This design comes from an exercise in tuning for small area, a short achievable clock period and few clock cycles on the open sky130 flow, not from production work.
At most, simulation tests tie the RTL to the original design; equivalence was not proved.
Some runs may be left out. An edit can pass the tests and still lose a function that they never use.
For runs 1, 2 and 13, only the layout was checked, not whether the RTL still works.
With no activity given, the tool overestimates toggling in this design, so its power and IR-drop figures are unreliable.

==> flow/design.v <==
module fir_mul
(
  input  wire [15:0] a,
  input  wire [8:0]  one,
  input  wire [7:0]  two,
  input  wire [7:0]  neg,
  output wire [15:0] m
);
  wire pp1;
  wire pp2;
  wire pp3;
  wire pp4;
  wire pp5;
  wire pp6;
  wire pp7;
  wire pp8;
  wire pp9;
  wire pp10;
  wire pp11;
  wire pp12;
  wire pp13;
  wire pp14;
  wire pp15;
  wire pp16;
  wire pp17;
  wire pp18;
  wire pp19;
  wire pp20;
  wire pp21;
  wire pp22;
  wire pp23;
  wire pp24;
  wire pp25;
  wire pp26;
  wire pp27;
  wire pp28;
  wire pp29;
  wire pp30;
  wire pp31;
  wire pp32;
  wire pp33;
  wire pp34;
  wire pp35;
  wire pp36;
  wire pp37;
  wire pp38;
  wire pp39;
  wire pp40;
  wire pp41;
  wire pp42;
  wire pp43;
  wire pp44;
  wire pp45;
  wire pp46;
  wire pp47;
  wire pp48;
  wire pp49;
  wire pp50;
  wire pp51;
  wire pp52;
  wire pp53;
  wire pp54;
  wire pp55;
  wire pp56;
  wire pp57;
  wire pp58;
  wire pp59;
  wire pp60;
  wire pp61;
  wire pp62;
  wire pp63;
  wire pp64;
  wire pp65;
  wire pp66;
  wire pp67;
  wire pp68;
  wire pp69;
  wire pp70;
  wire pp71;
  wire pp72;
  wire pp73;
  wire pp74;
  wire pp75;
  wire pp76;
  wire pp77;
  wire pp78;
  wire pp79;
  wire pp80;
  wire pp81;
  wire pp82;
  wire pp83;
  wire pp84;
  wire pp85;
  wire pp86;
  wire pp87;
  wire pp88;
  wire pp89;
  wire pp90;
  wire pp91;
  wire pp92;
  wire pp93;
  wire pp94;
  wire pp95;
  wire pp96;
  wire pp97;
  wire pp98;
  wire pp99;
  wire pp100;
  wire pp101;
  wire pp102;
  wire pp103;
  wire pp104;
  wire pp105;
  wire pp106;
  wire pp107;
  wire pp108;
  wire pp109;
  wire pp110;
  wire pp111;
  wire pp112;
  wire pp113;
  wire pp114;
  wire pp115;
  wire pp116;
  wire pp117;
  wire pp118;
  wire pp119;
  wire pp120;
  wire pp121;
  wire pp122;
  wire pp123;
  wire pp124;
  wire pp125;
  wire pp126;
  wire pp127;
  wire pp128;
  wire pp129;
  wire pp130;
  wire pp131;
  wire pp132;
  wire pp133;
  wire pp134;
  wire pp135;
  wire pp136;
  wire pp137;
  wire pp138;
  wire pp139;
  wire pp140;
  wire pp141;
  wire pp142;
  wire pp143;
  wire pp144;
  wire pp145;
  wire pp146;
  wire pp147;
  wire pp148;
  wire pp149;
  wire pp150;
  wire pp151;
  wire pp152;
  wire s153;
  wire c154;
  wire s155;
  wire c156;
  wire s157;
  wire c158;
  wire s159;
  wire c160;
  wire s161;
  wire c162;
  wire s163;
  wire c164;
  wire s165;
  wire c166;
  wire s167;
  wire c168;
  wire s169;
  wire c170;
  wire s171;
  wire c172;
  wire s173;
  wire c174;
  wire s175;
  wire c176;
  wire s177;
  wire c178;
  wire s179;
  wire c180;
  wire s181;
  wire c182;
  wire s183;
  wire c184;
  wire s185;
  wire c186;
  wire s187;
  wire c188;
  wire s189;
  wire c190;
  wire s191;
  wire c192;
  wire s193;
  wire c194;
  wire s195;
  wire c196;
  wire s197;
  wire c198;
  wire s199;
  wire c200;
  wire s201;
  wire c202;
  wire s203;
  wire c204;
  wire s205;
  wire c206;
  wire s207;
  wire c208;
  wire s209;
  wire c210;
  wire s211;
  wire c212;
  wire s213;
  wire c214;
  wire s215;
  wire c216;
  wire s217;
  wire c218;
  wire s219;
  wire c220;
  wire s221;
  wire c222;
  wire s223;
  wire c224;
  wire s225;
  wire c226;
  wire s227;
  wire c228;
  wire s229;
  wire c230;
  wire s231;
  wire c232;
  wire s233;
  wire c234;
  wire s235;
  wire c236;
  wire s237;
  wire c238;
  wire s239;
  wire c240;
  wire s241;
  wire c242;
  wire s243;
  wire c244;
  wire s245;
  wire c246;
  wire s247;
  wire c248;
  wire s249;
  wire c250;
  wire s251;
  wire c252;
  wire s253;
  wire c254;
  wire s255;
  wire c256;
  wire s257;
  wire c258;
  wire s259;
  wire c260;
  wire s261;
  wire c262;
  wire s263;
  wire c264;
  wire s265;
  wire c266;
  wire s267;
  wire c268;
  wire s269;
  wire c270;
  wire s271;
  wire c272;
  wire s273;
  wire c274;
  wire s275;
  wire c276;
  wire s277;
  wire c278;
  wire s279;
  wire c280;
  wire s281;
  wire c282;
  wire s283;
  wire c284;
  wire s285;
  wire c286;
  wire s287;
  wire c288;
  wire s289;
  wire c290;
  wire s291;
  wire c292;
  wire s293;
  wire c294;
  wire s295;
  wire c296;
  wire s297;
  wire c298;
  wire s299;
  wire c300;
  wire s301;
  wire c302;
  wire s303;
  wire c304;
  wire s305;
  wire c306;
  wire s307;
  wire c308;
  wire s309;
  wire c310;
  wire s311;
  wire c312;
  wire s313;
  wire c314;
  wire s315;
  wire c316;
  wire s317;
  wire c318;
  wire s319;
  wire c320;
  wire s321;
  wire c322;
  wire s323;
  wire c324;
  wire s325;
  wire c326;
  wire s327;
  wire c328;
  wire s329;
  wire c330;
  wire s331;
  wire c332;
  wire s333;
  wire c334;
  wire s335;
  wire c336;
  wire s337;
  wire c338;
  wire s339;
  wire c340;
  wire s341;
  wire c342;
  wire s343;
  wire c344;
  wire s345;
  wire c346;
  wire s347;
  wire c348;
  wire s349;
  wire c350;
  wire s351;
  wire c352;
  wire s353;
  wire c354;
  wire s355;
  wire c356;
  wire s357;
  wire c358;
  wire s359;
  wire c360;
  wire s361;
  wire c362;
  wire s363;
  wire c364;
  wire s365;
  wire c366;
  wire s367;
  wire c368;
  wire s369;
  wire c370;
  wire s371;
  wire c372;
  wire s373;
  wire c374;
  wire s375;
  wire c376;
  wire s377;
  wire c378;
  wire s379;
  wire c380;
  wire s381;
  wire c382;
  wire s383;
  wire c384;
  wire s385;
  wire c386;
  wire s387;
  wire c388;
  wire s389;
  wire c390;
  wire s391;
  wire c392;
  wire s393;
  wire c394;
  wire s395;
  wire c396;
  wire s397;
  wire c398;
  wire s399;
  wire c400;
  wire s401;
  wire c402;
  wire s403;
  wire c404;
  wire s405;
  wire c406;
  wire s407;
  wire c408;
  wire s409;
  wire c410;
  wire s411;
  wire c412;
  wire s413;
  wire c414;
  assign pp1 = ((one[0] & a[0])) ^ neg[0];
  assign pp2 = ((one[0] & a[1]) | (two[0] & a[0])) ^ neg[0];
  assign pp3 = ((one[0] & a[2]) | (two[0] & a[1])) ^ neg[0];
  assign pp4 = ((one[0] & a[3]) | (two[0] & a[2])) ^ neg[0];
  assign pp5 = ((one[0] & a[4]) | (two[0] & a[3])) ^ neg[0];
  assign pp6 = ((one[0] & a[5]) | (two[0] & a[4])) ^ neg[0];
  assign pp7 = ((one[0] & a[6]) | (two[0] & a[5])) ^ neg[0];
  assign pp8 = ((one[0] & a[7]) | (two[0] & a[6])) ^ neg[0];
  assign pp9 = ((one[0] & a[8]) | (two[0] & a[7])) ^ neg[0];
  assign pp10 = ((one[0] & a[9]) | (two[0] & a[8])) ^ neg[0];
  assign pp11 = ((one[0] & a[10]) | (two[0] & a[9])) ^ neg[0];
  assign pp12 = ((one[0] & a[11]) | (two[0] & a[10])) ^ neg[0];
  assign pp13 = ((one[0] & a[12]) | (two[0] & a[11])) ^ neg[0];
  assign pp14 = ((one[0] & a[13]) | (two[0] & a[12])) ^ neg[0];
  assign pp15 = ((one[0] & a[14]) | (two[0] & a[13])) ^ neg[0];
  assign pp16 = ((one[0] & a[15]) | (two[0] & a[14])) ^ neg[0];
  assign pp17 = ((two[0] & a[15])) ^ neg[0];
  assign pp18 = ((one[1] & a[0])) ^ neg[1];
  assign pp19 = ((one[1] & a[1]) | (two[1] & a[0])) ^ neg[1];
  assign pp20 = ((one[1] & a[2]) | (two[1] & a[1])) ^ neg[1];
  assign pp21 = ((one[1] & a[3]) | (two[1] & a[2])) ^ neg[1];
  assign pp22 = ((one[1] & a[4]) | (two[1] & a[3])) ^ neg[1];
  assign pp23 = ((one[1] & a[5]) | (two[1] & a[4])) ^ neg[1];
  assign pp24 = ((one[1] & a[6]) | (two[1] & a[5])) ^ neg[1];
  assign pp25 = ((one[1] & a[7]) | (two[1] & a[6])) ^ neg[1];
  assign pp26 = ((one[1] & a[8]) | (two[1] & a[7])) ^ neg[1];
  assign pp27 = ((one[1] & a[9]) | (two[1] & a[8])) ^ neg[1];
  assign pp28 = ((one[1] & a[10]) | (two[1] & a[9])) ^ neg[1];
  assign pp29 = ((one[1] & a[11]) | (two[1] & a[10])) ^ neg[1];
  assign pp30 = ((one[1] & a[12]) | (two[1] & a[11])) ^ neg[1];
  assign pp31 = ((one[1] & a[13]) | (two[1] & a[12])) ^ neg[1];
  assign pp32 = ((one[1] & a[14]) | (two[1] & a[13])) ^ neg[1];
  assign pp33 = ((one[1] & a[15]) | (two[1] & a[14])) ^ neg[1];
  assign pp34 = ((two[1] & a[15])) ^ neg[1];
  assign pp35 = ((one[2] & a[0])) ^ neg[2];
  assign pp36 = ((one[2] & a[1]) | (two[2] & a[0])) ^ neg[2];
  assign pp37 = ((one[2] & a[2]) | (two[2] & a[1])) ^ neg[2];
  assign pp38 = ((one[2] & a[3]) | (two[2] & a[2])) ^ neg[2];
  assign pp39 = ((one[2] & a[4]) | (two[2] & a[3])) ^ neg[2];
  assign pp40 = ((one[2] & a[5]) | (two[2] & a[4])) ^ neg[2];
  assign pp41 = ((one[2] & a[6]) | (two[2] & a[5])) ^ neg[2];
  assign pp42 = ((one[2] & a[7]) | (two[2] & a[6])) ^ neg[2];
  assign pp43 = ((one[2] & a[8]) | (two[2] & a[7])) ^ neg[2];
  assign pp44 = ((one[2] & a[9]) | (two[2] & a[8])) ^ neg[2];
  assign pp45 = ((one[2] & a[10]) | (two[2] & a[9])) ^ neg[2];
  assign pp46 = ((one[2] & a[11]) | (two[2] & a[10])) ^ neg[2];
  assign pp47 = ((one[2] & a[12]) | (two[2] & a[11])) ^ neg[2];
  assign pp48 = ((one[2] & a[13]) | (two[2] & a[12])) ^ neg[2];
  assign pp49 = ((one[2] & a[14]) | (two[2] & a[13])) ^ neg[2];
  assign pp50 = ((one[2] & a[15]) | (two[2] & a[14])) ^ neg[2];
  assign pp51 = ((two[2] & a[15])) ^ neg[2];
  assign pp52 = ((one[3] & a[0])) ^ neg[3];
  assign pp53 = ((one[3] & a[1]) | (two[3] & a[0])) ^ neg[3];
  assign pp54 = ((one[3] & a[2]) | (two[3] & a[1])) ^ neg[3];
  assign pp55 = ((one[3] & a[3]) | (two[3] & a[2])) ^ neg[3];
  assign pp56 = ((one[3] & a[4]) | (two[3] & a[3])) ^ neg[3];
  assign pp57 = ((one[3] & a[5]) | (two[3] & a[4])) ^ neg[3];
  assign pp58 = ((one[3] & a[6]) | (two[3] & a[5])) ^ neg[3];
  assign pp59 = ((one[3] & a[7]) | (two[3] & a[6])) ^ neg[3];
  assign pp60 = ((one[3] & a[8]) | (two[3] & a[7])) ^ neg[3];
  assign pp61 = ((one[3] & a[9]) | (two[3] & a[8])) ^ neg[3];
  assign pp62 = ((one[3] & a[10]) | (two[3] & a[9])) ^ neg[3];
  assign pp63 = ((one[3] & a[11]) | (two[3] & a[10])) ^ neg[3];
  assign pp64 = ((one[3] & a[12]) | (two[3] & a[11])) ^ neg[3];
  assign pp65 = ((one[3] & a[13]) | (two[3] & a[12])) ^ neg[3];
  assign pp66 = ((one[3] & a[14]) | (two[3] & a[13])) ^ neg[3];
  assign pp67 = ((one[3] & a[15]) | (two[3] & a[14])) ^ neg[3];
  assign pp68 = ((two[3] & a[15])) ^ neg[3];
  assign pp69 = ((one[4] & a[0])) ^ neg[4];
  assign pp70 = ((one[4] & a[1]) | (two[4] & a[0])) ^ neg[4];
  assign pp71 = ((one[4] & a[2]) | (two[4] & a[1])) ^ neg[4];
  assign pp72 = ((one[4] & a[3]) | (two[4] & a[2])) ^ neg[4];
  assign pp73 = ((one[4] & a[4]) | (two[4] & a[3])) ^ neg[4];
  assign pp74 = ((one[4] & a[5]) | (two[4] & a[4])) ^ neg[4];
  assign pp75 = ((one[4] & a[6]) | (two[4] & a[5])) ^ neg[4];
  assign pp76 = ((one[4] & a[7]) | (two[4] & a[6])) ^ neg[4];
  assign pp77 = ((one[4] & a[8]) | (two[4] & a[7])) ^ neg[4];
  assign pp78 = ((one[4] & a[9]) | (two[4] & a[8])) ^ neg[4];
  assign pp79 = ((one[4] & a[10]) | (two[4] & a[9])) ^ neg[4];
  assign pp80 = ((one[4] & a[11]) | (two[4] & a[10])) ^ neg[4];
  assign pp81 = ((one[4] & a[12]) | (two[4] & a[11])) ^ neg[4];
  assign pp82 = ((one[4] & a[13]) | (two[4] & a[12])) ^ neg[4];
  assign pp83 = ((one[4] & a[14]) | (two[4] & a[13])) ^ neg[4];
  assign pp84 = ((one[4] & a[15]) | (two[4] & a[14])) ^ neg[4];
  assign pp85 = ((two[4] & a[15])) ^ neg[4];
  assign pp86 = ((one[5] & a[0])) ^ neg[5];
  assign pp87 = ((one[5] & a[1]) | (two[5] & a[0])) ^ neg[5];
  assign pp88 = ((one[5] & a[2]) | (two[5] & a[1])) ^ neg[5];
  assign pp89 = ((one[5] & a[3]) | (two[5] & a[2])) ^ neg[5];
  assign pp90 = ((one[5] & a[4]) | (two[5] & a[3])) ^ neg[5];
  assign pp91 = ((one[5] & a[5]) | (two[5] & a[4])) ^ neg[5];
  assign pp92 = ((one[5] & a[6]) | (two[5] & a[5])) ^ neg[5];
  assign pp93 = ((one[5] & a[7]) | (two[5] & a[6])) ^ neg[5];
  assign pp94 = ((one[5] & a[8]) | (two[5] & a[7])) ^ neg[5];
  assign pp95 = ((one[5] & a[9]) | (two[5] & a[8])) ^ neg[5];
  assign pp96 = ((one[5] & a[10]) | (two[5] & a[9])) ^ neg[5];
  assign pp97 = ((one[5] & a[11]) | (two[5] & a[10])) ^ neg[5];
  assign pp98 = ((one[5] & a[12]) | (two[5] & a[11])) ^ neg[5];
  assign pp99 = ((one[5] & a[13]) | (two[5] & a[12])) ^ neg[5];
  assign pp100 = ((one[5] & a[14]) | (two[5] & a[13])) ^ neg[5];
  assign pp101 = ((one[5] & a[15]) | (two[5] & a[14])) ^ neg[5];
  assign pp102 = ((two[5] & a[15])) ^ neg[5];
  assign pp103 = ((one[6] & a[0])) ^ neg[6];
  assign pp104 = ((one[6] & a[1]) | (two[6] & a[0])) ^ neg[6];
  assign pp105 = ((one[6] & a[2]) | (two[6] & a[1])) ^ neg[6];
  assign pp106 = ((one[6] & a[3]) | (two[6] & a[2])) ^ neg[6];
  assign pp107 = ((one[6] & a[4]) | (two[6] & a[3])) ^ neg[6];
  assign pp108 = ((one[6] & a[5]) | (two[6] & a[4])) ^ neg[6];
  assign pp109 = ((one[6] & a[6]) | (two[6] & a[5])) ^ neg[6];
  assign pp110 = ((one[6] & a[7]) | (two[6] & a[6])) ^ neg[6];
  assign pp111 = ((one[6] & a[8]) | (two[6] & a[7])) ^ neg[6];
  assign pp112 = ((one[6] & a[9]) | (two[6] & a[8])) ^ neg[6];
  assign pp113 = ((one[6] & a[10]) | (two[6] & a[9])) ^ neg[6];
  assign pp114 = ((one[6] & a[11]) | (two[6] & a[10])) ^ neg[6];
  assign pp115 = ((one[6] & a[12]) | (two[6] & a[11])) ^ neg[6];
  assign pp116 = ((one[6] & a[13]) | (two[6] & a[12])) ^ neg[6];
  assign pp117 = ((one[6] & a[14]) | (two[6] & a[13])) ^ neg[6];
  assign pp118 = ((one[6] & a[15]) | (two[6] & a[14])) ^ neg[6];
  assign pp119 = ((two[6] & a[15])) ^ neg[6];
  assign pp120 = ((one[7] & a[0])) ^ neg[7];
  assign pp121 = ((one[7] & a[1]) | (two[7] & a[0])) ^ neg[7];
  assign pp122 = ((one[7] & a[2]) | (two[7] & a[1])) ^ neg[7];
  assign pp123 = ((one[7] & a[3]) | (two[7] & a[2])) ^ neg[7];
  assign pp124 = ((one[7] & a[4]) | (two[7] & a[3])) ^ neg[7];
  assign pp125 = ((one[7] & a[5]) | (two[7] & a[4])) ^ neg[7];
  assign pp126 = ((one[7] & a[6]) | (two[7] & a[5])) ^ neg[7];
  assign pp127 = ((one[7] & a[7]) | (two[7] & a[6])) ^ neg[7];
  assign pp128 = ((one[7] & a[8]) | (two[7] & a[7])) ^ neg[7];
  assign pp129 = ((one[7] & a[9]) | (two[7] & a[8])) ^ neg[7];
  assign pp130 = ((one[7] & a[10]) | (two[7] & a[9])) ^ neg[7];
  assign pp131 = ((one[7] & a[11]) | (two[7] & a[10])) ^ neg[7];
  assign pp132 = ((one[7] & a[12]) | (two[7] & a[11])) ^ neg[7];
  assign pp133 = ((one[7] & a[13]) | (two[7] & a[12])) ^ neg[7];
  assign pp134 = ((one[7] & a[14]) | (two[7] & a[13])) ^ neg[7];
  assign pp135 = ((one[7] & a[15]) | (two[7] & a[14])) ^ neg[7];
  assign pp136 = ((two[7] & a[15])) ^ neg[7];
  assign pp137 = one[8] & a[0];
  assign pp138 = one[8] & a[1];
  assign pp139 = one[8] & a[2];
  assign pp140 = one[8] & a[3];
  assign pp141 = one[8] & a[4];
  assign pp142 = one[8] & a[5];
  assign pp143 = one[8] & a[6];
  assign pp144 = one[8] & a[7];
  assign pp145 = one[8] & a[8];
  assign pp146 = one[8] & a[9];
  assign pp147 = one[8] & a[10];
  assign pp148 = one[8] & a[11];
  assign pp149 = one[8] & a[12];
  assign pp150 = one[8] & a[13];
  assign pp151 = one[8] & a[14];
  assign pp152 = one[8] & a[15];
  assign s153 = pp11 ^ pp26;
  assign c154 = pp11 & pp26;
  assign s155 = pp12 ^ pp27;
  assign c156 = pp12 & pp27;
  assign s157 = pp13 ^ pp28 ^ pp43;
  assign c158 = (pp13 & pp28) | (pp13 & pp43) | (pp28 & pp43);
  assign s159 = pp58 ^ pp73;
  assign c160 = pp58 & pp73;
  assign s161 = pp14 ^ pp29 ^ pp44;
  assign c162 = (pp14 & pp29) | (pp14 & pp44) | (pp29 & pp44);
  assign s163 = pp59 ^ pp74;
  assign c164 = pp59 & pp74;
  assign s165 = pp15 ^ pp30 ^ pp45;
  assign c166 = (pp15 & pp30) | (pp15 & pp45) | (pp30 & pp45);
  assign s167 = pp60 ^ pp75 ^ pp90;
  assign c168 = (pp60 & pp75) | (pp60 & pp90) | (pp75 & pp90);
  assign s169 = pp105 ^ pp120;
  assign c170 = pp105 & pp120;
  assign s171 = pp16 ^ pp31 ^ pp46;
  assign c172 = (pp16 & pp31) | (pp16 & pp46) | (pp31 & pp46);
  assign s173 = pp61 ^ pp76 ^ pp91;
  assign c174 = (pp61 & pp76) | (pp61 & pp91) | (pp76 & pp91);
  assign s175 = pp106 ^ pp121;
  assign c176 = pp106 & pp121;
  assign s177 = pp17 ^ pp32 ^ pp47;
  assign c178 = (pp17 & pp32) | (pp17 & pp47) | (pp32 & pp47);
  assign s179 = pp62 ^ pp77 ^ pp92;
  assign c180 = (pp62 & pp77) | (pp62 & pp92) | (pp77 & pp92);
  assign s181 = pp107 ^ pp122 ^ pp137;
  assign c182 = (pp107 & pp122) | (pp107 & pp137) | (pp122 & pp137);
  assign s183 = pp33 ^ pp48 ^ pp63;
  assign c184 = (pp33 & pp48) | (pp33 & pp63) | (pp48 & pp63);
  assign s185 = pp78 ^ pp93 ^ pp108;
  assign c186 = (pp78 & pp93) | (pp78 & pp108) | (pp93 & pp108);
  assign s187 = pp123 ^ pp138 ^ neg[0];
  assign c188 = (pp123 & pp138) | (pp123 & neg[0]) | (pp138 & neg[0]);
  assign s189 = pp34 ^ pp49 ^ pp64;
  assign c190 = (pp34 & pp49) | (pp34 & pp64) | (pp49 & pp64);
  assign s191 = pp79 ^ pp94 ^ pp109;
  assign c192 = (pp79 & pp94) | (pp79 & pp109) | (pp94 & pp109);
  assign s193 = pp124 ^ pp139 ^ neg[0];
  assign c194 = (pp124 & pp139) | (pp124 & neg[0]) | (pp139 & neg[0]);
  assign s195 = pp50 ^ pp65 ^ pp80;
  assign c196 = (pp50 & pp65) | (pp50 & pp80) | (pp65 & pp80);
  assign s197 = pp95 ^ pp110 ^ pp125;
  assign c198 = (pp95 & pp110) | (pp95 & pp125) | (pp110 & pp125);
  assign s199 = pp140 ^ ~neg[0] ^ ~neg[1];
  assign c200 = (pp140 & ~neg[0]) | (pp140 & ~neg[1]) | (~neg[0] & ~neg[1]);
  assign s201 = pp51 ^ pp66 ^ pp81;
  assign c202 = (pp51 & pp66) | (pp51 & pp81) | (pp66 & pp81);
  assign s203 = pp96 ^ pp111 ^ pp126;
  assign c204 = (pp96 & pp111) | (pp96 & pp126) | (pp111 & pp126);
  assign s205 = pp141 ^ 1'b1;
  assign c206 = pp141 & 1'b1;
  assign s207 = pp67 ^ pp82 ^ pp97;
  assign c208 = (pp67 & pp82) | (pp67 & pp97) | (pp82 & pp97);
  assign s209 = pp112 ^ pp127 ^ pp142;
  assign c210 = (pp112 & pp127) | (pp112 & pp142) | (pp127 & pp142);
  assign s211 = pp68 ^ pp83 ^ pp98;
  assign c212 = (pp68 & pp83) | (pp68 & pp98) | (pp83 & pp98);
  assign s213 = pp113 ^ pp128;
  assign c214 = pp113 & pp128;
  assign s215 = pp84 ^ pp99 ^ pp114;
  assign c216 = (pp84 & pp99) | (pp84 & pp114) | (pp99 & pp114);
  assign s217 = pp85 ^ pp100;
  assign c218 = pp85 & pp100;
  assign s219 = pp7 ^ pp22;
  assign c220 = pp7 & pp22;
  assign s221 = pp8 ^ pp23;
  assign c222 = pp8 & pp23;
  assign s223 = pp9 ^ pp24 ^ pp39;
  assign c224 = (pp9 & pp24) | (pp9 & pp39) | (pp24 & pp39);
  assign s225 = pp54 ^ pp69;
  assign c226 = pp54 & pp69;
  assign s227 = pp10 ^ pp25 ^ pp40;
  assign c228 = (pp10 & pp25) | (pp10 & pp40) | (pp25 & pp40);
  assign s229 = pp55 ^ pp70;
  assign c230 = pp55 & pp70;
  assign s231 = s153 ^ pp41 ^ pp56;
  assign c232 = (s153 & pp41) | (s153 & pp56) | (pp41 & pp56);
  assign s233 = pp71 ^ pp86 ^ neg[5];
  assign c234 = (pp71 & pp86) | (pp71 & neg[5]) | (pp86 & neg[5]);
  assign s235 = c154 ^ s155 ^ pp42;
  assign c236 = (c154 & s155) | (c154 & pp42) | (s155 & pp42);
  assign s237 = pp57 ^ pp72 ^ pp87;
  assign c238 = (pp57 & pp72) | (pp57 & pp87) | (pp72 & pp87);
  assign s239 = c156 ^ s157 ^ s159;
  assign c240 = (c156 & s157) | (c156 & s159) | (s157 & s159);
  assign s241 = pp88 ^ pp103 ^ neg[6];
  assign c242 = (pp88 & pp103) | (pp88 & neg[6]) | (pp103 & neg[6]);
  assign s243 = c158 ^ c160 ^ s161;
  assign c244 = (c158 & c160) | (c158 & s161) | (c160 & s161);
  assign s245 = s163 ^ pp89 ^ pp104;
  assign c246 = (s163 & pp89) | (s163 & pp104) | (pp89 & pp104);
  assign s247 = c162 ^ c164 ^ s165;
  assign c248 = (c162 & c164) | (c162 & s165) | (c164 & s165);
  assign s249 = s167 ^ s169 ^ neg[7];
  assign c250 = (s167 & s169) | (s167 & neg[7]) | (s169 & neg[7]);
  assign s251 = c166 ^ c168 ^ c170;
  assign c252 = (c166 & c168) | (c166 & c170) | (c168 & c170);
  assign s253 = s171 ^ s173 ^ s175;
  assign c254 = (s171 & s173) | (s171 & s175) | (s173 & s175);
  assign s255 = c172 ^ c174 ^ c176;
  assign c256 = (c172 & c174) | (c172 & c176) | (c174 & c176);
  assign s257 = s177 ^ s179 ^ s181;
  assign c258 = (s177 & s179) | (s177 & s181) | (s179 & s181);
  assign s259 = c178 ^ c180 ^ c182;
  assign c260 = (c178 & c180) | (c178 & c182) | (c180 & c182);
  assign s261 = s183 ^ s185 ^ s187;
  assign c262 = (s183 & s185) | (s183 & s187) | (s185 & s187);
  assign s263 = c184 ^ c186 ^ c188;
  assign c264 = (c184 & c186) | (c184 & c188) | (c186 & c188);
  assign s265 = s189 ^ s191 ^ s193;
  assign c266 = (s189 & s191) | (s189 & s193) | (s191 & s193);
  assign s267 = c190 ^ c192 ^ c194;
  assign c268 = (c190 & c192) | (c190 & c194) | (c192 & c194);
  assign s269 = s195 ^ s197 ^ s199;
  assign c270 = (s195 & s197) | (s195 & s199) | (s197 & s199);
  assign s271 = c196 ^ c198 ^ c200;
  assign c272 = (c196 & c198) | (c196 & c200) | (c198 & c200);
  assign s273 = s201 ^ s203 ^ s205;
  assign c274 = (s201 & s203) | (s201 & s205) | (s203 & s205);
  assign s275 = c202 ^ c204 ^ c206;
  assign c276 = (c202 & c204) | (c202 & c206) | (c204 & c206);
  assign s277 = s207 ^ s209 ^ ~neg[2];
  assign c278 = (s207 & s209) | (s207 & ~neg[2]) | (s209 & ~neg[2]);
  assign s279 = c208 ^ c210 ^ s211;
  assign c280 = (c208 & c210) | (c208 & s211) | (c210 & s211);
  assign s281 = s213 ^ pp143 ^ 1'b1;
  assign c282 = (s213 & pp143) | (s213 & 1'b1) | (pp143 & 1'b1);
  assign s283 = c212 ^ c214 ^ s215;
  assign c284 = (c212 & c214) | (c212 & s215) | (c214 & s215);
  assign s285 = pp129 ^ pp144 ^ ~neg[3];
  assign c286 = (pp129 & pp144) | (pp129 & ~neg[3]) | (pp144 & ~neg[3]);
  assign s287 = c216 ^ s217 ^ pp115;
  assign c288 = (c216 & s217) | (c216 & pp115) | (s217 & pp115);
  assign s289 = pp130 ^ pp145 ^ 1'b1;
  assign c290 = (pp130 & pp145) | (pp130 & 1'b1) | (pp145 & 1'b1);
  assign s291 = c218 ^ pp101 ^ pp116;
  assign c292 = (c218 & pp101) | (c218 & pp116) | (pp101 & pp116);
  assign s293 = pp131 ^ pp146 ^ ~neg[4];
  assign c294 = (pp131 & pp146) | (pp131 & ~neg[4]) | (pp146 & ~neg[4]);
  assign s295 = pp102 ^ pp117 ^ pp132;
  assign c296 = (pp102 & pp117) | (pp102 & pp132) | (pp117 & pp132);
  assign s297 = pp147 ^ 1'b1;
  assign c298 = pp147 & 1'b1;
  assign s299 = pp118 ^ pp133 ^ pp148;
  assign c300 = (pp118 & pp133) | (pp118 & pp148) | (pp133 & pp148);
  assign s301 = pp119 ^ pp134;
  assign c302 = pp119 & pp134;
  assign s303 = pp5 ^ pp20;
  assign c304 = pp5 & pp20;
  assign s305 = pp6 ^ pp21;
  assign c306 = pp6 & pp21;
  assign s307 = s219 ^ pp37 ^ pp52;
  assign c308 = (s219 & pp37) | (s219 & pp52) | (pp37 & pp52);
  assign s309 = c220 ^ s221 ^ pp38;
  assign c310 = (c220 & s221) | (c220 & pp38) | (s221 & pp38);
  assign s311 = c222 ^ s223 ^ s225;
  assign c312 = (c222 & s223) | (c222 & s225) | (s223 & s225);
  assign s313 = c224 ^ c226 ^ s227;
  assign c314 = (c224 & c226) | (c224 & s227) | (c226 & s227);
  assign s315 = c228 ^ c230 ^ s231;
  assign c316 = (c228 & c230) | (c228 & s231) | (c230 & s231);
  assign s317 = c232 ^ c234 ^ s235;
  assign c318 = (c232 & c234) | (c232 & s235) | (c234 & s235);
  assign s319 = c236 ^ c238 ^ s239;
  assign c320 = (c236 & c238) | (c236 & s239) | (c238 & s239);
  assign s321 = c240 ^ c242 ^ s243;
  assign c322 = (c240 & c242) | (c240 & s243) | (c242 & s243);
  assign s323 = c244 ^ c246 ^ s247;
  assign c324 = (c244 & c246) | (c244 & s247) | (c246 & s247);
  assign s325 = c248 ^ c250 ^ s251;
  assign c326 = (c248 & c250) | (c248 & s251) | (c250 & s251);
  assign s327 = c252 ^ c254 ^ s255;
  assign c328 = (c252 & c254) | (c252 & s255) | (c254 & s255);
  assign s329 = c256 ^ c258 ^ s259;
  assign c330 = (c256 & c258) | (c256 & s259) | (c258 & s259);
  assign s331 = c260 ^ c262 ^ s263;
  assign c332 = (c260 & c262) | (c260 & s263) | (c262 & s263);
  assign s333 = c264 ^ c266 ^ s267;
  assign c334 = (c264 & c266) | (c264 & s267) | (c266 & s267);
  assign s335 = c268 ^ c270 ^ s271;
  assign c336 = (c268 & c270) | (c268 & s271) | (c270 & s271);
  assign s337 = c272 ^ c274 ^ s275;
  assign c338 = (c272 & c274) | (c272 & s275) | (c274 & s275);
  assign s339 = c276 ^ c278 ^ s279;
  assign c340 = (c276 & c278) | (c276 & s279) | (c278 & s279);
  assign s341 = c280 ^ c282 ^ s283;
  assign c342 = (c280 & c282) | (c280 & s283) | (c282 & s283);
  assign s343 = c284 ^ c286 ^ s287;
  assign c344 = (c284 & c286) | (c284 & s287) | (c286 & s287);
  assign s345 = c288 ^ c290 ^ s291;
  assign c346 = (c288 & c290) | (c288 & s291) | (c290 & s291);
  assign s347 = c292 ^ c294 ^ s295;
  assign c348 = (c292 & c294) | (c292 & s295) | (c294 & s295);
  assign s349 = c296 ^ c298 ^ s299;
  assign c350 = (c296 & c298) | (c296 & s299) | (c298 & s299);
  assign s351 = c300 ^ s301 ^ pp149;
  assign c352 = (c300 & s301) | (c300 & pp149) | (s301 & pp149);
  assign s353 = c302 ^ pp135 ^ pp150;
  assign c354 = (c302 & pp135) | (c302 & pp150) | (pp135 & pp150);
  assign s355 = pp136 ^ pp151;
  assign c356 = pp136 & pp151;
  assign s357 = pp3 ^ pp18;
  assign c358 = pp3 & pp18;
  assign s359 = pp4 ^ pp19;
  assign c360 = pp4 & pp19;
  assign s361 = s303 ^ pp35 ^ neg[2];
  assign c362 = (s303 & pp35) | (s303 & neg[2]) | (pp35 & neg[2]);
  assign s363 = c304 ^ s305 ^ pp36;
  assign c364 = (c304 & s305) | (c304 & pp36) | (s305 & pp36);
  assign s365 = c306 ^ s307 ^ neg[3];
  assign c366 = (c306 & s307) | (c306 & neg[3]) | (s307 & neg[3]);
  assign s367 = c308 ^ s309 ^ pp53;
  assign c368 = (c308 & s309) | (c308 & pp53) | (s309 & pp53);
  assign s369 = c310 ^ s311 ^ neg[4];
  assign c370 = (c310 & s311) | (c310 & neg[4]) | (s311 & neg[4]);
  assign s371 = c312 ^ s313 ^ s229;
  assign c372 = (c312 & s313) | (c312 & s229) | (s313 & s229);
  assign s373 = c314 ^ s315 ^ s233;
  assign c374 = (c314 & s315) | (c314 & s233) | (s315 & s233);
  assign s375 = c316 ^ s317 ^ s237;
  assign c376 = (c316 & s317) | (c316 & s237) | (s317 & s237);
  assign s377 = c318 ^ s319 ^ s241;
  assign c378 = (c318 & s319) | (c318 & s241) | (s319 & s241);
  assign s379 = c320 ^ s321 ^ s245;
  assign c380 = (c320 & s321) | (c320 & s245) | (s321 & s245);
  assign s381 = c322 ^ s323 ^ s249;
  assign c382 = (c322 & s323) | (c322 & s249) | (s323 & s249);
  assign s383 = c324 ^ s325 ^ s253;
  assign c384 = (c324 & s325) | (c324 & s253) | (s325 & s253);
  assign s385 = c326 ^ s327 ^ s257;
  assign c386 = (c326 & s327) | (c326 & s257) | (s327 & s257);
  assign s387 = c328 ^ s329 ^ s261;
  assign c388 = (c328 & s329) | (c328 & s261) | (s329 & s261);
  assign s389 = c330 ^ s331 ^ s265;
  assign c390 = (c330 & s331) | (c330 & s265) | (s331 & s265);
  assign s391 = c332 ^ s333 ^ s269;
  assign c392 = (c332 & s333) | (c332 & s269) | (s333 & s269);
  assign s393 = c334 ^ s335 ^ s273;
  assign c394 = (c334 & s335) | (c334 & s273) | (s335 & s273);
  assign s395 = c336 ^ s337 ^ s277;
  assign c396 = (c336 & s337) | (c336 & s277) | (s337 & s277);
  assign s397 = c338 ^ s339 ^ s281;
  assign c398 = (c338 & s339) | (c338 & s281) | (s339 & s281);
  assign s399 = c340 ^ s341 ^ s285;
  assign c400 = (c340 & s341) | (c340 & s285) | (s341 & s285);
  assign s401 = c342 ^ s343 ^ s289;
  assign c402 = (c342 & s343) | (c342 & s289) | (s343 & s289);
  assign s403 = c344 ^ s345 ^ s293;
  assign c404 = (c344 & s345) | (c344 & s293) | (s345 & s293);
  assign s405 = c346 ^ s347 ^ s297;
  assign c406 = (c346 & s347) | (c346 & s297) | (s347 & s297);
  assign s407 = c348 ^ s349 ^ ~neg[5];
  assign c408 = (c348 & s349) | (c348 & ~neg[5]) | (s349 & ~neg[5]);
  assign s409 = c350 ^ s351 ^ 1'b1;
  assign c410 = (c350 & s351) | (c350 & 1'b1) | (s351 & 1'b1);
  assign s411 = c352 ^ s353 ^ ~neg[6];
  assign c412 = (c352 & s353) | (c352 & ~neg[6]) | (s353 & ~neg[6]);
  assign s413 = c354 ^ s355 ^ 1'b1;
  assign c414 = (c354 & s355) | (c354 & 1'b1) | (s355 & 1'b1);
  wire [30:0] r0 = {c412, c410, c408, c406, c404, c402, c400, c398, c396, c394, c392, c390, c388, c386, c384, c382, c380, c378, c376, c374, c372, c370, c368, c366, c364, c362, c360, c358, s357, pp2, pp1};
  wire [30:0] r1 = {s413, s411, s409, s407, s405, s403, s401, s399, s397, s395, s393, s391, s389, s387, s385, s383, s381, s379, s377, s375, s373, s371, s369, s367, s365, s363, s361, s359, neg[1], 1'b0, neg[0]};
  wire [30:0] g0 = r0 & r1;
  wire [30:0] p0 = r0 ^ r1;
  wire G1 = g0[1] | (p0[1] & g0[0]);
  wire P1 = p0[1] & p0[0];
  wire G2 = g0[3] | (p0[3] & g0[2]);
  wire P2 = p0[3] & p0[2];
  wire G3 = g0[5] | (p0[5] & g0[4]);
  wire P3 = p0[5] & p0[4];
  wire G4 = g0[7] | (p0[7] & g0[6]);
  wire P4 = p0[7] & p0[6];
  wire G5 = g0[9] | (p0[9] & g0[8]);
  wire P5 = p0[9] & p0[8];
  wire G6 = g0[11] | (p0[11] & g0[10]);
  wire P6 = p0[11] & p0[10];
  wire G7 = g0[13] | (p0[13] & g0[12]);
  wire P7 = p0[13] & p0[12];
  wire G8 = g0[15] | (p0[15] & g0[14]);
  wire P8 = p0[15] & p0[14];
  wire G9 = g0[17] | (p0[17] & g0[16]);
  wire P9 = p0[17] & p0[16];
  wire G10 = g0[19] | (p0[19] & g0[18]);
  wire P10 = p0[19] & p0[18];
  wire G11 = g0[21] | (p0[21] & g0[20]);
  wire P11 = p0[21] & p0[20];
  wire G12 = g0[23] | (p0[23] & g0[22]);
  wire P12 = p0[23] & p0[22];
  wire G13 = g0[25] | (p0[25] & g0[24]);
  wire P13 = p0[25] & p0[24];
  wire G14 = g0[27] | (p0[27] & g0[26]);
  wire P14 = p0[27] & p0[26];
  wire G15 = g0[29] | (p0[29] & g0[28]);
  wire P15 = p0[29] & p0[28];
  wire G16 = G2 | (P2 & G1);
  wire P16 = P2 & P1;
  wire G17 = G4 | (P4 & G3);
  wire P17 = P4 & P3;
  wire G18 = G6 | (P6 & G5);
  wire P18 = P6 & P5;
  wire G19 = G8 | (P8 & G7);
  wire P19 = P8 & P7;
  wire G20 = G10 | (P10 & G9);
  wire P20 = P10 & P9;
  wire G21 = G12 | (P12 & G11);
  wire P21 = P12 & P11;
  wire G22 = G14 | (P14 & G13);
  wire P22 = P14 & P13;
  wire G23 = G17 | (P17 & G16);
  wire P23 = P17 & P16;
  wire G24 = G19 | (P19 & G18);
  wire P24 = P19 & P18;
  wire G25 = G21 | (P21 & G20);
  wire P25 = P21 & P20;
  wire G26 = G24 | (P24 & G23);
  wire P26 = P24 & P23;
  wire G27 = G25 | (P25 & G26);
  wire P27 = P25 & P26;
  wire G28 = G18 | (P18 & G23);
  wire P28 = P18 & P23;
  wire G29 = G20 | (P20 & G26);
  wire P29 = P20 & P26;
  wire G30 = G22 | (P22 & G27);
  wire P30 = P22 & P27;
  wire G31 = G3 | (P3 & G16);
  wire P31 = P3 & P16;
  wire G32 = G5 | (P5 & G23);
  wire P32 = P5 & P23;
  wire G33 = G7 | (P7 & G28);
  wire P33 = P7 & P28;
  wire G34 = G9 | (P9 & G26);
  wire P34 = P9 & P26;
  wire G35 = G11 | (P11 & G29);
  wire P35 = P11 & P29;
  wire G36 = G13 | (P13 & G27);
  wire P36 = P13 & P27;
  wire G37 = G15 | (P15 & G30);
  wire P37 = P15 & P30;
  wire G38 = g0[2] | (p0[2] & G1);
  wire P38 = p0[2] & P1;
  wire G39 = g0[4] | (p0[4] & G16);
  wire P39 = p0[4] & P16;
  wire G40 = g0[6] | (p0[6] & G31);
  wire P40 = p0[6] & P31;
  wire G41 = g0[8] | (p0[8] & G23);
  wire P41 = p0[8] & P23;
  wire G42 = g0[10] | (p0[10] & G32);
  wire P42 = p0[10] & P32;
  wire G43 = g0[12] | (p0[12] & G28);
  wire P43 = p0[12] & P28;
  wire G44 = g0[14] | (p0[14] & G33);
  wire P44 = p0[14] & P33;
  wire G45 = g0[16] | (p0[16] & G26);
  wire P45 = p0[16] & P26;
  wire G46 = g0[18] | (p0[18] & G34);
  wire P46 = p0[18] & P34;
  wire G47 = g0[20] | (p0[20] & G29);
  wire P47 = p0[20] & P29;
  wire G48 = g0[22] | (p0[22] & G35);
  wire P48 = p0[22] & P35;
  wire G49 = g0[24] | (p0[24] & G27);
  wire P49 = p0[24] & P27;
  wire G50 = g0[26] | (p0[26] & G36);
  wire P50 = p0[26] & P36;
  wire G51 = g0[28] | (p0[28] & G30);
  wire P51 = p0[28] & P30;
  wire G52 = g0[30] | (p0[30] & G37);
  wire P52 = p0[30] & P37;
  assign m[0] = p0[15] ^ G44;
  assign m[1] = p0[16] ^ G26;
  assign m[2] = p0[17] ^ G45;
  assign m[3] = p0[18] ^ G34;
  assign m[4] = p0[19] ^ G46;
  assign m[5] = p0[20] ^ G29;
  assign m[6] = p0[21] ^ G47;
  assign m[7] = p0[22] ^ G35;
  assign m[8] = p0[23] ^ G48;
  assign m[9] = p0[24] ^ G27;
  assign m[10] = p0[25] ^ G49;
  assign m[11] = p0[26] ^ G36;
  assign m[12] = p0[27] ^ G50;
  assign m[13] = p0[28] ^ G30;
  assign m[14] = p0[29] ^ G51;
  assign m[15] = p0[30] ^ G37;
endmodule
module fir_booth
(
  input  wire [15:0] b,
  output wire [8:0]  one,
  output wire [7:0]  two,
  output wire [7:0]  neg
);
  wire [16:0] bx = {b, 1'b0};
  genvar i;
  generate
    for (i = 0; i < 8; i = i + 1) begin : dig
      wire h = bx[2*i+2], m = bx[2*i+1], l = bx[2*i];
      assign one[i] = m ^ l;
      assign two[i] = (h & ~m & ~l) | (~h & m & l);
      assign neg[i] = h & ~(m & l);
    end
  endgenerate
  assign one[8] = b[15];
endmodule
module ahb_lite_fir_filter
(
  input  wire        clk,
  input  wire        n_rst,
  input  wire        hsel,
  input  wire [3:0]  haddr,
  input  wire        hsize,
  input  wire [1:0]  htrans,
  input  wire        hwrite,
  input  wire [15:0] hwdata,
  output reg  [15:0] hrdata,
  output reg         hresp
);
  wire xfer   = hsel & (htrans == 2'd2);
  wire wr_ok  = (haddr >= 4'd4) & (haddr <= 4'd14);
  always_comb hresp = xfer & (hwrite ? ~wr_ok : (haddr == 4'd15));
  reg        wp;           
  reg [3:0]  pa;           
  reg        ps;           
  always_ff @(posedge clk, negedge n_rst)
    if (!n_rst) wp <= 1'b0;
    else        wp <= xfer & hwrite & wr_ok;
  always_ff @(posedge clk) begin
    pa <= haddr;
    ps <= hsize;
  end
  wire wlo = wp & (ps | ~pa[0]);
  wire whi = wp & (ps |  pa[0]);
  reg [15:0] smp;                  
  reg [15:0] f0, f1, f2, f3;       
  reg [15:0] c0, c1, c2, c3;       
  reg [15:0] x1, x2;               
  reg        vc, vx1, vx2;         
  reg [17:0] acc;                  
  reg [15:0] res;                  
  reg        err;
  reg [15:0] mr;                   
  reg [15:0] ma;                   
  reg [8:0]  bone;                 
  reg [7:0]  btwo, bneg;
  reg s_0;                         
  reg u;                           
  reg s_c1;                        
  reg s_c2;                        
  reg s_c3;                        
  reg s_a3;                        
  reg g2;                          
  wire sel_smp = pa[3:1] == 3'd2;
  wire start   = wp & sel_smp;
  wire wr14    = wp & (pa == 4'd14);
  wire load    = wr14 & hwdata[0];
  wire [15:0] smp_n = {whi & sel_smp ? hwdata[15:8] : smp[15:8],
                       wlo & sel_smp ? hwdata[7:0]  : smp[7:0]};
  function automatic gt16(input [15:0] a, input [15:0] b);
    reg [15:0] g, l;
    integer w, i;
    g = a & ~b;
    l = ~a & b;
    for (w = 1; w < 16; w = w * 2)
      for (i = 0; i < 16; i = i + 2 * w) begin
        g[i] = g[i + w] | (~l[i + w] & g[i]);
        l[i] = l[i + w] | (~g[i + w] & l[i]);
      end
    gt16 = g[0];
  endfunction
  reg  [15:0] bn;
  wire [8:0]  bn_one;
  wire [7:0]  bn_two, bn_neg;
  wire [15:0] m;
  always_comb
    bn = ({16{start & vc}} & c0) | ({16{s_0 & vc}} & c1) |
         ({16{s_c1 & vc}} & c2) | ({16{s_c2 & vc}} & c3);
  fir_booth ENC (.b(bn), .one(bn_one), .two(bn_two), .neg(bn_neg));
  always_ff @(posedge clk) begin
    ma <= ({16{start | wr14 | s_0}} & smp_n) | ({16{s_c1 & vx1}} & x1) |
          ({16{s_c2 & vx2}} & x2);
    bone <= bn_one;
    btwo <= bn_two;
    bneg <= bn_neg;
  end
  fir_mul MUL (.a(ma), .one(bone), .two(btwo), .neg(bneg), .m(m));
  wire        sub  = g2 | s_c3;
  wire [17:0] opa  = s_c2 ? 18'd0 : acc;
  wire [17:0] sum  = sub ? opa - {2'b0, mr} : opa + {2'b0, mr};
  wire err_now = (~acc[17] & acc[16]) | (acc[17] & gt16(mr, acc[15:0]));
  always_ff @(posedge clk)
    mr <= m;
  always_ff @(posedge clk, negedge n_rst) begin
    if (!n_rst) begin
      smp <= '0;
      f0 <= '0; f1 <= '0; f2 <= '0; f3 <= '0;
      vc <= 1'b0; vx1 <= 1'b0; vx2 <= 1'b0;
      acc <= '0;
      res <= '0;
      err <= 1'b0;
      s_0 <= 1'b0; u <= 1'b0; s_c1 <= 1'b0; s_c2 <= 1'b0; s_c3 <= 1'b0;
      s_a3 <= 1'b0; g2 <= 1'b0;
    end else begin
      smp <= smp_n;
      if (wlo && pa[3:1] == 3'd3) f0[7:0]  <= hwdata[7:0];
      if (whi && pa[3:1] == 3'd3) f0[15:8] <= hwdata[15:8];
      if (wlo && pa[3:1] == 3'd4) f1[7:0]  <= hwdata[7:0];
      if (whi && pa[3:1] == 3'd4) f1[15:8] <= hwdata[15:8];
      if (wlo && pa[3:1] == 3'd5) f2[7:0]  <= hwdata[7:0];
      if (whi && pa[3:1] == 3'd5) f2[15:8] <= hwdata[15:8];
      if (wlo && pa[3:1] == 3'd6) f3[7:0]  <= hwdata[7:0];
      if (whi && pa[3:1] == 3'd6) f3[15:8] <= hwdata[15:8];
      if (start) begin
        vx1 <= 1'b1;
        vx2 <= vx1;
      end
      if (load)
        vc <= 1'b1;
      s_0  <= start | load;
      u    <= start;
      s_c1 <= s_0;
      g2   <= s_0 & u;
      s_c2 <= s_c1;
      s_c3 <= s_c2;
      s_a3 <= s_c3;
      if (load)
        err <= 1'b0;
      else if (g2)
        err <= err_now;
      if (g2)
        res <= sum[17] ? 16'd0 - sum[15:0] : sum[15:0];
      if (s_c2 | s_c3 | s_a3)
        acc <= sum;
    end
  end
  always_ff @(posedge clk) begin
    if (start) begin
      x1 <= smp;
      x2 <= x1;
    end
    if (load) begin
      c0 <= f0; c1 <= f1; c2 <= f2; c3 <= f3;
    end
  end
  reg [6:0] rlo, rhi;
  wire      rd = xfer & ~hwrite;
  always_ff @(posedge clk) begin
    for (int k = 0; k < 7; k++) begin
      rlo[k] <= rd & (haddr[3:1] == k) & (hsize | ~haddr[0]);
      rhi[k] <= rd & (haddr[3:1] == k) & (hsize |  haddr[0]);
    end
  end
  wire [15:0] g0 = {7'b0, g2 ? err_now : err, 7'b0, s_0};
  wire [15:0] r_hl [0:6];
  assign r_hl[0] = g0;
  assign r_hl[1] = res;
  assign r_hl[2] = smp;
  assign r_hl[3] = f0;
  assign r_hl[4] = f1;
  assign r_hl[5] = f2;
  assign r_hl[6] = f3;
  always_comb begin
    hrdata = 16'd0;
    for (int k = 0; k < 7; k++)
      hrdata = hrdata | ({{8{rhi[k]}}, {8{rlo[k]}}} & r_hl[k]);
  end
endmodule
==> flow/flow/run.sh <==
#!/bin/bash
set -uo pipefail
export SETUP_SLACK_MARGIN=6.0
export BUFFER_PORTS_ARGS="-buffer_cell sky130_fd_sc_hd__buf_2"
bash standard.sh > standard.log 2>&1
==> flow/standard.sh <==
#!/bin/bash
# synth_recipe.tcl (not shown) runs the flow's synth.tcl, then flattens the netlist and writes it again
# the make line also repeats each setting of config.mk as NAME=value (left out here)
make -C /OpenROAD-flow-scripts/flow DESIGN_CONFIG=/design/flow/config.mk WORK_HOME=/design/flow/orfs CLKGATE_MAP_FILE= SYNTH_SCRIPT=/design/flow/synth_recipe.tcl "${@:-finish}"
==> flow/config.mk <==
export PLATFORM = sky130hd
export DESIGN_NAME = ahb_lite_fir_filter
export DESIGN_NICKNAME = ahb_lite_fir_filter
export VERILOG_FILES = /design/flow/design.v
export SDC_FILE = /design/flow/constraint.sdc
export NUM_CORES = 4
export LEC_CHECK = 0
export CAP_MARGIN = 20
export CORE_MARGIN = 2
export CORE_UTILIZATION = 40
export CTS_BUF_LIST = sky130_fd_sc_hd__clkbuf_16
export CTS_CLUSTER_DIAMETER = 80
export CTS_CLUSTER_SIZE = 25
export SLEW_MARGIN = 20
==> flow/constraint.sdc <==
create_clock -name core_clock -period 11.0 [get_ports {clk}]
set_input_delay 2.2000 -clock core_clock [delete_from_list [all_inputs] [get_ports {clk}]]
set_output_delay 2.2000 -clock core_clock [all_outputs]
set_load 0.01 [all_outputs]
### Cells colored by class, run 1

The bar under the picture is 50 um long.
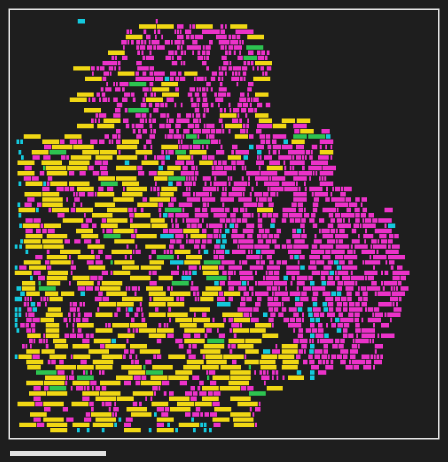
- other buffers and delay cells: cyan (cells 108; share of their area 3.8%)
- flops: yellow (cells 298; share of their area 37%)
- all other logic: magenta (cells 1381; share of their area 56%)
- clock drivers and dummy loads: green (cells 32; share of their area 3.1%)

### Clock distribution, run 1

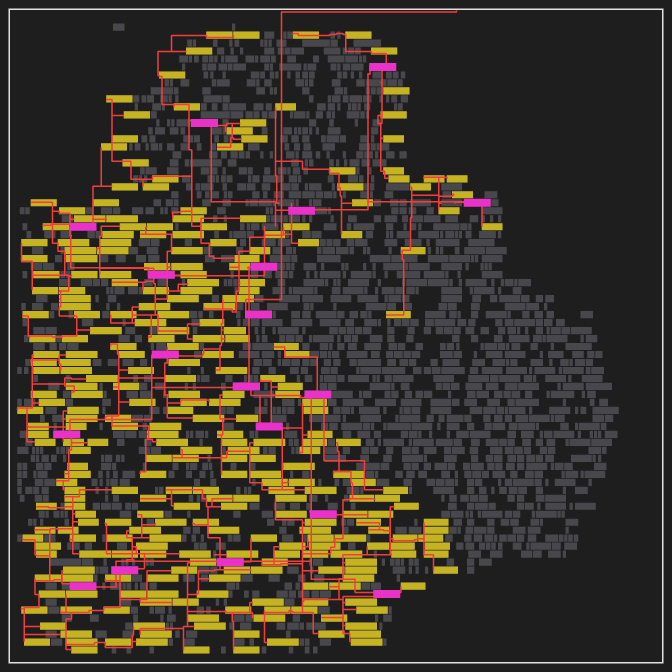
- cells driving clock nets: magenta (count 18)
- clock wires: red (length 3480 um)
- flip-flops: yellow (count 298)
- routed clock nets: 19

==> metrics.cfg, run 1 <==
[sta]
finalHoldViolCount = 0
slew_headroom = 0.284
report.final.slew_viol_count = 0
setup_tns_ps = 0
worstMarginPinSlew_ps = 1070
skew_ps = 21.7
min_period_over_period = 0.474
max_freq_ghz = 0.192
period_minus_slack_ps = 5220
rsz0062_at_grt = true
setup_violations = 0

[logic_synthesis]
synth.net_count = 2018
synth.distinct_cells = 78
ys.flop_type = dfrtp_1
synthTopCellsByArea = dfrtp_1, edfxtp_1, fa_1, dfxtp_1, a22oi_1
yosys.area_share.simple = 0.0896
synth_edf_count = 96
ys_seq_area_frac = 0.397
synth_top_area_frac = 0.166
synth_compound_area_frac = 0.142
synth_area_leader_cell = dfrtp_1
synthAdderAreaFrac = 0.171
syn_area_per_cell_sq_um = 10.5
synth_xor_area_frac = 0.0851
synth_top_family_by_area = adder cells
synthArstFlopShare = 0.423
yosysWarnings = 1
synth-seq-cells = 298
synth_area_sq_mm = 0.0190
synth.area.mux_share = 0.0497
syn_inst = 1805

[final_layout]
dominant_cells = multi-input gates
layout_commonest_cell = inv_1
num-multi-input-gates = 1191
nNonClkBuffers = 108
largest-register = acc
seq_area_frac = 0.361
fin_nets = 2020
layout_common_cells = inv_1, a22oi_1, xnor2_1, dfrtp_1, nand2_1
nClkBuffers = 18
syn2layout_area_growth_pct = 11.9
multi_input_area_sq_mm = 0.0107
layout.nonclk_buf_frac = 0.0363
seq_cells = 298
fillers = 4321
inv_count = 190
multi_input_area_share = 0.503
diodes = 0
clk_share = 0.0300
largest_register_ff_count = 18
drive_above_1_share = 0.197

[job]
maxCapViolCount = 0

[setup_path]
crit_cells = 10
rr_endpoint = mr[14]
reg2reg_slack_ps = 6030
r2r-start = bone[3]
crit_arrival_ps = 3020
crit_required_ps = 8800
r2r_cells = 20
critPathMaxFanout = 2
cp_cell_sequence = nor2b_4 > maj3_2 > maj3_2 > maj3_2 > a21oi_2 > maj3_2 > o221ai_4 > a31oi_4 > o211ai_1 > buf_2
critPathSlowestCell = dfxtp_4
cpMostUsedCell = maj3_2
cp-start-kind = register
cpLargestDelayFamily = adder cells
max_stage_delay_ps = 360
path_buf_inv = 1
critPathLaunch = mr[0]
end_kind = output pin
setup.worst_path.end = hrdata[8]
crit_type = register to output pin

[die]
die_h_um = 222
ioPinCount = 44
die_x_um = 222
die_area_sq_mm = 0.0493
coreArea_sq_mm = 0.0468
row_count = 79

[global_route]
grt.total_usage = 0.197
grt_pass1_wl_um = 77500
gr-usage-met2 = 0.330
antenna_found_initial = 0
grt_use_met1 = 0.273
grt_util_met3 = 0.0178
grt_pass1_vias = 13700
grt_max_degree = 70
globalRoute.totalOverflow = 0

[route]
ant_nets = 0
drt_wl_total_um = 49100
drc = 0
first_pass_iters = 5
route.met3.wl_um = 2580
top_layer = met4
vias_per_cell = 5.59
routedWlPerCell_um = 20.2
dr_wl_met2_um = 23300
via_count = 13600
drt-initial-drc-count = 1104

[placed_design]
dpl.hpwl_um = 34500
port_buffers = 43
gp_congestion = 0.868

[clock_network]
cts_htree_levels = 1
clkSinkCount = 298
cts_buffers = 18
cts_root_buf = clkbuf_16
clk_pin_slew_worst_paths_ps = 100
hold_buffers = 0
worst_skew_pair.late_latency_ps = 530
clk_path_buf_depth = 3
cts.repair.resized = 106
cts_setup_buffers = 12

[run_status]
status = complete, no violations

[worst_hold_path]
hold_end = s_c2
hold_start = s_c1
hold_class = register to register

### IR drop over the die, run 1

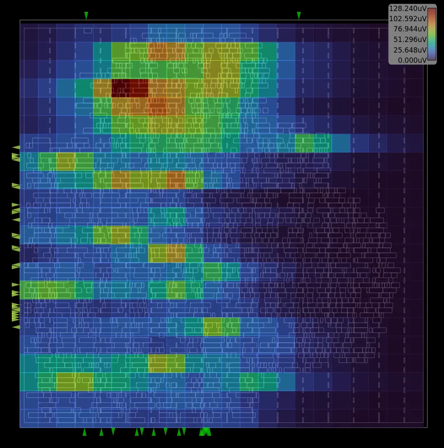

### Cell sizes after repair, run 1

The bar under the picture is 50 um long.
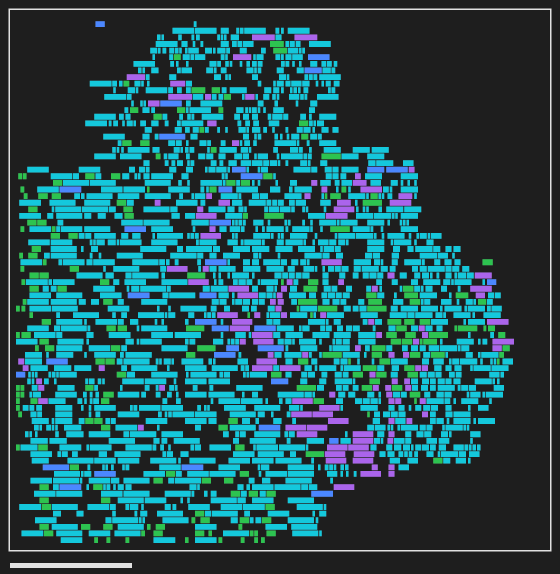
- drive 2: green (cells 205; most used mux2_2)
- drive 1 or less: cyan (cells 1461; most used inv_1)
- drive 3 to 4: purple (cells 120; most used buf_4)
- drive 6 and up: blue (cells 33; most used clkbuf_16)

[run 1: metrics by stage]
stage / hold slack [ps] / worst slack, ps / util / cells / area [sq um]
after floorplan: 359 / 5990 / - / 1805 / 19100
after global placement: 380 / 5250 / 0.419 / 2341 / 19600
after detailed placement: 395 / 5160 / 0.419 / 2341 / 19600
after CTS: 426 / 5740 / 0.441 / 2385 / 20600
after global routing: 456 / 5740 / 0.455 / 2426 / 21300
final: 428 / 5780 / 0.455 / 2426 / 21300
[run 1: worst register-to-register path, delay by kind of cell, from the launching register on]
kind / cells / cell delay (ps)
flip-flops: 1 / 490
AND/OR/NAND/NOR: 4 / 380
adder cells (fa/ha/maj): 6 / 2790
XOR/XNOR: 2 / 310
AO/OA/AOI/OAI: 4 / 580
buffers and inverters: 4 / 300
[run 1: cells in the mapped netlist (41+ instances only)]
library cell  number
inv_1            185
a22oi_1          181
xnor2_1          151
dfrtp_1          126
clkbuf_1         115
nand2_1          114
fa_1             112
edfxtp_1          96
nor2_1            81
dfxtp_1           76
ha_1              74
mux2_2            68
o21ai_0           64
a21oi_1           41
==> run 2, diff against run 1 <==
--- a/flow/design.v
+++ b/flow/design.v
@@ -1061,6 +1061,10 @@
   fir_mul MUL (.a(ma), .one(bone), .two(btwo), .neg(bneg), .m(m));
+  wire        mgt  = gt16(mr, acc[15:0]);
+  wire        dneg = acc[17] | mgt;
   wire        sub  = g2 | s_c3;
   wire [17:0] opa  = s_c2 ? 18'd0 : acc;
-  wire [17:0] sum  = sub ? opa - {2'b0, mr} : opa + {2'b0, mr};
-  wire err_now = (~acc[17] & acc[16]) | (acc[17] & gt16(mr, acc[15:0]));
+  wire [17:0] opb  = sub ? ~{2'b0, mr} : {2'b0, mr};
+  wire        cin  = s_c3 | (g2 & ~dneg);
+  wire [17:0] sum  = opa + opb + {17'd0, cin};
+  wire err_now = (~acc[17] & acc[16]) | (acc[17] & mgt);
   always_ff @(posedge clk)
@@ -1105,3 +1109,3 @@
       if (g2)
-        res <= sum[17] ? 16'd0 - sum[15:0] : sum[15:0];
+        res <= sum[15:0] ^ {16{dneg}};
       if (s_c2 | s_c3 | s_a3)
--- a/flow/config.mk
+++ b/flow/config.mk
@@ -9,3 +9,3 @@
 export CORE_MARGIN = 2
-export CORE_UTILIZATION = 40
+export CORE_UTILIZATION = 60
 export CTS_BUF_LIST = sky130_fd_sc_hd__clkbuf_16
==> metrics.cfg, run 2 <==
[worst_hold_path]
hold_class = register to register

[setup_path]
max_stage_delay_ps = 510
critPathSlowestCell = fa_1
end_kind = register
cp_cell_sequence = buf_4 > buf_4 > a22oi_1 > xnor2_1 > fa_1 > inv_1 > fa_1 > inv_1 > fa_1 > fa_1 > ha_1 > nor2b_1 > o21ai_0 > nand2b_1 > o21bai_4 > a21o_1 > a21o_1 > fa_2 > xor2_1
r2r_cells = 19
crit_arrival_ps = 5420
critPathMaxFanout = 9

[global_route]
grt.total_usage = 0.296
globalRoute.totalOverflow = 0
grt_max_degree = 76
grt_pass1_vias = 12400
antenna_found_initial = 1
grt_pass1_wl_um = 71500

[die]
die_area_sq_mm = 0.0320
die_h_um = 179
ioPinCount = 44
coreArea_sq_mm = 0.0303

[sta]
report.final.slew_viol_count = 0
setup_violations = 0
period_minus_slack_ps = 5020
setup_ws_ps = 5980
setup_tns_ps = 0
whs_ps = 427
slew_headroom = 0.354
max_freq_ghz = 0.199
worstMarginPinSlew_ps = 966
min_period_over_period = 0.456

[logic_synthesis]
synth.net_count = 1899
synth_edf_count = 96
synth_top_family_by_area = adder cells
ys_seq_area_frac = 0.411
synthAdderAreaFrac = 0.176
synth_top_area_frac = 0.172
synth_compound_area_frac = 0.125
synthArstFlopShare = 0.423
yosysWarnings = 1
syn_inst = 1688
synthTopCellsByArea = dfrtp_1, edfxtp_1, fa_1, dfxtp_1, a22oi_1
synth_xor_area_frac = 0.0920
ys.flop_type = dfrtp_1
yosys.area_share.simple = 0.0742
syn_area_per_cell_sq_um = 10.9

[route]
vias_per_cell = 5.96
routedWlPerCell_um = 22.0
via_count = 12600
drc = 0
first_pass_iters = 6

[final_layout]
layout_commonest_cell = inv_1
largest-register = acc
fin_nets = 1921
fillers = 2372
layout_common_cells = inv_1, a22oi_1, xnor2_1, dfrtp_1, fa_1
drive_above_1_share = 0.199

[placed_design]
post-place-cells = 2022
gp_congestion = 0.871
pre_cts_ws_ps = 5180

[job]
maxCapViolCount = 0

[clock_network]
clkSinkCount = 298
cts_htree_levels = 1
clk_path_buf_depth = 3

[run_status]
status = complete, no violations

-- run 2: repair_timing --
| item | CTS | global route |
|---|---|---|
| pin swaps | 31 | 20 |
| gates cloned | 0 | 0 |
| setup endpoints to repair | 22 | 14 |
| buffers inserted | 62 | 3 |
| gates resized for setup | 109 | 35 |
| hold buffers | 0 | 0 |
-- run 2: metal layers --
layer  GRT usage  vias up  share of wire
li1            -     5815              -
met3      0.0386       65          0.069
met4      0.0650        2          0.022
met1       0.435     6257           0.45
met5           0        -        0.00028
met2       0.471      484           0.46
-- run 2: worst paths after layout --
kind / from / slack [ps] / endpoint
hold / removal: s_c1 / 430 / s_c2
hold reg to reg: s_c1 / 430 / s_c2
setup reg to reg: ma[13] / 5980 / mr[12]
setup / recovery: ma[13] / 5980 / mr[12]
max in group asynchronous: n_rst / 8220 / acc[8]
min in group asynchronous: n_rst / 1620 / f2[1]
-- run 2: area by class of cell --
class,count,area share
Multi-Input combinational cell,1087,0.494
Sequential cell,298,0.378
Timing Repair Buffer,122,0.0438
Inverter,184,0.0343
Tap cell,396,0.0244
Clock buffer,17,0.0209
Clock inverter,13,0.00468
### Clock distribution, run 2

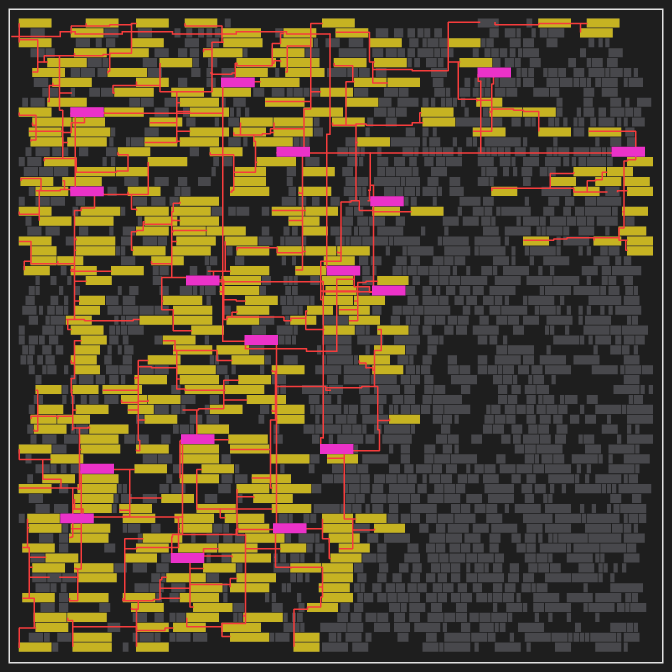
- flip-flops: yellow (count 298)
- cells driving clock nets: magenta (count 17)
- clock wires: red (length 3210 um)
- routed clock nets: 18
Setup Skew: 17.6 ps
Skew-Pair Late Insertion Delay: 520 ps

### Cells colored by class, run 2

The bar under the picture is 50 um long.
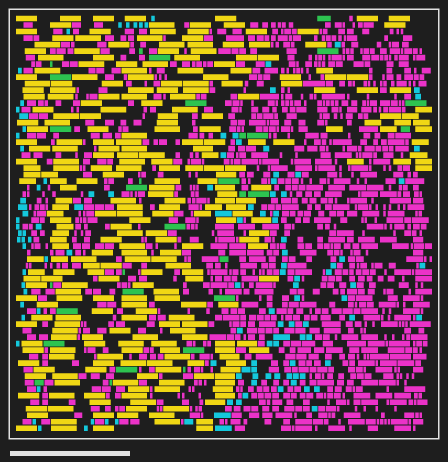
- other buffers and delay cells: cyan (cells 122; share of their area 4.5%)
- flops: yellow (cells 298; share of their area 39%)
- all other logic: magenta (cells 1271; share of their area 54%)
- clock drivers and dummy loads: green (cells 30; share of their area 2.6%)
final core occ: 0.670
Finished Cell Area: 0.0203 sq mm

### IR drop over the die, run 2

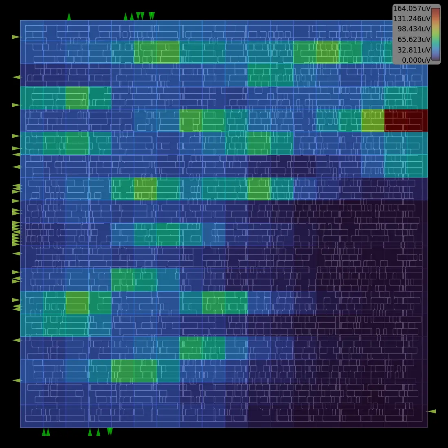

### Cell placement, run 2

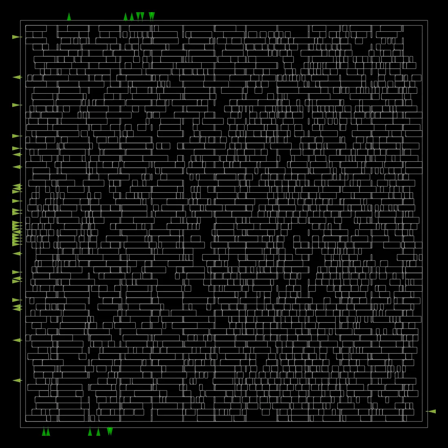
num sequential: 298
FP Rows: 64
Non-Filler Instances: 2117

==> run 3, diff against run 2 <==
--- a/flow/design.v
+++ b/flow/design.v
@@ -870,92 +870,138 @@
   wire P15 = p0[29] & p0[28];
-  wire G16 = G2 | (P2 & G1);
-  wire P16 = P2 & P1;
-  wire G17 = G4 | (P4 & G3);
-  wire P17 = P4 & P3;
-  wire G18 = G6 | (P6 & G5);
-  wire P18 = P6 & P5;
-  wire G19 = G8 | (P8 & G7);
-  wire P19 = P8 & P7;
-  wire G20 = G10 | (P10 & G9);
-  wire P20 = P10 & P9;
-  wire G21 = G12 | (P12 & G11);
-  wire P21 = P12 & P11;
-  wire G22 = G14 | (P14 & G13);
-  wire P22 = P14 & P13;
-  wire G23 = G17 | (P17 & G16);
-  wire P23 = P17 & P16;
-  wire G24 = G19 | (P19 & G18);
-  wire P24 = P19 & P18;
-  wire G25 = G21 | (P21 & G20);
-  wire P25 = P21 & P20;
-  wire G26 = G24 | (P24 & G23);
-  wire P26 = P24 & P23;
-  wire G27 = G25 | (P25 & G26);
-  wire P27 = P25 & P26;
-  wire G28 = G18 | (P18 & G23);
-  wire P28 = P18 & P23;
-  wire G29 = G20 | (P20 & G26);
-  wire P29 = P20 & P26;
-  wire G30 = G22 | (P22 & G27);
-  wire P30 = P22 & P27;
-  wire G31 = G3 | (P3 & G16);
-  wire P31 = P3 & P16;
-  wire G32 = G5 | (P5 & G23);
-  wire P32 = P5 & P23;
-  wire G33 = G7 | (P7 & G28);
-  wire P33 = P7 & P28;
-  wire G34 = G9 | (P9 & G26);
-  wire P34 = P9 & P26;
-  wire G35 = G11 | (P11 & G29);
-  wire P35 = P11 & P29;
-  wire G36 = G13 | (P13 & G27);
-  wire P36 = P13 & P27;
-  wire G37 = G15 | (P15 & G30);
-  wire P37 = P15 & P30;
-  wire G38 = g0[2] | (p0[2] & G1);
-  wire P38 = p0[2] & P1;
-  wire G39 = g0[4] | (p0[4] & G16);
-  wire P39 = p0[4] & P16;
-  wire G40 = g0[6] | (p0[6] & G31);
-  wire P40 = p0[6] & P31;
-  wire G41 = g0[8] | (p0[8] & G23);
-  wire P41 = p0[8] & P23;
-  wire G42 = g0[10] | (p0[10] & G32);
-  wire P42 = p0[10] & P32;
-  wire G43 = g0[12] | (p0[12] & G28);
-  wire P43 = p0[12] & P28;
-  wire G44 = g0[14] | (p0[14] & G33);
-  wire P44 = p0[14] & P33;
-  wire G45 = g0[16] | (p0[16] & G26);
-  wire P45 = p0[16] & P26;
-  wire G46 = g0[18] | (p0[18] & G34);
-  wire P46 = p0[18] & P34;
-  wire G47 = g0[20] | (p0[20] & G29);
-  wire P47 = p0[20] & P29;
-  wire G48 = g0[22] | (p0[22] & G35);
-  wire P48 = p0[22] & P35;
-  wire G49 = g0[24] | (p0[24] & G27);
-  wire P49 = p0[24] & P27;
-  wire G50 = g0[26] | (p0[26] & G36);
-  wire P50 = p0[26] & P36;
-  wire G51 = g0[28] | (p0[28] & G30);
-  wire P51 = p0[28] & P30;
-  wire G52 = g0[30] | (p0[30] & G37);
-  wire P52 = p0[30] & P37;
-  assign m[0] = p0[15] ^ G44;
-  assign m[1] = p0[16] ^ G26;
-  assign m[2] = p0[17] ^ G45;
-  assign m[3] = p0[18] ^ G34;
-  assign m[4] = p0[19] ^ G46;
-  assign m[5] = p0[20] ^ G29;
-  assign m[6] = p0[21] ^ G47;
-  assign m[7] = p0[22] ^ G35;
-  assign m[8] = p0[23] ^ G48;
-  assign m[9] = p0[24] ^ G27;
-  assign m[10] = p0[25] ^ G49;
-  assign m[11] = p0[26] ^ G36;
-  assign m[12] = p0[27] ^ G50;
-  assign m[13] = p0[28] ^ G30;
-  assign m[14] = p0[29] ^ G51;
-  assign m[15] = p0[30] ^ G37;
+  wire G16 = g0[2] | (p0[2] & G1);
+  wire P16 = p0[2] & P1;
+  wire G17 = G2 | (P2 & G1);
+  wire P17 = P2 & P1;
+  wire G18 = g0[6] | (p0[6] & G3);
+  wire P18 = p0[6] & P3;
+  wire G19 = G4 | (P4 & G3);
+  wire P19 = P4 & P3;
+  wire G20 = g0[10] | (p0[10] & G5);
+  wire P20 = p0[10] & P5;
+  wire G21 = G6 | (P6 & G5);
+  wire P21 = P6 & P5;
+  wire G22 = g0[14] | (p0[14] & G7);
+  wire P22 = p0[14] & P7;
+  wire G23 = G8 | (P8 & G7);
+  wire P23 = P8 & P7;
+  wire G24 = g0[18] | (p0[18] & G9);
+  wire P24 = p0[18] & P9;
+  wire G25 = G10 | (P10 & G9);
+  wire P25 = P10 & P9;
+  wire G26 = g0[22] | (p0[22] & G11);
+  wire P26 = p0[22] & P11;
+  wire G27 = G12 | (P12 & G11);
+  wire P27 = P12 & P11;
+  wire G28 = g0[26] | (p0[26] & G13);
+  wire P28 = p0[26] & P13;
+  wire G29 = G14 | (P14 & G13);
+  wire P29 = P14 & P13;
+  wire G30 = g0[30] | (p0[30] & G15);
+  wire P30 = p0[30] & P15;
+  wire G31 = g0[4] | (p0[4] & G17);
+  wire P31 = p0[4] & P17;
+  wire G32 = G3 | (P3 & G17);
+  wire P32 = P3 & P17;
+  wire G33 = G18 | (P18 & G17);
+  wire P33 = P18 & P17;
+  wire G34 = G19 | (P19 & G17);
+  wire P34 = P19 & P17;
+  wire G35 = g0[12] | (p0[12] & G21);
+  wire P35 = p0[12] & P21;
+  wire G36 = G7 | (P7 & G21);
+  wire P36 = P7 & P21;
+  wire G37 = G22 | (P22 & G21);
+  wire P37 = P22 & P21;
+  wire G38 = G23 | (P23 & G21);
+  wire P38 = P23 & P21;
+  wire G39 = g0[20] | (p0[20] & G25);
+  wire P39 = p0[20] & P25;
+  wire G40 = G11 | (P11 & G25);
+  wire P40 = P11 & P25;
+  wire G41 = G26 | (P26 & G25);
+  wire P41 = P26 & P25;
+  wire G42 = G27 | (P27 & G25);
+  wire P42 = P27 & P25;
+  wire G43 = g0[28] | (p0[28] & G29);
+  wire P43 = p0[28] & P29;
+  wire G44 = G15 | (P15 & G29);
+  wire P44 = P15 & P29;
+  wire G45 = G30 | (P30 & G29);
+  wire P45 = P30 & P29;
+  wire G46 = g0[8] | (p0[8] & G34);
+  wire P46 = p0[8] & P34;
+  wire G47 = G5 | (P5 & G34);
+  wire P47 = P5 & P34;
+  wire G48 = G20 | (P20 & G34);
+  wire P48 = P20 & P34;
+  wire G49 = G21 | (P21 & G34);
+  wire P49 = P21 & P34;
+  wire G50 = G35 | (P35 & G34);
+  wire P50 = P35 & P34;
+  wire G51 = G36 | (P36 & G34);
+  wire P51 = P36 & P34;
+  wire G52 = G37 | (P37 & G34);
+  wire P52 = P37 & P34;
+  wire G53 = G38 | (P38 & G34);
+  wire P53 = P38 & P34;
+  wire G54 = g0[24] | (p0[24] & G42);
+  wire P54 = p0[24] & P42;
+  wire G55 = G13 | (P13 & G42);
+  wire P55 = P13 & P42;
+  wire G56 = G28 | (P28 & G42);
+  wire P56 = P28 & P42;
+  wire G57 = G29 | (P29 & G42);
+  wire P57 = P29 & P42;
+  wire G58 = G43 | (P43 & G42);
+  wire P58 = P43 & P42;
+  wire G59 = G44 | (P44 & G42);
+  wire P59 = P44 & P42;
+  wire G60 = G45 | (P45 & G42);
+  wire P60 = P45 & P42;
+  wire G61 = g0[16] | (p0[16] & G53);
+  wire P61 = p0[16] & P53;
+  wire G62 = G9 | (P9 & G53);
+  wire P62 = P9 & P53;
+  wire G63 = G24 | (P24 & G53);
+  wire P63 = P24 & P53;
+  wire G64 = G25 | (P25 & G53);
+  wire P64 = P25 & P53;
+  wire G65 = G39 | (P39 & G53);
+  wire P65 = P39 & P53;
+  wire G66 = G40 | (P40 & G53);
+  wire P66 = P40 & P53;
+  wire G67 = G41 | (P41 & G53);
+  wire P67 = P41 & P53;
+  wire G68 = G42 | (P42 & G53);
+  wire P68 = P42 & P53;
+  wire G69 = G54 | (P54 & G53);
+  wire P69 = P54 & P53;
+  wire G70 = G55 | (P55 & G53);
+  wire P70 = P55 & P53;
+  wire G71 = G56 | (P56 & G53);
+  wire P71 = P56 & P53;
+  wire G72 = G57 | (P57 & G53);
+  wire P72 = P57 & P53;
+  wire G73 = G58 | (P58 & G53);
+  wire P73 = P58 & P53;
+  wire G74 = G59 | (P59 & G53);
+  wire P74 = P59 & P53;
+  wire G75 = G60 | (P60 & G53);
+  wire P75 = P60 & P53;
+  assign m[0] = p0[15] ^ G52;
+  assign m[1] = p0[16] ^ G53;
+  assign m[2] = p0[17] ^ G61;
+  assign m[3] = p0[18] ^ G62;
+  assign m[4] = p0[19] ^ G63;
+  assign m[5] = p0[20] ^ G64;
+  assign m[6] = p0[21] ^ G65;
+  assign m[7] = p0[22] ^ G66;
+  assign m[8] = p0[23] ^ G67;
+  assign m[9] = p0[24] ^ G68;
+  assign m[10] = p0[25] ^ G69;
+  assign m[11] = p0[26] ^ G70;
+  assign m[12] = p0[27] ^ G71;
+  assign m[13] = p0[28] ^ G72;
+  assign m[14] = p0[29] ^ G73;
+  assign m[15] = p0[30] ^ G74;
 endmodule
@@ -1061,10 +1107,6 @@
   fir_mul MUL (.a(ma), .one(bone), .two(btwo), .neg(bneg), .m(m));
-  wire        mgt  = gt16(mr, acc[15:0]);
-  wire        dneg = acc[17] | mgt;
   wire        sub  = g2 | s_c3;
   wire [17:0] opa  = s_c2 ? 18'd0 : acc;
-  wire [17:0] opb  = sub ? ~{2'b0, mr} : {2'b0, mr};
-  wire        cin  = s_c3 | (g2 & ~dneg);
-  wire [17:0] sum  = opa + opb + {17'd0, cin};
-  wire err_now = (~acc[17] & acc[16]) | (acc[17] & mgt);
+  wire [17:0] sum  = sub ? opa - {2'b0, mr} : opa + {2'b0, mr};
+  wire err_now = (~acc[17] & acc[16]) | (acc[17] & gt16(mr, acc[15:0]));
   always_ff @(posedge clk)
@@ -1109,3 +1151,3 @@
       if (g2)
-        res <= sum[15:0] ^ {16{dneg}};
+        res <= sum[17] ? 16'd0 - sum[15:0] : sum[15:0];
       if (s_c2 | s_c3 | s_a3)
==> flow/flow/run.sh (replaced) <==
#!/bin/bash
set -uo pipefail
export SETUP_SLACK_MARGIN=6.0
export BUFFER_PORTS_ARGS="-buffer_cell sky130_fd_sc_hd__buf_2"
export CTS_ARGS="-sink_clustering_enable -repair_clock_nets -sink_clustering_size 25 -sink_clustering_max_diameter 80 -buf_list sky130_fd_sc_hd__clkbuf_16 -dont_use_dummy_load"
bash standard.sh > standard.log 2>&1
--- a/flow/config.mk
+++ b/flow/config.mk
@@ -9,6 +9,3 @@
 export CORE_MARGIN = 2
-export CORE_UTILIZATION = 60
-export CTS_BUF_LIST = sky130_fd_sc_hd__clkbuf_16
-export CTS_CLUSTER_DIAMETER = 80
-export CTS_CLUSTER_SIZE = 25
+export CORE_UTILIZATION = 40
 export SLEW_MARGIN = 20
==> metrics.cfg, run 3 <==
[run_status]
status = complete, no violations

[worst_hold_path]
hold_class = register to register
hold_start = s_c1
hold_end = s_c2
worstHoldPathCells = 0

[die]
die_h_um = 222
ioPinCount = 44
nWellTaps = 607
die_area_sq_mm = 0.0493
row_count = 79
die_x_um = 222
initial_core_util = 0.406

[logic_synthesis]
synth_edf_count = 96
syn_area_per_cell_sq_um = 10.4
synthArstFlopShare = 0.423
synth.net_count = 2041
synth-seq-cells = 298
ys_seq_area_frac = 0.398
ys.flop_type = dfrtp_1
synth_top_area_frac = 0.166
syn_inst = 1834
synth.distinct_cells = 80
ys_top_cells_by_count = a22oi_1, inv_1, xnor2_1
yosysMostFrequentCell = a22oi_1
synth_area_sq_mm = 0.0190
synth_area_leader_cell = dfrtp_1
yosysWarnings = 1
synthTopCellsByArea = dfrtp_1, edfxtp_1, fa_1, dfxtp_1, a22oi_1

[placed_design]
pre_cts_ws_ps = 5160
dpl.hpwl_um = 35100
place_area_sq_mm = 0.0196
post-place-cells = 2373
port_buffers = 43
gp_congestion = 0.871

[sta]
rsz0062_at_grt = true
worstMarginPinSlew_ps = 1050
slew_headroom = 0.299
whs_ps = 400
min_period_over_period = 0.458
setup_violations = 0
finalHoldViolCount = 0
report.final.slew_viol_count = 0
setup_ws_ps = 5970
period_minus_slack_ps = 5030
setup_tns_ps = 0
max_freq_ghz = 0.199

[final_layout]
seq_cells = 298
layout_common_cells = inv_1, a22oi_1, xnor2_1, dfrtp_1, nand2_1
num-multi-input-gates = 1224
drive_above_1_share = 0.203
dominant_cells = multi-input gates
clk_share = 0.0222
nClkBuffers = 19
post-route-cell-area_sq_mm = 0.0215
largest-register = acc
multi_input_area_sq_mm = 0.0108
inv_count = 186
seq_area_sq_mm = 0.00769
layout.nonclk_buf_frac = 0.0464
multi_input_area_share = 0.505
largest_register_ff_count = 18
syn2layout_area_growth_pct = 12.9
layout_commonest_cell = inv_1
utilization = 0.459
nNonClkBuffers = 137
fillers = 4359
fin_nets = 2073
diodes = 0

[setup_path]
critPathMaxFanout = 8
cpMostUsedCell = fa_1
crit_type = register to register
cpLargestDelayFamily = adder cells
critPathSlowestCell = fa_2
cp_cell_sequence = a22oi_2 > xor2_2 > fa_1 > fa_2 > fa_1 > inv_1 > fa_1 > ha_1 > o2111ai_4 > or4_4 > a21oi_4 > o21ai_2 > and2_4 > fa_2 > inv_1
max_stage_delay_ps = 550
crit_arrival_ps = 5420
reg2reg_slack_ps = 5970
crit_required_ps = 11390
r2r_cells = 15
r2r-start = ma[11]
end_kind = register
rr_endpoint = mr[1]
cp-start-kind = register
path_buf_inv = 2

[clock_network]
cts_buffers = 19
cts_tree = built
clk_pin_slew_worst_paths_ps = 90
hold_buffers = 0
cts_root_buf = clkbuf_16
cts_setup_buffers = 14
cts_htree_levels = 1
clkSinkCount = 298
cts.repair.resized = 83
clk_path_buf_depth = 3

[route]
routedWlPerCell_um = 20.3
first_pass_iters = 6
drc = 0
route.met3.wl_um = 2660
drt_wl_total_um = 50100
met1_length_um = 22800
vias_per_cell = 5.64
drt-initial-drc-count = 1183
ant_nets = 0
top_layer = met4
dr_wl_met2_um = 23400
via_count = 13900

[global_route]
grt-busiest-layer = met2
gr-usage-met2 = 0.317
globalRoute.totalOverflow = 0
grt.total_usage = 0.198
antenna_found_initial = 0
grt_use_met1 = 0.284
grt_pass1_vias = 13500
grt_max_degree = 66
grt_util_met3 = 0.0233
grt_pass1_wl_um = 77800

[job]
maxCapViolCount = 0

Testbench counts for the RTL of run 3, summed over its fixed seeds: cycles 4,104.
==> run 3: cell types whose count changed in the layout (fill, tap and decap cells not counted), sizes merged, moves of 8 or more <==
cell   delta
a31oi    +10
buf      +12
inv       -8
mux2     -13
nand2    +28
nand3    +11
nor2     +30
nor3     +11
o21ai    +23
or3       +8
xor2     -11
==> run 3: cell families after synthesis <==
family	Yosys count	synth area share
mux	85	0.0491
compound gates	400	0.150
fa+ha+maj	182	0.161
simple gates	380	0.0972
xor+xnor	177	0.0820
flops	298	0.398
buf+inv	312	0.0626
==> run 3: how the worst max path moves through the flow <==
stage	start	end	cells after the start
2_1_floorplan	bneg[0]	mr[14]	18
3_3_place_gp	bneg[4]	mr[14]	16
3_5_place_dp	bneg[4]	mr[14]	18
4_1_cts	ma[1]	mr[14]	17
5_1_grt	ma[7]	mr[14]	18
6_report	ma[11]	mr[1]	15
### Cell sizes after repair, run 3

The bar under the picture is 50 um long.
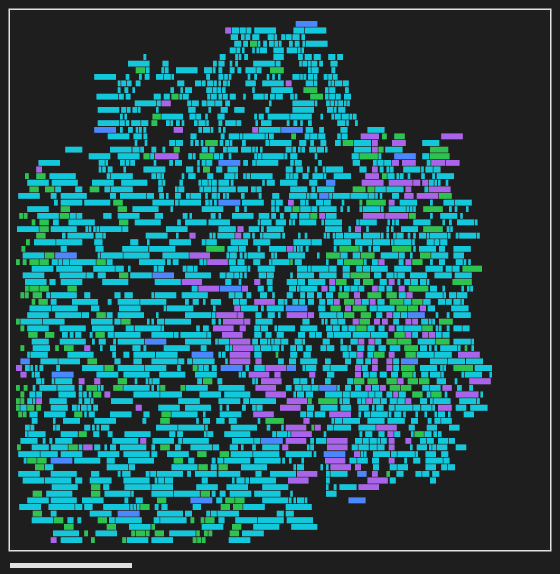
- drive 1 or less: cyan (cells 1485; most used inv_1)
- drive 2: green (cells 203; most used mux2_2)
- drive 6 and up: blue (cells 28; most used clkbuf_16)
- drive 3 to 4: purple (cells 148; most used buf_4)

### Clock distribution, run 3

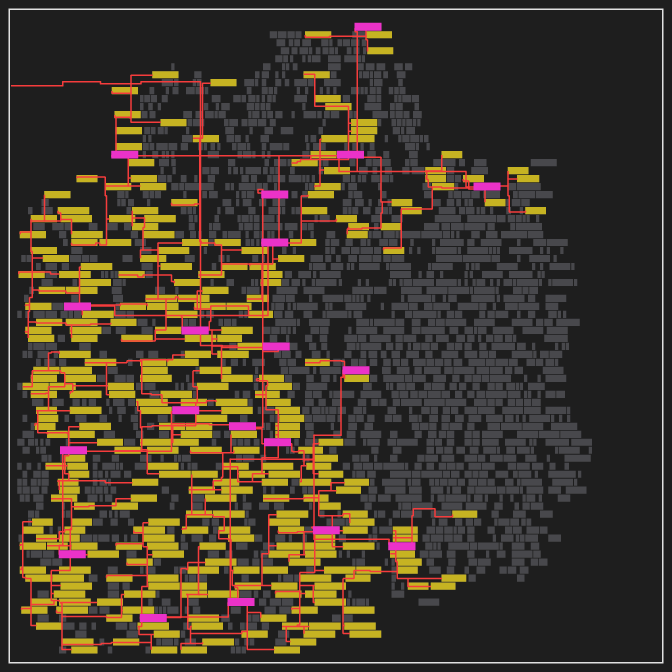
Setup Skew: 68.1 ps
Skew-Pair Late Insertion Delay: 530 ps

### IR drop over the die, run 3

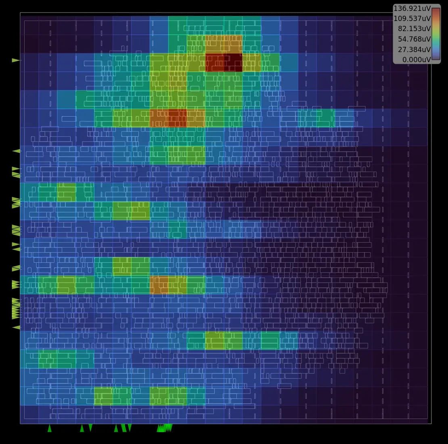

### Cell placement, run 3

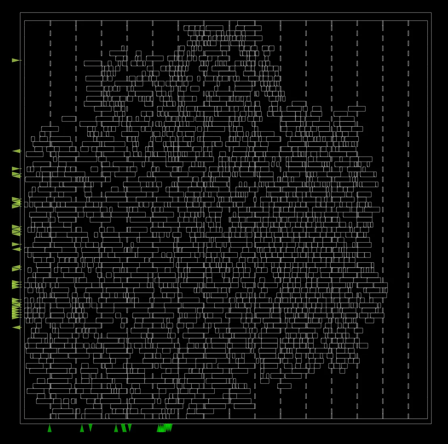
fraction of area in registers: 0.358
area of the core: 0.0468 sq mm
Non-Filler Instances: 2471

==> run 4, diff against run 3 <==
==> flow/flow/run.sh (replaced) <==
#!/bin/bash
set -uo pipefail
export SETUP_SLACK_MARGIN=6.0
export BUFFER_PORTS_ARGS="-buffer_cell sky130_fd_sc_hd__buf_2"
bash standard.sh > standard.log 2>&1
--- a/flow/config.mk
+++ b/flow/config.mk
@@ -10,2 +10,5 @@
 export CORE_UTILIZATION = 40
+export CTS_BUF_LIST = sky130_fd_sc_hd__clkbuf_16
+export CTS_CLUSTER_DIAMETER = 80
+export CTS_CLUSTER_SIZE = 25
 export SLEW_MARGIN = 20
==> metrics.cfg, run 4 <==
[clock_network]
clk_path_buf_depth = 3
cts_htree_levels = 1
hold_buffers = 0
cts_buffers = 19
clk_pin_slew_worst_paths_ps = 90
cts_setup_buffers = 24
clkSinkCount = 298
cts_tree = built

[sta]
setup_violations = 0
setup_tns_ps = 0
setup_ws_ps = 6000
period_minus_slack_ps = 5000
report.final.slew_viol_count = 0
skew_ps = 26.3
max_freq_ghz = 0.200
min_period_over_period = 0.454
whs_ps = 400

[logic_synthesis]
yosysMostFrequentCell = a22oi_1
synthTopCellsByArea = dfrtp_1, edfxtp_1, fa_1, dfxtp_1, a22oi_1
synth_area_leader_cell = dfrtp_1
ys_seq_area_frac = 0.398
syn_inst = 1834
synth_top_area_frac = 0.166
synth_edf_count = 96
ys.flop_type = dfrtp_1

[die]
initial_core_util = 0.406
die_h_um = 222
die_x_um = 222
die_area_sq_mm = 0.0493
ioPinCount = 44

[setup_path]
critPathLaunch = haddr[3]
max_stage_delay_ps = 150
r2r-start = ma[11]
critPathSlowestCell = clkbuf_4
end_kind = output pin
crit_required_ps = 8800
cp-start-kind = input port
cp_cell_sequence = clkbuf_4 > nor2_2 > nand2_1 > a21oi_2 > buf_2
crit_arrival_ps = 2800
critPathMaxFanout = 7
crit_type = input port to output pin

[global_route]
grt-busiest-layer = met2
grt.total_usage = 0.200
antenna_found_initial = 0
grt_use_met1 = 0.285
gr-usage-met2 = 0.320
grt_util_met3 = 0.0239

[final_layout]
stdcell_count = 2469
diodes = 0
layout_commonest_cell = inv_1
largest_register_ff_count = 18
layout_common_cells = inv_1, a22oi_1, xnor2_1, dfrtp_1, nand2_1
largest-register = acc

[route]
first_pass_iters = 7
drt_wl_total_um = 49800
route.met3.wl_um = 2740
drc = 0
top_layer = met4
drt-initial-drc-count = 1313
ant_nets = 0

[placed_design]
pre_cts_ws_ps = 5160
port_buffers = 43
post-place-cells = 2373

[worst_hold_path]
hold_start = s_c1
hold_class = register to register

[run_status]
status = complete, no violations

[run 4: cell counts after synthesis]
Identical to the previous run, type by type.
[run 4: kinds of logic after synthesis]
kind of cell,after synthesis,synth area share
AOI/OAI and AO/OA,400,0.150
and+or+nand+nor,380,0.0972
buffers and inverters,312,0.0626
DFF,298,0.398
adders and majority gates,182,0.161
xor gates and xnor gates,177,0.0820
muxes,85,0.0491
[run 4: path summary, 6_finish.rpt]
| kind | cells past startpoint | slack [ps] | end |
|---|---|---|---|
| min in group asynchronous | 1 | 1740 | f0[6] |
| hold / removal | 0 | 400 | s_c2 |
| setup / recovery | 5 | 6000 | hresp |
| hold reg to reg | 0 | 400 | s_c2 |
| setup reg to reg | 15 | 6020 | mr[1] |
| max in group asynchronous | 2 | 7820 | acc[15] |
[run 4: layout make-up]
class / instances / area (sq um) / area share
clock inverter: 15 / 166 / 0.00777
timing repair buffer: 120 / 856 / 0.0399
clock buffer: 19 / 475 / 0.0222
multi-input combinational: 1224 / 10800 / 0.503
inverter: 186 / 698 / 0.0326
tap: 607 / 759 / 0.0355
sequential: 298 / 7690 / 0.359
### Cells colored by class, run 4

The bar under the picture is 50 um long.
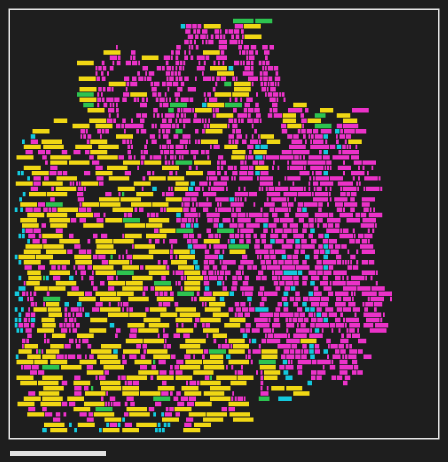
final core occ: 0.458
Finished Cell Area: 0.0214 sq mm
fraction of area in registers: 0.359
FP Rows: 79

### Cell placement, run 4

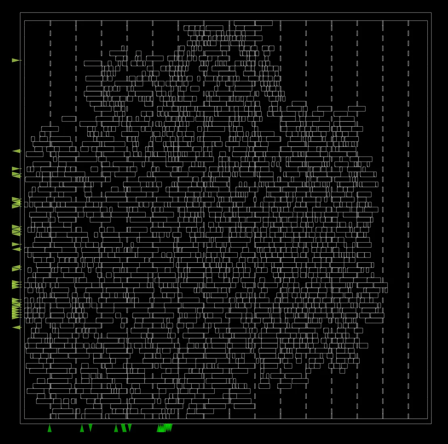
tapcells inserted: 607
number of fill cells: 4339

### Zoomed window, run 4

Region (101, 57) to (121, 77) um. Cells in gray, sequential cells in the stronger gray; small squares are vias.
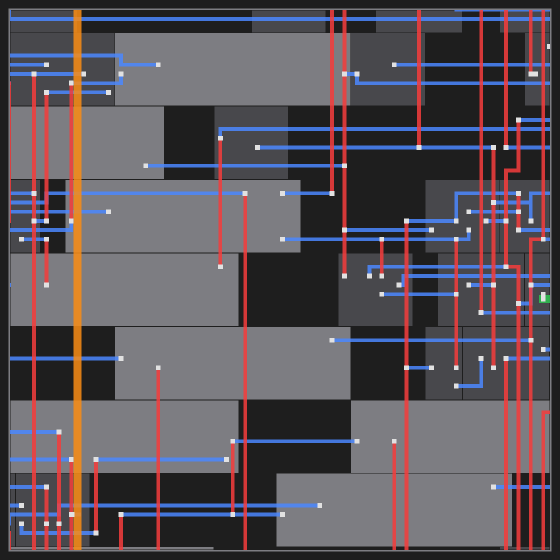
- met1: blue
- met4: orange
- met3: green
- met2: red
- most frequent: dfxtp_4 (7), a22oi_1 (3), xnor2_1 (3)
- cells with their middle in the window: 20
- netlist names of flops here include: ma (3), btwo (2)
- sequential cells in the window: 8

### Clock distribution, run 4

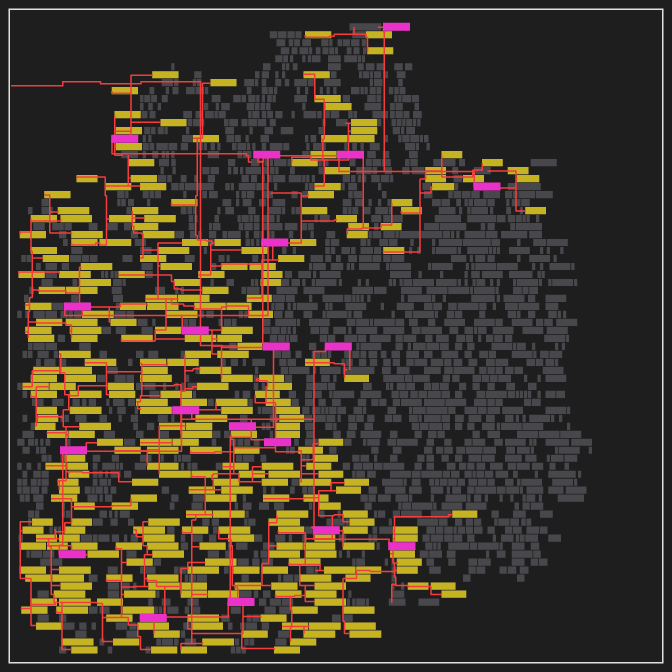
- cells driving clock nets: magenta (count 19)
- flip-flops: yellow (count 298)
- clock wires: red (length 3520 um)
- routed clock nets: 20

==> run 5, diff against run 4 <==
--- a/flow/design.v
+++ b/flow/design.v
@@ -1107,6 +1107,10 @@
   fir_mul MUL (.a(ma), .one(bone), .two(btwo), .neg(bneg), .m(m));
+  wire        mgt  = gt16(mr, acc[15:0]);
+  wire        dneg = acc[17] | mgt;
   wire        sub  = g2 | s_c3;
   wire [17:0] opa  = s_c2 ? 18'd0 : acc;
-  wire [17:0] sum  = sub ? opa - {2'b0, mr} : opa + {2'b0, mr};
-  wire err_now = (~acc[17] & acc[16]) | (acc[17] & gt16(mr, acc[15:0]));
+  wire [17:0] opb  = sub ? ~{2'b0, mr} : {2'b0, mr};
+  wire        cin  = s_c3 | (g2 & ~dneg);
+  wire [17:0] sum  = opa + opb + {17'd0, cin};
+  wire err_now = (~acc[17] & acc[16]) | (acc[17] & mgt);
   always_ff @(posedge clk)
@@ -1151,3 +1155,3 @@
       if (g2)
-        res <= sum[17] ? 16'd0 - sum[15:0] : sum[15:0];
+        res <= sum[15:0] ^ {16{dneg}};
       if (s_c2 | s_c3 | s_a3)
--- a/flow/config.mk
+++ b/flow/config.mk
@@ -9,3 +9,3 @@
 export CORE_MARGIN = 2
-export CORE_UTILIZATION = 40
+export CORE_UTILIZATION = 70
 export CTS_BUF_LIST = sky130_fd_sc_hd__clkbuf_16
==> metrics.cfg, run 5 <==
[logic_synthesis]
ys.flop_type = dfrtp_1
yosysMostFrequentCell = a22oi_1
ys_top_cells_by_count = a22oi_1, inv_1, xnor2_1
synth-seq-cells = 298
syn_inst = 1713
synthAdderAreaFrac = 0.165
synth_top_family_by_area = adder cells
syn_area_per_cell_sq_um = 10.8
synth_edf_count = 96
synth.area.mux_share = 0.0572
synth.distinct_cells = 75
ys_seq_area_frac = 0.409
synth_top_area_frac = 0.171
synth.net_count = 1918
synthTopCellsByArea = dfrtp_1, edfxtp_1, fa_1, dfxtp_1, xnor2_1
synthArstFlopShare = 0.423
yosys.area_share.simple = 0.0827
synth_area_sq_mm = 0.0185
synth_area_leader_cell = dfrtp_1
yosysWarnings = 1
synth_xor_area_frac = 0.0909
synth_compound_area_frac = 0.133

[setup_path]
cp_cell_sequence = buf_6 > nand3b_1 > a21oi_2 > buf_2
crit_arrival_ps = 2760
cpLargestDelayFamily = buffers and inverters
crit_type = input port to output pin
end_kind = output pin
critPathSlowestCell = nand3b_1
critPathMaxFanout = 4
r2r_cells = 17
cp-start-kind = input port
path_buf_inv = 2
crit_required_ps = 8800
max_stage_delay_ps = 210
rr_endpoint = mr[15]
r2r-start = bneg[0]
reg2reg_slack_ps = 6070

[clock_network]
cts_root_buf = clkbuf_16
hold_buffers = 0
cts_buffers = 16
cts_htree_levels = 1
clk_pin_slew_worst_paths_ps = 110
clk_path_buf_depth = 3
cts_tree = built
clkSinkCount = 298
worst_skew_pair.late_latency_ps = 510

[global_route]
grt_max_degree = 79
globalRoute.totalOverflow = 0
antenna_found_initial = 0
grt_pass1_wl_um = 72200
grt.total_usage = 0.329
grt_pass1_vias = 13100

[die]
ioPinCount = 44
die_area_sq_mm = 0.0277
die_x_um = 167
initial_core_util = 0.712
coreArea_sq_mm = 0.0260
die_h_um = 167

[sta]
worstMarginPinSlew_ps = 1060
finalHoldViolCount = 0
max_freq_ghz = 0.202
report.final.slew_viol_count = 0
setup_ws_ps = 6040
min_period_over_period = 0.451
period_minus_slack_ps = 4960
setup_violations = 0
whs_ps = 428
setup_tns_ps = 0
rsz0062_at_grt = true
slew_headroom = 0.293

[worst_hold_path]
hold_end = s_c2
hold_start = s_c1
worstHoldPathCells = 0
hold_class = register to register

[final_layout]
fin_nets = 1909
largest-register = acc
stdcell_count = 2049
largest_register_ff_count = 18
fillers = 1800
drive_above_1_share = 0.165
layout_commonest_cell = inv_1
layout_common_cells = inv_1, a22oi_1, xnor2_1, dfrtp_1, fa_1
diodes = 0

[run_status]
status = complete, no violations

[placed_design]
pre_cts_ws_ps = 5440
port_buffers = 43
gp_congestion = 0.898
dpl.hpwl_um = 31900
post-place-cells = 1984
place_area_sq_mm = 0.0188

[route]
drc = 0
ant_nets = 0
via_count = 13200
drt-initial-drc-count = 1308
vias_per_cell = 6.43
routedWlPerCell_um = 22.6
drt_wl_total_um = 46200
first_pass_iters = 8

[job]
maxCapViolCount = 0

Testbench counts for the RTL of run 5, summed over its fixed seeds: cycles 4,104.
run 5: area by class of cell:
cell class	count	area (sq um)	share of cell area
multi-input cells	1111	9970	0.501
flip-flops and latches	298	7660	0.386
inverters	181	679	0.0342
repair buffers	96	658	0.0331
clock buffers	17	425	0.0214
well taps	335	419	0.0211
clock inverters	11	63.8	0.00321
run 5: timing repair:
action / CTS / global route
setup buffers: 1 / 36
gates cloned: 0 / 0
gates resized for setup: 59 / 49
setup endpoints to repair: 17 / 15
hold endpoints to repair: 0 / 0
pin swaps: 2 / 20
run 5: how the worst max path moves through the flow:
stage,startpoint,to,slack (ps),cells after the start
floorplan,bneg[0],mr[15],6010,19
global placement,ma[7],mr[15],5530,18
detailed placement,ma[9],mr[15],5440,18
CTS,bneg[5],mr[15],5960,17
global route,bneg[0],mr[15],5910,17
finish,htrans[0],hresp,6040,4
run 5: logic make-up after synthesis:
kind of cell    Yosys count
mux                      96
fa+ha+maj               180
compound gates          337
buf+inv                 304
simple gates            306
flops                   298
xor+xnor                192
run 5: per-layer routing:
layer,GRT usage,vias up,wire (um)
met4,0.0993,0,1600
met1,0.465,6564,18900
met3,0.0285,128,3330
li1,-,5860,-
met5,0,-,0
met2,0.551,625,22400
### Zoomed window, run 5

Region (73, 40) to (93, 60) um. Cells in gray, sequential cells in the stronger gray; small squares are vias.
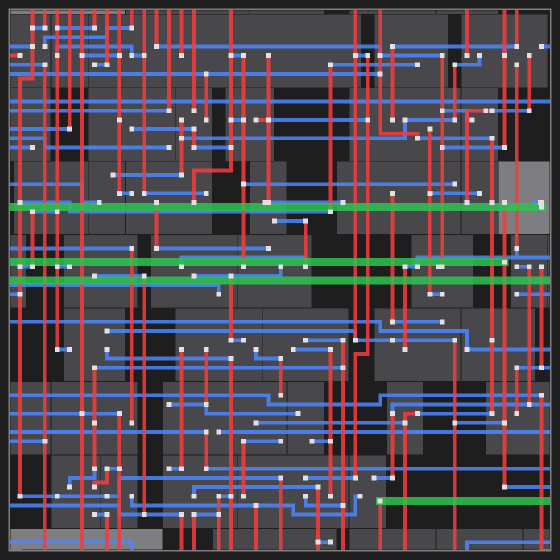
- met1: blue
- met2: red
- met3: green
- cells with their middle in the window: 36
- most frequent: inv_1 (5), nor2_1 (5)
- sequential cells in the window: 0

### Cells colored by class, run 5

The bar under the picture is 50 um long.
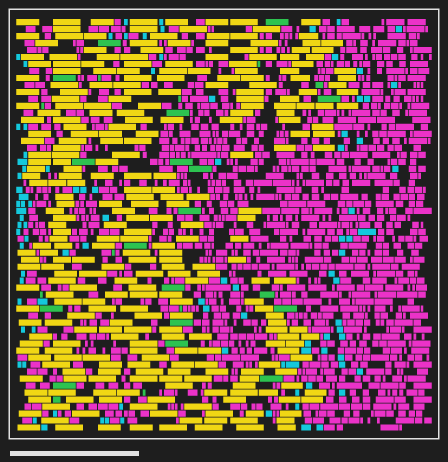
fraction of area in registers: 0.386
final core occ: 0.765
FP Rows: 59

### Clock distribution, run 5

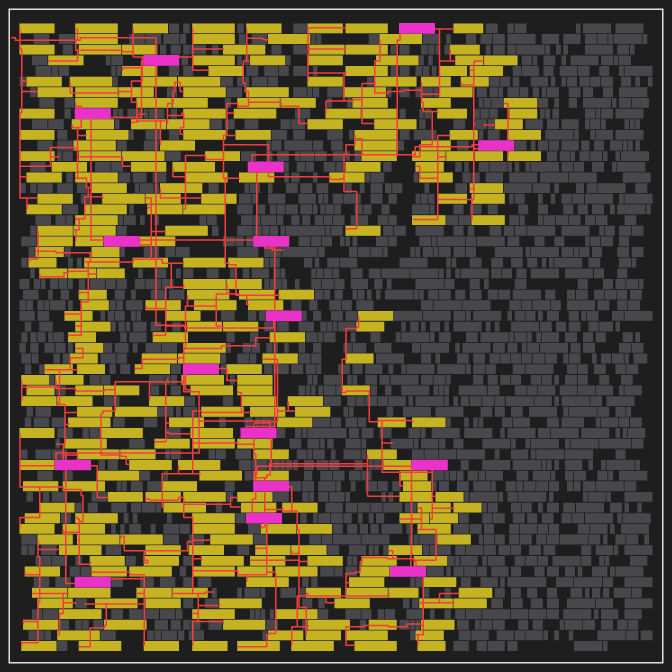
Setup Skew: 27.6 ps

### Cell sizes after repair, run 5

The bar under the picture is 50 um long.
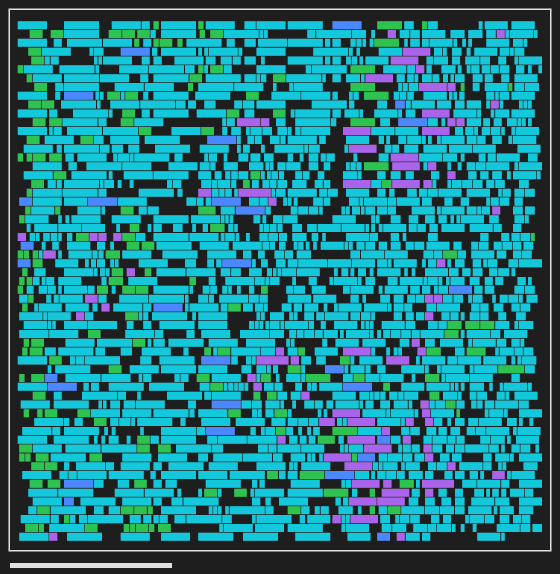
Finished Cell Area: 0.0199 sq mm
area grow syn2layout: 7.46%

==> run 6, diff against run 5 <==
--- a/flow/config.mk
+++ b/flow/config.mk
@@ -9,3 +9,3 @@
 export CORE_MARGIN = 2
-export CORE_UTILIZATION = 70
+export CORE_UTILIZATION = 40
 export CTS_BUF_LIST = sky130_fd_sc_hd__clkbuf_16
==> metrics.cfg, run 6 <==
[global_route]
antenna_found_initial = 0
grt.total_usage = 0.195
grt_util_met3 = 0.0276
grt_max_degree = 75
grt_pass1_vias = 12600
grt-busiest-layer = met2

[clock_network]
cts_root_buf = clkbuf_16
hold_buffers = 0
cts_htree_levels = 1
clk_pin_slew_worst_paths_ps = 100
cts_tree = built
cts_buffers = 18

[sta]
skew_ps = 25.1
min_period_over_period = 0.452
whs_ps = 404
setup_violations = 0
setup_ws_ps = 6030
period_minus_slack_ps = 4970
worstMarginPinSlew_ps = 1080
finalHoldViolCount = 0
slew_headroom = 0.274

[setup_path]
cpLargestDelayFamily = buffers and inverters
cp_cell_sequence = buf_4 > nand4_1 > a21oi_2 > buf_2
critPathSlowestCell = a21oi_2
cp-start-kind = input port
critPathMaxFanout = 9
max_stage_delay_ps = 150
path_buf_inv = 2
crit_type = input port to output pin
crit_arrival_ps = 2770

[logic_synthesis]
synth.net_count = 1918
synthTopCellsByArea = dfrtp_1, edfxtp_1, fa_1, dfxtp_1, xnor2_1
synth-seq-cells = 298
yosysMostFrequentCell = a22oi_1
synth_edf_count = 96
syn_inst = 1713
synth.distinct_cells = 75
synth_top_family_by_area = adder cells
synthAdderAreaFrac = 0.165
synthArstFlopShare = 0.423
ys_top_cells_by_count = a22oi_1, inv_1, xnor2_1
synth_area_sq_mm = 0.0185
synth.area.mux_share = 0.0572
synth_area_leader_cell = dfrtp_1
syn_area_per_cell_sq_um = 10.8
ys_seq_area_frac = 0.409
synth_top_area_frac = 0.171

[final_layout]
num-multi-input-gates = 1111
clk_share = 0.0293
layout_commonest_cell = inv_1
multi_input_area_sq_mm = 0.0100
layout.nonclk_buf_frac = 0.0356
largest-register = acc
largest_register_ff_count = 18
drive_above_1_share = 0.180
multi_input_area_share = 0.491
seq_area_frac = 0.374
utilization = 0.449
seq_area_sq_mm = 0.00765
post-route-cell-area_sq_mm = 0.0204
diodes = 0
stdcell_count = 2327
fin_nets = 1920
syn2layout_area_growth_pct = 10.5
seq_cells = 298

[route]
routedWlPerCell_um = 20.4
dr_wl_met2_um = 22300
top_layer = met4
route.met3.wl_um = 2680
drt_wl_total_um = 47500
first_pass_iters = 6
drc = 0
ant_nets = 0
vias_per_cell = 5.48
via_count = 12700
drt-initial-drc-count = 814
met1_length_um = 21000

[placed_design]
port_buffers = 43
place_area_sq_mm = 0.0191
pre_cts_ws_ps = 5180
dpl.hpwl_um = 34100

[worst_hold_path]
hold_start = s_c1

[die]
nWellTaps = 600
die_h_um = 219
row_count = 78
coreArea_sq_mm = 0.0455

[job]
maxCapViolCount = 0

[run_status]
status = complete, no violations

## run 6: cell counts after synthesis
No cell type changed its count.
## run 6: repair_timing
| item | in CTS | in global routing |
|---|---|---|
| setup endpoints to repair | 19 | 17 |
| gates resized for setup | 66 | 49 |
| pin swaps | 4 | 17 |
| buffers inserted | 2 | 47 |
## run 6: path summary, 6_finish.rpt
kind	endpoint	slack [ps]	cells past startpoint
setup reg to reg	mr[15]	6140	17
setup / recovery	hresp	6030	4
max in group asynchronous	f1[1]	8000	3
hold / removal	s_c2	400	0
min in group asynchronous	f3[9]	1740	1
hold reg to reg	s_c2	400	0
## run 6: cells by family after synthesis
| group | Yosys count |
|---|---|
| AO/OA/AOI/OAI | 337 |
| XOR/XNOR | 192 |
| adder cells (fa/ha/maj) | 180 |
| buffers and inverters | 304 |
| flip-flops | 298 |
| multiplexers | 96 |
| AND/OR/NAND/NOR | 306 |
### Zoomed window, run 6

Region (100, 56) to (120, 76) um. Cells in gray, sequential cells in the stronger gray; small squares are vias.
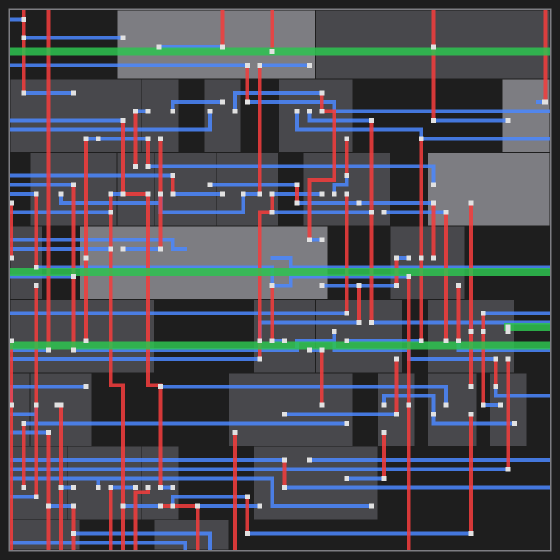
- met1: blue
- met3: green
- met2: red
- most frequent: nand2_1 (4), nand2b_1 (3)
- cells with their middle in the window: 26
- netlist names of flops here include: acc (1), mr (1)
- sequential cells in the window: 2

### IR drop over the die, run 6

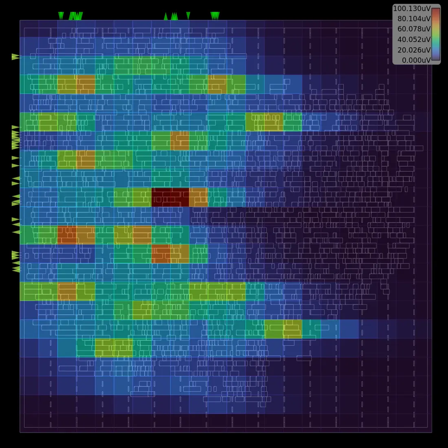

### Clock distribution, run 6

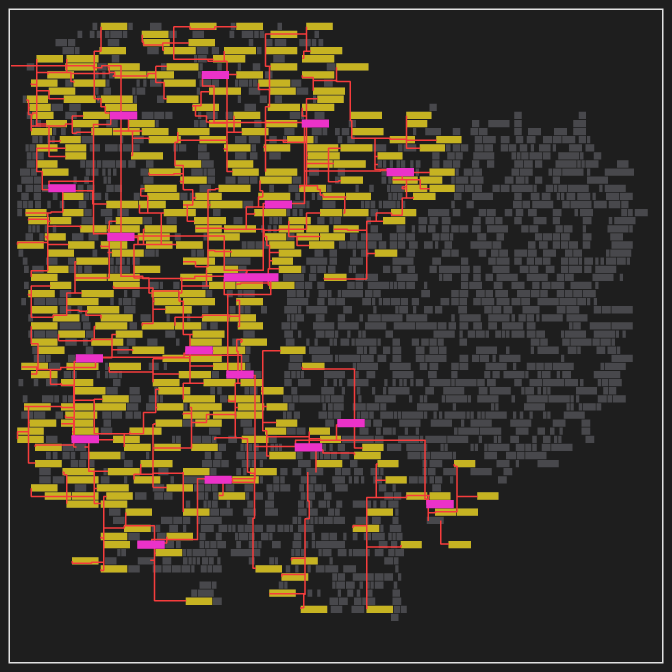
- clock wires: red (length 3440 um)
- cells driving clock nets: magenta (count 18)
- flip-flops: yellow (count 298)
- routed clock nets: 19

### Cell sizes after repair, run 6

The bar under the picture is 50 um long.
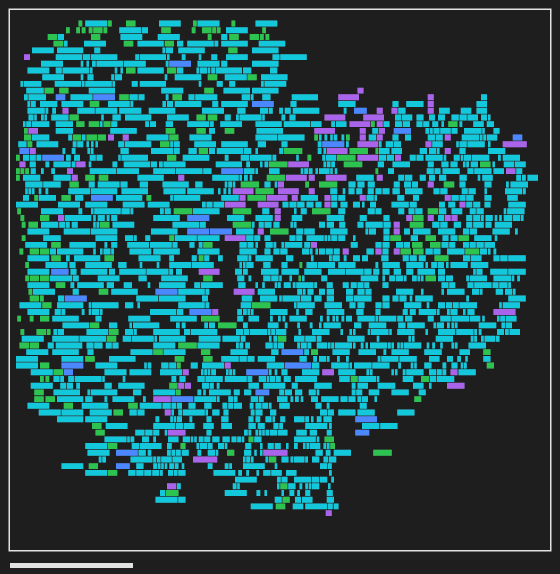
- drive 6 and up: blue (cells 30; most used clkbuf_16)
- drive 3 to 4: purple (cells 89; most used buf_4)
- drive 1 or less: cyan (cells 1417; most used inv_1)
- drive 2: green (cells 191; most used mux2_2)

==> run 7, diff against run 6 <==
==> flow/flow/run.sh (replaced) <==
#!/bin/bash
set -uo pipefail
export SETUP_SLACK_MARGIN=6.25
export BUFFER_PORTS_ARGS="-buffer_cell sky130_fd_sc_hd__buf_2"
bash standard.sh > standard.log 2>&1
--- a/flow/config.mk
+++ b/flow/config.mk
@@ -9,3 +9,3 @@
 export CORE_MARGIN = 2
-export CORE_UTILIZATION = 40
+export CORE_UTILIZATION = 60
 export CTS_BUF_LIST = sky130_fd_sc_hd__clkbuf_16
==> metrics.cfg, run 7 <==
[sta]
rsz0062_at_grt = true
report.final.slew_viol_count = 0
finalHoldViolCount = 0
setup_violations = 0
min_period_over_period = 0.447
setup_tns_ps = 0
period_minus_slack_ps = 4920
slew_headroom = 0.322
max_freq_ghz = 0.203
worstMarginPinSlew_ps = 1010

[clock_network]
clk_path_buf_depth = 3
cts_tree = built
cts_htree_levels = 1
cts_buffers = 16
clk_pin_slew_worst_paths_ps = 100

[run_status]
status = complete, no violations

[logic_synthesis]
synth_compound_area_frac = 0.133
synth.distinct_cells = 75
synthTopCellsByArea = dfrtp_1, edfxtp_1, fa_1, dfxtp_1, xnor2_1
yosysMostFrequentCell = a22oi_1
ys_seq_area_frac = 0.409
synth.area.mux_share = 0.0572
synth_edf_count = 96
synthArstFlopShare = 0.423
synth_xor_area_frac = 0.0909
synthAdderAreaFrac = 0.165
yosysWarnings = 1
synth_top_family_by_area = adder cells
syn_inst = 1713
synth_area_leader_cell = dfrtp_1
synth_area_sq_mm = 0.0185
synth-seq-cells = 298
ys_top_cells_by_count = a22oi_1, inv_1, xnor2_1

[setup_path]
reg2reg_slack_ps = 6160
path_buf_inv = 2
r2r-start = bone[2]
critPathMaxFanout = 4
setup.worst_path.end = hresp
rr_endpoint = mr[15]
crit_arrival_ps = 2720
crit_type = input port to output pin
crit_required_ps = 8800
max_stage_delay_ps = 130
critPathLaunch = haddr[2]
cp-start-kind = input port
critPathSlowestCell = buf_2
cp_cell_sequence = buf_12 > nor2_4 > nand2_2 > a21oi_2 > buf_2
crit_cells = 5

[route]
met1_length_um = 21300
route.met3.wl_um = 2130
routedWlPerCell_um = 22.0
dr_wl_met2_um = 22100
first_pass_iters = 6
drc = 0
vias_per_cell = 6.01

[final_layout]
drive_above_1_share = 0.202
multi_input_area_sq_mm = 0.0102
largest_register_ff_count = 18
post-route-cell-area_sq_mm = 0.0205
layout_common_cells = inv_1, a22oi_1, xnor2_1, dfrtp_1, fa_1
layout_commonest_cell = inv_1
seq_area_sq_mm = 0.00767
fin_nets = 1943
diodes = 0

[die]
initial_core_util = 0.606
die_h_um = 180
ioPinCount = 44

[global_route]
grt.total_usage = 0.285
grt_util_met3 = 0.0276
grt_pass1_wl_um = 72200
gr-usage-met2 = 0.466
grt_max_degree = 73
grt_pass1_vias = 12800
grt-busiest-layer = met2
antenna_found_initial = 0
globalRoute.totalOverflow = 0
grt_use_met1 = 0.408

[placed_design]
post-place-cells = 2041
gp_congestion = 0.854

[worst_hold_path]
worstHoldPathCells = 0
hold_class = register to register
hold_end = s_c2
hold_start = s_c1

run 7: cell counts after synthesis:
Identical to the previous run, type by type.
run 7: final cells by class:
| class | count | share of cell area |
|---|---|---|
| Multi-Input combinational cell | 1111 | 0.499 |
| Sequential cell | 298 | 0.375 |
| Timing Repair Buffer | 130 | 0.0454 |
| Inverter | 181 | 0.0333 |
| Tap cell | 396 | 0.0242 |
| Clock buffer | 17 | 0.0208 |
| Clock inverter | 11 | 0.00330 |
run 7: metrics by stage:
stage / hold slack, ps / worst slack (ps)
6_report: 401 / 6080
5_1_grt: 421 / 5990
4_1_cts: 403 / 6080
3_5_place_dp: 392 / 5410
3_3_place_gp: 385 / 5490
2_1_floorplan: 359 / 6170
run 7: what timing repair did:
item	CTS	global route
endpoints found under the hold margin	0	0
gates resized for setup	85	62
endpoints found under the setup margin	19	19
hold buffers	0	0
pin swaps	10	31
buffers inserted	14	61
### Clock distribution, run 7

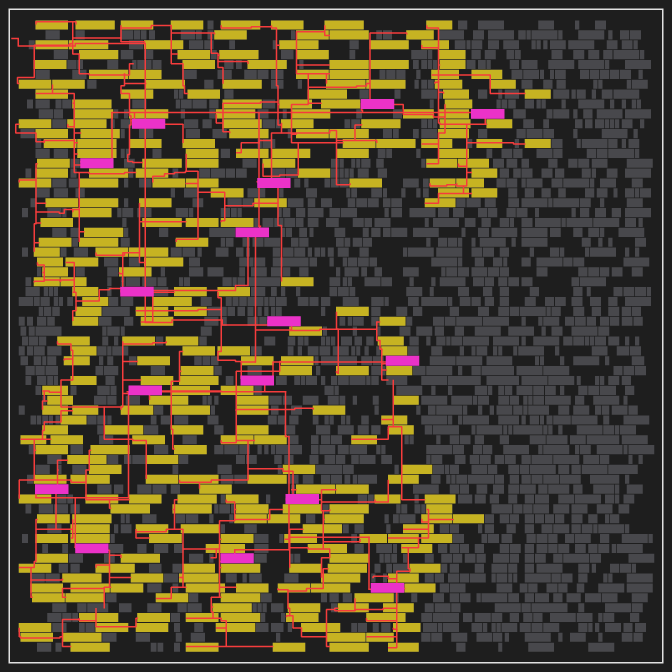
Skew-Pair Late Insertion Delay: 510 ps
Setup Skew: 20.7 ps

### IR drop over the die, run 7

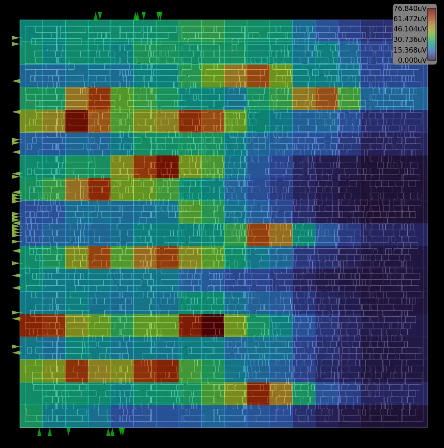

### Cells colored by class, run 7

The bar under the picture is 50 um long.
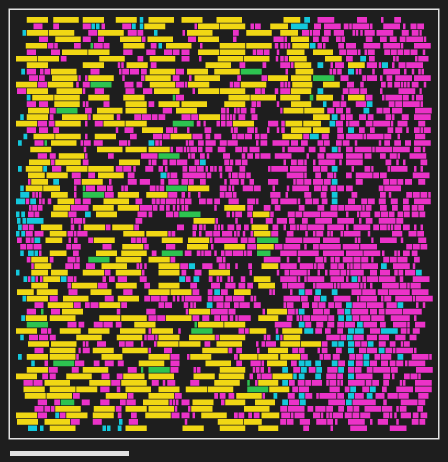
final core occ: 0.671
fraction of area in registers: 0.375
FP Rows: 64

### Cell placement, run 7

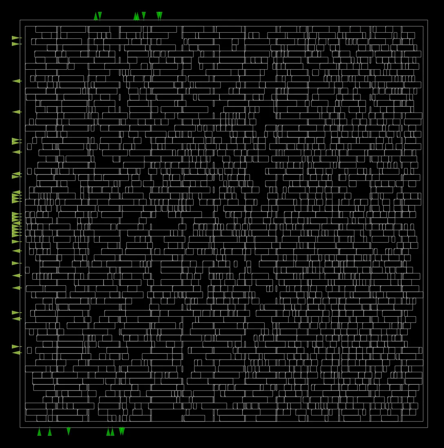
tapcells inserted: 396
area of the core: 0.0305 sq mm
number of fill cells: 2383
Non-Filler Instances: 2144

==> run 8, diff against run 7 <==
==> flow/flow/run.sh (replaced) <==
#!/bin/bash
set -uo pipefail
export SETUP_SLACK_MARGIN=6.0
export BUFFER_PORTS_ARGS="-buffer_cell sky130_fd_sc_hd__buf_2"
bash standard.sh > standard.log 2>&1
--- a/flow/config.mk
+++ b/flow/config.mk
@@ -13,2 +13,3 @@
 export CTS_CLUSTER_SIZE = 25
+export PLACE_DENSITY = 0.75
 export SLEW_MARGIN = 20
==> metrics.cfg, run 8 <==
[run_status]
status = complete, no violations

[route]
first_pass_iters = 7
drt_wl_total_um = 45400
via_count = 13000
drt-initial-drc-count = 1312
vias_per_cell = 6.16
drc = 0
ant_nets = 0

[worst_hold_path]
hold_start = s_c1
worstHoldPathCells = 0
hold_end = s_c2
hold_class = register to register

[logic_synthesis]
synth_area_leader_cell = dfrtp_1
syn_area_per_cell_sq_um = 10.8
synth_top_area_frac = 0.171
ys_seq_area_frac = 0.409
synthTopCellsByArea = dfrtp_1, edfxtp_1, fa_1, dfxtp_1, xnor2_1
yosysMostFrequentCell = a22oi_1
synth.distinct_cells = 75
ys_top_cells_by_count = a22oi_1, inv_1, xnor2_1
yosysWarnings = 1
syn_inst = 1713
synthArstFlopShare = 0.423

[setup_path]
crit_arrival_ps = 2810
cp_cell_sequence = nor2b_2 > o221ai_1 > a22oi_1 > o21ai_1 > a21o_1 > a221o_1 > o211a_1 > o22ai_4 > o21ai_2 > buf_2
critPathLaunch = acc[1]
crit_type = register to output pin
end_kind = output pin
cp-start-kind = register
crit_required_ps = 8800
critPathSlowestCell = dfrtp_1
critPathMaxFanout = 4

[clock_network]
cts_tree = built
clk_path_buf_depth = 3
clkSinkCount = 298
clk_pin_slew_worst_paths_ps = 100

[sta]
slew_headroom = 0.319
report.final.slew_viol_count = 0
period_minus_slack_ps = 5010
max_freq_ghz = 0.200
rsz0062_at_grt = true
setup_violations = 0

[final_layout]
seq_area_sq_mm = 0.00769
seq_cells = 298
syn2layout_area_growth_pct = 7.78
drive_above_1_share = 0.164
dominant_cells = multi-input gates
layout_commonest_cell = inv_1
diodes = 0
multi_input_area_sq_mm = 0.00994
layout_common_cells = inv_1, a22oi_1, xnor2_1, dfrtp_1, fa_1
multi_input_area_share = 0.499
largest-register = acc
nClkBuffers = 17
num-multi-input-gates = 1111

[die]
row_count = 64
die_h_um = 180
nWellTaps = 396

[job]
maxCapViolCount = 0

[global_route]
grt_pass1_vias = 12500
grt.total_usage = 0.275
grt_max_degree = 54

[placed_design]
dpl.hpwl_um = 32500

## run 8: cell families (layout without fill, tap and decap cells)
family          after synthesis  count (layout)  synth area share
compound gates              337             337             0.133
xor+xnor                    192             192            0.0909
fa+ha+maj                   180             180             0.165
buf+inv                     304             302            0.0628
flops                       298             298             0.409
mux                          96              96            0.0572
simple gates                306             306            0.0827
## run 8: critical path, delay by kind of cell (launching register included)
kind            cells  cell delay [ps]
flops               1              390
simple gates        1              150
compound gates      8             1590
buf+inv             1              150
## run 8: routing by layer
layer,routed length (um),track usage,up-vias
met5,0,0,-
met4,1880,0.112,0
met3,3230,0.0403,97
met2,21200,0.432,540
met1,19100,0.388,6480
li1,-,-,5861
## run 8: timing repair
action	CTS	global route
resized for setup	52	61
hold endpoints to repair	0	0
setup endpoints to repair	21	22
hold buffers	0	0
buffers inserted	0	36
pin swaps	5	13
## run 8: per-stage QoR
step           cells  worst slack (ps)
2_1_floorplan   1713              6010
3_3_place_gp    2042              5470
3_5_place_dp    2042              5310
4_1_cts         2071              5950
5_1_grt         2107              5880
6_report        2107              5990
### Cell placement, run 8

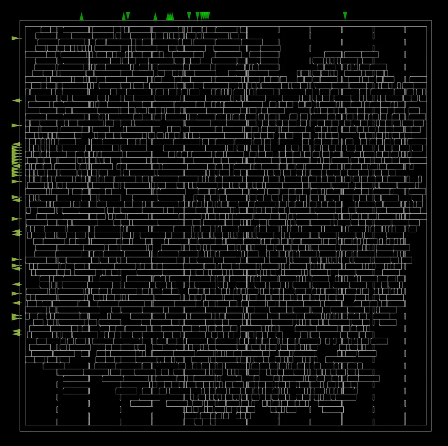
number of fill cells: 2342
Non-Filler Instances: 2107
fraction of area in registers: 0.386
final core occ: 0.653

### Zoomed window, run 8

Region (80, 44) to (100, 64) um. Cells in gray, sequential cells in the stronger gray; small squares are vias.
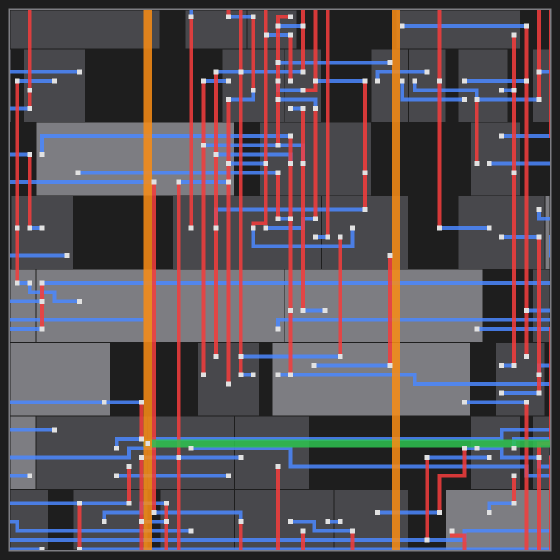

### Cell sizes after repair, run 8

The bar under the picture is 50 um long.
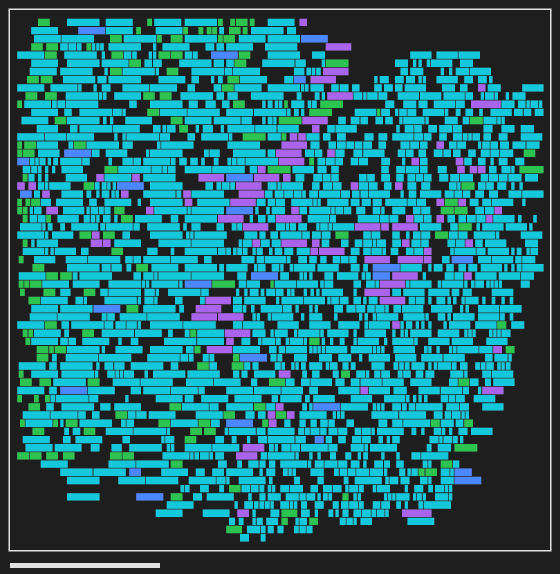
final worst slack: 5990 ps
Non-clk bufs: 92
Finished Cell Area: 0.0199 sq mm

### Clock distribution, run 8

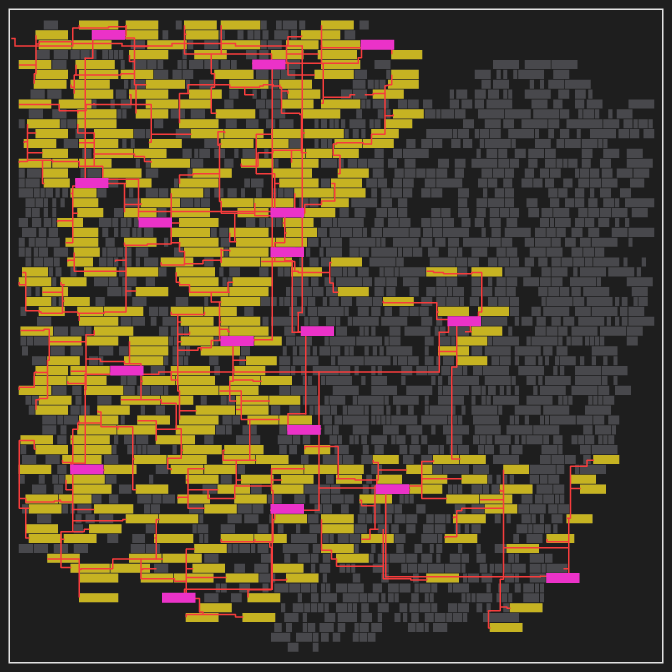
Setup Skew: 38.4 ps
Skew-Pair Late Insertion Delay: 520 ps

==> run 9, diff against run 8 <==
--- a/flow/config.mk
+++ b/flow/config.mk
@@ -7,2 +7,3 @@
 export LEC_CHECK = 0
+export ABC_AREA = 1
 export CAP_MARGIN = 20
@@ -13,3 +14,2 @@
 export CTS_CLUSTER_SIZE = 25
-export PLACE_DENSITY = 0.75
 export SLEW_MARGIN = 20
==> metrics.cfg, run 9 <==
[worst_hold_path]
hold_class = register to register

[global_route]
grt_pass1_wl_um = 81600
grt_use_met1 = 0.447
gr-usage-met2 = 0.518
grt_pass1_vias = 14800
antenna_found_initial = 0
grt_max_degree = 75
grt-busiest-layer = met2
grt.total_usage = 0.314
globalRoute.totalOverflow = 0
grt_util_met3 = 0.0355

[final_layout]
layout_commonest_cell = nand2_1
diodes = 0
post-route-cell-area_sq_mm = 0.0211
fin_nets = 2515
layout_common_cells = nand2_1, inv_1, xor2_1, dfrtp_1, o22ai_1
stdcell_count = 2724
drive_above_1_share = 0.104
syn2layout_area_growth_pct = 10.7
largest-register = acc
largest_register_ff_count = 18

[logic_synthesis]
synth.distinct_cells = 44
ys.flop_type = dfrtp_1
synthTopCellsByArea = dfrtp_1, edfxtp_1, nand2_1, fa_1, dfxtp_1
synth_top_area_frac = 0.165
synthArstFlopShare = 0.423
synth_area_leader_cell = dfrtp_1
syn_area_per_cell_sq_um = 8.50
synth_area_sq_mm = 0.0191
ys_top_cells_by_count = nand2_1, inv_1, xor2_1
synth-seq-cells = 298
syn_inst = 2247
yosysMostFrequentCell = nand2_1
synth_edf_count = 96
yosysWarnings = 1
ys_seq_area_frac = 0.396
synth.net_count = 2452

[route]
drt_wl_total_um = 52700
ant_nets = 0
dr_wl_met2_um = 24400
drc = 0
top_layer = met4
drt-initial-drc-count = 1534
vias_per_cell = 5.70
routedWlPerCell_um = 19.4
met1_length_um = 22800
route.met3.wl_um = 4040
first_pass_iters = 8
via_count = 15500

[clock_network]
clkSinkCount = 298
cts.repair.resized = 32
cts_setup_buffers = 10
worst_skew_pair.late_latency_ps = 550
cts_htree_levels = 1
hold_buffers = 0
clk_pin_slew_worst_paths_ps = 100
cts_buffers = 18
cts_root_buf = clkbuf_16
clk_path_buf_depth = 3
cts_tree = built

[placed_design]
gp_congestion = 0.911
port_buffers = 43
post-place-cells = 2612
place_area_sq_mm = 0.0195
dpl.hpwl_um = 37200
pre_cts_ws_ps = 5460

[sta]
slew_headroom = 0.373
skew_ps = 54.3
whs_ps = 456
finalHoldViolCount = 0
setup_tns_ps = 0
min_period_over_period = 0.450
max_freq_ghz = 0.202
worstMarginPinSlew_ps = 938
period_minus_slack_ps = 4950
report.final.slew_viol_count = 0
setup_ws_ps = 6050
setup_violations = 0
rsz0062_at_grt = false

[setup_path]
crit_type = input port to output pin
crit_arrival_ps = 2750
path_buf_inv = 2
critPathMaxFanout = 8
max_stage_delay_ps = 130
cp_cell_sequence = buf_8 > nand3_4 > nor2_4 > a21oi_2 > nor2_1 > buf_2
end_kind = output pin
cpLargestDelayFamily = simple AND/OR/NAND/NOR gates
critPathSlowestCell = buf_2
cp-start-kind = input port
crit_required_ps = 8800

[job]
maxCapViolCount = 0

[run_status]
status = complete, no violations

[die]
initial_core_util = 0.607
die_area_sq_mm = 0.0333
die_x_um = 182
die_h_um = 182
ioPinCount = 44
row_count = 65

run 9: cell types whose count changed after synthesis, sizes merged, moves of 117 or more:
cell,change
nand2,+481
inv,+167
a22oi,-166
xnor2,-151
xor2,+121
o22ai,+117
run 9: cell type report:
type	instances	area (sq um)
Fill cell	2650	10300
Multi-Input combinational cell	1507	9970
Sequential cell	298	7580
Inverter	354	1430
Timing Repair Buffer	127	992
Tap cell	402	503
Clock buffer	19	475
Clock inverter	13	143
Timing Repair inverter	4	22.5
run 9: worst paths after layout:
check / end / slack (ps) / depth (start not counted) / start
hold reg to reg: s_c2 / 460 / 0 / s_c1
min in group asynchronous: acc[7] / 1700 / 1 / n_rst
hold / removal: s_c2 / 460 / 0 / s_c1
max in group asynchronous: res[11] / 8030 / 2 / n_rst
setup / recovery: hresp / 6050 / 6 / haddr[2]
setup reg to reg: mr[15] / 6210 / 20 / ma[12]
run 9: logic make-up (layout without fill, tap and decap cells):
group | count (synthesis) | count (layout) | share of synthesized area
fa+ha+maj | 178 | 178 | 0.159
flops | 298 | 298 | 0.396
xor+xnor | 162 | 162 | 0.0743
buf+inv | 442 | 517 | 0.0887
compound gates | 324 | 324 | 0.101
simple gates | 843 | 843 | 0.181
### Zoomed window, run 9

Region (81, 45) to (101, 65) um. Cells in gray, sequential cells in the stronger gray; small squares are vias.
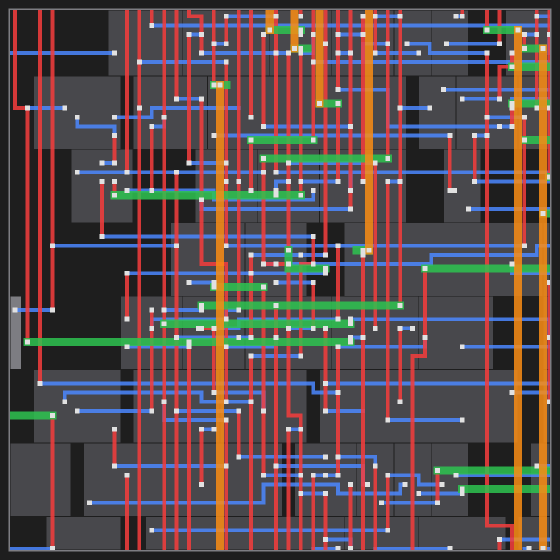

### Clock distribution, run 9

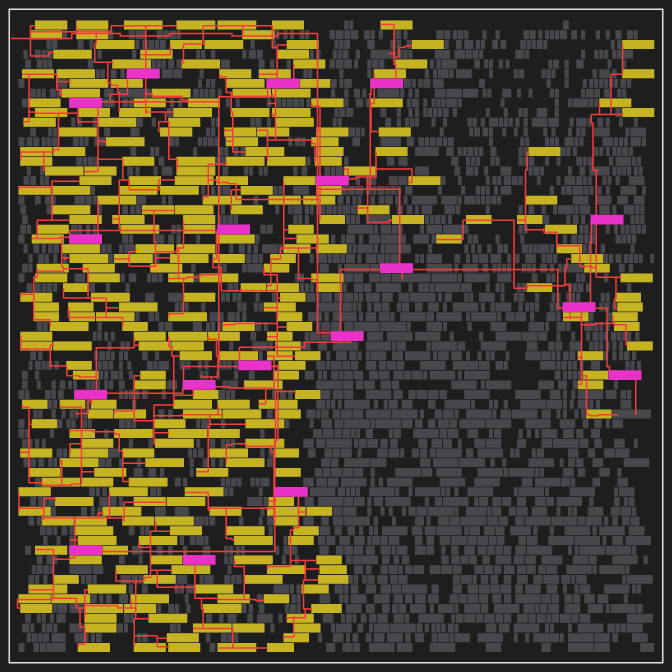
- clock wires: red (length 3310 um)
- cells driving clock nets: magenta (count 18)
- flip-flops: yellow (count 298)
- routed clock nets: 19

### Cells colored by class, run 9

The bar under the picture is 50 um long.
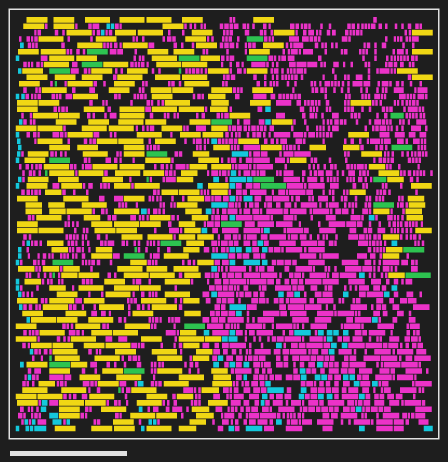
- clock drivers and dummy loads: green (cells 32; share of their area 3.0%)
- all other logic: magenta (cells 1865; share of their area 55%)
- other buffers and delay cells: cyan (cells 127; share of their area 4.8%)
- flops: yellow (cells 298; share of their area 37%)

### Cell placement, run 9

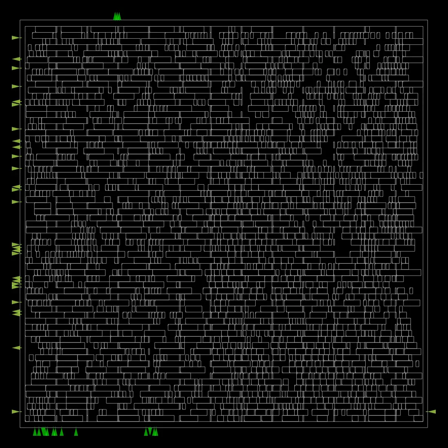
number of fill cells: 2650
final core occ: 0.671
area of the core: 0.0315 sq mm
fraction of area in registers: 0.359

==> run 10, diff against run 9 <==
--- a/flow/config.mk
+++ b/flow/config.mk
@@ -7,3 +7,2 @@
 export LEC_CHECK = 0
-export ABC_AREA = 1
 export CAP_MARGIN = 20
==> metrics.cfg, run 10 <==
[run_status]
status = complete, no violations

[setup_path]
cp-start-kind = input port
r2r-start = btwo[1]
crit_cells = 5
crit_required_ps = 8800
critPathMaxFanout = 7
critPathSlowestCell = clkbuf_4
crit_arrival_ps = 2770
cp_cell_sequence = clkbuf_4 > nor2_4 > nand2_1 > a21oi_2 > buf_2
path_buf_inv = 2
r2r_cells = 20

[route]
drc = 0
vias_per_cell = 6.09
top_layer = met4
met1_length_um = 21000
routedWlPerCell_um = 22.2
drt_wl_total_um = 47000
ant_nets = 0
route.met3.wl_um = 2360
via_count = 12900
drt-initial-drc-count = 1179
first_pass_iters = 5

[global_route]
grt_use_met1 = 0.421
grt_pass1_vias = 12800
globalRoute.totalOverflow = 0
grt_util_met3 = 0.0215
grt_max_degree = 68
grt.total_usage = 0.290
gr-usage-met2 = 0.470
grt-busiest-layer = met2
antenna_found_initial = 0

[clock_network]
cts_tree = built
cts_root_buf = clkbuf_16
clk_pin_slew_worst_paths_ps = 110
clkSinkCount = 298
clk_path_buf_depth = 3
cts_buffers = 16
hold_buffers = 0
cts_htree_levels = 1

[logic_synthesis]
synth_area_sq_mm = 0.0185
synthArstFlopShare = 0.423
syn_area_per_cell_sq_um = 10.8
synth_top_family_by_area = adder cells
synth_edf_count = 96
ys_top_cells_by_count = a22oi_1, inv_1, xnor2_1
syn_inst = 1713
synth_compound_area_frac = 0.133
synth_top_area_frac = 0.171
synth_area_leader_cell = dfrtp_1
synthTopCellsByArea = dfrtp_1, edfxtp_1, fa_1, dfxtp_1, xnor2_1
synth.area.mux_share = 0.0572
ys.flop_type = dfrtp_1
synth-seq-cells = 298
yosysMostFrequentCell = a22oi_1
yosysWarnings = 1
synth.net_count = 1918
synthAdderAreaFrac = 0.165
ys_seq_area_frac = 0.409

[final_layout]
multi_input_area_sq_mm = 0.0100
fin_nets = 1912
largest_register_ff_count = 18
clk_share = 0.0243
nNonClkBuffers = 99
drive_above_1_share = 0.172
seq_cells = 298
dominant_cells = multi-input gates
layout_commonest_cell = inv_1
num-multi-input-gates = 1111
layout_common_cells = inv_1, a22oi_1, xnor2_1, dfrtp_1, fa_1
diodes = 0
layout.nonclk_buf_frac = 0.0345
inv_count = 181
multi_input_area_share = 0.501
largest-register = acc
seq_area_sq_mm = 0.00765
nClkBuffers = 17

[die]
nWellTaps = 396
die_area_sq_mm = 0.0322
die_x_um = 180
row_count = 64
initial_core_util = 0.606
ioPinCount = 44

[sta]
skew_ps = 30.2
period_minus_slack_ps = 4970
finalHoldViolCount = 0
rsz0062_at_grt = false
slew_headroom = 0.327
report.final.slew_viol_count = 0
setup_violations = 0
min_period_over_period = 0.452
worstMarginPinSlew_ps = 1010
max_freq_ghz = 0.201

[worst_hold_path]
worstHoldPathCells = 0
hold_class = register to register
hold_start = s_c1

[placed_design]
dpl.hpwl_um = 32300
post-place-cells = 2043
port_buffers = 43
gp_congestion = 0.876

[job]
maxCapViolCount = 0

-- run 10: final timing paths --
check                      slack, ps       to
min                              400     s_c2
min in group asynchronous       1690    f1[2]
max reg2reg                     6160   mr[12]
min reg2reg                      400     s_c2
max                             6030    hresp
max in group asynchronous       8040  smp[11]
-- run 10: cell families after synthesis --
kind of cell | Yosys count
and+or+nand+nor | 306
muxes | 96
xor gates and xnor gates | 192
buffers and inverters | 304
adders and majority gates | 180
AOI/OAI and AO/OA | 337
DFF | 298
-- run 10: per-stage QoR --
step           area (sq um)  hold slack (ps)  worst slack, ps  utilization
3_3_place_gp          18900              394             5470        0.619
5_1_grt               20000              424             5960        0.657
6_report              20000              403             6030        0.657
3_5_place_dp          18900              397             5360        0.619
4_1_cts               19500              411             6000        0.640
2_1_floorplan         18500              359             6010            -
-- run 10: what timing repair did --
action	CTS	global route
gates resized for setup	59	56
pin swaps	3	18
endpoints found under the setup margin	19	14
setup buffers	2	40
### Zoomed window, run 10

Region (80, 44) to (100, 64) um. Cells in gray, sequential cells in the stronger gray; small squares are vias.
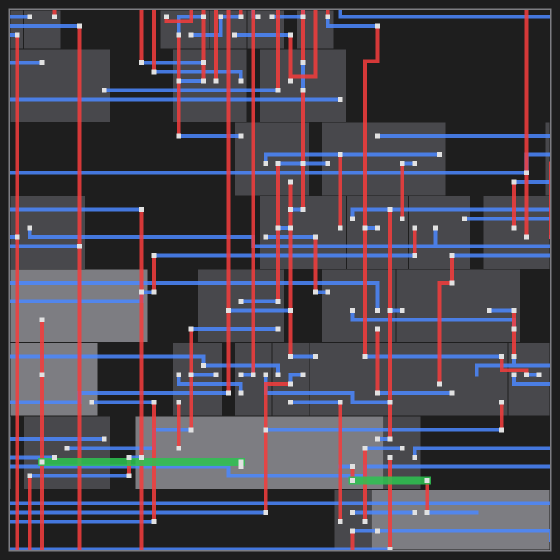
- met1: blue
- met2: red
- met3: green
- netlist names of flops here include: acc (3)
- sequential cells in the window: 3
- most frequent: xnor2_1 (5), nand2_1 (4), dfrtp_1 (3)
- cells with their middle in the window: 28

### Cells colored by class, run 10

The bar under the picture is 50 um long.
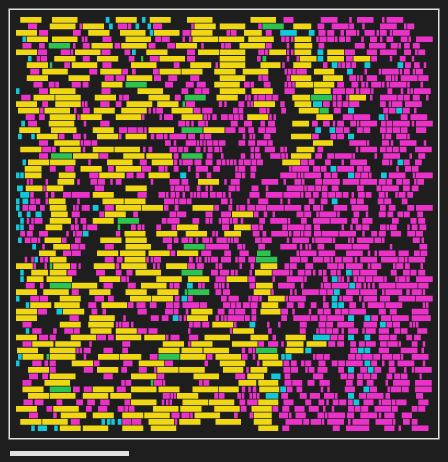
- all other logic: magenta (cells 1292; share of their area 55%)
- clock drivers and dummy loads: green (cells 28; share of their area 2.5%)
- other buffers and delay cells: cyan (cells 99; share of their area 3.5%)
- flops: yellow (cells 298; share of their area 39%)
fraction of area in registers: 0.382
area of the core: 0.0305 sq mm

### Cell placement, run 10

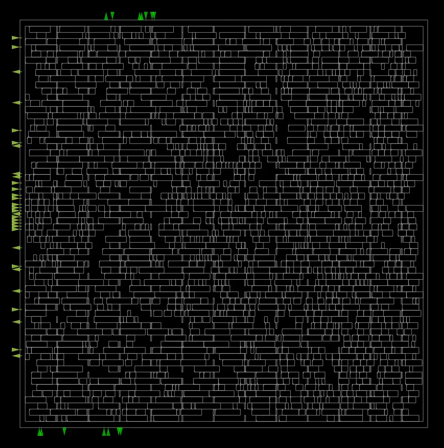
number of fill cells: 2456
final core occ: 0.657
Non-Filler Instances: 2113

### Cell sizes after repair, run 10

The bar under the picture is 50 um long.
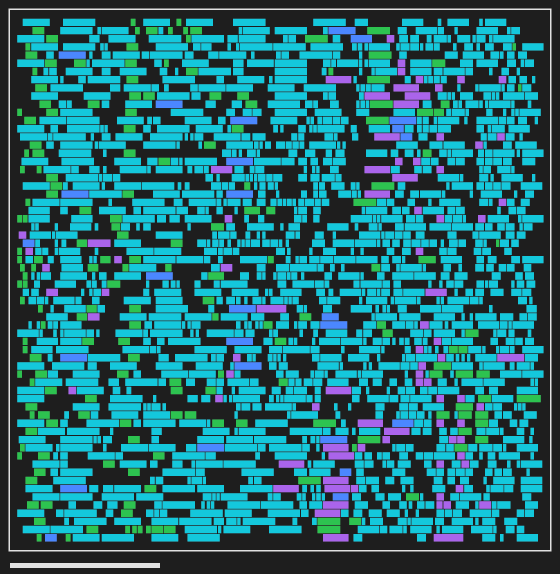
area grow syn2layout: 8.41%
final worst slack: 6030 ps
Finished Cell Area: 0.0200 sq mm

==> run 11, diff against run 10 <==
==> flow/flow/run.sh (replaced) <==
#!/bin/bash
set -uo pipefail
export SETUP_SLACK_MARGIN=6.0
export BUFFER_PORTS_ARGS="-buffer_cell sky130_fd_sc_hd__buf_2"
export SYNTH_ARGS="-noabc"
bash standard.sh > standard.log 2>&1
==> metrics.cfg, run 11 <==
[run_status]
status = complete, no violations

[route]
via_count = 13500
routedWlPerCell_um = 23.4
drt-initial-drc-count = 1450
vias_per_cell = 6.34
first_pass_iters = 8
ant_nets = 0

[global_route]
grt_util_met3 = 0.0318
grt_pass1_vias = 13100
globalRoute.totalOverflow = 0
grt_use_met1 = 0.446
antenna_found_initial = 1
grt.total_usage = 0.311
grt_max_degree = 72

[logic_synthesis]
synth.area.mux_share = 0.0494
synth_area_sq_mm = 0.0184
syn_inst = 1692
ys_top_cells_by_count = a22oi_1, xnor2_1, nand2_1
synth_top_area_frac = 0.171
synth_area_leader_cell = dfrtp_1
synthAdderAreaFrac = 0.172
synth-seq-cells = 298
syn_area_per_cell_sq_um = 10.9
ys.flop_type = dfrtp_1
synth_top_family_by_area = adder cells
synthArstFlopShare = 0.423
synth.net_count = 1904

[setup_path]
rr_endpoint = res[14]
r2r-start = acc[4]
critPathMaxFanout = 3
crit_arrival_ps = 3010
r2r_cells = 22
cpMostUsedCell = maj3_2
end_kind = output pin
cp_cell_sequence = nand2b_4 > maj3_2 > maj3_2 > a211oi_2 > o211ai_1 > o2111a_2 > a2111oi_4 > buf_6 > o21ai_4 > o21ai_1 > buf_2
path_buf_inv = 2
crit_type = register to output pin

[worst_hold_path]
hold_end = s_c2
hold_start = s_c1
hold_class = register to register

[die]
die_h_um = 179
initial_core_util = 0.606
die_area_sq_mm = 0.0321

[clock_network]
clkSinkCount = 298
cts_htree_levels = 1
clk_pin_slew_worst_paths_ps = 90
cts_root_buf = clkbuf_16
cts_tree = built
hold_buffers = 0

[sta]
report.final.slew_viol_count = 0
worstMarginPinSlew_ps = 1020
setup_ws_ps = 5790
skew_ps = 54.2
slew_headroom = 0.315

[placed_design]
post-place-cells = 2014
place_area_sq_mm = 0.0188
pre_cts_ws_ps = 5090
dpl.hpwl_um = 34500
port_buffers = 43
gp_congestion = 0.892

[final_layout]
drive_above_1_share = 0.209
layout_common_cells = xnor2_1, a22oi_1, nand2_1, dfrtp_1, fa_1
fin_nets = 1938

==> run 11: changes by cell type in the layout (fill, tap and decap cells not counted), moves of 12 or more <==
cell,delta
inv_1,-89
buf_4,+39
nand2_1,+32
xor2_1,-19
a22oi_2,+14
mux2_2,-14
a221o_1,+13
a22oi_1,-13
fa_2,+12
==> run 11: routing by layer <==
layer  part of all wire  wire length (um)
met1               0.43             21300
met2               0.47             23700
met3              0.063              3130
met4              0.037              1850
met5                  0                 0
==> run 11: worst max-delay path by stage <==
stage,from,to,slack [ps],depth (start not counted)
4_1_cts,acc[4],hrdata[8],5700,11
5_1_grt,acc[4],res[14],5680,22
3_3_place_gp,acc[4],acc[16],5200,20
2_1_floorplan,bneg[5],mr[14],5910,17
3_5_place_dp,acc[4],res[12],5090,20
6_report,acc[4],hrdata[8],5790,11
==> run 11: layout make-up <==
cell class,count,area [sq um]
Antenna cell,1,2.50
Sequential cell,298,7680
Inverter,93,349
Clock buffer,18,450
Tap cell,396,495
Clock inverter,14,144
Timing Repair Buffer,147,1110
Fill cell,2286,9720
Multi-Input combinational cell,1168,10500
### Cell placement, run 11

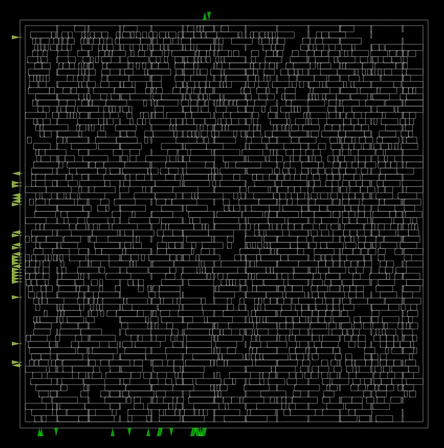
final core occ: 0.681
Non-Filler Instances: 2135
fraction of area in registers: 0.371
area of the core: 0.0304 sq mm
number of fill cells: 2286

### IR drop over the die, run 11

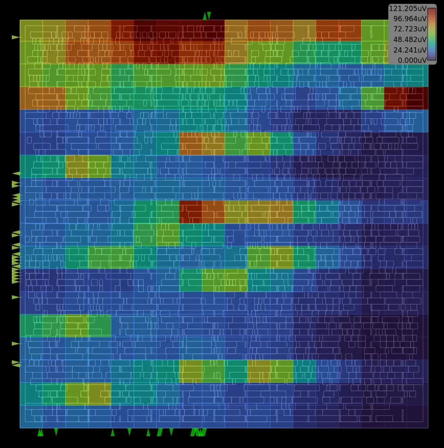

### Cells colored by class, run 11

The bar under the picture is 50 um long.
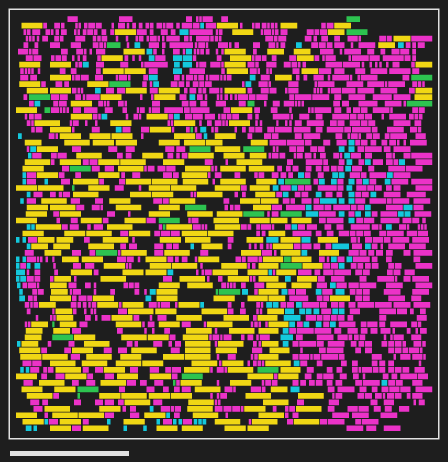
Finished Cell Area: 0.0207 sq mm

### Zoomed window, run 11

Region (80, 44) to (100, 64) um. Cells in gray, sequential cells in the stronger gray; small squares are vias.
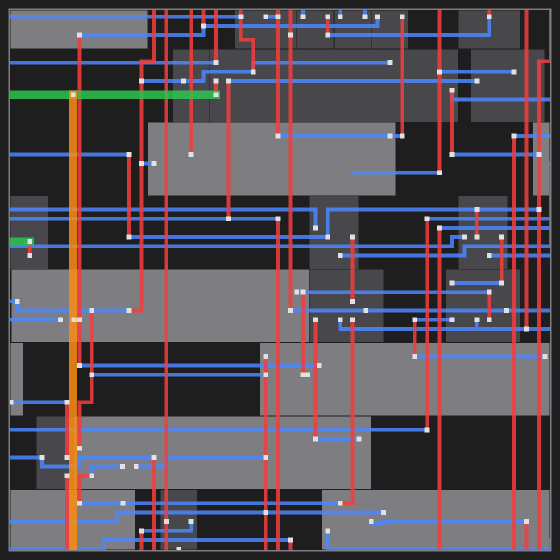
- met4: orange
- met1: blue
- met3: green
- met2: red
- cells with their middle in the window: 20
- sequential cells in the window: 5
- most frequent: nand2_1 (5), edfxtp_1 (4)
- netlist names of flops here include: x2 (3)

==> run 12, diff against run 11 <==
==> flow/flow/run.sh (replaced) <==
#!/bin/bash
set -uo pipefail
export SETUP_SLACK_MARGIN=6.0
export BUFFER_PORTS_ARGS="-buffer_cell sky130_fd_sc_hd__buf_2"
bash standard.sh > standard.log 2>&1
--- a/flow/config.mk
+++ b/flow/config.mk
@@ -11,4 +11,4 @@
 export CTS_BUF_LIST = sky130_fd_sc_hd__clkbuf_16
-export CTS_CLUSTER_DIAMETER = 80
-export CTS_CLUSTER_SIZE = 25
+export CTS_CLUSTER_DIAMETER = 70
+export CTS_CLUSTER_SIZE = 35
 export SLEW_MARGIN = 20
==> metrics.cfg, run 12 <==
[logic_synthesis]
synthAdderAreaFrac = 0.165
synthTopCellsByArea = dfrtp_1, edfxtp_1, fa_1, dfxtp_1, xnor2_1
synth_area_sq_mm = 0.0185
synth_top_area_frac = 0.171
ys_seq_area_frac = 0.409
synth_xor_area_frac = 0.0909
syn_inst = 1713
yosysMostFrequentCell = a22oi_1
yosys.area_share.simple = 0.0827
yosysWarnings = 1
synth_area_leader_cell = dfrtp_1
syn_area_per_cell_sq_um = 10.8
synthArstFlopShare = 0.423
synth.area.mux_share = 0.0572
synth_top_family_by_area = adder cells
synth_compound_area_frac = 0.133
synth-seq-cells = 298
synth.net_count = 1918
ys_top_cells_by_count = a22oi_1, inv_1, xnor2_1
synth.distinct_cells = 75
synth_edf_count = 96
ys.flop_type = dfrtp_1

[worst_hold_path]
hold_class = register to register
worstHoldPathCells = 0

[placed_design]
post-place-cells = 2043
port_buffers = 43
place_area_sq_mm = 0.0189
pre_cts_ws_ps = 5360
dpl.hpwl_um = 32300
gp_congestion = 0.876

[route]
route.met3.wl_um = 2530
ant_nets = 0
drt_wl_total_um = 46700
met1_length_um = 20800
vias_per_cell = 6.09
drc = 0
dr_wl_met2_um = 22000
via_count = 12900
drt-initial-drc-count = 1166
first_pass_iters = 9
routedWlPerCell_um = 22.1
top_layer = met4

[sta]
finalHoldViolCount = 0
max_freq_ghz = 0.201
period_minus_slack_ps = 4970
whs_ps = 405
setup_ws_ps = 6030
report.final.slew_viol_count = 0
min_period_over_period = 0.452
slew_headroom = 0.304
setup_violations = 0
setup_tns_ps = 0
rsz0062_at_grt = false
worstMarginPinSlew_ps = 1040

[setup_path]
critPathSlowestCell = clkbuf_4
crit_required_ps = 8800
critPathMaxFanout = 7
max_stage_delay_ps = 150
cp-start-kind = input port
crit_arrival_ps = 2770
crit_type = input port to output pin
cp_cell_sequence = clkbuf_4 > nor2_4 > nand2_1 > a21oi_2 > buf_2
end_kind = output pin
r2r_cells = 16

[final_layout]
largest_register_ff_count = 18
layout_commonest_cell = inv_1
fillers = 2427
diodes = 0
stdcell_count = 2114
fin_nets = 1911
layout_common_cells = inv_1, a22oi_1, xnor2_1, dfrtp_1, fa_1
drive_above_1_share = 0.176
syn2layout_area_growth_pct = 9.33
largest-register = acc

[clock_network]
clk_pin_slew_worst_paths_ps = 120
cts_root_buf = clkbuf_16
clkSinkCount = 298
cts_buffers = 18
cts_setup_buffers = 5
hold_buffers = 0
cts.repair.resized = 61
cts_htree_levels = 1
cts_tree = built
clk_path_buf_depth = 3

[run_status]
status = complete, no violations

[global_route]
globalRoute.totalOverflow = 0
grt-busiest-layer = met2
grt_use_met1 = 0.425
grt_pass1_wl_um = 73700
grt_util_met3 = 0.0207
grt_pass1_vias = 12800
antenna_found_initial = 0
grt_max_degree = 68
gr-usage-met2 = 0.470
grt.total_usage = 0.291

[die]
initial_core_util = 0.606
die_h_um = 180
row_count = 64
ioPinCount = 44
die_area_sq_mm = 0.0322
die_x_um = 180

[job]
maxCapViolCount = 0

run 12: layout make-up:
| class | count | area, sq um | share of cell area |
|---|---|---|---|
| Timing Repair Buffer | 96 | 656 | 0.0324 |
| Multi-Input combinational cell | 1111 | 10000 | 0.496 |
| Clock inverter | 13 | 224 | 0.0111 |
| Tap cell | 396 | 495 | 0.0245 |
| Clock buffer | 19 | 475 | 0.0235 |
| Inverter | 181 | 682 | 0.0337 |
| Sequential cell | 298 | 7660 | 0.379 |
run 12: worst max-delay path: cells and delay by family:
kind	cells	cell delay (ps)
compound gates	1	120
buf+inv	2	290
simple gates	2	160
run 12: cells by family after synthesis:
logic type / Yosys count
multiplexers: 96
AND/OR/NAND/NOR: 306
adder cells (fa/ha/maj): 180
AO/OA/AOI/OAI: 337
buffers and inverters: 304
XOR/XNOR: 192
flip-flops: 298
run 12: final timing paths:
kind,startpoint,end,slack (ps)
setup / recovery,haddr[3],hresp,6030
hold reg to reg,s_c1,s_c2,400
setup reg to reg,ma[4],mr[15],6190
min in group asynchronous,n_rst,f1[2],1660
hold / removal,s_c1,s_c2,400
max in group asynchronous,n_rst,acc[14],8050
### Cells colored by class, run 12

The bar under the picture is 50 um long.
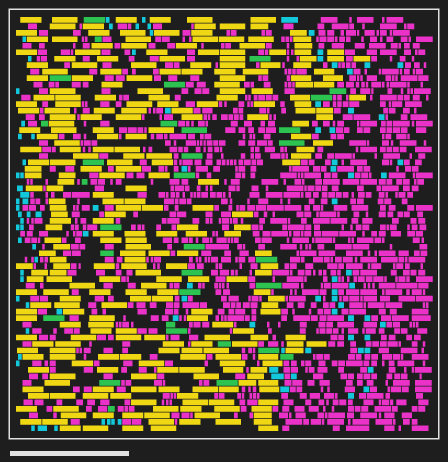
- all other logic: magenta (cells 1292; share of their area 54%)
- clock drivers and dummy loads: green (cells 32; share of their area 3.5%)
- flops: yellow (cells 298; share of their area 39%)
- other buffers and delay cells: cyan (cells 96; share of their area 3.3%)
area of the core: 0.0305 sq mm
Finished Cell Area: 0.0202 sq mm
final core occ: 0.663
fraction of area in registers: 0.379

### IR drop over the die, run 12

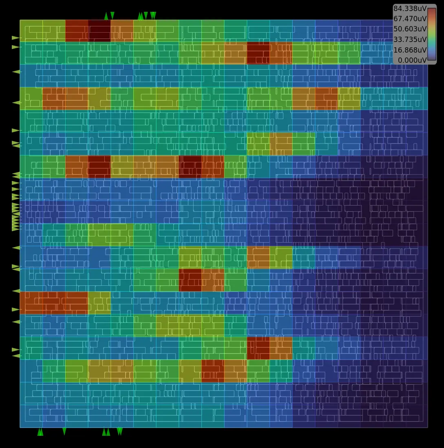

### Clock distribution, run 12

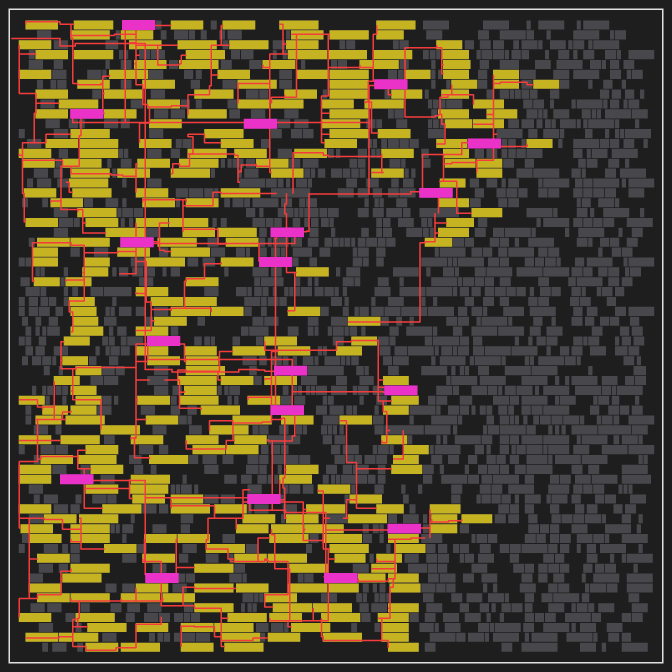
Setup Skew: 28.5 ps
Skew-Pair Late Insertion Delay: 530 ps

### Zoomed window, run 12

Region (80, 44) to (100, 64) um. Cells in gray, sequential cells in the stronger gray; small squares are vias.
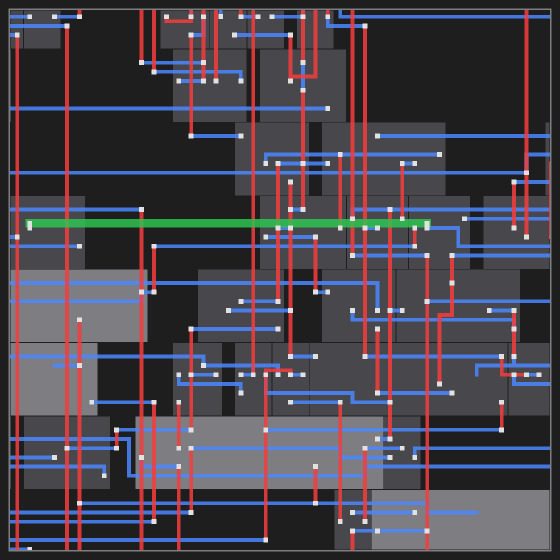
- met3: green
- met1: blue
- met2: red
- most frequent: xnor2_1 (5), nand2_1 (4), dfrtp_1 (3)
- sequential cells in the window: 3
- cells with their middle in the window: 28
- netlist names of flops here include: acc (3)

==> run 13, diff against run 12 <==
--- a/flow/design.v
+++ b/flow/design.v
@@ -1079,14 +1079,2 @@
                        wlo & sel_smp ? hwdata[7:0]  : smp[7:0]};
-  function automatic gt16(input [15:0] a, input [15:0] b);
-    reg [15:0] g, l;
-    integer w, i;
-    g = a & ~b;
-    l = ~a & b;
-    for (w = 1; w < 16; w = w * 2)
-      for (i = 0; i < 16; i = i + 2 * w) begin
-        g[i] = g[i + w] | (~l[i + w] & g[i]);
-        l[i] = l[i + w] | (~g[i + w] & l[i]);
-      end
-    gt16 = g[0];
-  endfunction
   reg  [15:0] bn;
@@ -1107,10 +1095,6 @@
   fir_mul MUL (.a(ma), .one(bone), .two(btwo), .neg(bneg), .m(m));
-  wire        mgt  = gt16(mr, acc[15:0]);
-  wire        dneg = acc[17] | mgt;
   wire        sub  = g2 | s_c3;
   wire [17:0] opa  = s_c2 ? 18'd0 : acc;
-  wire [17:0] opb  = sub ? ~{2'b0, mr} : {2'b0, mr};
-  wire        cin  = s_c3 | (g2 & ~dneg);
-  wire [17:0] sum  = opa + opb + {17'd0, cin};
-  wire err_now = (~acc[17] & acc[16]) | (acc[17] & mgt);
+  wire [17:0] sum  = sub ? opa - {2'b0, mr} : opa + {2'b0, mr};
+  wire err_now = (~acc[17] & acc[16]) | (acc[17] & (mr > acc[15:0]));
   always_ff @(posedge clk)
@@ -1155,3 +1139,3 @@
       if (g2)
-        res <= sum[15:0] ^ {16{dneg}};
+        res <= sum[17] ? 16'd0 - sum[15:0] : sum[15:0];
       if (s_c2 | s_c3 | s_a3)
@@ -1169,23 +1153,15 @@
   end
-  reg [6:0] rlo, rhi;
-  wire      rd = xfer & ~hwrite;
-  always_ff @(posedge clk) begin
-    for (int k = 0; k < 7; k++) begin
-      rlo[k] <= rd & (haddr[3:1] == k) & (hsize | ~haddr[0]);
-      rhi[k] <= rd & (haddr[3:1] == k) & (hsize |  haddr[0]);
-    end
-  end
-  wire [15:0] g0 = {7'b0, g2 ? err_now : err, 7'b0, s_0};
-  wire [15:0] r_hl [0:6];
-  assign r_hl[0] = g0;
-  assign r_hl[1] = res;
-  assign r_hl[2] = smp;
-  assign r_hl[3] = f0;
-  assign r_hl[4] = f1;
-  assign r_hl[5] = f2;
-  assign r_hl[6] = f3;
+  reg [7:0] blo, bhi;
   always_comb begin
-    hrdata = 16'd0;
-    for (int k = 0; k < 7; k++)
-      hrdata = hrdata | ({{8{rhi[k]}}, {8{rlo[k]}}} & r_hl[k]);
+    case (pa[3:1])
+      3'd0:    begin blo = {7'b0, s_0}; bhi = {7'b0, g2 ? err_now : err}; end
+      3'd1:    begin blo = res[7:0];     bhi = res[15:8];   end
+      3'd2:    begin blo = smp[7:0];     bhi = smp[15:8];   end
+      3'd3:    begin blo = f0[7:0];      bhi = f0[15:8];    end
+      3'd4:    begin blo = f1[7:0];      bhi = f1[15:8];    end
+      3'd5:    begin blo = f2[7:0];      bhi = f2[15:8];    end
+      3'd6:    begin blo = f3[7:0];      bhi = f3[15:8];    end
+      default: begin blo = 8'd0;         bhi = 8'd0;        end
+    endcase
+    hrdata = {(ps | pa[0]) ? bhi : 8'd0, (ps | ~pa[0]) ? blo : 8'd0};
   end
--- a/flow/config.mk
+++ b/flow/config.mk
@@ -9,6 +9,6 @@
 export CORE_MARGIN = 2
-export CORE_UTILIZATION = 60
+export CORE_UTILIZATION = 40
 export CTS_BUF_LIST = sky130_fd_sc_hd__clkbuf_16
-export CTS_CLUSTER_DIAMETER = 70
-export CTS_CLUSTER_SIZE = 35
+export CTS_CLUSTER_DIAMETER = 80
+export CTS_CLUSTER_SIZE = 25
 export SLEW_MARGIN = 20
==> metrics.cfg, run 13 <==
[run_status]
status = complete, no violations

[final_layout]
largest_register_ff_count = 18
fin_nets = 2045
largest-register = acc
stdcell_count = 2440
multi_input_area_sq_mm = 0.0109
layout_commonest_cell = inv_1
utilization = 0.452
diodes = 0
drive_above_1_share = 0.187
seq_area_sq_mm = 0.00739
fillers = 4283
layout_common_cells = inv_1, xnor2_1, a22oi_1, dfrtp_1, fa_1

[sta]
setup_violations = 0
period_minus_slack_ps = 5230
max_freq_ghz = 0.191
finalHoldViolCount = 0
whs_ps = 414
setup_tns_ps = 0
min_period_over_period = 0.476
slew_headroom = 0.280
skew_ps = 30.3
rsz0062_at_grt = true
report.final.slew_viol_count = 0
worstMarginPinSlew_ps = 1080

[setup_path]
end_kind = output pin
path_buf_inv = 2
critPathMaxFanout = 2
cpLargestDelayFamily = compound AO/OA/AOI/OAI gates
critPathSlowestCell = dfrtp_1
crit_type = register to output pin
crit_required_ps = 8800
cp_cell_sequence = inv_2 > ha_4 > a21o_1 > a21o_1 > a21o_1 > a21oi_2 > nor2_2 > a2111oi_4 > o221ai_4 > o21ai_4 > a31oi_1 > buf_2
max_stage_delay_ps = 410
cpMostUsedCell = a21o_1
crit_arrival_ps = 3030
cp-start-kind = register

[route]
first_pass_iters = 6
drt-initial-drc-count = 1275
drt_wl_total_um = 50400
via_count = 13800
ant_nets = 0
drc = 0
routedWlPerCell_um = 20.6
vias_per_cell = 5.64

[logic_synthesis]
syn_inst = 1811
yosysWarnings = 1
synth_top_family_by_area = adder cells
yosys.area_share.simple = 0.0927
synthTopCellsByArea = dfrtp_1, edfxtp_1, fa_1, xnor2_1, dfxtp_1
synth.net_count = 2034
synth_xor_area_frac = 0.0812
yosysMostFrequentCell = inv_1
synth_top_area_frac = 0.167
synth_compound_area_frac = 0.145
ys.flop_type = dfrtp_1
ys_seq_area_frac = 0.385
synth_area_sq_mm = 0.0189
syn_area_per_cell_sq_um = 10.4
synth.distinct_cells = 70
synth.area.mux_share = 0.0621
synthArstFlopShare = 0.444
synth-seq-cells = 284
ys_top_cells_by_count = inv_1, a22oi_1, xnor2_1
synthAdderAreaFrac = 0.172
synth_edf_count = 96
synth_area_leader_cell = dfrtp_1

[global_route]
grt_max_degree = 71
grt.total_usage = 0.204
grt_pass1_vias = 14000
globalRoute.totalOverflow = 0
antenna_found_initial = 0
grt_pass1_wl_um = 80000

[worst_hold_path]
hold_class = register to register

[die]
initial_core_util = 0.406
die_area_sq_mm = 0.0490
row_count = 79
ioPinCount = 44
die_h_um = 221
coreArea_sq_mm = 0.0466
die_x_um = 221

[clock_network]
hold_buffers = 0
clkSinkCount = 284
cts_root_buf = clkbuf_16
cts_tree = built
clk_pin_slew_worst_paths_ps = 100
clk_path_buf_depth = 3
cts_htree_levels = 1
cts_buffers = 17
worst_skew_pair.late_latency_ps = 510

[placed_design]
pre_cts_ws_ps = 4900
dpl.hpwl_um = 35200
place_area_sq_mm = 0.0195
post-place-cells = 2350
gp_congestion = 0.853
port_buffers = 43

[job]
maxCapViolCount = 0

[run 13: path summary, 6_finish.rpt]
check | start | end | slack [ps] | depth (start not counted)
setup / recovery | acc[9] | hrdata[8] | 5770 | 12
hold / removal | s_c1 | s_c2 | 410 | 0
setup reg to reg | ma[9] | mr[15] | 5900 | 19
hold reg to reg | s_c1 | s_c2 | 410 | 0
max in group asynchronous | n_rst | f1[4] | 7980 | 2
min in group asynchronous | n_rst | res[15] | 1630 | 1
[run 13: routing by layer]
metal  up-vias  track usage  routed length, um
met4         0       0.0701               1590
met2       472        0.339              23800
met3        79       0.0185               2590
li1       6300            -                  -
met1      6901        0.281              22400
met5         -            0                  0
[run 13: timing repair]
action | CTS | global route
pin swaps | 40 | 32
buffers inserted | 52 | 7
gates resized for setup | 101 | 45
setup endpoints to repair | 18 | 38
gates cloned | 0 | 1
[run 13: final cells by class]
class | instances | share of cell area
well taps | 607 | 0.0361
clock buffers | 17 | 0.0202
inverters | 180 | 0.0324
repair buffers | 119 | 0.0389
multi-input cells | 1220 | 0.516
flip-flops and latches | 284 | 0.351
clock inverters | 13 | 0.00512
### Cell sizes after repair, run 13

The bar under the picture is 50 um long.
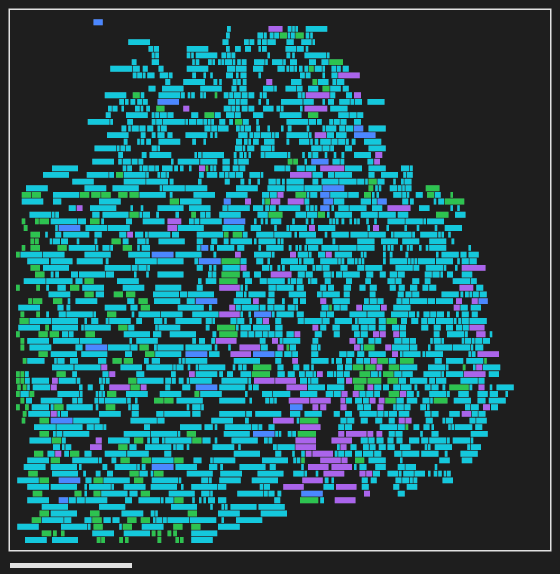
area grow syn2layout: 11.4%
final worst slack: 5770 ps
Finished Cell Area: 0.0210 sq mm

### IR drop over the die, run 13

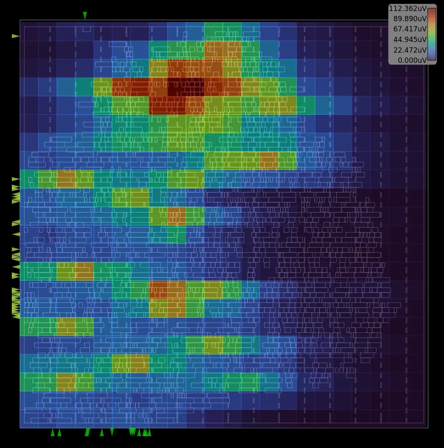

### Zoomed window, run 13

Region (101, 56) to (121, 76) um. Cells in gray, sequential cells in the stronger gray; small squares are vias.
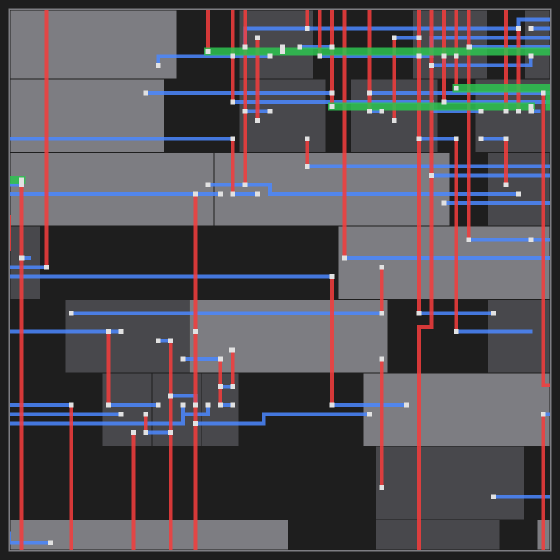

### Cells colored by class, run 13

The bar under the picture is 50 um long.
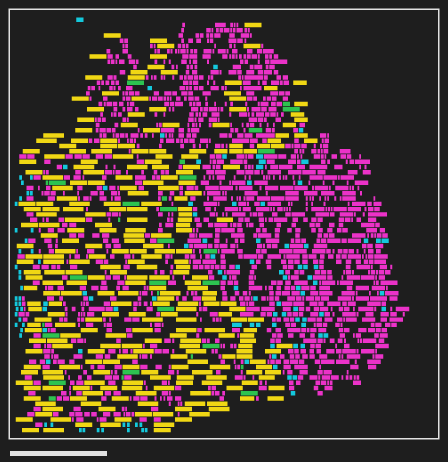
- other buffers and delay cells: cyan (cells 119; share of their area 4.0%)
- flops: yellow (cells 284; share of their area 36%)
- clock drivers and dummy loads: green (cells 30; share of their area 2.6%)
- all other logic: magenta (cells 1400; share of their area 57%)

==> run 14, diff against run 13 <==
--- a/flow/design.v
+++ b/flow/design.v
@@ -1079,2 +1079,14 @@
                        wlo & sel_smp ? hwdata[7:0]  : smp[7:0]};
+  function automatic gt16(input [15:0] a, input [15:0] b);
+    reg [15:0] g, l;
+    integer w, i;
+    g = a & ~b;
+    l = ~a & b;
+    for (w = 1; w < 16; w = w * 2)
+      for (i = 0; i < 16; i = i + 2 * w) begin
+        g[i] = g[i + w] | (~l[i + w] & g[i]);
+        l[i] = l[i + w] | (~g[i + w] & l[i]);
+      end
+    gt16 = g[0];
+  endfunction
   reg  [15:0] bn;
@@ -1095,6 +1107,10 @@
   fir_mul MUL (.a(ma), .one(bone), .two(btwo), .neg(bneg), .m(m));
+  wire        mgt  = gt16(mr, acc[15:0]);
+  wire        dneg = acc[17] | mgt;
   wire        sub  = g2 | s_c3;
   wire [17:0] opa  = s_c2 ? 18'd0 : acc;
-  wire [17:0] sum  = sub ? opa - {2'b0, mr} : opa + {2'b0, mr};
-  wire err_now = (~acc[17] & acc[16]) | (acc[17] & (mr > acc[15:0]));
+  wire [17:0] opb  = sub ? ~{2'b0, mr} : {2'b0, mr};
+  wire        cin  = s_c3 | (g2 & ~dneg);
+  wire [17:0] sum  = opa + opb + {17'd0, cin};
+  wire err_now = (~acc[17] & acc[16]) | (acc[17] & mgt);
   always_ff @(posedge clk)
@@ -1139,3 +1155,3 @@
       if (g2)
-        res <= sum[17] ? 16'd0 - sum[15:0] : sum[15:0];
+        res <= sum[15:0] ^ {16{dneg}};
       if (s_c2 | s_c3 | s_a3)
@@ -1153,15 +1169,23 @@
   end
-  reg [7:0] blo, bhi;
+  reg [6:0] rlo, rhi;
+  wire      rd = xfer & ~hwrite;
+  always_ff @(posedge clk) begin
+    for (int k = 0; k < 7; k++) begin
+      rlo[k] <= rd & (haddr[3:1] == k) & (hsize | ~haddr[0]);
+      rhi[k] <= rd & (haddr[3:1] == k) & (hsize |  haddr[0]);
+    end
+  end
+  wire [15:0] g0 = {7'b0, g2 ? err_now : err, 7'b0, s_0};
+  wire [15:0] r_hl [0:6];
+  assign r_hl[0] = g0;
+  assign r_hl[1] = res;
+  assign r_hl[2] = smp;
+  assign r_hl[3] = f0;
+  assign r_hl[4] = f1;
+  assign r_hl[5] = f2;
+  assign r_hl[6] = f3;
   always_comb begin
-    case (pa[3:1])
-      3'd0:    begin blo = {7'b0, s_0}; bhi = {7'b0, g2 ? err_now : err}; end
-      3'd1:    begin blo = res[7:0];     bhi = res[15:8];   end
-      3'd2:    begin blo = smp[7:0];     bhi = smp[15:8];   end
-      3'd3:    begin blo = f0[7:0];      bhi = f0[15:8];    end
-      3'd4:    begin blo = f1[7:0];      bhi = f1[15:8];    end
-      3'd5:    begin blo = f2[7:0];      bhi = f2[15:8];    end
-      3'd6:    begin blo = f3[7:0];      bhi = f3[15:8];    end
-      default: begin blo = 8'd0;         bhi = 8'd0;        end
-    endcase
-    hrdata = {(ps | pa[0]) ? bhi : 8'd0, (ps | ~pa[0]) ? blo : 8'd0};
+    hrdata = 16'd0;
+    for (int k = 0; k < 7; k++)
+      hrdata = hrdata | ({{8{rhi[k]}}, {8{rlo[k]}}} & r_hl[k]);
   end
==> flow/flow/run.sh (replaced) <==
#!/bin/bash
set -uo pipefail
export SETUP_SLACK_MARGIN=6.1
export BUFFER_PORTS_ARGS="-buffer_cell sky130_fd_sc_hd__buf_2"
R=orfs/results/sky130hd/ahb_lite_fir_filter/base
bash standard.sh synth > synth.log 2>&1 || exit 1
cp $R/1_2_yosys.v synth_netlist.v
python3 flow/polfa.py synth_netlist.v $R/1_2_yosys.v > polfa.log 2>&1 || exit 1
rm -f $R/1_synth.odb $R/1_synth.sdc
bash standard.sh > standard.log 2>&1
==> flow/flow/polfa.py (new file) <==
#!/usr/bin/env python3
"""Remove inverters around full adders in a Yosys gate netlist.

A full adder on complemented inputs gives complemented outputs:
FA(~a, ~b, ~c) = (~s, ~co). So each sky130 fa cell may be "flipped": it then
carries the complement of its original logical values, with no change to the
cell. This script picks flips that minimise the inverters needed between full
adders (and between full adders and other cells), removes the inverters next
to full adders and re-inserts only the ones still needed. An xor2/xnor2 whose
every consumer wants its complement is swapped to the other type instead.
The netlist's function is unchanged; no flip-flop is touched.

usage: polfa.py in.v out.v
"""
import re
import sys
import random
from collections import defaultdict

OUTS = {"X", "Y", "Q", "Q_N", "SUM", "COUT", "HI", "LO"}
P = "sky130_fd_sc_hd__"

src = open(sys.argv[1]).read()
inst_re = re.compile(r"^(\s*)(" + P + r"\w+)\s+(\S+)\s*\((.*?)\);\n", re.S | re.M)
pin_re = re.compile(r"\.(\w+)\(([^()]*)\)")

insts = {}      # name -> [type, {pin: raw net}]
order = []
spans = {}
for m in inst_re.finditer(src):
    typ, name, body = m.group(2), m.group(3), m.group(4)
    pins = {p: n for p, n in pin_re.findall(body)}
    insts[name] = [typ, pins]
    order.append(name)
    spans[name] = (m.start(), m.end())


def key(raw):
    return raw.strip()


drv = {}
loads = defaultdict(list)   # net -> [(inst, pin)]
for name, (typ, pins) in insts.items():
    for p, n in pins.items():
        k = key(n)
        if p in OUTS:
            drv[k] = (name, p)
        else:
            loads[k].append((name, p))

# nets that are module ports must not lose their driver: find port names
ports = set()
for m in re.finditer(r"^\s*(?:input|output)\s+(?:\[[^\]]*\]\s*)?(\S+);", src, re.M):
    ports.add(m.group(1))


def is_port(k):
    base = k.split("[")[0].lstrip("\\")
    return base in ports or k in ports


def ctype(name):
    return insts[name][0][len(P):]


fas = [n for n in order if ctype(n).startswith("fa_")]
faset = set(fas)


def is_inv(name):
    t = ctype(name)
    return t.startswith("inv_") or t.startswith("clkinv_")


# scope inverters: input driven by a full adder, or every load a full adder input
scope = set()
for name in order:
    if not is_inv(name):
        continue
    a = key(insts[name][1]["A"])
    y = key(insts[name][1]["Y"])
    if is_port(y) or is_port(a):
        continue
    d = drv.get(a)
    ls = loads[y]
    if (d and d[0] in faset) or (ls and all(l[0] in faset for l in ls)):
        scope.add(name)

# follow scope inverters back to a source: net -> (source net, parity)
def source(k):
    p = 0
    seen = 0
    while True:
        d = drv.get(k)
        if d and d[0] in scope:
            k = key(insts[d[0]][1]["A"])
            p ^= 1
            seen += 1
            if seen > 10:
                raise SystemExit("inverter loop")
        else:
            return k, p


# consumers: (consumer inst, pin, needed logical = source ^ parity)
# collect demands for every source net of interest
demands = defaultdict(list)   # src net -> [(inst, pin, parity)]
for name in order:
    if name in scope:
        continue
    for p, n in insts[name][1].items():
        if p in OUTS:
            continue
        k = key(n)
        s, par = source(k)
        d = drv.get(k)
        if (d and d[0] in scope) or (name in faset) or (drv.get(s) and drv[s][0] in faset):
            demands[s].append((name, p, par))
# port nets / loads outside instances: a scope inverter driving a port is excluded above

srcs = list(demands)


def src_flip(s, f):
    d = drv.get(s)
    if d and d[0] in faset:
        return f[d[0]]
    return 0


def swappable(s):
    d = drv.get(s)
    if d is None or ctype(d[0]).split("_")[0] not in ("xor2", "xnor2") or is_port(s):
        return False
    # every load of s must be a demand (or a removed inverter)
    dem = set((i, p) for i, p, _ in demands[s])
    return all(l in dem or l[0] in scope for l in loads[s])


def cost(f):
    c = 0
    for s in srcs:
        fs = src_flip(s, f)
        need = [par ^ fs ^ (f[i] if i in faset else 0) for i, _, par in demands[s]]
        if any(need):
            if all(need) and swappable(s):
                continue
            c += 1
    return c


f = {n: 0 for n in fas}
best = cost(f)
start_cost = best
touch = defaultdict(set)
for s in srcs:
    d = drv.get(s)
    if d and d[0] in faset:
        touch[d[0]].add(s)
    for i, _, _ in demands[s]:
        if i in faset:
            touch[i].add(s)


def local(s, f):
    fs = src_flip(s, f)
    need = [par ^ fs ^ (f[i] if i in faset else 0) for i, _, par in demands[s]]
    if any(need):
        if all(need) and swappable(s):
            return 0
        return 1
    return 0


rng = random.Random(1)
cur = dict(f)
curc = best
for rnd in range(40):
    improved = True
    while improved:
        improved = False
        for n in fas:
            before = sum(local(s, cur) for s in touch[n])
            cur[n] ^= 1
            after = sum(local(s, cur) for s in touch[n])
            if after < before:
                curc += after - before
                improved = True
            else:
                cur[n] ^= 1
    if curc < best:
        best, f = curc, dict(cur)
    # perturb
    cur = dict(f)
    curc = best
    for n in rng.sample(fas, max(1, len(fas) // 10)):
        before = sum(local(s, cur) for s in touch[n])
        cur[n] ^= 1
        curc += sum(local(s, cur) for s in touch[n]) - before

sys.stderr.write(f"polfa: {len(fas)} full adders, {len(scope)} inverters in scope, "
                 f"cost {start_cost} -> {best}, flipped {sum(f.values())}\n")

# ---- rebuild ----
newwires = []
newinst = []
rename = {}   # (inst, pin) -> raw net
swap = set()
cnt = 0
for s in srcs:
    fs = src_flip(s, f)
    need = [(i, p, par ^ fs ^ (f[i] if i in faset else 0)) for i, p, par in demands[s]]
    raw_s = s + (" " if s.startswith("\\") else "")
    if any(n for _, _, n in need) and all(n for _, _, n in need) and swappable(s):
        swap.add(drv[s][0])
        for i, p, _ in need:
            rename[(i, p)] = raw_s
        continue
    inv_net = None
    for i, p, n in need:
        if n:
            if inv_net is None:
                cnt += 1
                inv_net = f"_polinv{cnt}_"
                newwires.append(f"  wire {inv_net};\n")
                newinst.append(f"  {P}inv_1 _polinvc{cnt}_ (\n    .A({raw_s}),\n    .Y({inv_net})\n  );\n")
            rename[(i, p)] = inv_net
        else:
            rename[(i, p)] = raw_s

out = []
pos = 0
for name in order:
    a, b = spans[name]
    out.append(src[pos:a])
    pos = b
    if name in scope:
        continue
    typ, pins = insts[name]
    if name in swap:
        t = ctype(name)
        if t.startswith("xnor2"):
            typ = P + t.replace("xnor2", "xor2")
            pins = {("X" if p == "Y" else p): n for p, n in pins.items()}
        else:
            typ = P + t.replace("xor2", "xnor2")
            pins = {("Y" if p == "X" else p): n for p, n in pins.items()}
    body = ",\n".join(f"    .{p}({rename.get((name, p), n)})" for p, n in pins.items())
    out.append(f"  {typ} {name} (\n{body}\n  );\n")
rest = src[pos:]
text = "".join(out)
# declare new wires after the last existing wire declaration
idx = text.rfind("  wire ")
idx = text.index("\n", idx) + 1
text = text[:idx] + "".join(newwires) + text[idx:]
rest = "".join(newinst) + rest
open(sys.argv[2], "w").write(text + rest)
--- a/flow/config.mk
+++ b/flow/config.mk
@@ -9,3 +9,3 @@
 export CORE_MARGIN = 2
-export CORE_UTILIZATION = 40
+export CORE_UTILIZATION = 60
 export CTS_BUF_LIST = sky130_fd_sc_hd__clkbuf_16
==> metrics.cfg, run 14 <==
[final_layout]
drive_above_1_share = 0.185
fin_nets = 1812
syn2layout_area_growth_pct = 8.88
layout_common_cells = a22oi_1, xnor2_1, dfrtp_1, fa_1, nand2_1
largest_register_ff_count = 18
largest-register = acc
layout_commonest_cell = a22oi_1

[sta]
slew_headroom = 0.349
rsz0062_at_grt = true
max_freq_ghz = 0.203
setup_tns_ps = 0
setup_ws_ps = 6070
worstMarginPinSlew_ps = 974
whs_ps = 430
setup_violations = 0
report.final.slew_viol_count = 0
finalHoldViolCount = 0
period_minus_slack_ps = 4930

[logic_synthesis]
synth.net_count = 1813
syn_inst = 1608
syn_area_per_cell_sq_um = 11.3
synth_area_sq_mm = 0.0181
yosysWarnings = 1

[route]
via_count = 12500
routedWlPerCell_um = 23.1
ant_nets = 0
drt_wl_total_um = 46400
first_pass_iters = 5
vias_per_cell = 6.21
drc = 0

[clock_network]
cts_htree_levels = 1
cts_setup_buffers = 4
clk_path_buf_depth = 3
cts_tree = built
cts_buffers = 16
cts.repair.resized = 74
clk_pin_slew_worst_paths_ps = 100
cts_root_buf = clkbuf_16
clkSinkCount = 298

[setup_path]
critPathMaxFanout = 2
rr_endpoint = mr[15]
critPathLaunch = htrans[0]
critPathSlowestCell = nand3b_1
max_stage_delay_ps = 180
r2r-start = ma[7]
setup.worst_path.end = hresp
reg2reg_slack_ps = 6160
cpMostUsedCell = buf_2
crit_type = input port to output pin
cp_cell_sequence = buf_2 > nand3b_1 > a21oi_2 > buf_2
r2r_cells = 17
end_kind = output pin
crit_required_ps = 8800

[worst_hold_path]
hold_class = register to register
worstHoldPathCells = 0
hold_end = s_c2
hold_start = s_c1

[die]
ioPinCount = 44
die_area_sq_mm = 0.0316
die_h_um = 178
initial_core_util = 0.611
die_x_um = 178

[global_route]
globalRoute.totalOverflow = 0
grt.total_usage = 0.299
antenna_found_initial = 1
grt_max_degree = 66
grt_pass1_wl_um = 72000
grt_pass1_vias = 12400

[run_status]
status = complete, no violations

[job]
maxCapViolCount = 0

[placed_design]
pre_cts_ws_ps = 5310
port_buffers = 43
gp_congestion = 0.913
dpl.hpwl_um = 33100

Testbench counts for the RTL of run 14, summed over its fixed seeds: cycles 4,104.
## run 14: changes by cell type in the layout (fill, tap and decap cells not counted), moves of 9 or more
| cell | delta |
|---|---|
| ha_1 | -14 |
| o21ai_0 | -23 |
| a31oi_1 | -9 |
| a22oi_1 | +39 |
| a221oi_1 | -13 |
| dfxtp_1 | +14 |
| buf_4 | -18 |
| o21a_1 | -11 |
| xor2_1 | +24 |
| inv_1 | -96 |
| a21oi_1 | -9 |
| a22o_1 | -10 |
| nor2_1 | -39 |
## run 14: cell type report
cell class	instances	area [sq um]
repair buffers	104	747
clock buffers	17	425
diodes	1	2.50
inverters	76	288
fillers	2363	9930
flip-flops and latches	298	7660
well taps	390	488
clock inverters	11	62.6
multi-input cells	1111	10000
## run 14: worst max-delay path: cells and delay by family
family	cells	cell delay, ps
buffers and inverters	2	230
AND/OR/NAND/NOR	1	180
AO/OA/AOI/OAI	1	120
## run 14: routing by layer
metal,share of wire,global-route usage,routed length [um]
met2,0.48,0.493,22100
met5,0,0,0
met4,0.033,0.0915,1550
met1,0.44,0.420,20200
met3,0.055,0.0321,2560
### Cell placement, run 14

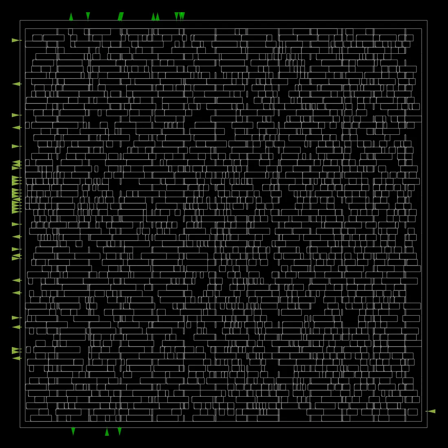
area of the core: 0.0296 sq mm
final core occ: 0.665
Non-Filler Instances: 2008
fraction of area in registers: 0.389
number of fill cells: 2363

### Zoomed window, run 14

Region (79, 43) to (99, 63) um. Cells in gray, sequential cells in the stronger gray; small squares are vias.
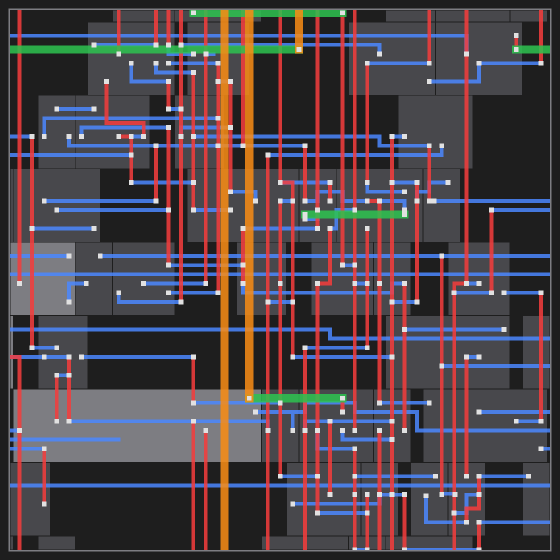
- met1: blue
- met4: orange
- met2: red
- met3: green
- sequential cells in the window: 1
- most frequent: nand2_1 (4), inv_1 (3), nor2_1 (3)
- netlist names of flops here include: acc (1)
- cells with their middle in the window: 30

### Clock distribution, run 14

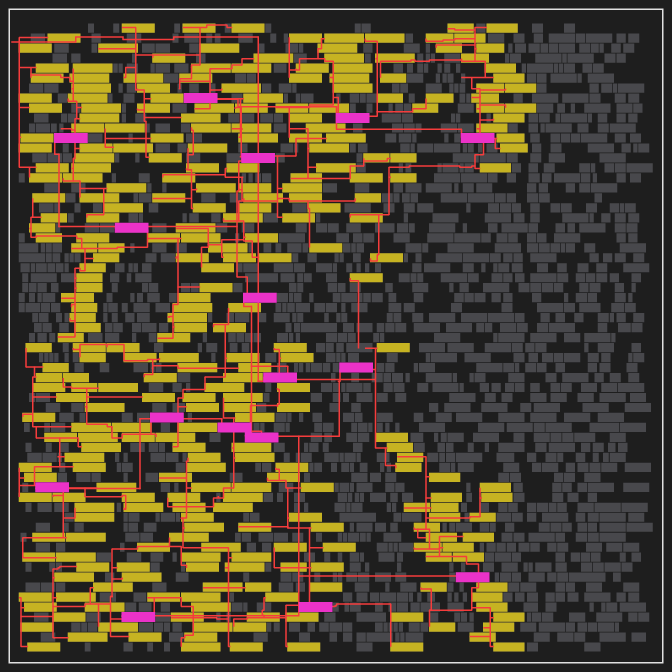
- flip-flops: yellow (count 298)
- clock wires: red (length 3050 um)
- cells driving clock nets: magenta (count 16)
- routed clock nets: 17
Skew-Pair Late Insertion Delay: 500 ps
Setup Skew: 17.2 ps

### Cells colored by class, run 14

The bar under the picture is 50 um long.
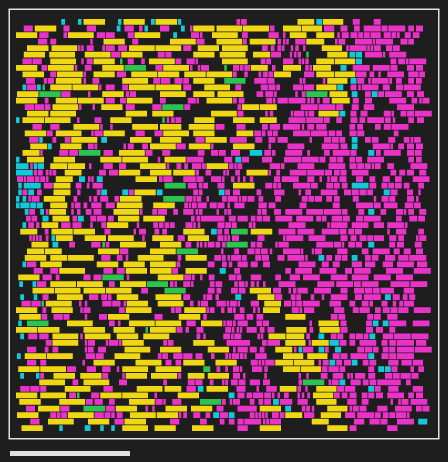
- clock drivers and dummy loads: green (cells 28; share of their area 2.5%)
- flops: yellow (cells 298; share of their area 40%)
- other buffers and delay cells: cyan (cells 104; share of their area 3.9%)
- all other logic: magenta (cells 1187; share of their area 54%)
Finished Cell Area: 0.0197 sq mm
FP Rows: 63

==> run 15, diff against run 14 <==
--- a/flow/flow/run.sh
+++ b/flow/flow/run.sh
@@ -2,3 +2,3 @@
 set -uo pipefail
-export SETUP_SLACK_MARGIN=6.1
+export SETUP_SLACK_MARGIN=6.0
 export BUFFER_PORTS_ARGS="-buffer_cell sky130_fd_sc_hd__buf_2"
==> metrics.cfg, run 15 <==
[setup_path]
crit_required_ps = 8800
cp_cell_sequence = nand2b_4 > maj3_2 > nor2_2 > a211oi_2 > a21o_1 > a221o_1 > o211a_1 > o22ai_4 > o21ai_2 > buf_2
end_kind = output pin
crit_type = register to output pin
critPathSlowestCell = dfrtp_1
critPathMaxFanout = 3
crit_arrival_ps = 2760
cp-start-kind = register
max_stage_delay_ps = 430

[route]
route.met3.wl_um = 2630
drc = 0
via_count = 12500
dr_wl_met2_um = 21700
met1_length_um = 20000
ant_nets = 0
drt-initial-drc-count = 1445
top_layer = met4
routedWlPerCell_um = 23.1
vias_per_cell = 6.27
drt_wl_total_um = 46000
first_pass_iters = 6

[final_layout]
largest_register_ff_count = 18
largest-register = acc
drive_above_1_share = 0.167
stdcell_count = 1991
layout_common_cells = a22oi_1, xnor2_1, dfrtp_1, fa_1, nand2_1
layout_commonest_cell = a22oi_1
fin_nets = 1796
diodes = 0

[placed_design]
dpl.hpwl_um = 33400
place_area_sq_mm = 0.0185
post-place-cells = 1933
gp_congestion = 0.855
pre_cts_ws_ps = 5470
port_buffers = 43

[die]
initial_core_util = 0.611
die_h_um = 178
die_area_sq_mm = 0.0316
coreArea_sq_mm = 0.0296
row_count = 63
die_x_um = 178
ioPinCount = 44

[global_route]
grt_pass1_vias = 12100
globalRoute.totalOverflow = 0
grt_max_degree = 65
grt.total_usage = 0.297
gr-usage-met2 = 0.479
grt-busiest-layer = met2
grt_pass1_wl_um = 70900
grt_util_met3 = 0.0304
antenna_found_initial = 1
grt_use_met1 = 0.423

[logic_synthesis]
syn_area_per_cell_sq_um = 11.3
synth.net_count = 1813
yosysWarnings = 1
synth_area_sq_mm = 0.0181
syn_inst = 1608

[sta]
worstMarginPinSlew_ps = 1020
setup_tns_ps = 0
finalHoldViolCount = 0
period_minus_slack_ps = 4960
slew_headroom = 0.315
min_period_over_period = 0.451
report.final.slew_viol_count = 0
setup_violations = 0
max_freq_ghz = 0.202
whs_ps = 415
skew_ps = 18.1
rsz0062_at_grt = true

[clock_network]
clk_path_buf_depth = 3
cts_htree_levels = 1
cts_buffers = 16
cts_tree = built
clk_pin_slew_worst_paths_ps = 100
worst_skew_pair.late_latency_ps = 500
clkSinkCount = 298
cts_root_buf = clkbuf_16

[worst_hold_path]
hold_class = register to register

[job]
maxCapViolCount = 0

[run_status]
status = complete, no violations

## run 15: critical path, delay by kind of cell (launching register included)
| family | cells | cell delay [ps] |
|---|---|---|
| fa+ha+maj | 1 | 300 |
| simple gates | 2 | 190 |
| compound gates | 6 | 1180 |
| flops | 1 | 430 |
| buf+inv | 1 | 150 |
## run 15: timing repair
action                                  4_1_cts  5_1_grt
setup buffers                                 0       30
hold buffers                                  0        0
hold endpoints to repair                      0        0
resized for setup                            54       46
endpoints found under the setup margin       17       14
pin swaps                                     2       15
## run 15: final timing paths
path / from / to / slack (ps) / cells past startpoint
setup / recovery: acc[4] / hrdata[8] / 6040 / 10
hold / removal: s_c1 / s_c2 / 410 / 0
setup reg to reg: btwo[0] / mr[15] / 6090 / 16
hold reg to reg: s_c1 / s_c2 / 410 / 0
max in group asynchronous: n_rst / f1[15] / 8010 / 2
min in group asynchronous: n_rst / acc[1] / 1660 / 1
## run 15: area by class of cell
cell class	instances	area, sq um
tap	390	488
clock buffer	17	425
timing repair buffer	88	586
inverter	76	288
clock inverter	11	85.1
sequential	298	7670
fill	2374	10200
multi-input combinational	1111	9940
### Clock distribution, run 15

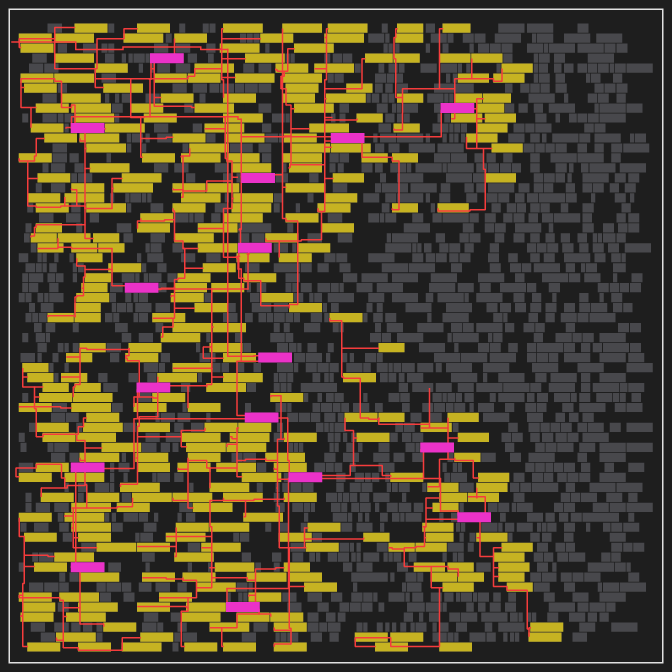
- clock wires: red (length 3130 um)
- flip-flops: yellow (count 298)
- cells driving clock nets: magenta (count 16)
- routed clock nets: 17

### Cell sizes after repair, run 15

The bar under the picture is 50 um long.
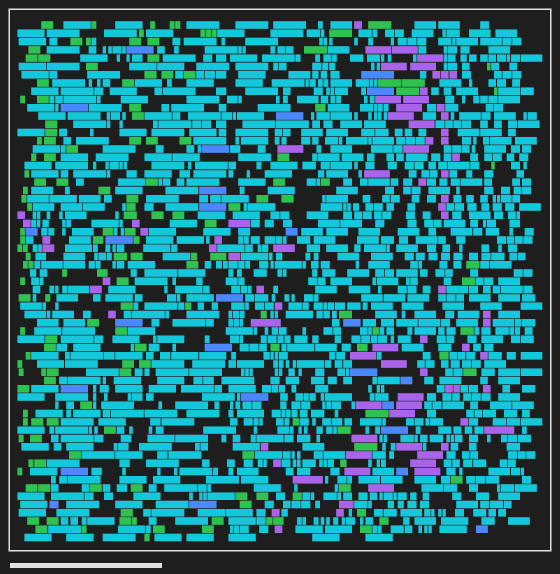
- drive 1 or less: cyan (cells 1333; most used a22oi_1)
- drive 3 to 4: purple (cells 81; most used buf_4)
- drive 6 and up: blue (cells 26; most used clkbuf_16)
- drive 2: green (cells 161; most used mux2_2)
Non-clk bufs: 88
final worst slack: 6040 ps
area grow syn2layout: 7.64%
Finished Cell Area: 0.0195 sq mm

### IR drop over the die, run 15

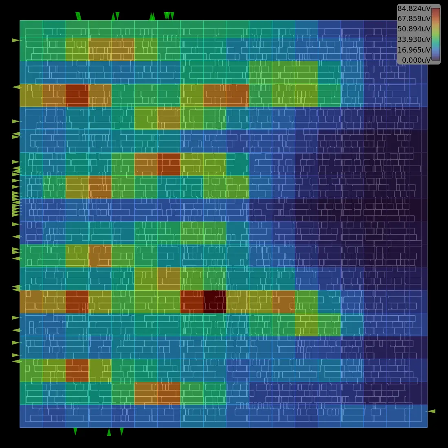

### Cells colored by class, run 15

The bar under the picture is 50 um long.
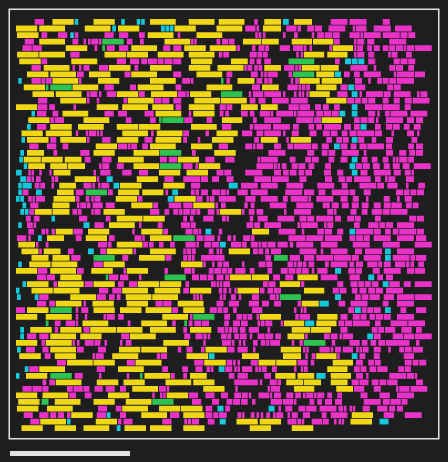
- clock drivers and dummy loads: green (cells 28; share of their area 2.7%)
- flops: yellow (cells 298; share of their area 40%)
- all other logic: magenta (cells 1187; share of their area 54%)
- other buffers and delay cells: cyan (cells 88; share of their area 3.1%)
final core occ: 0.657
fraction of area in registers: 0.394

==> run 16, diff against run 15 <==
--- a/flow/config.mk
+++ b/flow/config.mk
@@ -9,3 +9,3 @@
 export CORE_MARGIN = 2
-export CORE_UTILIZATION = 60
+export CORE_UTILIZATION = 70
 export CTS_BUF_LIST = sky130_fd_sc_hd__clkbuf_16
==> metrics.cfg, run 16 <==
[die]
die_area_sq_mm = 0.0272
nWellTaps = 330
initial_core_util = 0.717
coreArea_sq_mm = 0.0253
ioPinCount = 44
row_count = 58

[global_route]
grt.total_usage = 0.337
grt_pass1_wl_um = 69700
globalRoute.totalOverflow = 0
grt_util_met3 = 0.0429
gr-usage-met2 = 0.553
grt_use_met1 = 0.467
grt_max_degree = 72
antenna_found_initial = 1
grt-busiest-layer = met2

[final_layout]
largest_register_ff_count = 18
clk_share = 0.0254
diodes = 0
layout.nonclk_buf_frac = 0.0251
fillers = 1729
largest-register = acc
syn2layout_area_growth_pct = 6.60
inv_count = 76
layout_commonest_cell = a22oi_1
utilization = 0.764
fin_nets = 1782
seq_area_sq_mm = 0.00766
num-multi-input-gates = 1111
multi_input_area_share = 0.516
nNonClkBuffers = 74
seq_area_frac = 0.397
drive_above_1_share = 0.164
multi_input_area_sq_mm = 0.00996
dominant_cells = multi-input gates
layout_common_cells = a22oi_1, xnor2_1, dfrtp_1, fa_1, nand2_1

[clock_network]
hold_buffers = 0
clk_pin_slew_worst_paths_ps = 100
cts_buffers = 16
cts_tree = built
clkSinkCount = 298
cts_root_buf = clkbuf_16
cts.repair.resized = 63
clk_path_buf_depth = 3
cts_htree_levels = 1
cts_setup_buffers = 0

[placed_design]
port_buffers = 43
gp_congestion = 0.894
dpl.hpwl_um = 32000

[setup_path]
crit_arrival_ps = 2780
max_stage_delay_ps = 220
reg2reg_slack_ps = 6140
critPathMaxFanout = 4
critPathSlowestCell = nand3b_1
r2r_cells = 15
critPathLaunch = htrans[0]
r2r-start = ma[0]
end_kind = output pin
rr_endpoint = mr[15]
crit_type = input port to output pin
setup.worst_path.end = hresp
cp-start-kind = input port
crit_required_ps = 8800

[route]
via_count = 12600
vias_per_cell = 6.57
routedWlPerCell_um = 23.3
first_pass_iters = 6
drt_wl_total_um = 44600
drc = 0
top_layer = met5
drt-initial-drc-count = 1168
met1_length_um = 18500
dr_wl_met2_um = 21500
route.met3.wl_um = 3160

[sta]
skew_ps = 24.7
min_period_over_period = 0.453
period_minus_slack_ps = 4980
setup_tns_ps = 0
setup_violations = 0
rsz0062_at_grt = true
finalHoldViolCount = 0
max_freq_ghz = 0.201
report.final.slew_viol_count = 0
worstMarginPinSlew_ps = 1050

[worst_hold_path]
hold_start = s_c1
hold_class = register to register

[logic_synthesis]
syn_area_per_cell_sq_um = 11.3
synth.net_count = 1813
yosysWarnings = 1
syn_inst = 1608

[run_status]
status = complete, no violations

## run 16: changes by cell type in the layout (fill, tap and decap cells not counted), sizes merged
| cell | change |
|---|---|
| buf | -14 |
| bufinv | -1 |
| inv | +1 |
## run 16: critical path, delay by kind of cell
kind / cells / cell delay (ps)
AO/OA/AOI/OAI: 1 / 140
AND/OR/NAND/NOR: 1 / 220
buffers and inverters: 2 / 230
## run 16: how the worst min path moves through the flow
stage | cells after the start | to | slack [ps]
after global routing | 0 | s_c2 | 410
after CTS | 0 | s_c2 | 410
after floorplan | 0 | s_c2 | 360
final | 0 | s_c2 | 410
after global placement | 0 | s_c2 | 390
after detailed placement | 0 | s_c2 | 390
## run 16: stage by stage
| stage | area, sq um | instances | setup WS [ps] |
|---|---|---|---|
| after floorplan | 18100 | 1608 | 6010 |
| after global placement | 18400 | 1871 | 5470 |
| after detailed placement | 18400 | 1871 | 5400 |
| after CTS | 19000 | 1899 | 5980 |
| after global routing | 19300 | 1917 | 5940 |
| final | 19300 | 1917 | 6020 |
### IR drop over the die, run 16

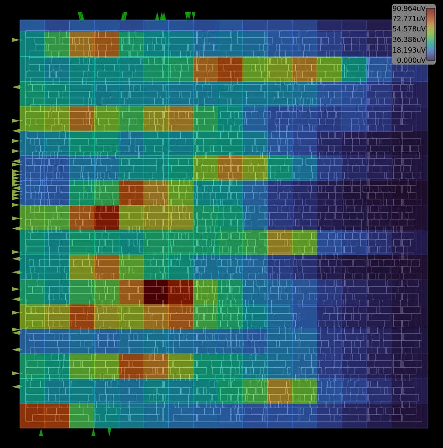

### Cell sizes after repair, run 16

The bar under the picture is 50 um long.
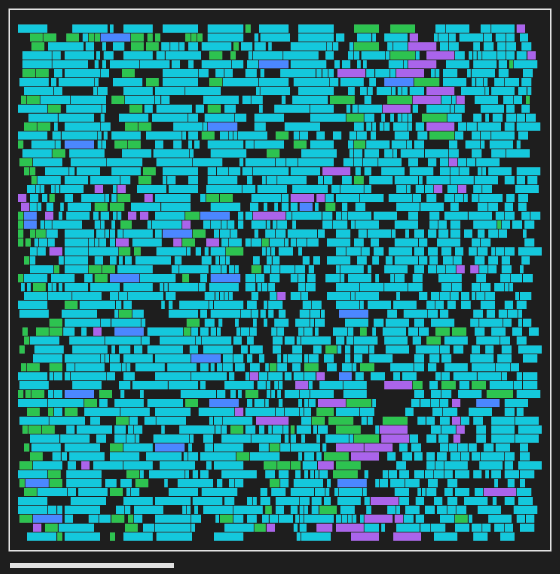
- drive 6 and up: blue (cells 23; most used clkbuf_16)
- drive 2: green (cells 173; most used mux2_2)
- drive 1 or less: cyan (cells 1326; most used a22oi_1)
- drive 3 to 4: purple (cells 65; most used buf_4)

### Clock distribution, run 16

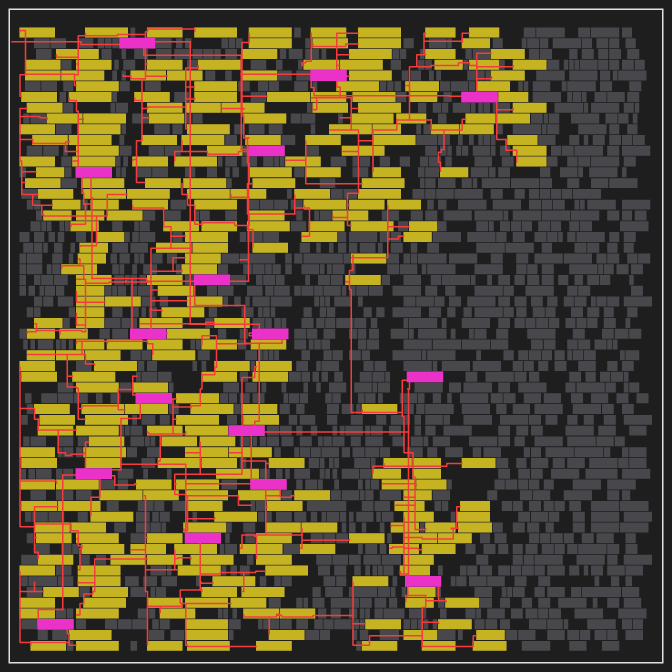
- flip-flops: yellow (count 298)
- cells driving clock nets: magenta (count 16)
- clock wires: red (length 2880 um)
- routed clock nets: 17
Skew-Pair Late Insertion Delay: 510 ps

### Zoomed window, run 16

Region (72, 39) to (92, 59) um. Cells in gray, sequential cells in the stronger gray; small squares are vias.
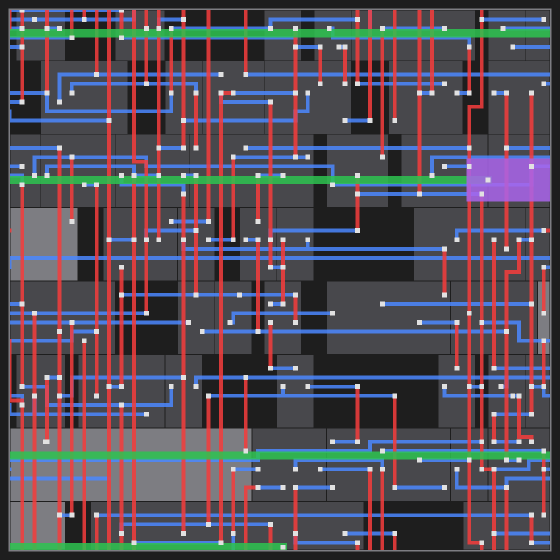

==> run 17, diff against run 16 <==
--- a/flow/flow/run.sh
+++ b/flow/flow/run.sh
@@ -4,2 +4,3 @@
 export BUFFER_PORTS_ARGS="-buffer_cell sky130_fd_sc_hd__buf_2"
+export CTS_ARGS="-sink_clustering_enable -repair_clock_nets -sink_clustering_size 25 -sink_clustering_max_diameter 80 -buf_list sky130_fd_sc_hd__clkbuf_16 -dont_use_dummy_load"
 R=orfs/results/sky130hd/ahb_lite_fir_filter/base
--- a/flow/config.mk
+++ b/flow/config.mk
@@ -9,3 +9,3 @@
 export CORE_MARGIN = 2
-export CORE_UTILIZATION = 70
+export CORE_UTILIZATION = 60
 export CTS_BUF_LIST = sky130_fd_sc_hd__clkbuf_16
==> metrics.cfg, run 17 <==
[placed_design]
dpl.hpwl_um = 33400
gp_congestion = 0.855
port_buffers = 43
pre_cts_ws_ps = 5470
place_area_sq_mm = 0.0185

[logic_synthesis]
syn_inst = 1608
yosysWarnings = 1
synth.net_count = 1813
syn_area_per_cell_sq_um = 11.3
synth_area_sq_mm = 0.0181

[die]
coreArea_sq_mm = 0.0296
die_h_um = 178
ioPinCount = 44
die_x_um = 178
row_count = 63

[sta]
max_freq_ghz = 0.202
whs_ps = 411
skew_ps = 40.7
rsz0062_at_grt = true
setup_tns_ps = 0
min_period_over_period = 0.449
slew_headroom = 0.342
setup_violations = 0
worstMarginPinSlew_ps = 983

[setup_path]
crit_arrival_ps = 2740
reg2reg_slack_ps = 6070
crit_type = register to output pin
critPathSlowestCell = dfrtp_1
critPathLaunch = acc[4]
crit_required_ps = 8800
end_kind = output pin
path_buf_inv = 1
critPathMaxFanout = 3
crit_cells = 10
setup.worst_path.end = hrdata[8]
r2r-start = ma[7]
cpLargestDelayFamily = compound AO/OA/AOI/OAI gates
max_stage_delay_ps = 430

[route]
drt_wl_total_um = 46000
drt-initial-drc-count = 1361
vias_per_cell = 6.29
first_pass_iters = 6
drc = 0
via_count = 12400

[clock_network]
clk_path_buf_depth = 3
cts_root_buf = clkbuf_16
cts_htree_levels = 1
cts_tree = built
worst_skew_pair.late_latency_ps = 510
clkSinkCount = 298

[final_layout]
drive_above_1_share = 0.162
fin_nets = 1791
num-multi-input-gates = 1111
layout_commonest_cell = a22oi_1
seq_cells = 298
inv_count = 76
layout_common_cells = a22oi_1, xnor2_1, dfrtp_1, fa_1, nand2_1
layout.nonclk_buf_frac = 0.0282
seq_area_sq_mm = 0.00765
multi_input_area_share = 0.514
diodes = 0

[global_route]
grt_pass1_vias = 12100
antenna_found_initial = 1
grt_max_degree = 65
globalRoute.totalOverflow = 0
grt_pass1_wl_um = 70900

[worst_hold_path]
hold_start = s_c1
hold_class = register to register
hold_end = s_c2
worstHoldPathCells = 0

[run_status]
status = complete, no violations

[job]
maxCapViolCount = 0

## run 17: changes by cell type in the layout (fill, tap and decap cells not counted), moves of 3 or more
| cell | before | now |
|---|---|---|
| buf_4 | 30 | 38 |
| inv_1 | 80 | 72 |
| dfxtp_4 | 22 | 19 |
| a22oi_2 | 5 | 2 |
| a22oi_1 | 177 | 180 |
| dfxtp_1 | 37 | 40 |
## run 17: routing by layer
metal | up-vias | global-route usage | share of wire
li1 | 5608 | - | -
met1 | 6242 | 0.421 | 0.43
met2 | 467 | 0.479 | 0.48
met3 | 107 | 0.0328 | 0.062
met4 | 0 | 0.0990 | 0.034
met5 | - | 0 | 0
## run 17: through the flow
| stage | utilization | cells |
|---|---|---|
| 2_1_floorplan | - | 1608 |
| 3_3_place_gp | 0.624 | 1933 |
| 3_5_place_dp | 0.624 | 1933 |
| 4_1_cts | 0.642 | 1952 |
| 5_1_grt | 0.651 | 1974 |
| 6_report | 0.651 | 1974 |
## run 17: what timing repair did
item                                    4_1_cts  5_1_grt
endpoints found under the setup margin       17       15
resized for setup                            54       35
pin swaps                                     3       14
buffers inserted                              3       22
### Cells colored by class, run 17

The bar under the picture is 50 um long.
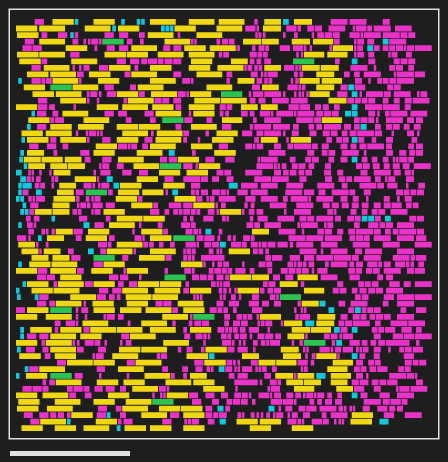
- cells driving clock nets: green (cells 16; share of their area 2.1%)
- flops: yellow (cells 298; share of their area 41%)
- all other logic: magenta (cells 1187; share of their area 54%)
- other buffers and delay cells: cyan (cells 83; share of their area 2.9%)
Finished Cell Area: 0.0193 sq mm
final core occ: 0.651
fraction of area in registers: 0.396

### Clock distribution, run 17

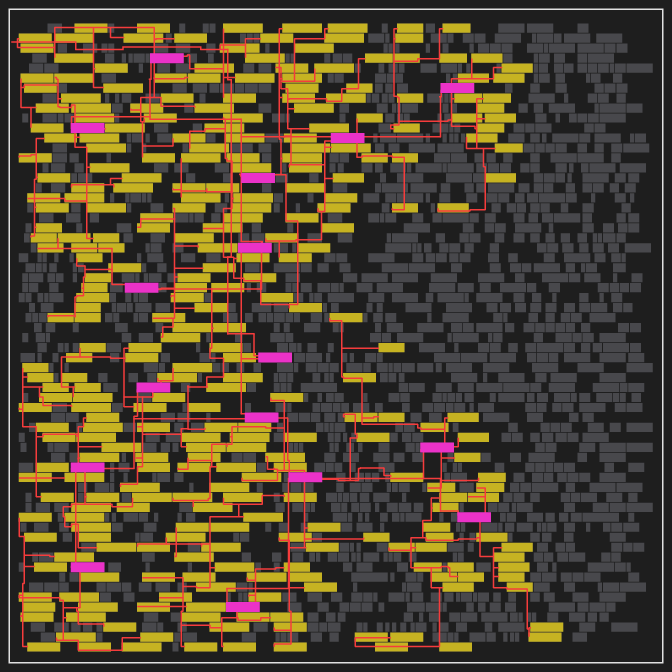
- cells driving clock nets: magenta (count 16)
- clock wires: red (length 3120 um)
- flip-flops: yellow (count 298)
- flops lie: all over the die

### Cell sizes after repair, run 17

The bar under the picture is 50 um long.
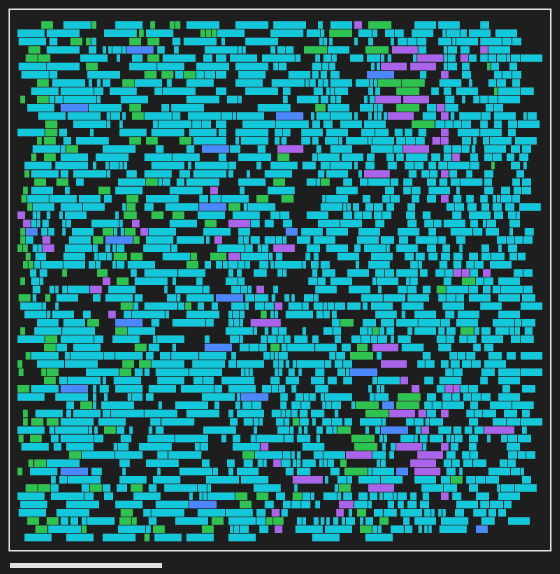
Non-clk bufs: 83
final worst slack: 6060 ps
area grow syn2layout: 6.62%

### Cell placement, run 17

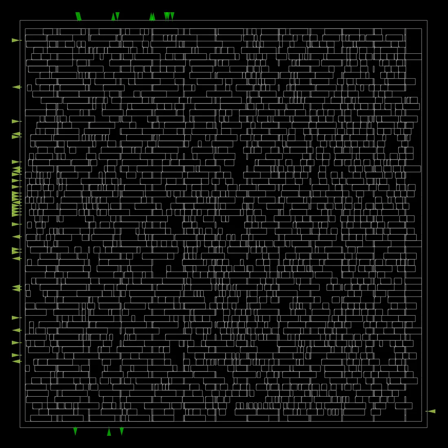
Non-Filler Instances: 1974
tapcells inserted: 390
number of fill cells: 2398

==> run 18, diff against run 17 <==
--- a/flow/config.mk
+++ b/flow/config.mk
@@ -9,3 +9,3 @@
 export CORE_MARGIN = 2
-export CORE_UTILIZATION = 60
+export CORE_UTILIZATION = 70
 export CTS_BUF_LIST = sky130_fd_sc_hd__clkbuf_16
@@ -13,2 +13,3 @@
 export CTS_CLUSTER_SIZE = 25
+export GPL_ROUTABILITY_DRIVEN = 0
 export SLEW_MARGIN = 20
==> metrics.cfg, run 18 <==
[final_layout]
largest_register_ff_count = 18
syn2layout_area_growth_pct = 5.59
diodes = 0
fillers = 1757
drive_above_1_share = 0.153
layout_common_cells = a22oi_1, xnor2_1, dfrtp_1, fa_1, nand2_1
fin_nets = 1773
post-route-cell-area_sq_mm = 0.0191
layout_commonest_cell = a22oi_1

[run_status]
status = complete, no violations

[worst_hold_path]
hold_class = register to register
hold_end = s_c2
worstHoldPathCells = 0

[global_route]
grt_util_met3 = 0.0535
grt_pass1_vias = 12400
grt_use_met1 = 0.457
gr-usage-met2 = 0.547
grt_max_degree = 70
antenna_found_initial = 0
globalRoute.totalOverflow = 0
grt_pass1_wl_um = 69000
grt-busiest-layer = met2

[job]
maxCapViolCount = 0

[clock_network]
cts_buffers = 16
cts_setup_buffers = 0
worst_skew_pair.late_latency_ps = 510
cts_htree_levels = 1
clk_path_buf_depth = 3
cts_tree = built
hold_buffers = 0
clk_pin_slew_worst_paths_ps = 90
cts_root_buf = clkbuf_16
clkSinkCount = 298

[sta]
setup_ws_ps = 6000
min_period_over_period = 0.455
worstMarginPinSlew_ps = 956
period_minus_slack_ps = 5000
max_freq_ghz = 0.200
skew_ps = 40.8
setup_tns_ps = 0
slew_headroom = 0.363
rsz0062_at_grt = true
finalHoldViolCount = 0
report.final.slew_viol_count = 0

[die]
die_h_um = 165
initial_core_util = 0.717
ioPinCount = 44
die_area_sq_mm = 0.0272
coreArea_sq_mm = 0.0253
row_count = 58

[setup_path]
critPathSlowestCell = nand3b_1
crit_required_ps = 8800
cpLargestDelayFamily = buffers and inverters
path_buf_inv = 2
end_kind = output pin
crit_arrival_ps = 2800
critPathMaxFanout = 4
cp-start-kind = input port
cp_cell_sequence = buf_6 > nand3b_1 > a21oi_2 > buf_2
crit_type = input port to output pin
rr_endpoint = mr[15]
r2r-start = ma[8]
max_stage_delay_ps = 220
r2r_cells = 16
reg2reg_slack_ps = 6060

[logic_synthesis]
syn_inst = 1608
yosysWarnings = 1
syn_area_per_cell_sq_um = 11.3
synth.net_count = 1813

[placed_design]
port_buffers = 43
place_area_sq_mm = 0.0184
post-place-cells = 1873

[route]
vias_per_cell = 6.56
drt-initial-drc-count = 1373
via_count = 12400
first_pass_iters = 8
routedWlPerCell_um = 23.2
drc = 0

-- run 18: routing by layer --
metal / vias up / wire, um
li1: 5587 / -
met1: 6193 / 18400
met2: 543 / 21100
met3: 112 / 3180
met4: 0 / 1430
met5: - / 0
-- run 18: area by class of cell --
cell class                 count  area (sq um)  share of cell area
sequential                   298          7680               0.402
multi-input combinational   1111          9900               0.518
clock buffer                  16           400              0.0210
inverter                      76           288              0.0151
tap                          330           413              0.0216
timing repair buffer          65           424              0.0222
-- run 18: per-stage QoR --
step / hold WS [ps] / util
after detailed placement: 409 / 0.728
after CTS: 441 / 0.748
final: 437 / 0.757
after floorplan: 359 / -
after global placement: 404 / 0.728
after global routing: 458 / 0.757
-- run 18: how the worst max path moves through the flow --
stage,start,endpoint,slack (ps),cells after the start
6_report,htrans[0],hresp,6000,4
5_1_grt,ma[9],mr[15],5940,16
4_1_cts,bone[1],mr[15],5920,16
3_5_place_dp,bneg[0],mr[15],5450,15
3_3_place_gp,bneg[0],mr[15],5530,15
2_1_floorplan,haddr[2],hresp,6010,3
### Zoomed window, run 18

Region (72, 39) to (92, 59) um. Cells in gray, sequential cells in the stronger gray; small squares are vias.
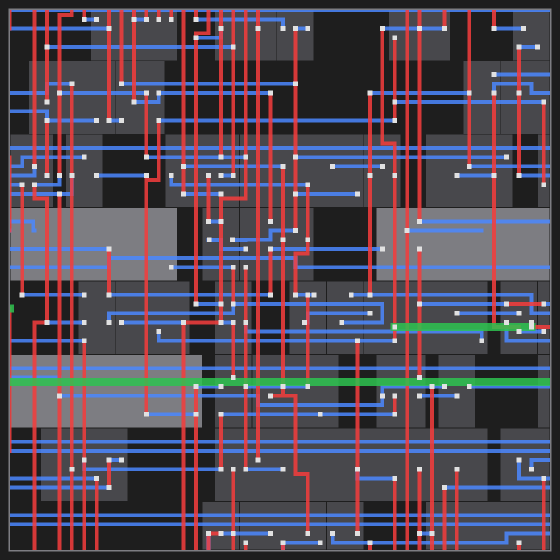
- met2: red
- met3: green
- met1: blue
- netlist names of flops here include: acc (3)
- cells with their middle in the window: 37
- sequential cells in the window: 3
- most frequent: nor2_1 (8), nand2_1 (4), xnor2_1 (4)

### Cell sizes after repair, run 18

The bar under the picture is 50 um long.
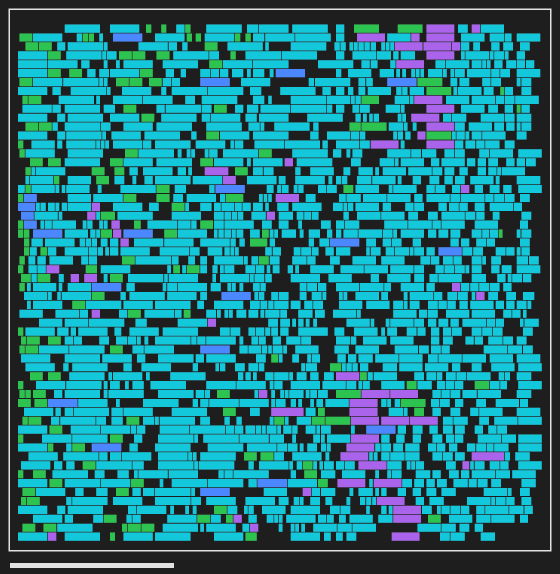
- drive 1 or less: cyan (cells 1326; most used a22oi_1)
- drive 3 to 4: purple (cells 61; most used dfxtp_4)
- drive 2: green (cells 158; most used mux2_2)
- drive 6 and up: blue (cells 21; most used clkbuf_16)

### Cell placement, run 18

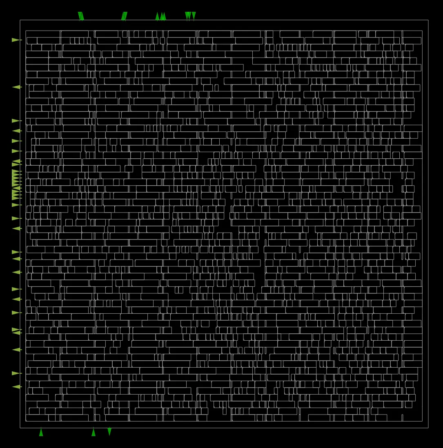
tapcells inserted: 330
Non-Filler Instances: 1896
final core occ: 0.757
fraction of area in registers: 0.402

### IR drop over the die, run 18

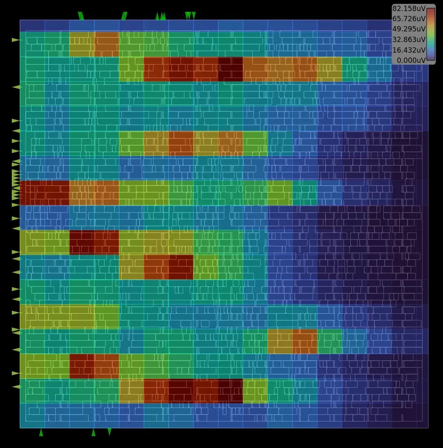

==> run 19, diff against run 18 <==
--- a/flow/config.mk
+++ b/flow/config.mk
@@ -13,3 +13,3 @@
 export CTS_CLUSTER_SIZE = 25
-export GPL_ROUTABILITY_DRIVEN = 0
+export GPL_TIMING_DRIVEN = 0
 export SLEW_MARGIN = 20
==> metrics.cfg, run 19 <==
[die]
ioPinCount = 44
die_h_um = 165
initial_core_util = 0.717
die_x_um = 165
die_area_sq_mm = 0.0272

[setup_path]
critPathSlowestCell = fa_1
max_stage_delay_ps = 540
r2r_cells = 18
r2r-start = ma[8]
cp-start-kind = register
critPathMaxFanout = 4
crit_required_ps = 11380
critPathLaunch = ma[8]
end_kind = register
crit_arrival_ps = 5420
cp_cell_sequence = buf_8 > buf_6 > a22oi_2 > xor2_1 > fa_2 > fa_1 > fa_1 > fa_1 > ha_4 > a21o_1 > a211o_1 > a21oi_4 > or2_4 > a211oi_4 > o21ai_2 > nand3_4 > and3_4 > a311oi_2
reg2reg_slack_ps = 5960
rr_endpoint = mr[15]
crit_type = register to register
cpLargestDelayFamily = adder cells
path_buf_inv = 2
cpMostUsedCell = fa_1

[route]
via_count = 13400
first_pass_iters = 7
drt_wl_total_um = 49500
drt-initial-drc-count = 1348
vias_per_cell = 6.59
routedWlPerCell_um = 24.4
drc = 0
ant_nets = 0

[sta]
setup_tns_ps = 0
finalHoldViolCount = 0
period_minus_slack_ps = 5040
setup_violations = 0
min_period_over_period = 0.459
max_freq_ghz = 0.198
report.final.slew_viol_count = 0
slew_headroom = 0.372
skew_ps = 59.2
rsz0062_at_grt = true
setup_ws_ps = 5960
worstMarginPinSlew_ps = 938

[worst_hold_path]
hold_class = register to register
hold_start = s_c1
hold_end = s_c2
worstHoldPathCells = 0

[global_route]
grt.total_usage = 0.370
antenna_found_initial = 0
grt_pass1_wl_um = 75000
grt_pass1_vias = 13400
grt_max_degree = 71
globalRoute.totalOverflow = 0

[clock_network]
cts_htree_levels = 1
clk_pin_slew_worst_paths_ps = 100
cts_buffers = 16
clkSinkCount = 298
cts_tree = built
worst_skew_pair.late_latency_ps = 520
cts_root_buf = clkbuf_16
clk_path_buf_depth = 3

[final_layout]
fin_nets = 1905
stdcell_count = 2028
diodes = 0
layout_commonest_cell = a22oi_1
largest_register_ff_count = 18
largest-register = acc
drive_above_1_share = 0.198
layout_common_cells = a22oi_1, xnor2_1, dfrtp_1, fa_1, nand2_1
syn2layout_area_growth_pct = 12.0

[placed_design]
gp_congestion = 0.978
dpl.hpwl_um = 36100
port_buffers = 43
post-place-cells = 1990
place_area_sq_mm = 0.0189
pre_cts_ws_ps = 4800

[logic_synthesis]
syn_area_per_cell_sq_um = 11.3
synth_area_sq_mm = 0.0181
syn_inst = 1608
synth.net_count = 1813
yosysWarnings = 1

[job]
maxCapViolCount = 0

[run_status]
status = complete, no violations

run 19: area by class of cell:
| type | instances | area (sq um) |
|---|---|---|
| well taps | 330 | 413 |
| flip-flops and latches | 298 | 7570 |
| inverters | 76 | 288 |
| multi-input cells | 1111 | 10200 |
| plain buffers | 123 | 900 |
| clock buffers | 16 | 400 |
| fillers | 1565 | 4980 |
| repair buffers | 74 | 524 |
run 19: what timing repair did:
action                     CTS  global route
hold buffers                 0             0
buffers inserted            12            10
setup endpoints to repair   19            21
pin swaps                   21            33
gates resized for setup    154           133
run 19: per-stage QoR:
step	hold WS [ps]
after global placement	367
after global routing	403
final	384
after detailed placement	378
after CTS	386
after floorplan	359
run 19: worst max path at each step:
stage          endpoint  depth (start not counted)
2_1_floorplan     hresp                          3
3_3_place_gp    bone[1]                         10
3_5_place_dp     mr[15]                         18
4_1_cts          mr[15]                         18
5_1_grt          mr[15]                         18
6_report         mr[15]                         18
run 19: metal layers:
layer,vias up,track usage,share of wire
met4,0,0.184,0.055
met3,173,0.0615,0.083
met5,-,0,0
met1,6638,0.489,0.39
li1,5837,-,-
met2,712,0.597,0.47
### Cell placement, run 19

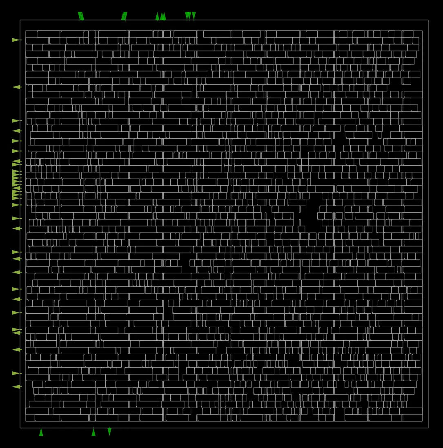
final core occ: 0.803
number of fill cells: 1565
fraction of area in registers: 0.373

### Zoomed window, run 19

Region (72, 39) to (92, 59) um. Cells in gray, sequential cells in the stronger gray; small squares are vias.
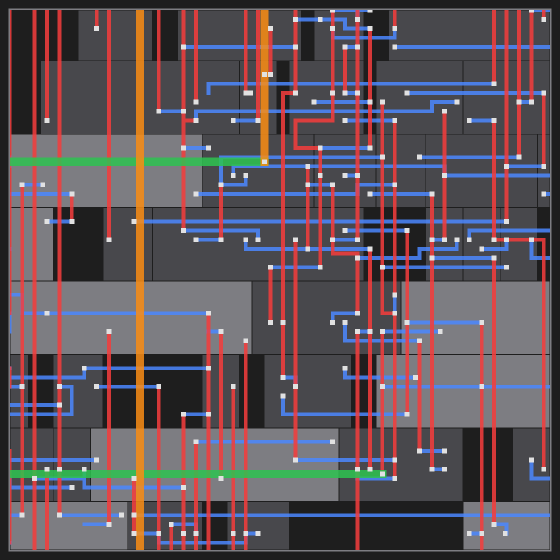
- met4: orange
- met1: blue
- met3: green
- met2: red
- most frequent: nor2_1 (4), dfxtp_1 (3)
- netlist names of flops here include: ma (2)
- sequential cells in the window: 5
- cells with their middle in the window: 32

### Cells colored by class, run 19

The bar under the picture is 50 um long.
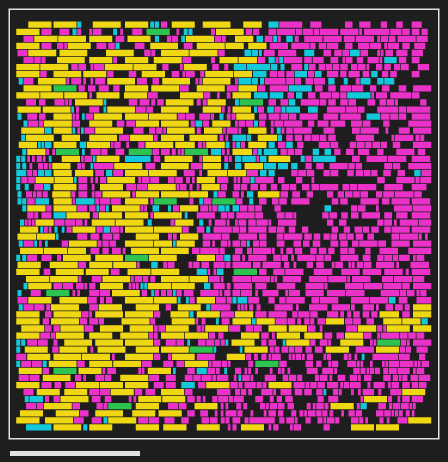
area of the core: 0.0253 sq mm
FP Rows: 58
Finished Cell Area: 0.0203 sq mm

### Clock distribution, run 19

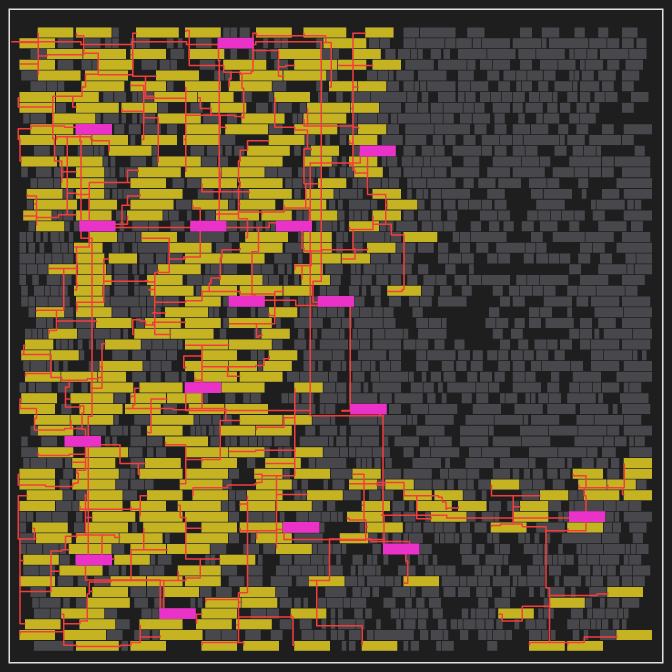
- flip-flops: yellow (count 298)
- cells driving clock nets: magenta (count 16)
- clock wires: red (length 3030 um)
- routed clock nets: 17

==> run 20, diff against run 19 <==
--- a/flow/config.mk
+++ b/flow/config.mk
@@ -13,3 +13,3 @@
 export CTS_CLUSTER_SIZE = 25
-export GPL_TIMING_DRIVEN = 0
 export SLEW_MARGIN = 20
+export TNS_END_PERCENT = 20
==> metrics.cfg, run 20 <==
[clock_network]
clkSinkCount = 298
worst_skew_pair.late_latency_ps = 510
clk_path_buf_depth = 3
cts_setup_buffers = 0
clk_pin_slew_worst_paths_ps = 100
cts_root_buf = clkbuf_16
cts_htree_levels = 1
cts_buffers = 16
cts_tree = built
hold_buffers = 0
cts.repair.resized = 56

[final_layout]
layout.nonclk_buf_frac = 0.0234
clk_share = 0.0209
nClkBuffers = 16
num-multi-input-gates = 1111
layout_commonest_cell = a22oi_1
largest-register = acc
multi_input_area_share = 0.519
largest_register_ff_count = 18
dominant_cells = multi-input gates
inv_count = 76
seq_cells = 298
seq_area_sq_mm = 0.00768
multi_input_area_sq_mm = 0.00994
fillers = 1778
layout_common_cells = a22oi_1, xnor2_1, dfrtp_1, fa_1, nand2_1
diodes = 0
drive_above_1_share = 0.161
seq_area_frac = 0.400
fin_nets = 1781

[die]
row_count = 58
nWellTaps = 330
initial_core_util = 0.717
die_area_sq_mm = 0.0272
die_h_um = 165
coreArea_sq_mm = 0.0253
die_x_um = 165
ioPinCount = 44

[global_route]
grt_max_degree = 51
globalRoute.totalOverflow = 0
grt_pass1_vias = 12400
grt_pass1_wl_um = 68900
antenna_found_initial = 0
grt.total_usage = 0.331

[setup_path]
cp-start-kind = input port
rr_endpoint = mr[15]
max_stage_delay_ps = 170
crit_cells = 5
r2r_cells = 16
end_kind = output pin
critPathMaxFanout = 10
cpLargestDelayFamily = buffers and inverters
r2r-start = btwo[1]
crit_type = input port to output pin
path_buf_inv = 2
cp_cell_sequence = clkbuf_4 > nor2_4 > nand2_1 > a21oi_2 > buf_2
crit_arrival_ps = 2800
reg2reg_slack_ps = 6160
crit_required_ps = 8800
critPathSlowestCell = clkbuf_4

[route]
top_layer = met4
routedWlPerCell_um = 22.8
first_pass_iters = 6
route.met3.wl_um = 3010
vias_per_cell = 6.53
ant_nets = 0
dr_wl_met2_um = 20700
met1_length_um = 18300
drt_wl_total_um = 43400
drc = 0
via_count = 12400
drt-initial-drc-count = 1204

[placed_design]
port_buffers = 43
dpl.hpwl_um = 31600
gp_congestion = 0.909
pre_cts_ws_ps = 5390

[worst_hold_path]
hold_class = register to register
hold_start = s_c1
hold_end = s_c2
worstHoldPathCells = 0

[run_status]
status = complete, no violations

[sta]
setup_tns_ps = 0
period_minus_slack_ps = 5000
finalHoldViolCount = 0
max_freq_ghz = 0.200
report.final.slew_viol_count = 0
worstMarginPinSlew_ps = 903
rsz0062_at_grt = true
slew_headroom = 0.396
setup_ws_ps = 6000
setup_violations = 0
min_period_over_period = 0.455

[logic_synthesis]
synth.net_count = 1813
syn_inst = 1608
synth_area_sq_mm = 0.0181
yosysWarnings = 1
syn_area_per_cell_sq_um = 11.3

[job]
maxCapViolCount = 0

-- run 20: worst max-delay path by stage --
stage                         from      to  slack (ps)
after CTS                  btwo[2]  mr[15]        5980
after floorplan            bneg[0]  mr[15]        5880
after global placement     bneg[0]  mr[15]        5540
after global routing       btwo[1]  mr[15]        5930
final                     haddr[2]   hresp        6000
after detailed placement   bneg[0]  mr[15]        5390
-- run 20: worst reg2reg max path: cells and delay by family (launching register included) --
family	cells	cell delay [ps]
simple gates	3	480
compound gates	7	1440
xor+xnor	1	190
flops	1	420
fa+ha+maj	5	2210
-- run 20: metrics by stage --
stage | cell area (sq um) | utilization | hold slack [ps] | cells
2_1_floorplan | 18100 | - | 359 | 1608
3_3_place_gp | 18400 | 0.728 | 400 | 1873
3_5_place_dp | 18400 | 0.728 | 398 | 1873
4_1_cts | 18900 | 0.748 | 387 | 1889
5_1_grt | 19200 | 0.759 | 419 | 1904
6_report | 19200 | 0.759 | 396 | 1904
-- run 20: metal layers --
layer | GRT usage | vias to the layer above
met5 | 0 | -
met4 | 0.102 | 0
met3 | 0.0417 | 110
met2 | 0.541 | 538
met1 | 0.470 | 6194
li1 | - | 5598
### IR drop over the die, run 20

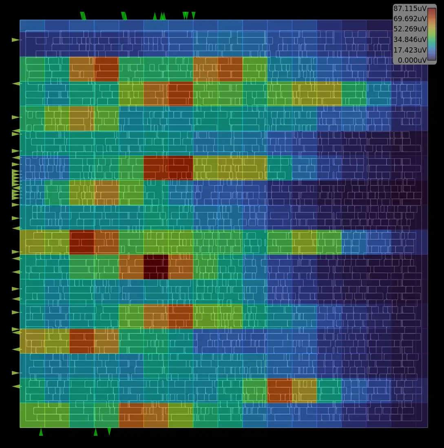

### Zoomed window, run 20

Region (72, 39) to (92, 59) um. Cells in gray, sequential cells in the stronger gray; small squares are vias.
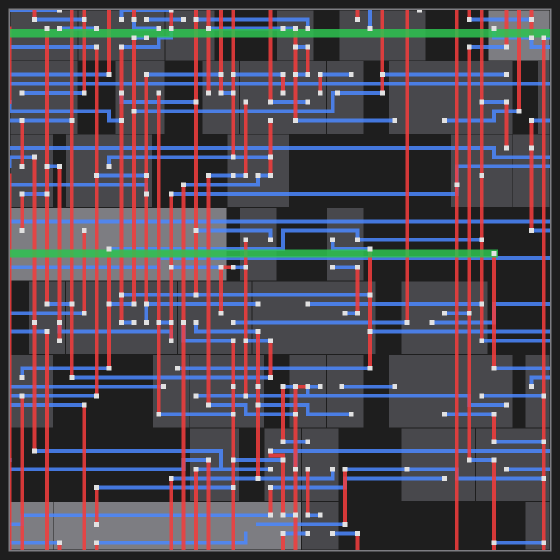
- met3: green
- met2: red
- met1: blue
- cells with their middle in the window: 37
- netlist names of flops here include: acc (2)
- sequential cells in the window: 2
- most frequent: nor2_1 (6), xnor2_1 (4), nand2_1 (4)

### Cell sizes after repair, run 20

The bar under the picture is 50 um long.
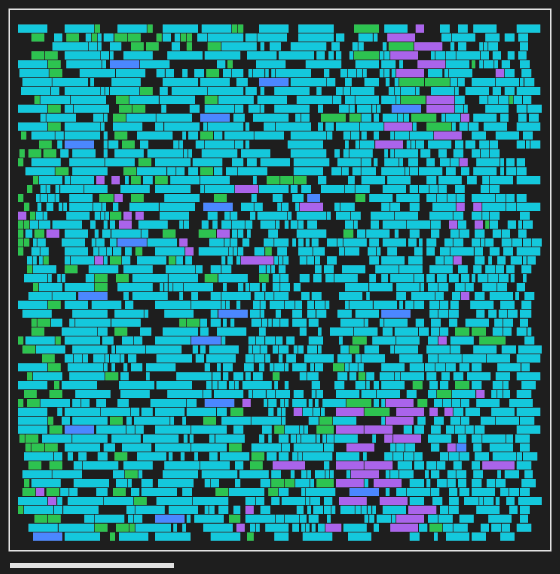
- drive 6 and up: blue (cells 18; most used clkbuf_16)
- drive 3 to 4: purple (cells 68; most used buf_4)
- drive 1 or less: cyan (cells 1320; most used a22oi_1)
- drive 2: green (cells 168; most used mux2_2)
Non-clk bufs: 73
area grow syn2layout: 5.92%

### Clock distribution, run 20

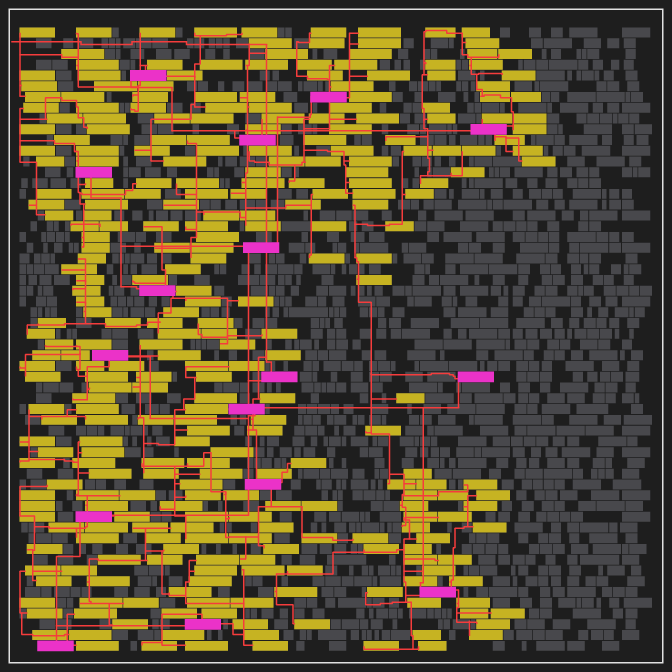
Setup Skew: 46.9 ps

==> run 21, diff against run 20 <==
--- a/flow/config.mk
+++ b/flow/config.mk
@@ -14,2 +14 @@
 export SLEW_MARGIN = 20
-export TNS_END_PERCENT = 20
==> metrics.cfg, run 21 <==
[route]
routedWlPerCell_um = 23.2
ant_nets = 0
first_pass_iters = 6
drt_wl_total_um = 44200
vias_per_cell = 6.57
drt-initial-drc-count = 1041
via_count = 12500
drc = 0

[logic_synthesis]
synth.net_count = 1813
syn_area_per_cell_sq_um = 11.3
syn_inst = 1608
synth_area_sq_mm = 0.0181
yosysWarnings = 1

[clock_network]
cts_htree_levels = 1
cts_tree = built
clk_path_buf_depth = 3
hold_buffers = 0
clkSinkCount = 298
clk_pin_slew_worst_paths_ps = 90
cts_root_buf = clkbuf_16
worst_skew_pair.late_latency_ps = 500
cts_buffers = 16

[die]
die_h_um = 165
initial_core_util = 0.717
row_count = 58
coreArea_sq_mm = 0.0253
die_x_um = 165
die_area_sq_mm = 0.0272
ioPinCount = 44

[run_status]
status = complete, no violations

[worst_hold_path]
hold_start = s_c1
worstHoldPathCells = 0
hold_class = register to register
hold_end = s_c2

[global_route]
antenna_found_initial = 1
grt_pass1_vias = 12400
grt_max_degree = 72
globalRoute.totalOverflow = 0
grt_pass1_wl_um = 69400
grt.total_usage = 0.336

[sta]
finalHoldViolCount = 0
rsz0062_at_grt = true
skew_ps = 44.2
period_minus_slack_ps = 4980
report.final.slew_viol_count = 0
worstMarginPinSlew_ps = 1040
setup_tns_ps = 0
slew_headroom = 0.306
min_period_over_period = 0.452
whs_ps = 405
setup_violations = 0
max_freq_ghz = 0.201

[placed_design]
gp_congestion = 0.894
port_buffers = 43
place_area_sq_mm = 0.0184
post-place-cells = 1871
dpl.hpwl_um = 32000

[setup_path]
critPathLaunch = htrans[0]
crit_type = input port to output pin
path_buf_inv = 2
reg2reg_slack_ps = 6130
r2r-start = ma[0]
max_stage_delay_ps = 220
end_kind = output pin
rr_endpoint = mr[15]
cp-start-kind = input port
cpLargestDelayFamily = buffers and inverters
crit_arrival_ps = 2780
cp_cell_sequence = buf_6 > nand3b_1 > a21oi_2 > buf_2
setup.worst_path.end = hresp
critPathMaxFanout = 4
crit_cells = 4
crit_required_ps = 8800
critPathSlowestCell = nand3b_1
r2r_cells = 15

[final_layout]
diodes = 0
layout_common_cells = a22oi_1, xnor2_1, dfrtp_1, fa_1, nand2_1
largest-register = acc
layout_commonest_cell = a22oi_1
fin_nets = 1778
syn2layout_area_growth_pct = 5.79
post-route-cell-area_sq_mm = 0.0191
drive_above_1_share = 0.158
largest_register_ff_count = 18

[job]
maxCapViolCount = 0

run 21: metrics by stage:
step                      worst slack, ps  utilization
after floorplan                      6010            -
after global placement               5470        0.728
after detailed placement             5400        0.728
after CTS                            5930        0.748
after global routing                 5970        0.758
final                                6020        0.758
run 21: cell type report:
| class | count | area (sq um) | share of cell area |
|---|---|---|---|
| multi-input combinational | 1111 | 9930 | 0.519 |
| timing repair buffer | 70 | 454 | 0.0237 |
| sequential | 298 | 7660 | 0.400 |
| inverter | 76 | 288 | 0.0150 |
| tap | 330 | 413 | 0.0216 |
| clock buffer | 16 | 400 | 0.0209 |
run 21: per-layer routing:
layer  track usage  wire length [um]  vias up
li1              -                 -     5579
met1         0.465             18300     6243
met2         0.551             21200      555
met3        0.0429              3110      114
met4         0.120              1540        2
met5             0                13        -
run 21: repair_timing:
action,CTS,global route
setup buffers,0,14
gates cloned,0,0
setup endpoints to repair,18,13
pin swaps,1,14
resized for setup,60,37
### Cells colored by class, run 21

The bar under the picture is 50 um long.
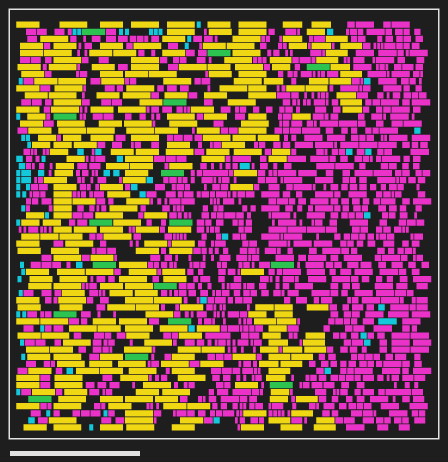
- other buffers and delay cells: cyan (cells 70; share of their area 2.4%)
- flops: yellow (cells 298; share of their area 41%)
- cells driving clock nets: green (cells 16; share of their area 2.1%)
- all other logic: magenta (cells 1187; share of their area 55%)

### Zoomed window, run 21

Region (72, 39) to (92, 59) um. Cells in gray, sequential cells in the stronger gray; small squares are vias.
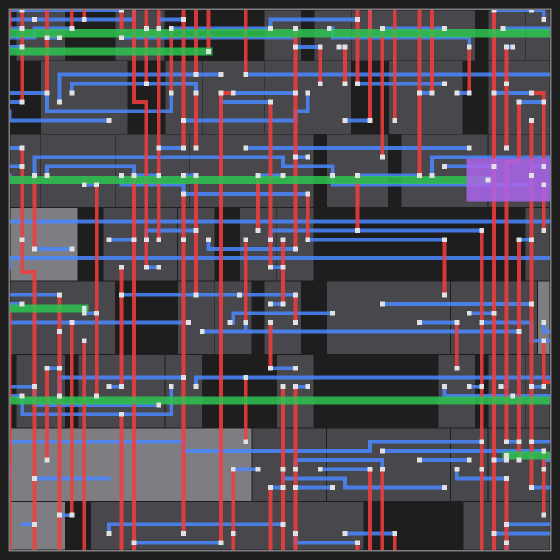
- met1: blue
- met2: red
- met3: green
- met5: purple
- netlist names of flops here include: acc (1)
- cells with their middle in the window: 43
- sequential cells in the window: 1
- most frequent: nor2_1 (7)

### Cell placement, run 21

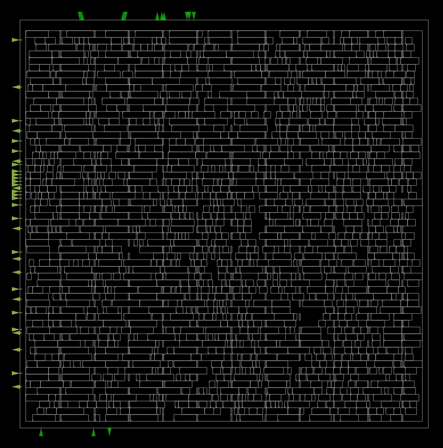
number of fill cells: 1734
Non-Filler Instances: 1901

### Cell sizes after repair, run 21

The bar under the picture is 50 um long.
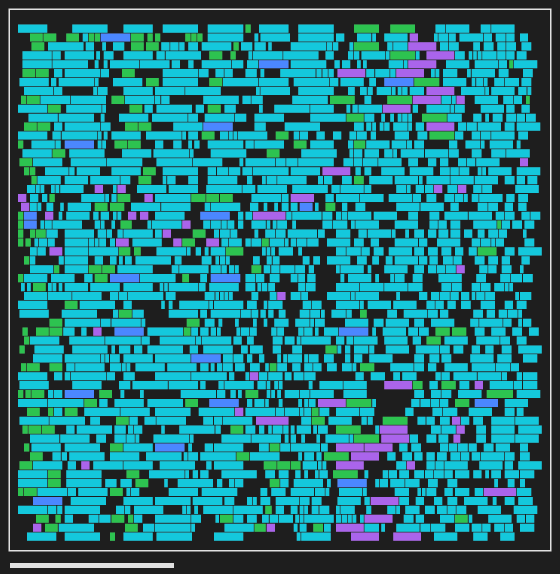
- drive 2: green (cells 170; most used mux2_2)
- drive 1 or less: cyan (cells 1322; most used a22oi_1)
- drive 6 and up: blue (cells 20; most used clkbuf_16)
- drive 3 to 4: purple (cells 59; most used buf_4)

==> run 22, diff against run 21 <==
--- a/flow/config.mk
+++ b/flow/config.mk
@@ -7,3 +7,3 @@
 export LEC_CHECK = 0
-export CAP_MARGIN = 20
+export CAP_MARGIN = 0
 export CORE_MARGIN = 2
@@ -13,2 +13,2 @@
 export CTS_CLUSTER_SIZE = 25
-export SLEW_MARGIN = 20
+export SLEW_MARGIN = 0
==> metrics.cfg, run 22 <==
[sta]
max_freq_ghz = 0.201
setup_violations = 0
rsz0062_at_grt = true
worstMarginPinSlew_ps = 1040
period_minus_slack_ps = 4980
report.final.slew_viol_count = 0
finalHoldViolCount = 0
min_period_over_period = 0.452
setup_tns_ps = 0
slew_headroom = 0.306

[route]
first_pass_iters = 6
vias_per_cell = 6.57
routedWlPerCell_um = 23.2
via_count = 12500
drt_wl_total_um = 44200
drt-initial-drc-count = 1041
ant_nets = 0
drc = 0

[setup_path]
critPathLaunch = htrans[0]
crit_type = input port to output pin
r2r-start = ma[0]
rr_endpoint = mr[15]
cp-start-kind = input port
setup.worst_path.end = hresp
critPathMaxFanout = 4
crit_required_ps = 8800
crit_arrival_ps = 2780
r2r_cells = 15
end_kind = output pin
reg2reg_slack_ps = 6130

[die]
ioPinCount = 44
die_h_um = 165
coreArea_sq_mm = 0.0253
die_area_sq_mm = 0.0272
row_count = 58
initial_core_util = 0.717
die_x_um = 165

[clock_network]
cts_tree = built
clk_path_buf_depth = 3
cts_buffers = 16
hold_buffers = 0
clkSinkCount = 298
clk_pin_slew_worst_paths_ps = 90
cts_htree_levels = 1
cts_root_buf = clkbuf_16

[global_route]
globalRoute.totalOverflow = 0
grt_max_degree = 72
antenna_found_initial = 1
grt.total_usage = 0.336
grt_pass1_vias = 12400
grt_pass1_wl_um = 69400

[final_layout]
stdcell_count = 1901
fin_nets = 1778
layout_commonest_cell = a22oi_1
layout_common_cells = a22oi_1, xnor2_1, dfrtp_1, fa_1, nand2_1
drive_above_1_share = 0.158
syn2layout_area_growth_pct = 5.79
post-route-cell-area_sq_mm = 0.0191
diodes = 0
largest_register_ff_count = 18
largest-register = acc

[logic_synthesis]
synth.net_count = 1813
syn_area_per_cell_sq_um = 11.3
syn_inst = 1608
yosysWarnings = 1
synth_area_sq_mm = 0.0181

[worst_hold_path]
hold_class = register to register
hold_start = s_c1
worstHoldPathCells = 0
hold_end = s_c2

[placed_design]
place_area_sq_mm = 0.0184
port_buffers = 43
post-place-cells = 1871
gp_congestion = 0.894
dpl.hpwl_um = 32000

[run_status]
status = complete, no violations

[job]
maxCapViolCount = 0

[run 22: cell counts in the layout (fill, tap and decap cells not counted)]
No cell type changed its count.
[run 22: timing repair]
item,4_1_cts,5_1_grt
setup buffers,0,14
pin swaps,1,14
endpoints found under the setup margin,18,13
hold endpoints to repair,0,0
gates resized for setup,60,37
[run 22: cell type report]
class                      count  area [sq um]
clock buffer                  16           400
fill                        1734          6110
inverter                      76           288
multi-input combinational   1111          9930
sequential                   298          7660
tap                          330           413
timing repair buffer          70           454
[run 22: through the flow]
| step | setup slack, ps | util | hold slack (ps) |
|---|---|---|---|
| 2_1_floorplan | 6010 | - | 359 |
| 3_3_place_gp | 5470 | 0.728 | 390 |
| 3_5_place_dp | 5400 | 0.728 | 391 |
| 4_1_cts | 5930 | 0.748 | 409 |
| 5_1_grt | 5970 | 0.758 | 407 |
| 6_report | 6020 | 0.758 | 405 |
[run 22: layer usage]
layer | wire [um] | global-route usage
met5 | 13 | 0
met4 | 1540 | 0.120
met3 | 3110 | 0.0429
met2 | 21200 | 0.551
met1 | 18300 | 0.465
[run 22: worst max-delay path, stage by stage]
cell and delay (ps):
buf_6 90, nand3b_1 220, a21oi_2 140, buf_2 140
### IR drop over the die, run 22

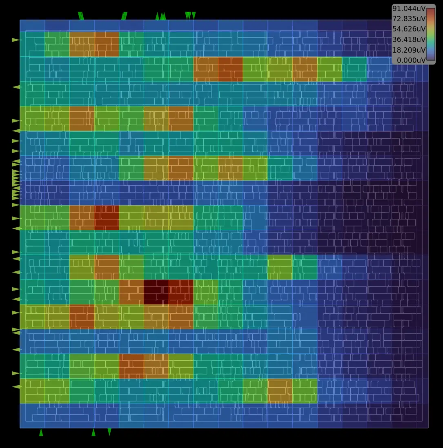

### Clock distribution, run 22

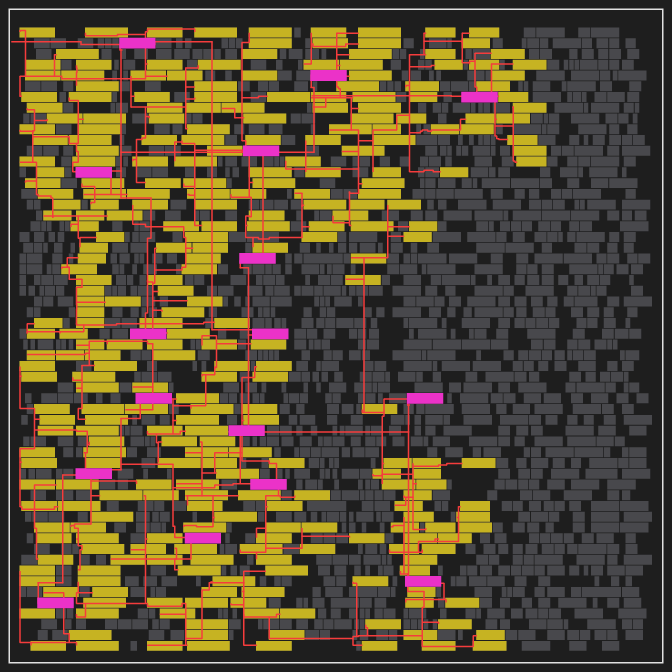
- cells driving clock nets: magenta (count 16)
- flip-flops: yellow (count 298)
- clock wires: red (length 2810 um)
- routed clock nets: 17
Skew-Pair Late Insertion Delay: 500 ps
Setup Skew: 44.2 ps


==> layout pictures side by side <==
Cells colored by class.
The bar under the picture is 50 um long.
Plate I
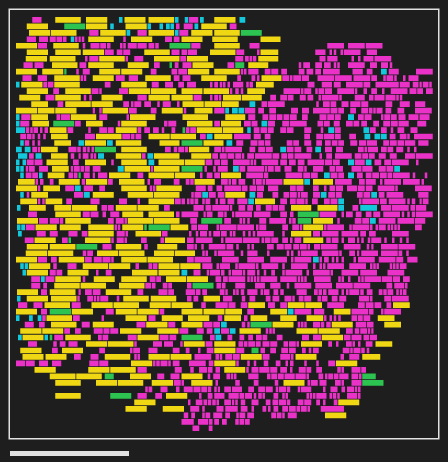
Plate II
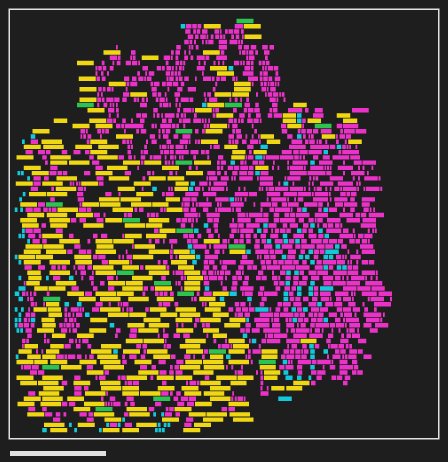
Plate III
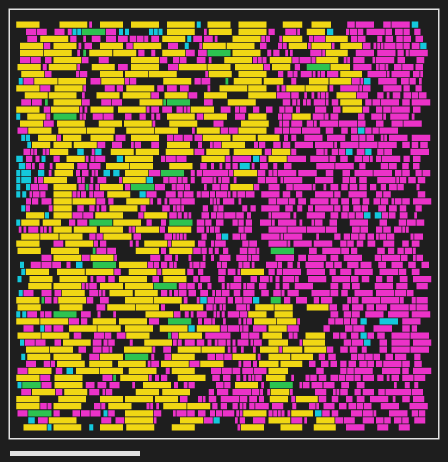
Plate IV
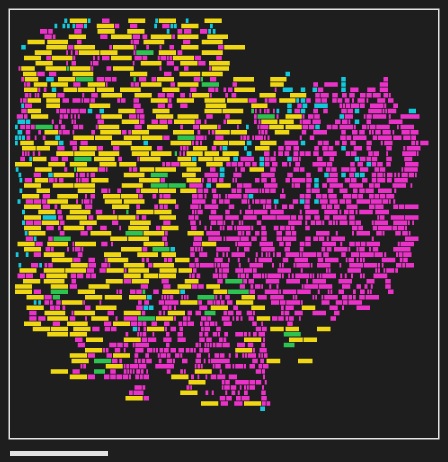
The one with the highest utilization is Plate III.
The one with the smallest die is Plate III.
run 3: Plate II
run 6: Plate IV
run 16: Plate III
run 8: Plate I

==> what the ideal ports hide <==
The flow's constraints put no driver on any port. The routed layouts listed below were extracted and timed again, unchanged, in two steps.
Step 1: set_driving_cell puts a clkbuf_16 on clk and a buf_2 on each other input, an assumption about the parent block.
Step 2 also shifts input and output timing later by t, the mid clock arrival at the registers, as if the neighbouring blocks saw the same clock.
a / b / c = ideal / step 1 / step 2; a / b = the first two.
run	t (ns)	slack for setup (ns)	clock arrival spread, ns
run 1	0.568	5.781 / 5.731 / 6.011	0.022 / 0.022
run 2	0.565	5.985 / 5.969 / 5.985	0.021 / 0.021
run 3	0.558	5.966 / 5.966 / 5.966	0.079 / 0.079
run 4	0.586	6.003 / 5.982 / 5.982	0.030 / 0.030
run 5	0.546	6.039 / 6.009 / 6.009	0.027 / 0.027
run 6	0.554	6.025 / 5.975 / 5.975	0.025 / 0.026
run 7	0.546	6.082 / 6.030 / 6.030	0.021 / 0.021
run 8	0.553	5.988 / 5.938 / 5.991	0.038 / 0.039
run 9	0.583	6.050 / 6.000 / 6.000	0.055 / 0.054
run 10	0.553	6.032 / 6.010 / 6.010	0.031 / 0.030
run 11	0.580	5.789 / 5.734 / 5.859	0.055 / 0.055
run 12	0.567	6.029 / 6.007 / 6.007	0.031 / 0.031
run 13	0.553	5.769 / 5.716 / 5.902	0.034 / 0.034
run 14	0.547	6.070 / 6.026 / 6.026	0.018 / 0.018
run 15	0.546	6.043 / 5.992 / 6.039	0.020 / 0.020
run 16	0.545	6.019 / 5.988 / 5.988	0.024 / 0.024
run 17	0.538	6.056 / 6.006 / 6.040	0.041 / 0.041
run 18	0.542	5.999 / 5.967 / 5.967	0.041 / 0.041
run 19	0.543	5.955 / 5.930 / 5.930	0.060 / 0.060
run 20	0.538	5.997 / 5.977 / 5.977	0.048 / 0.048
run 21	0.527	6.025 / 5.993 / 5.993	0.046 / 0.046
run 22	0.527	6.025 / 5.993 / 5.993	0.046 / 0.046
After both steps setup and hold are still met in every run listed. For run 7, which loses most, drivers alone change the setup slack by -0.052 ns; drivers and shift together by -0.052 ns.
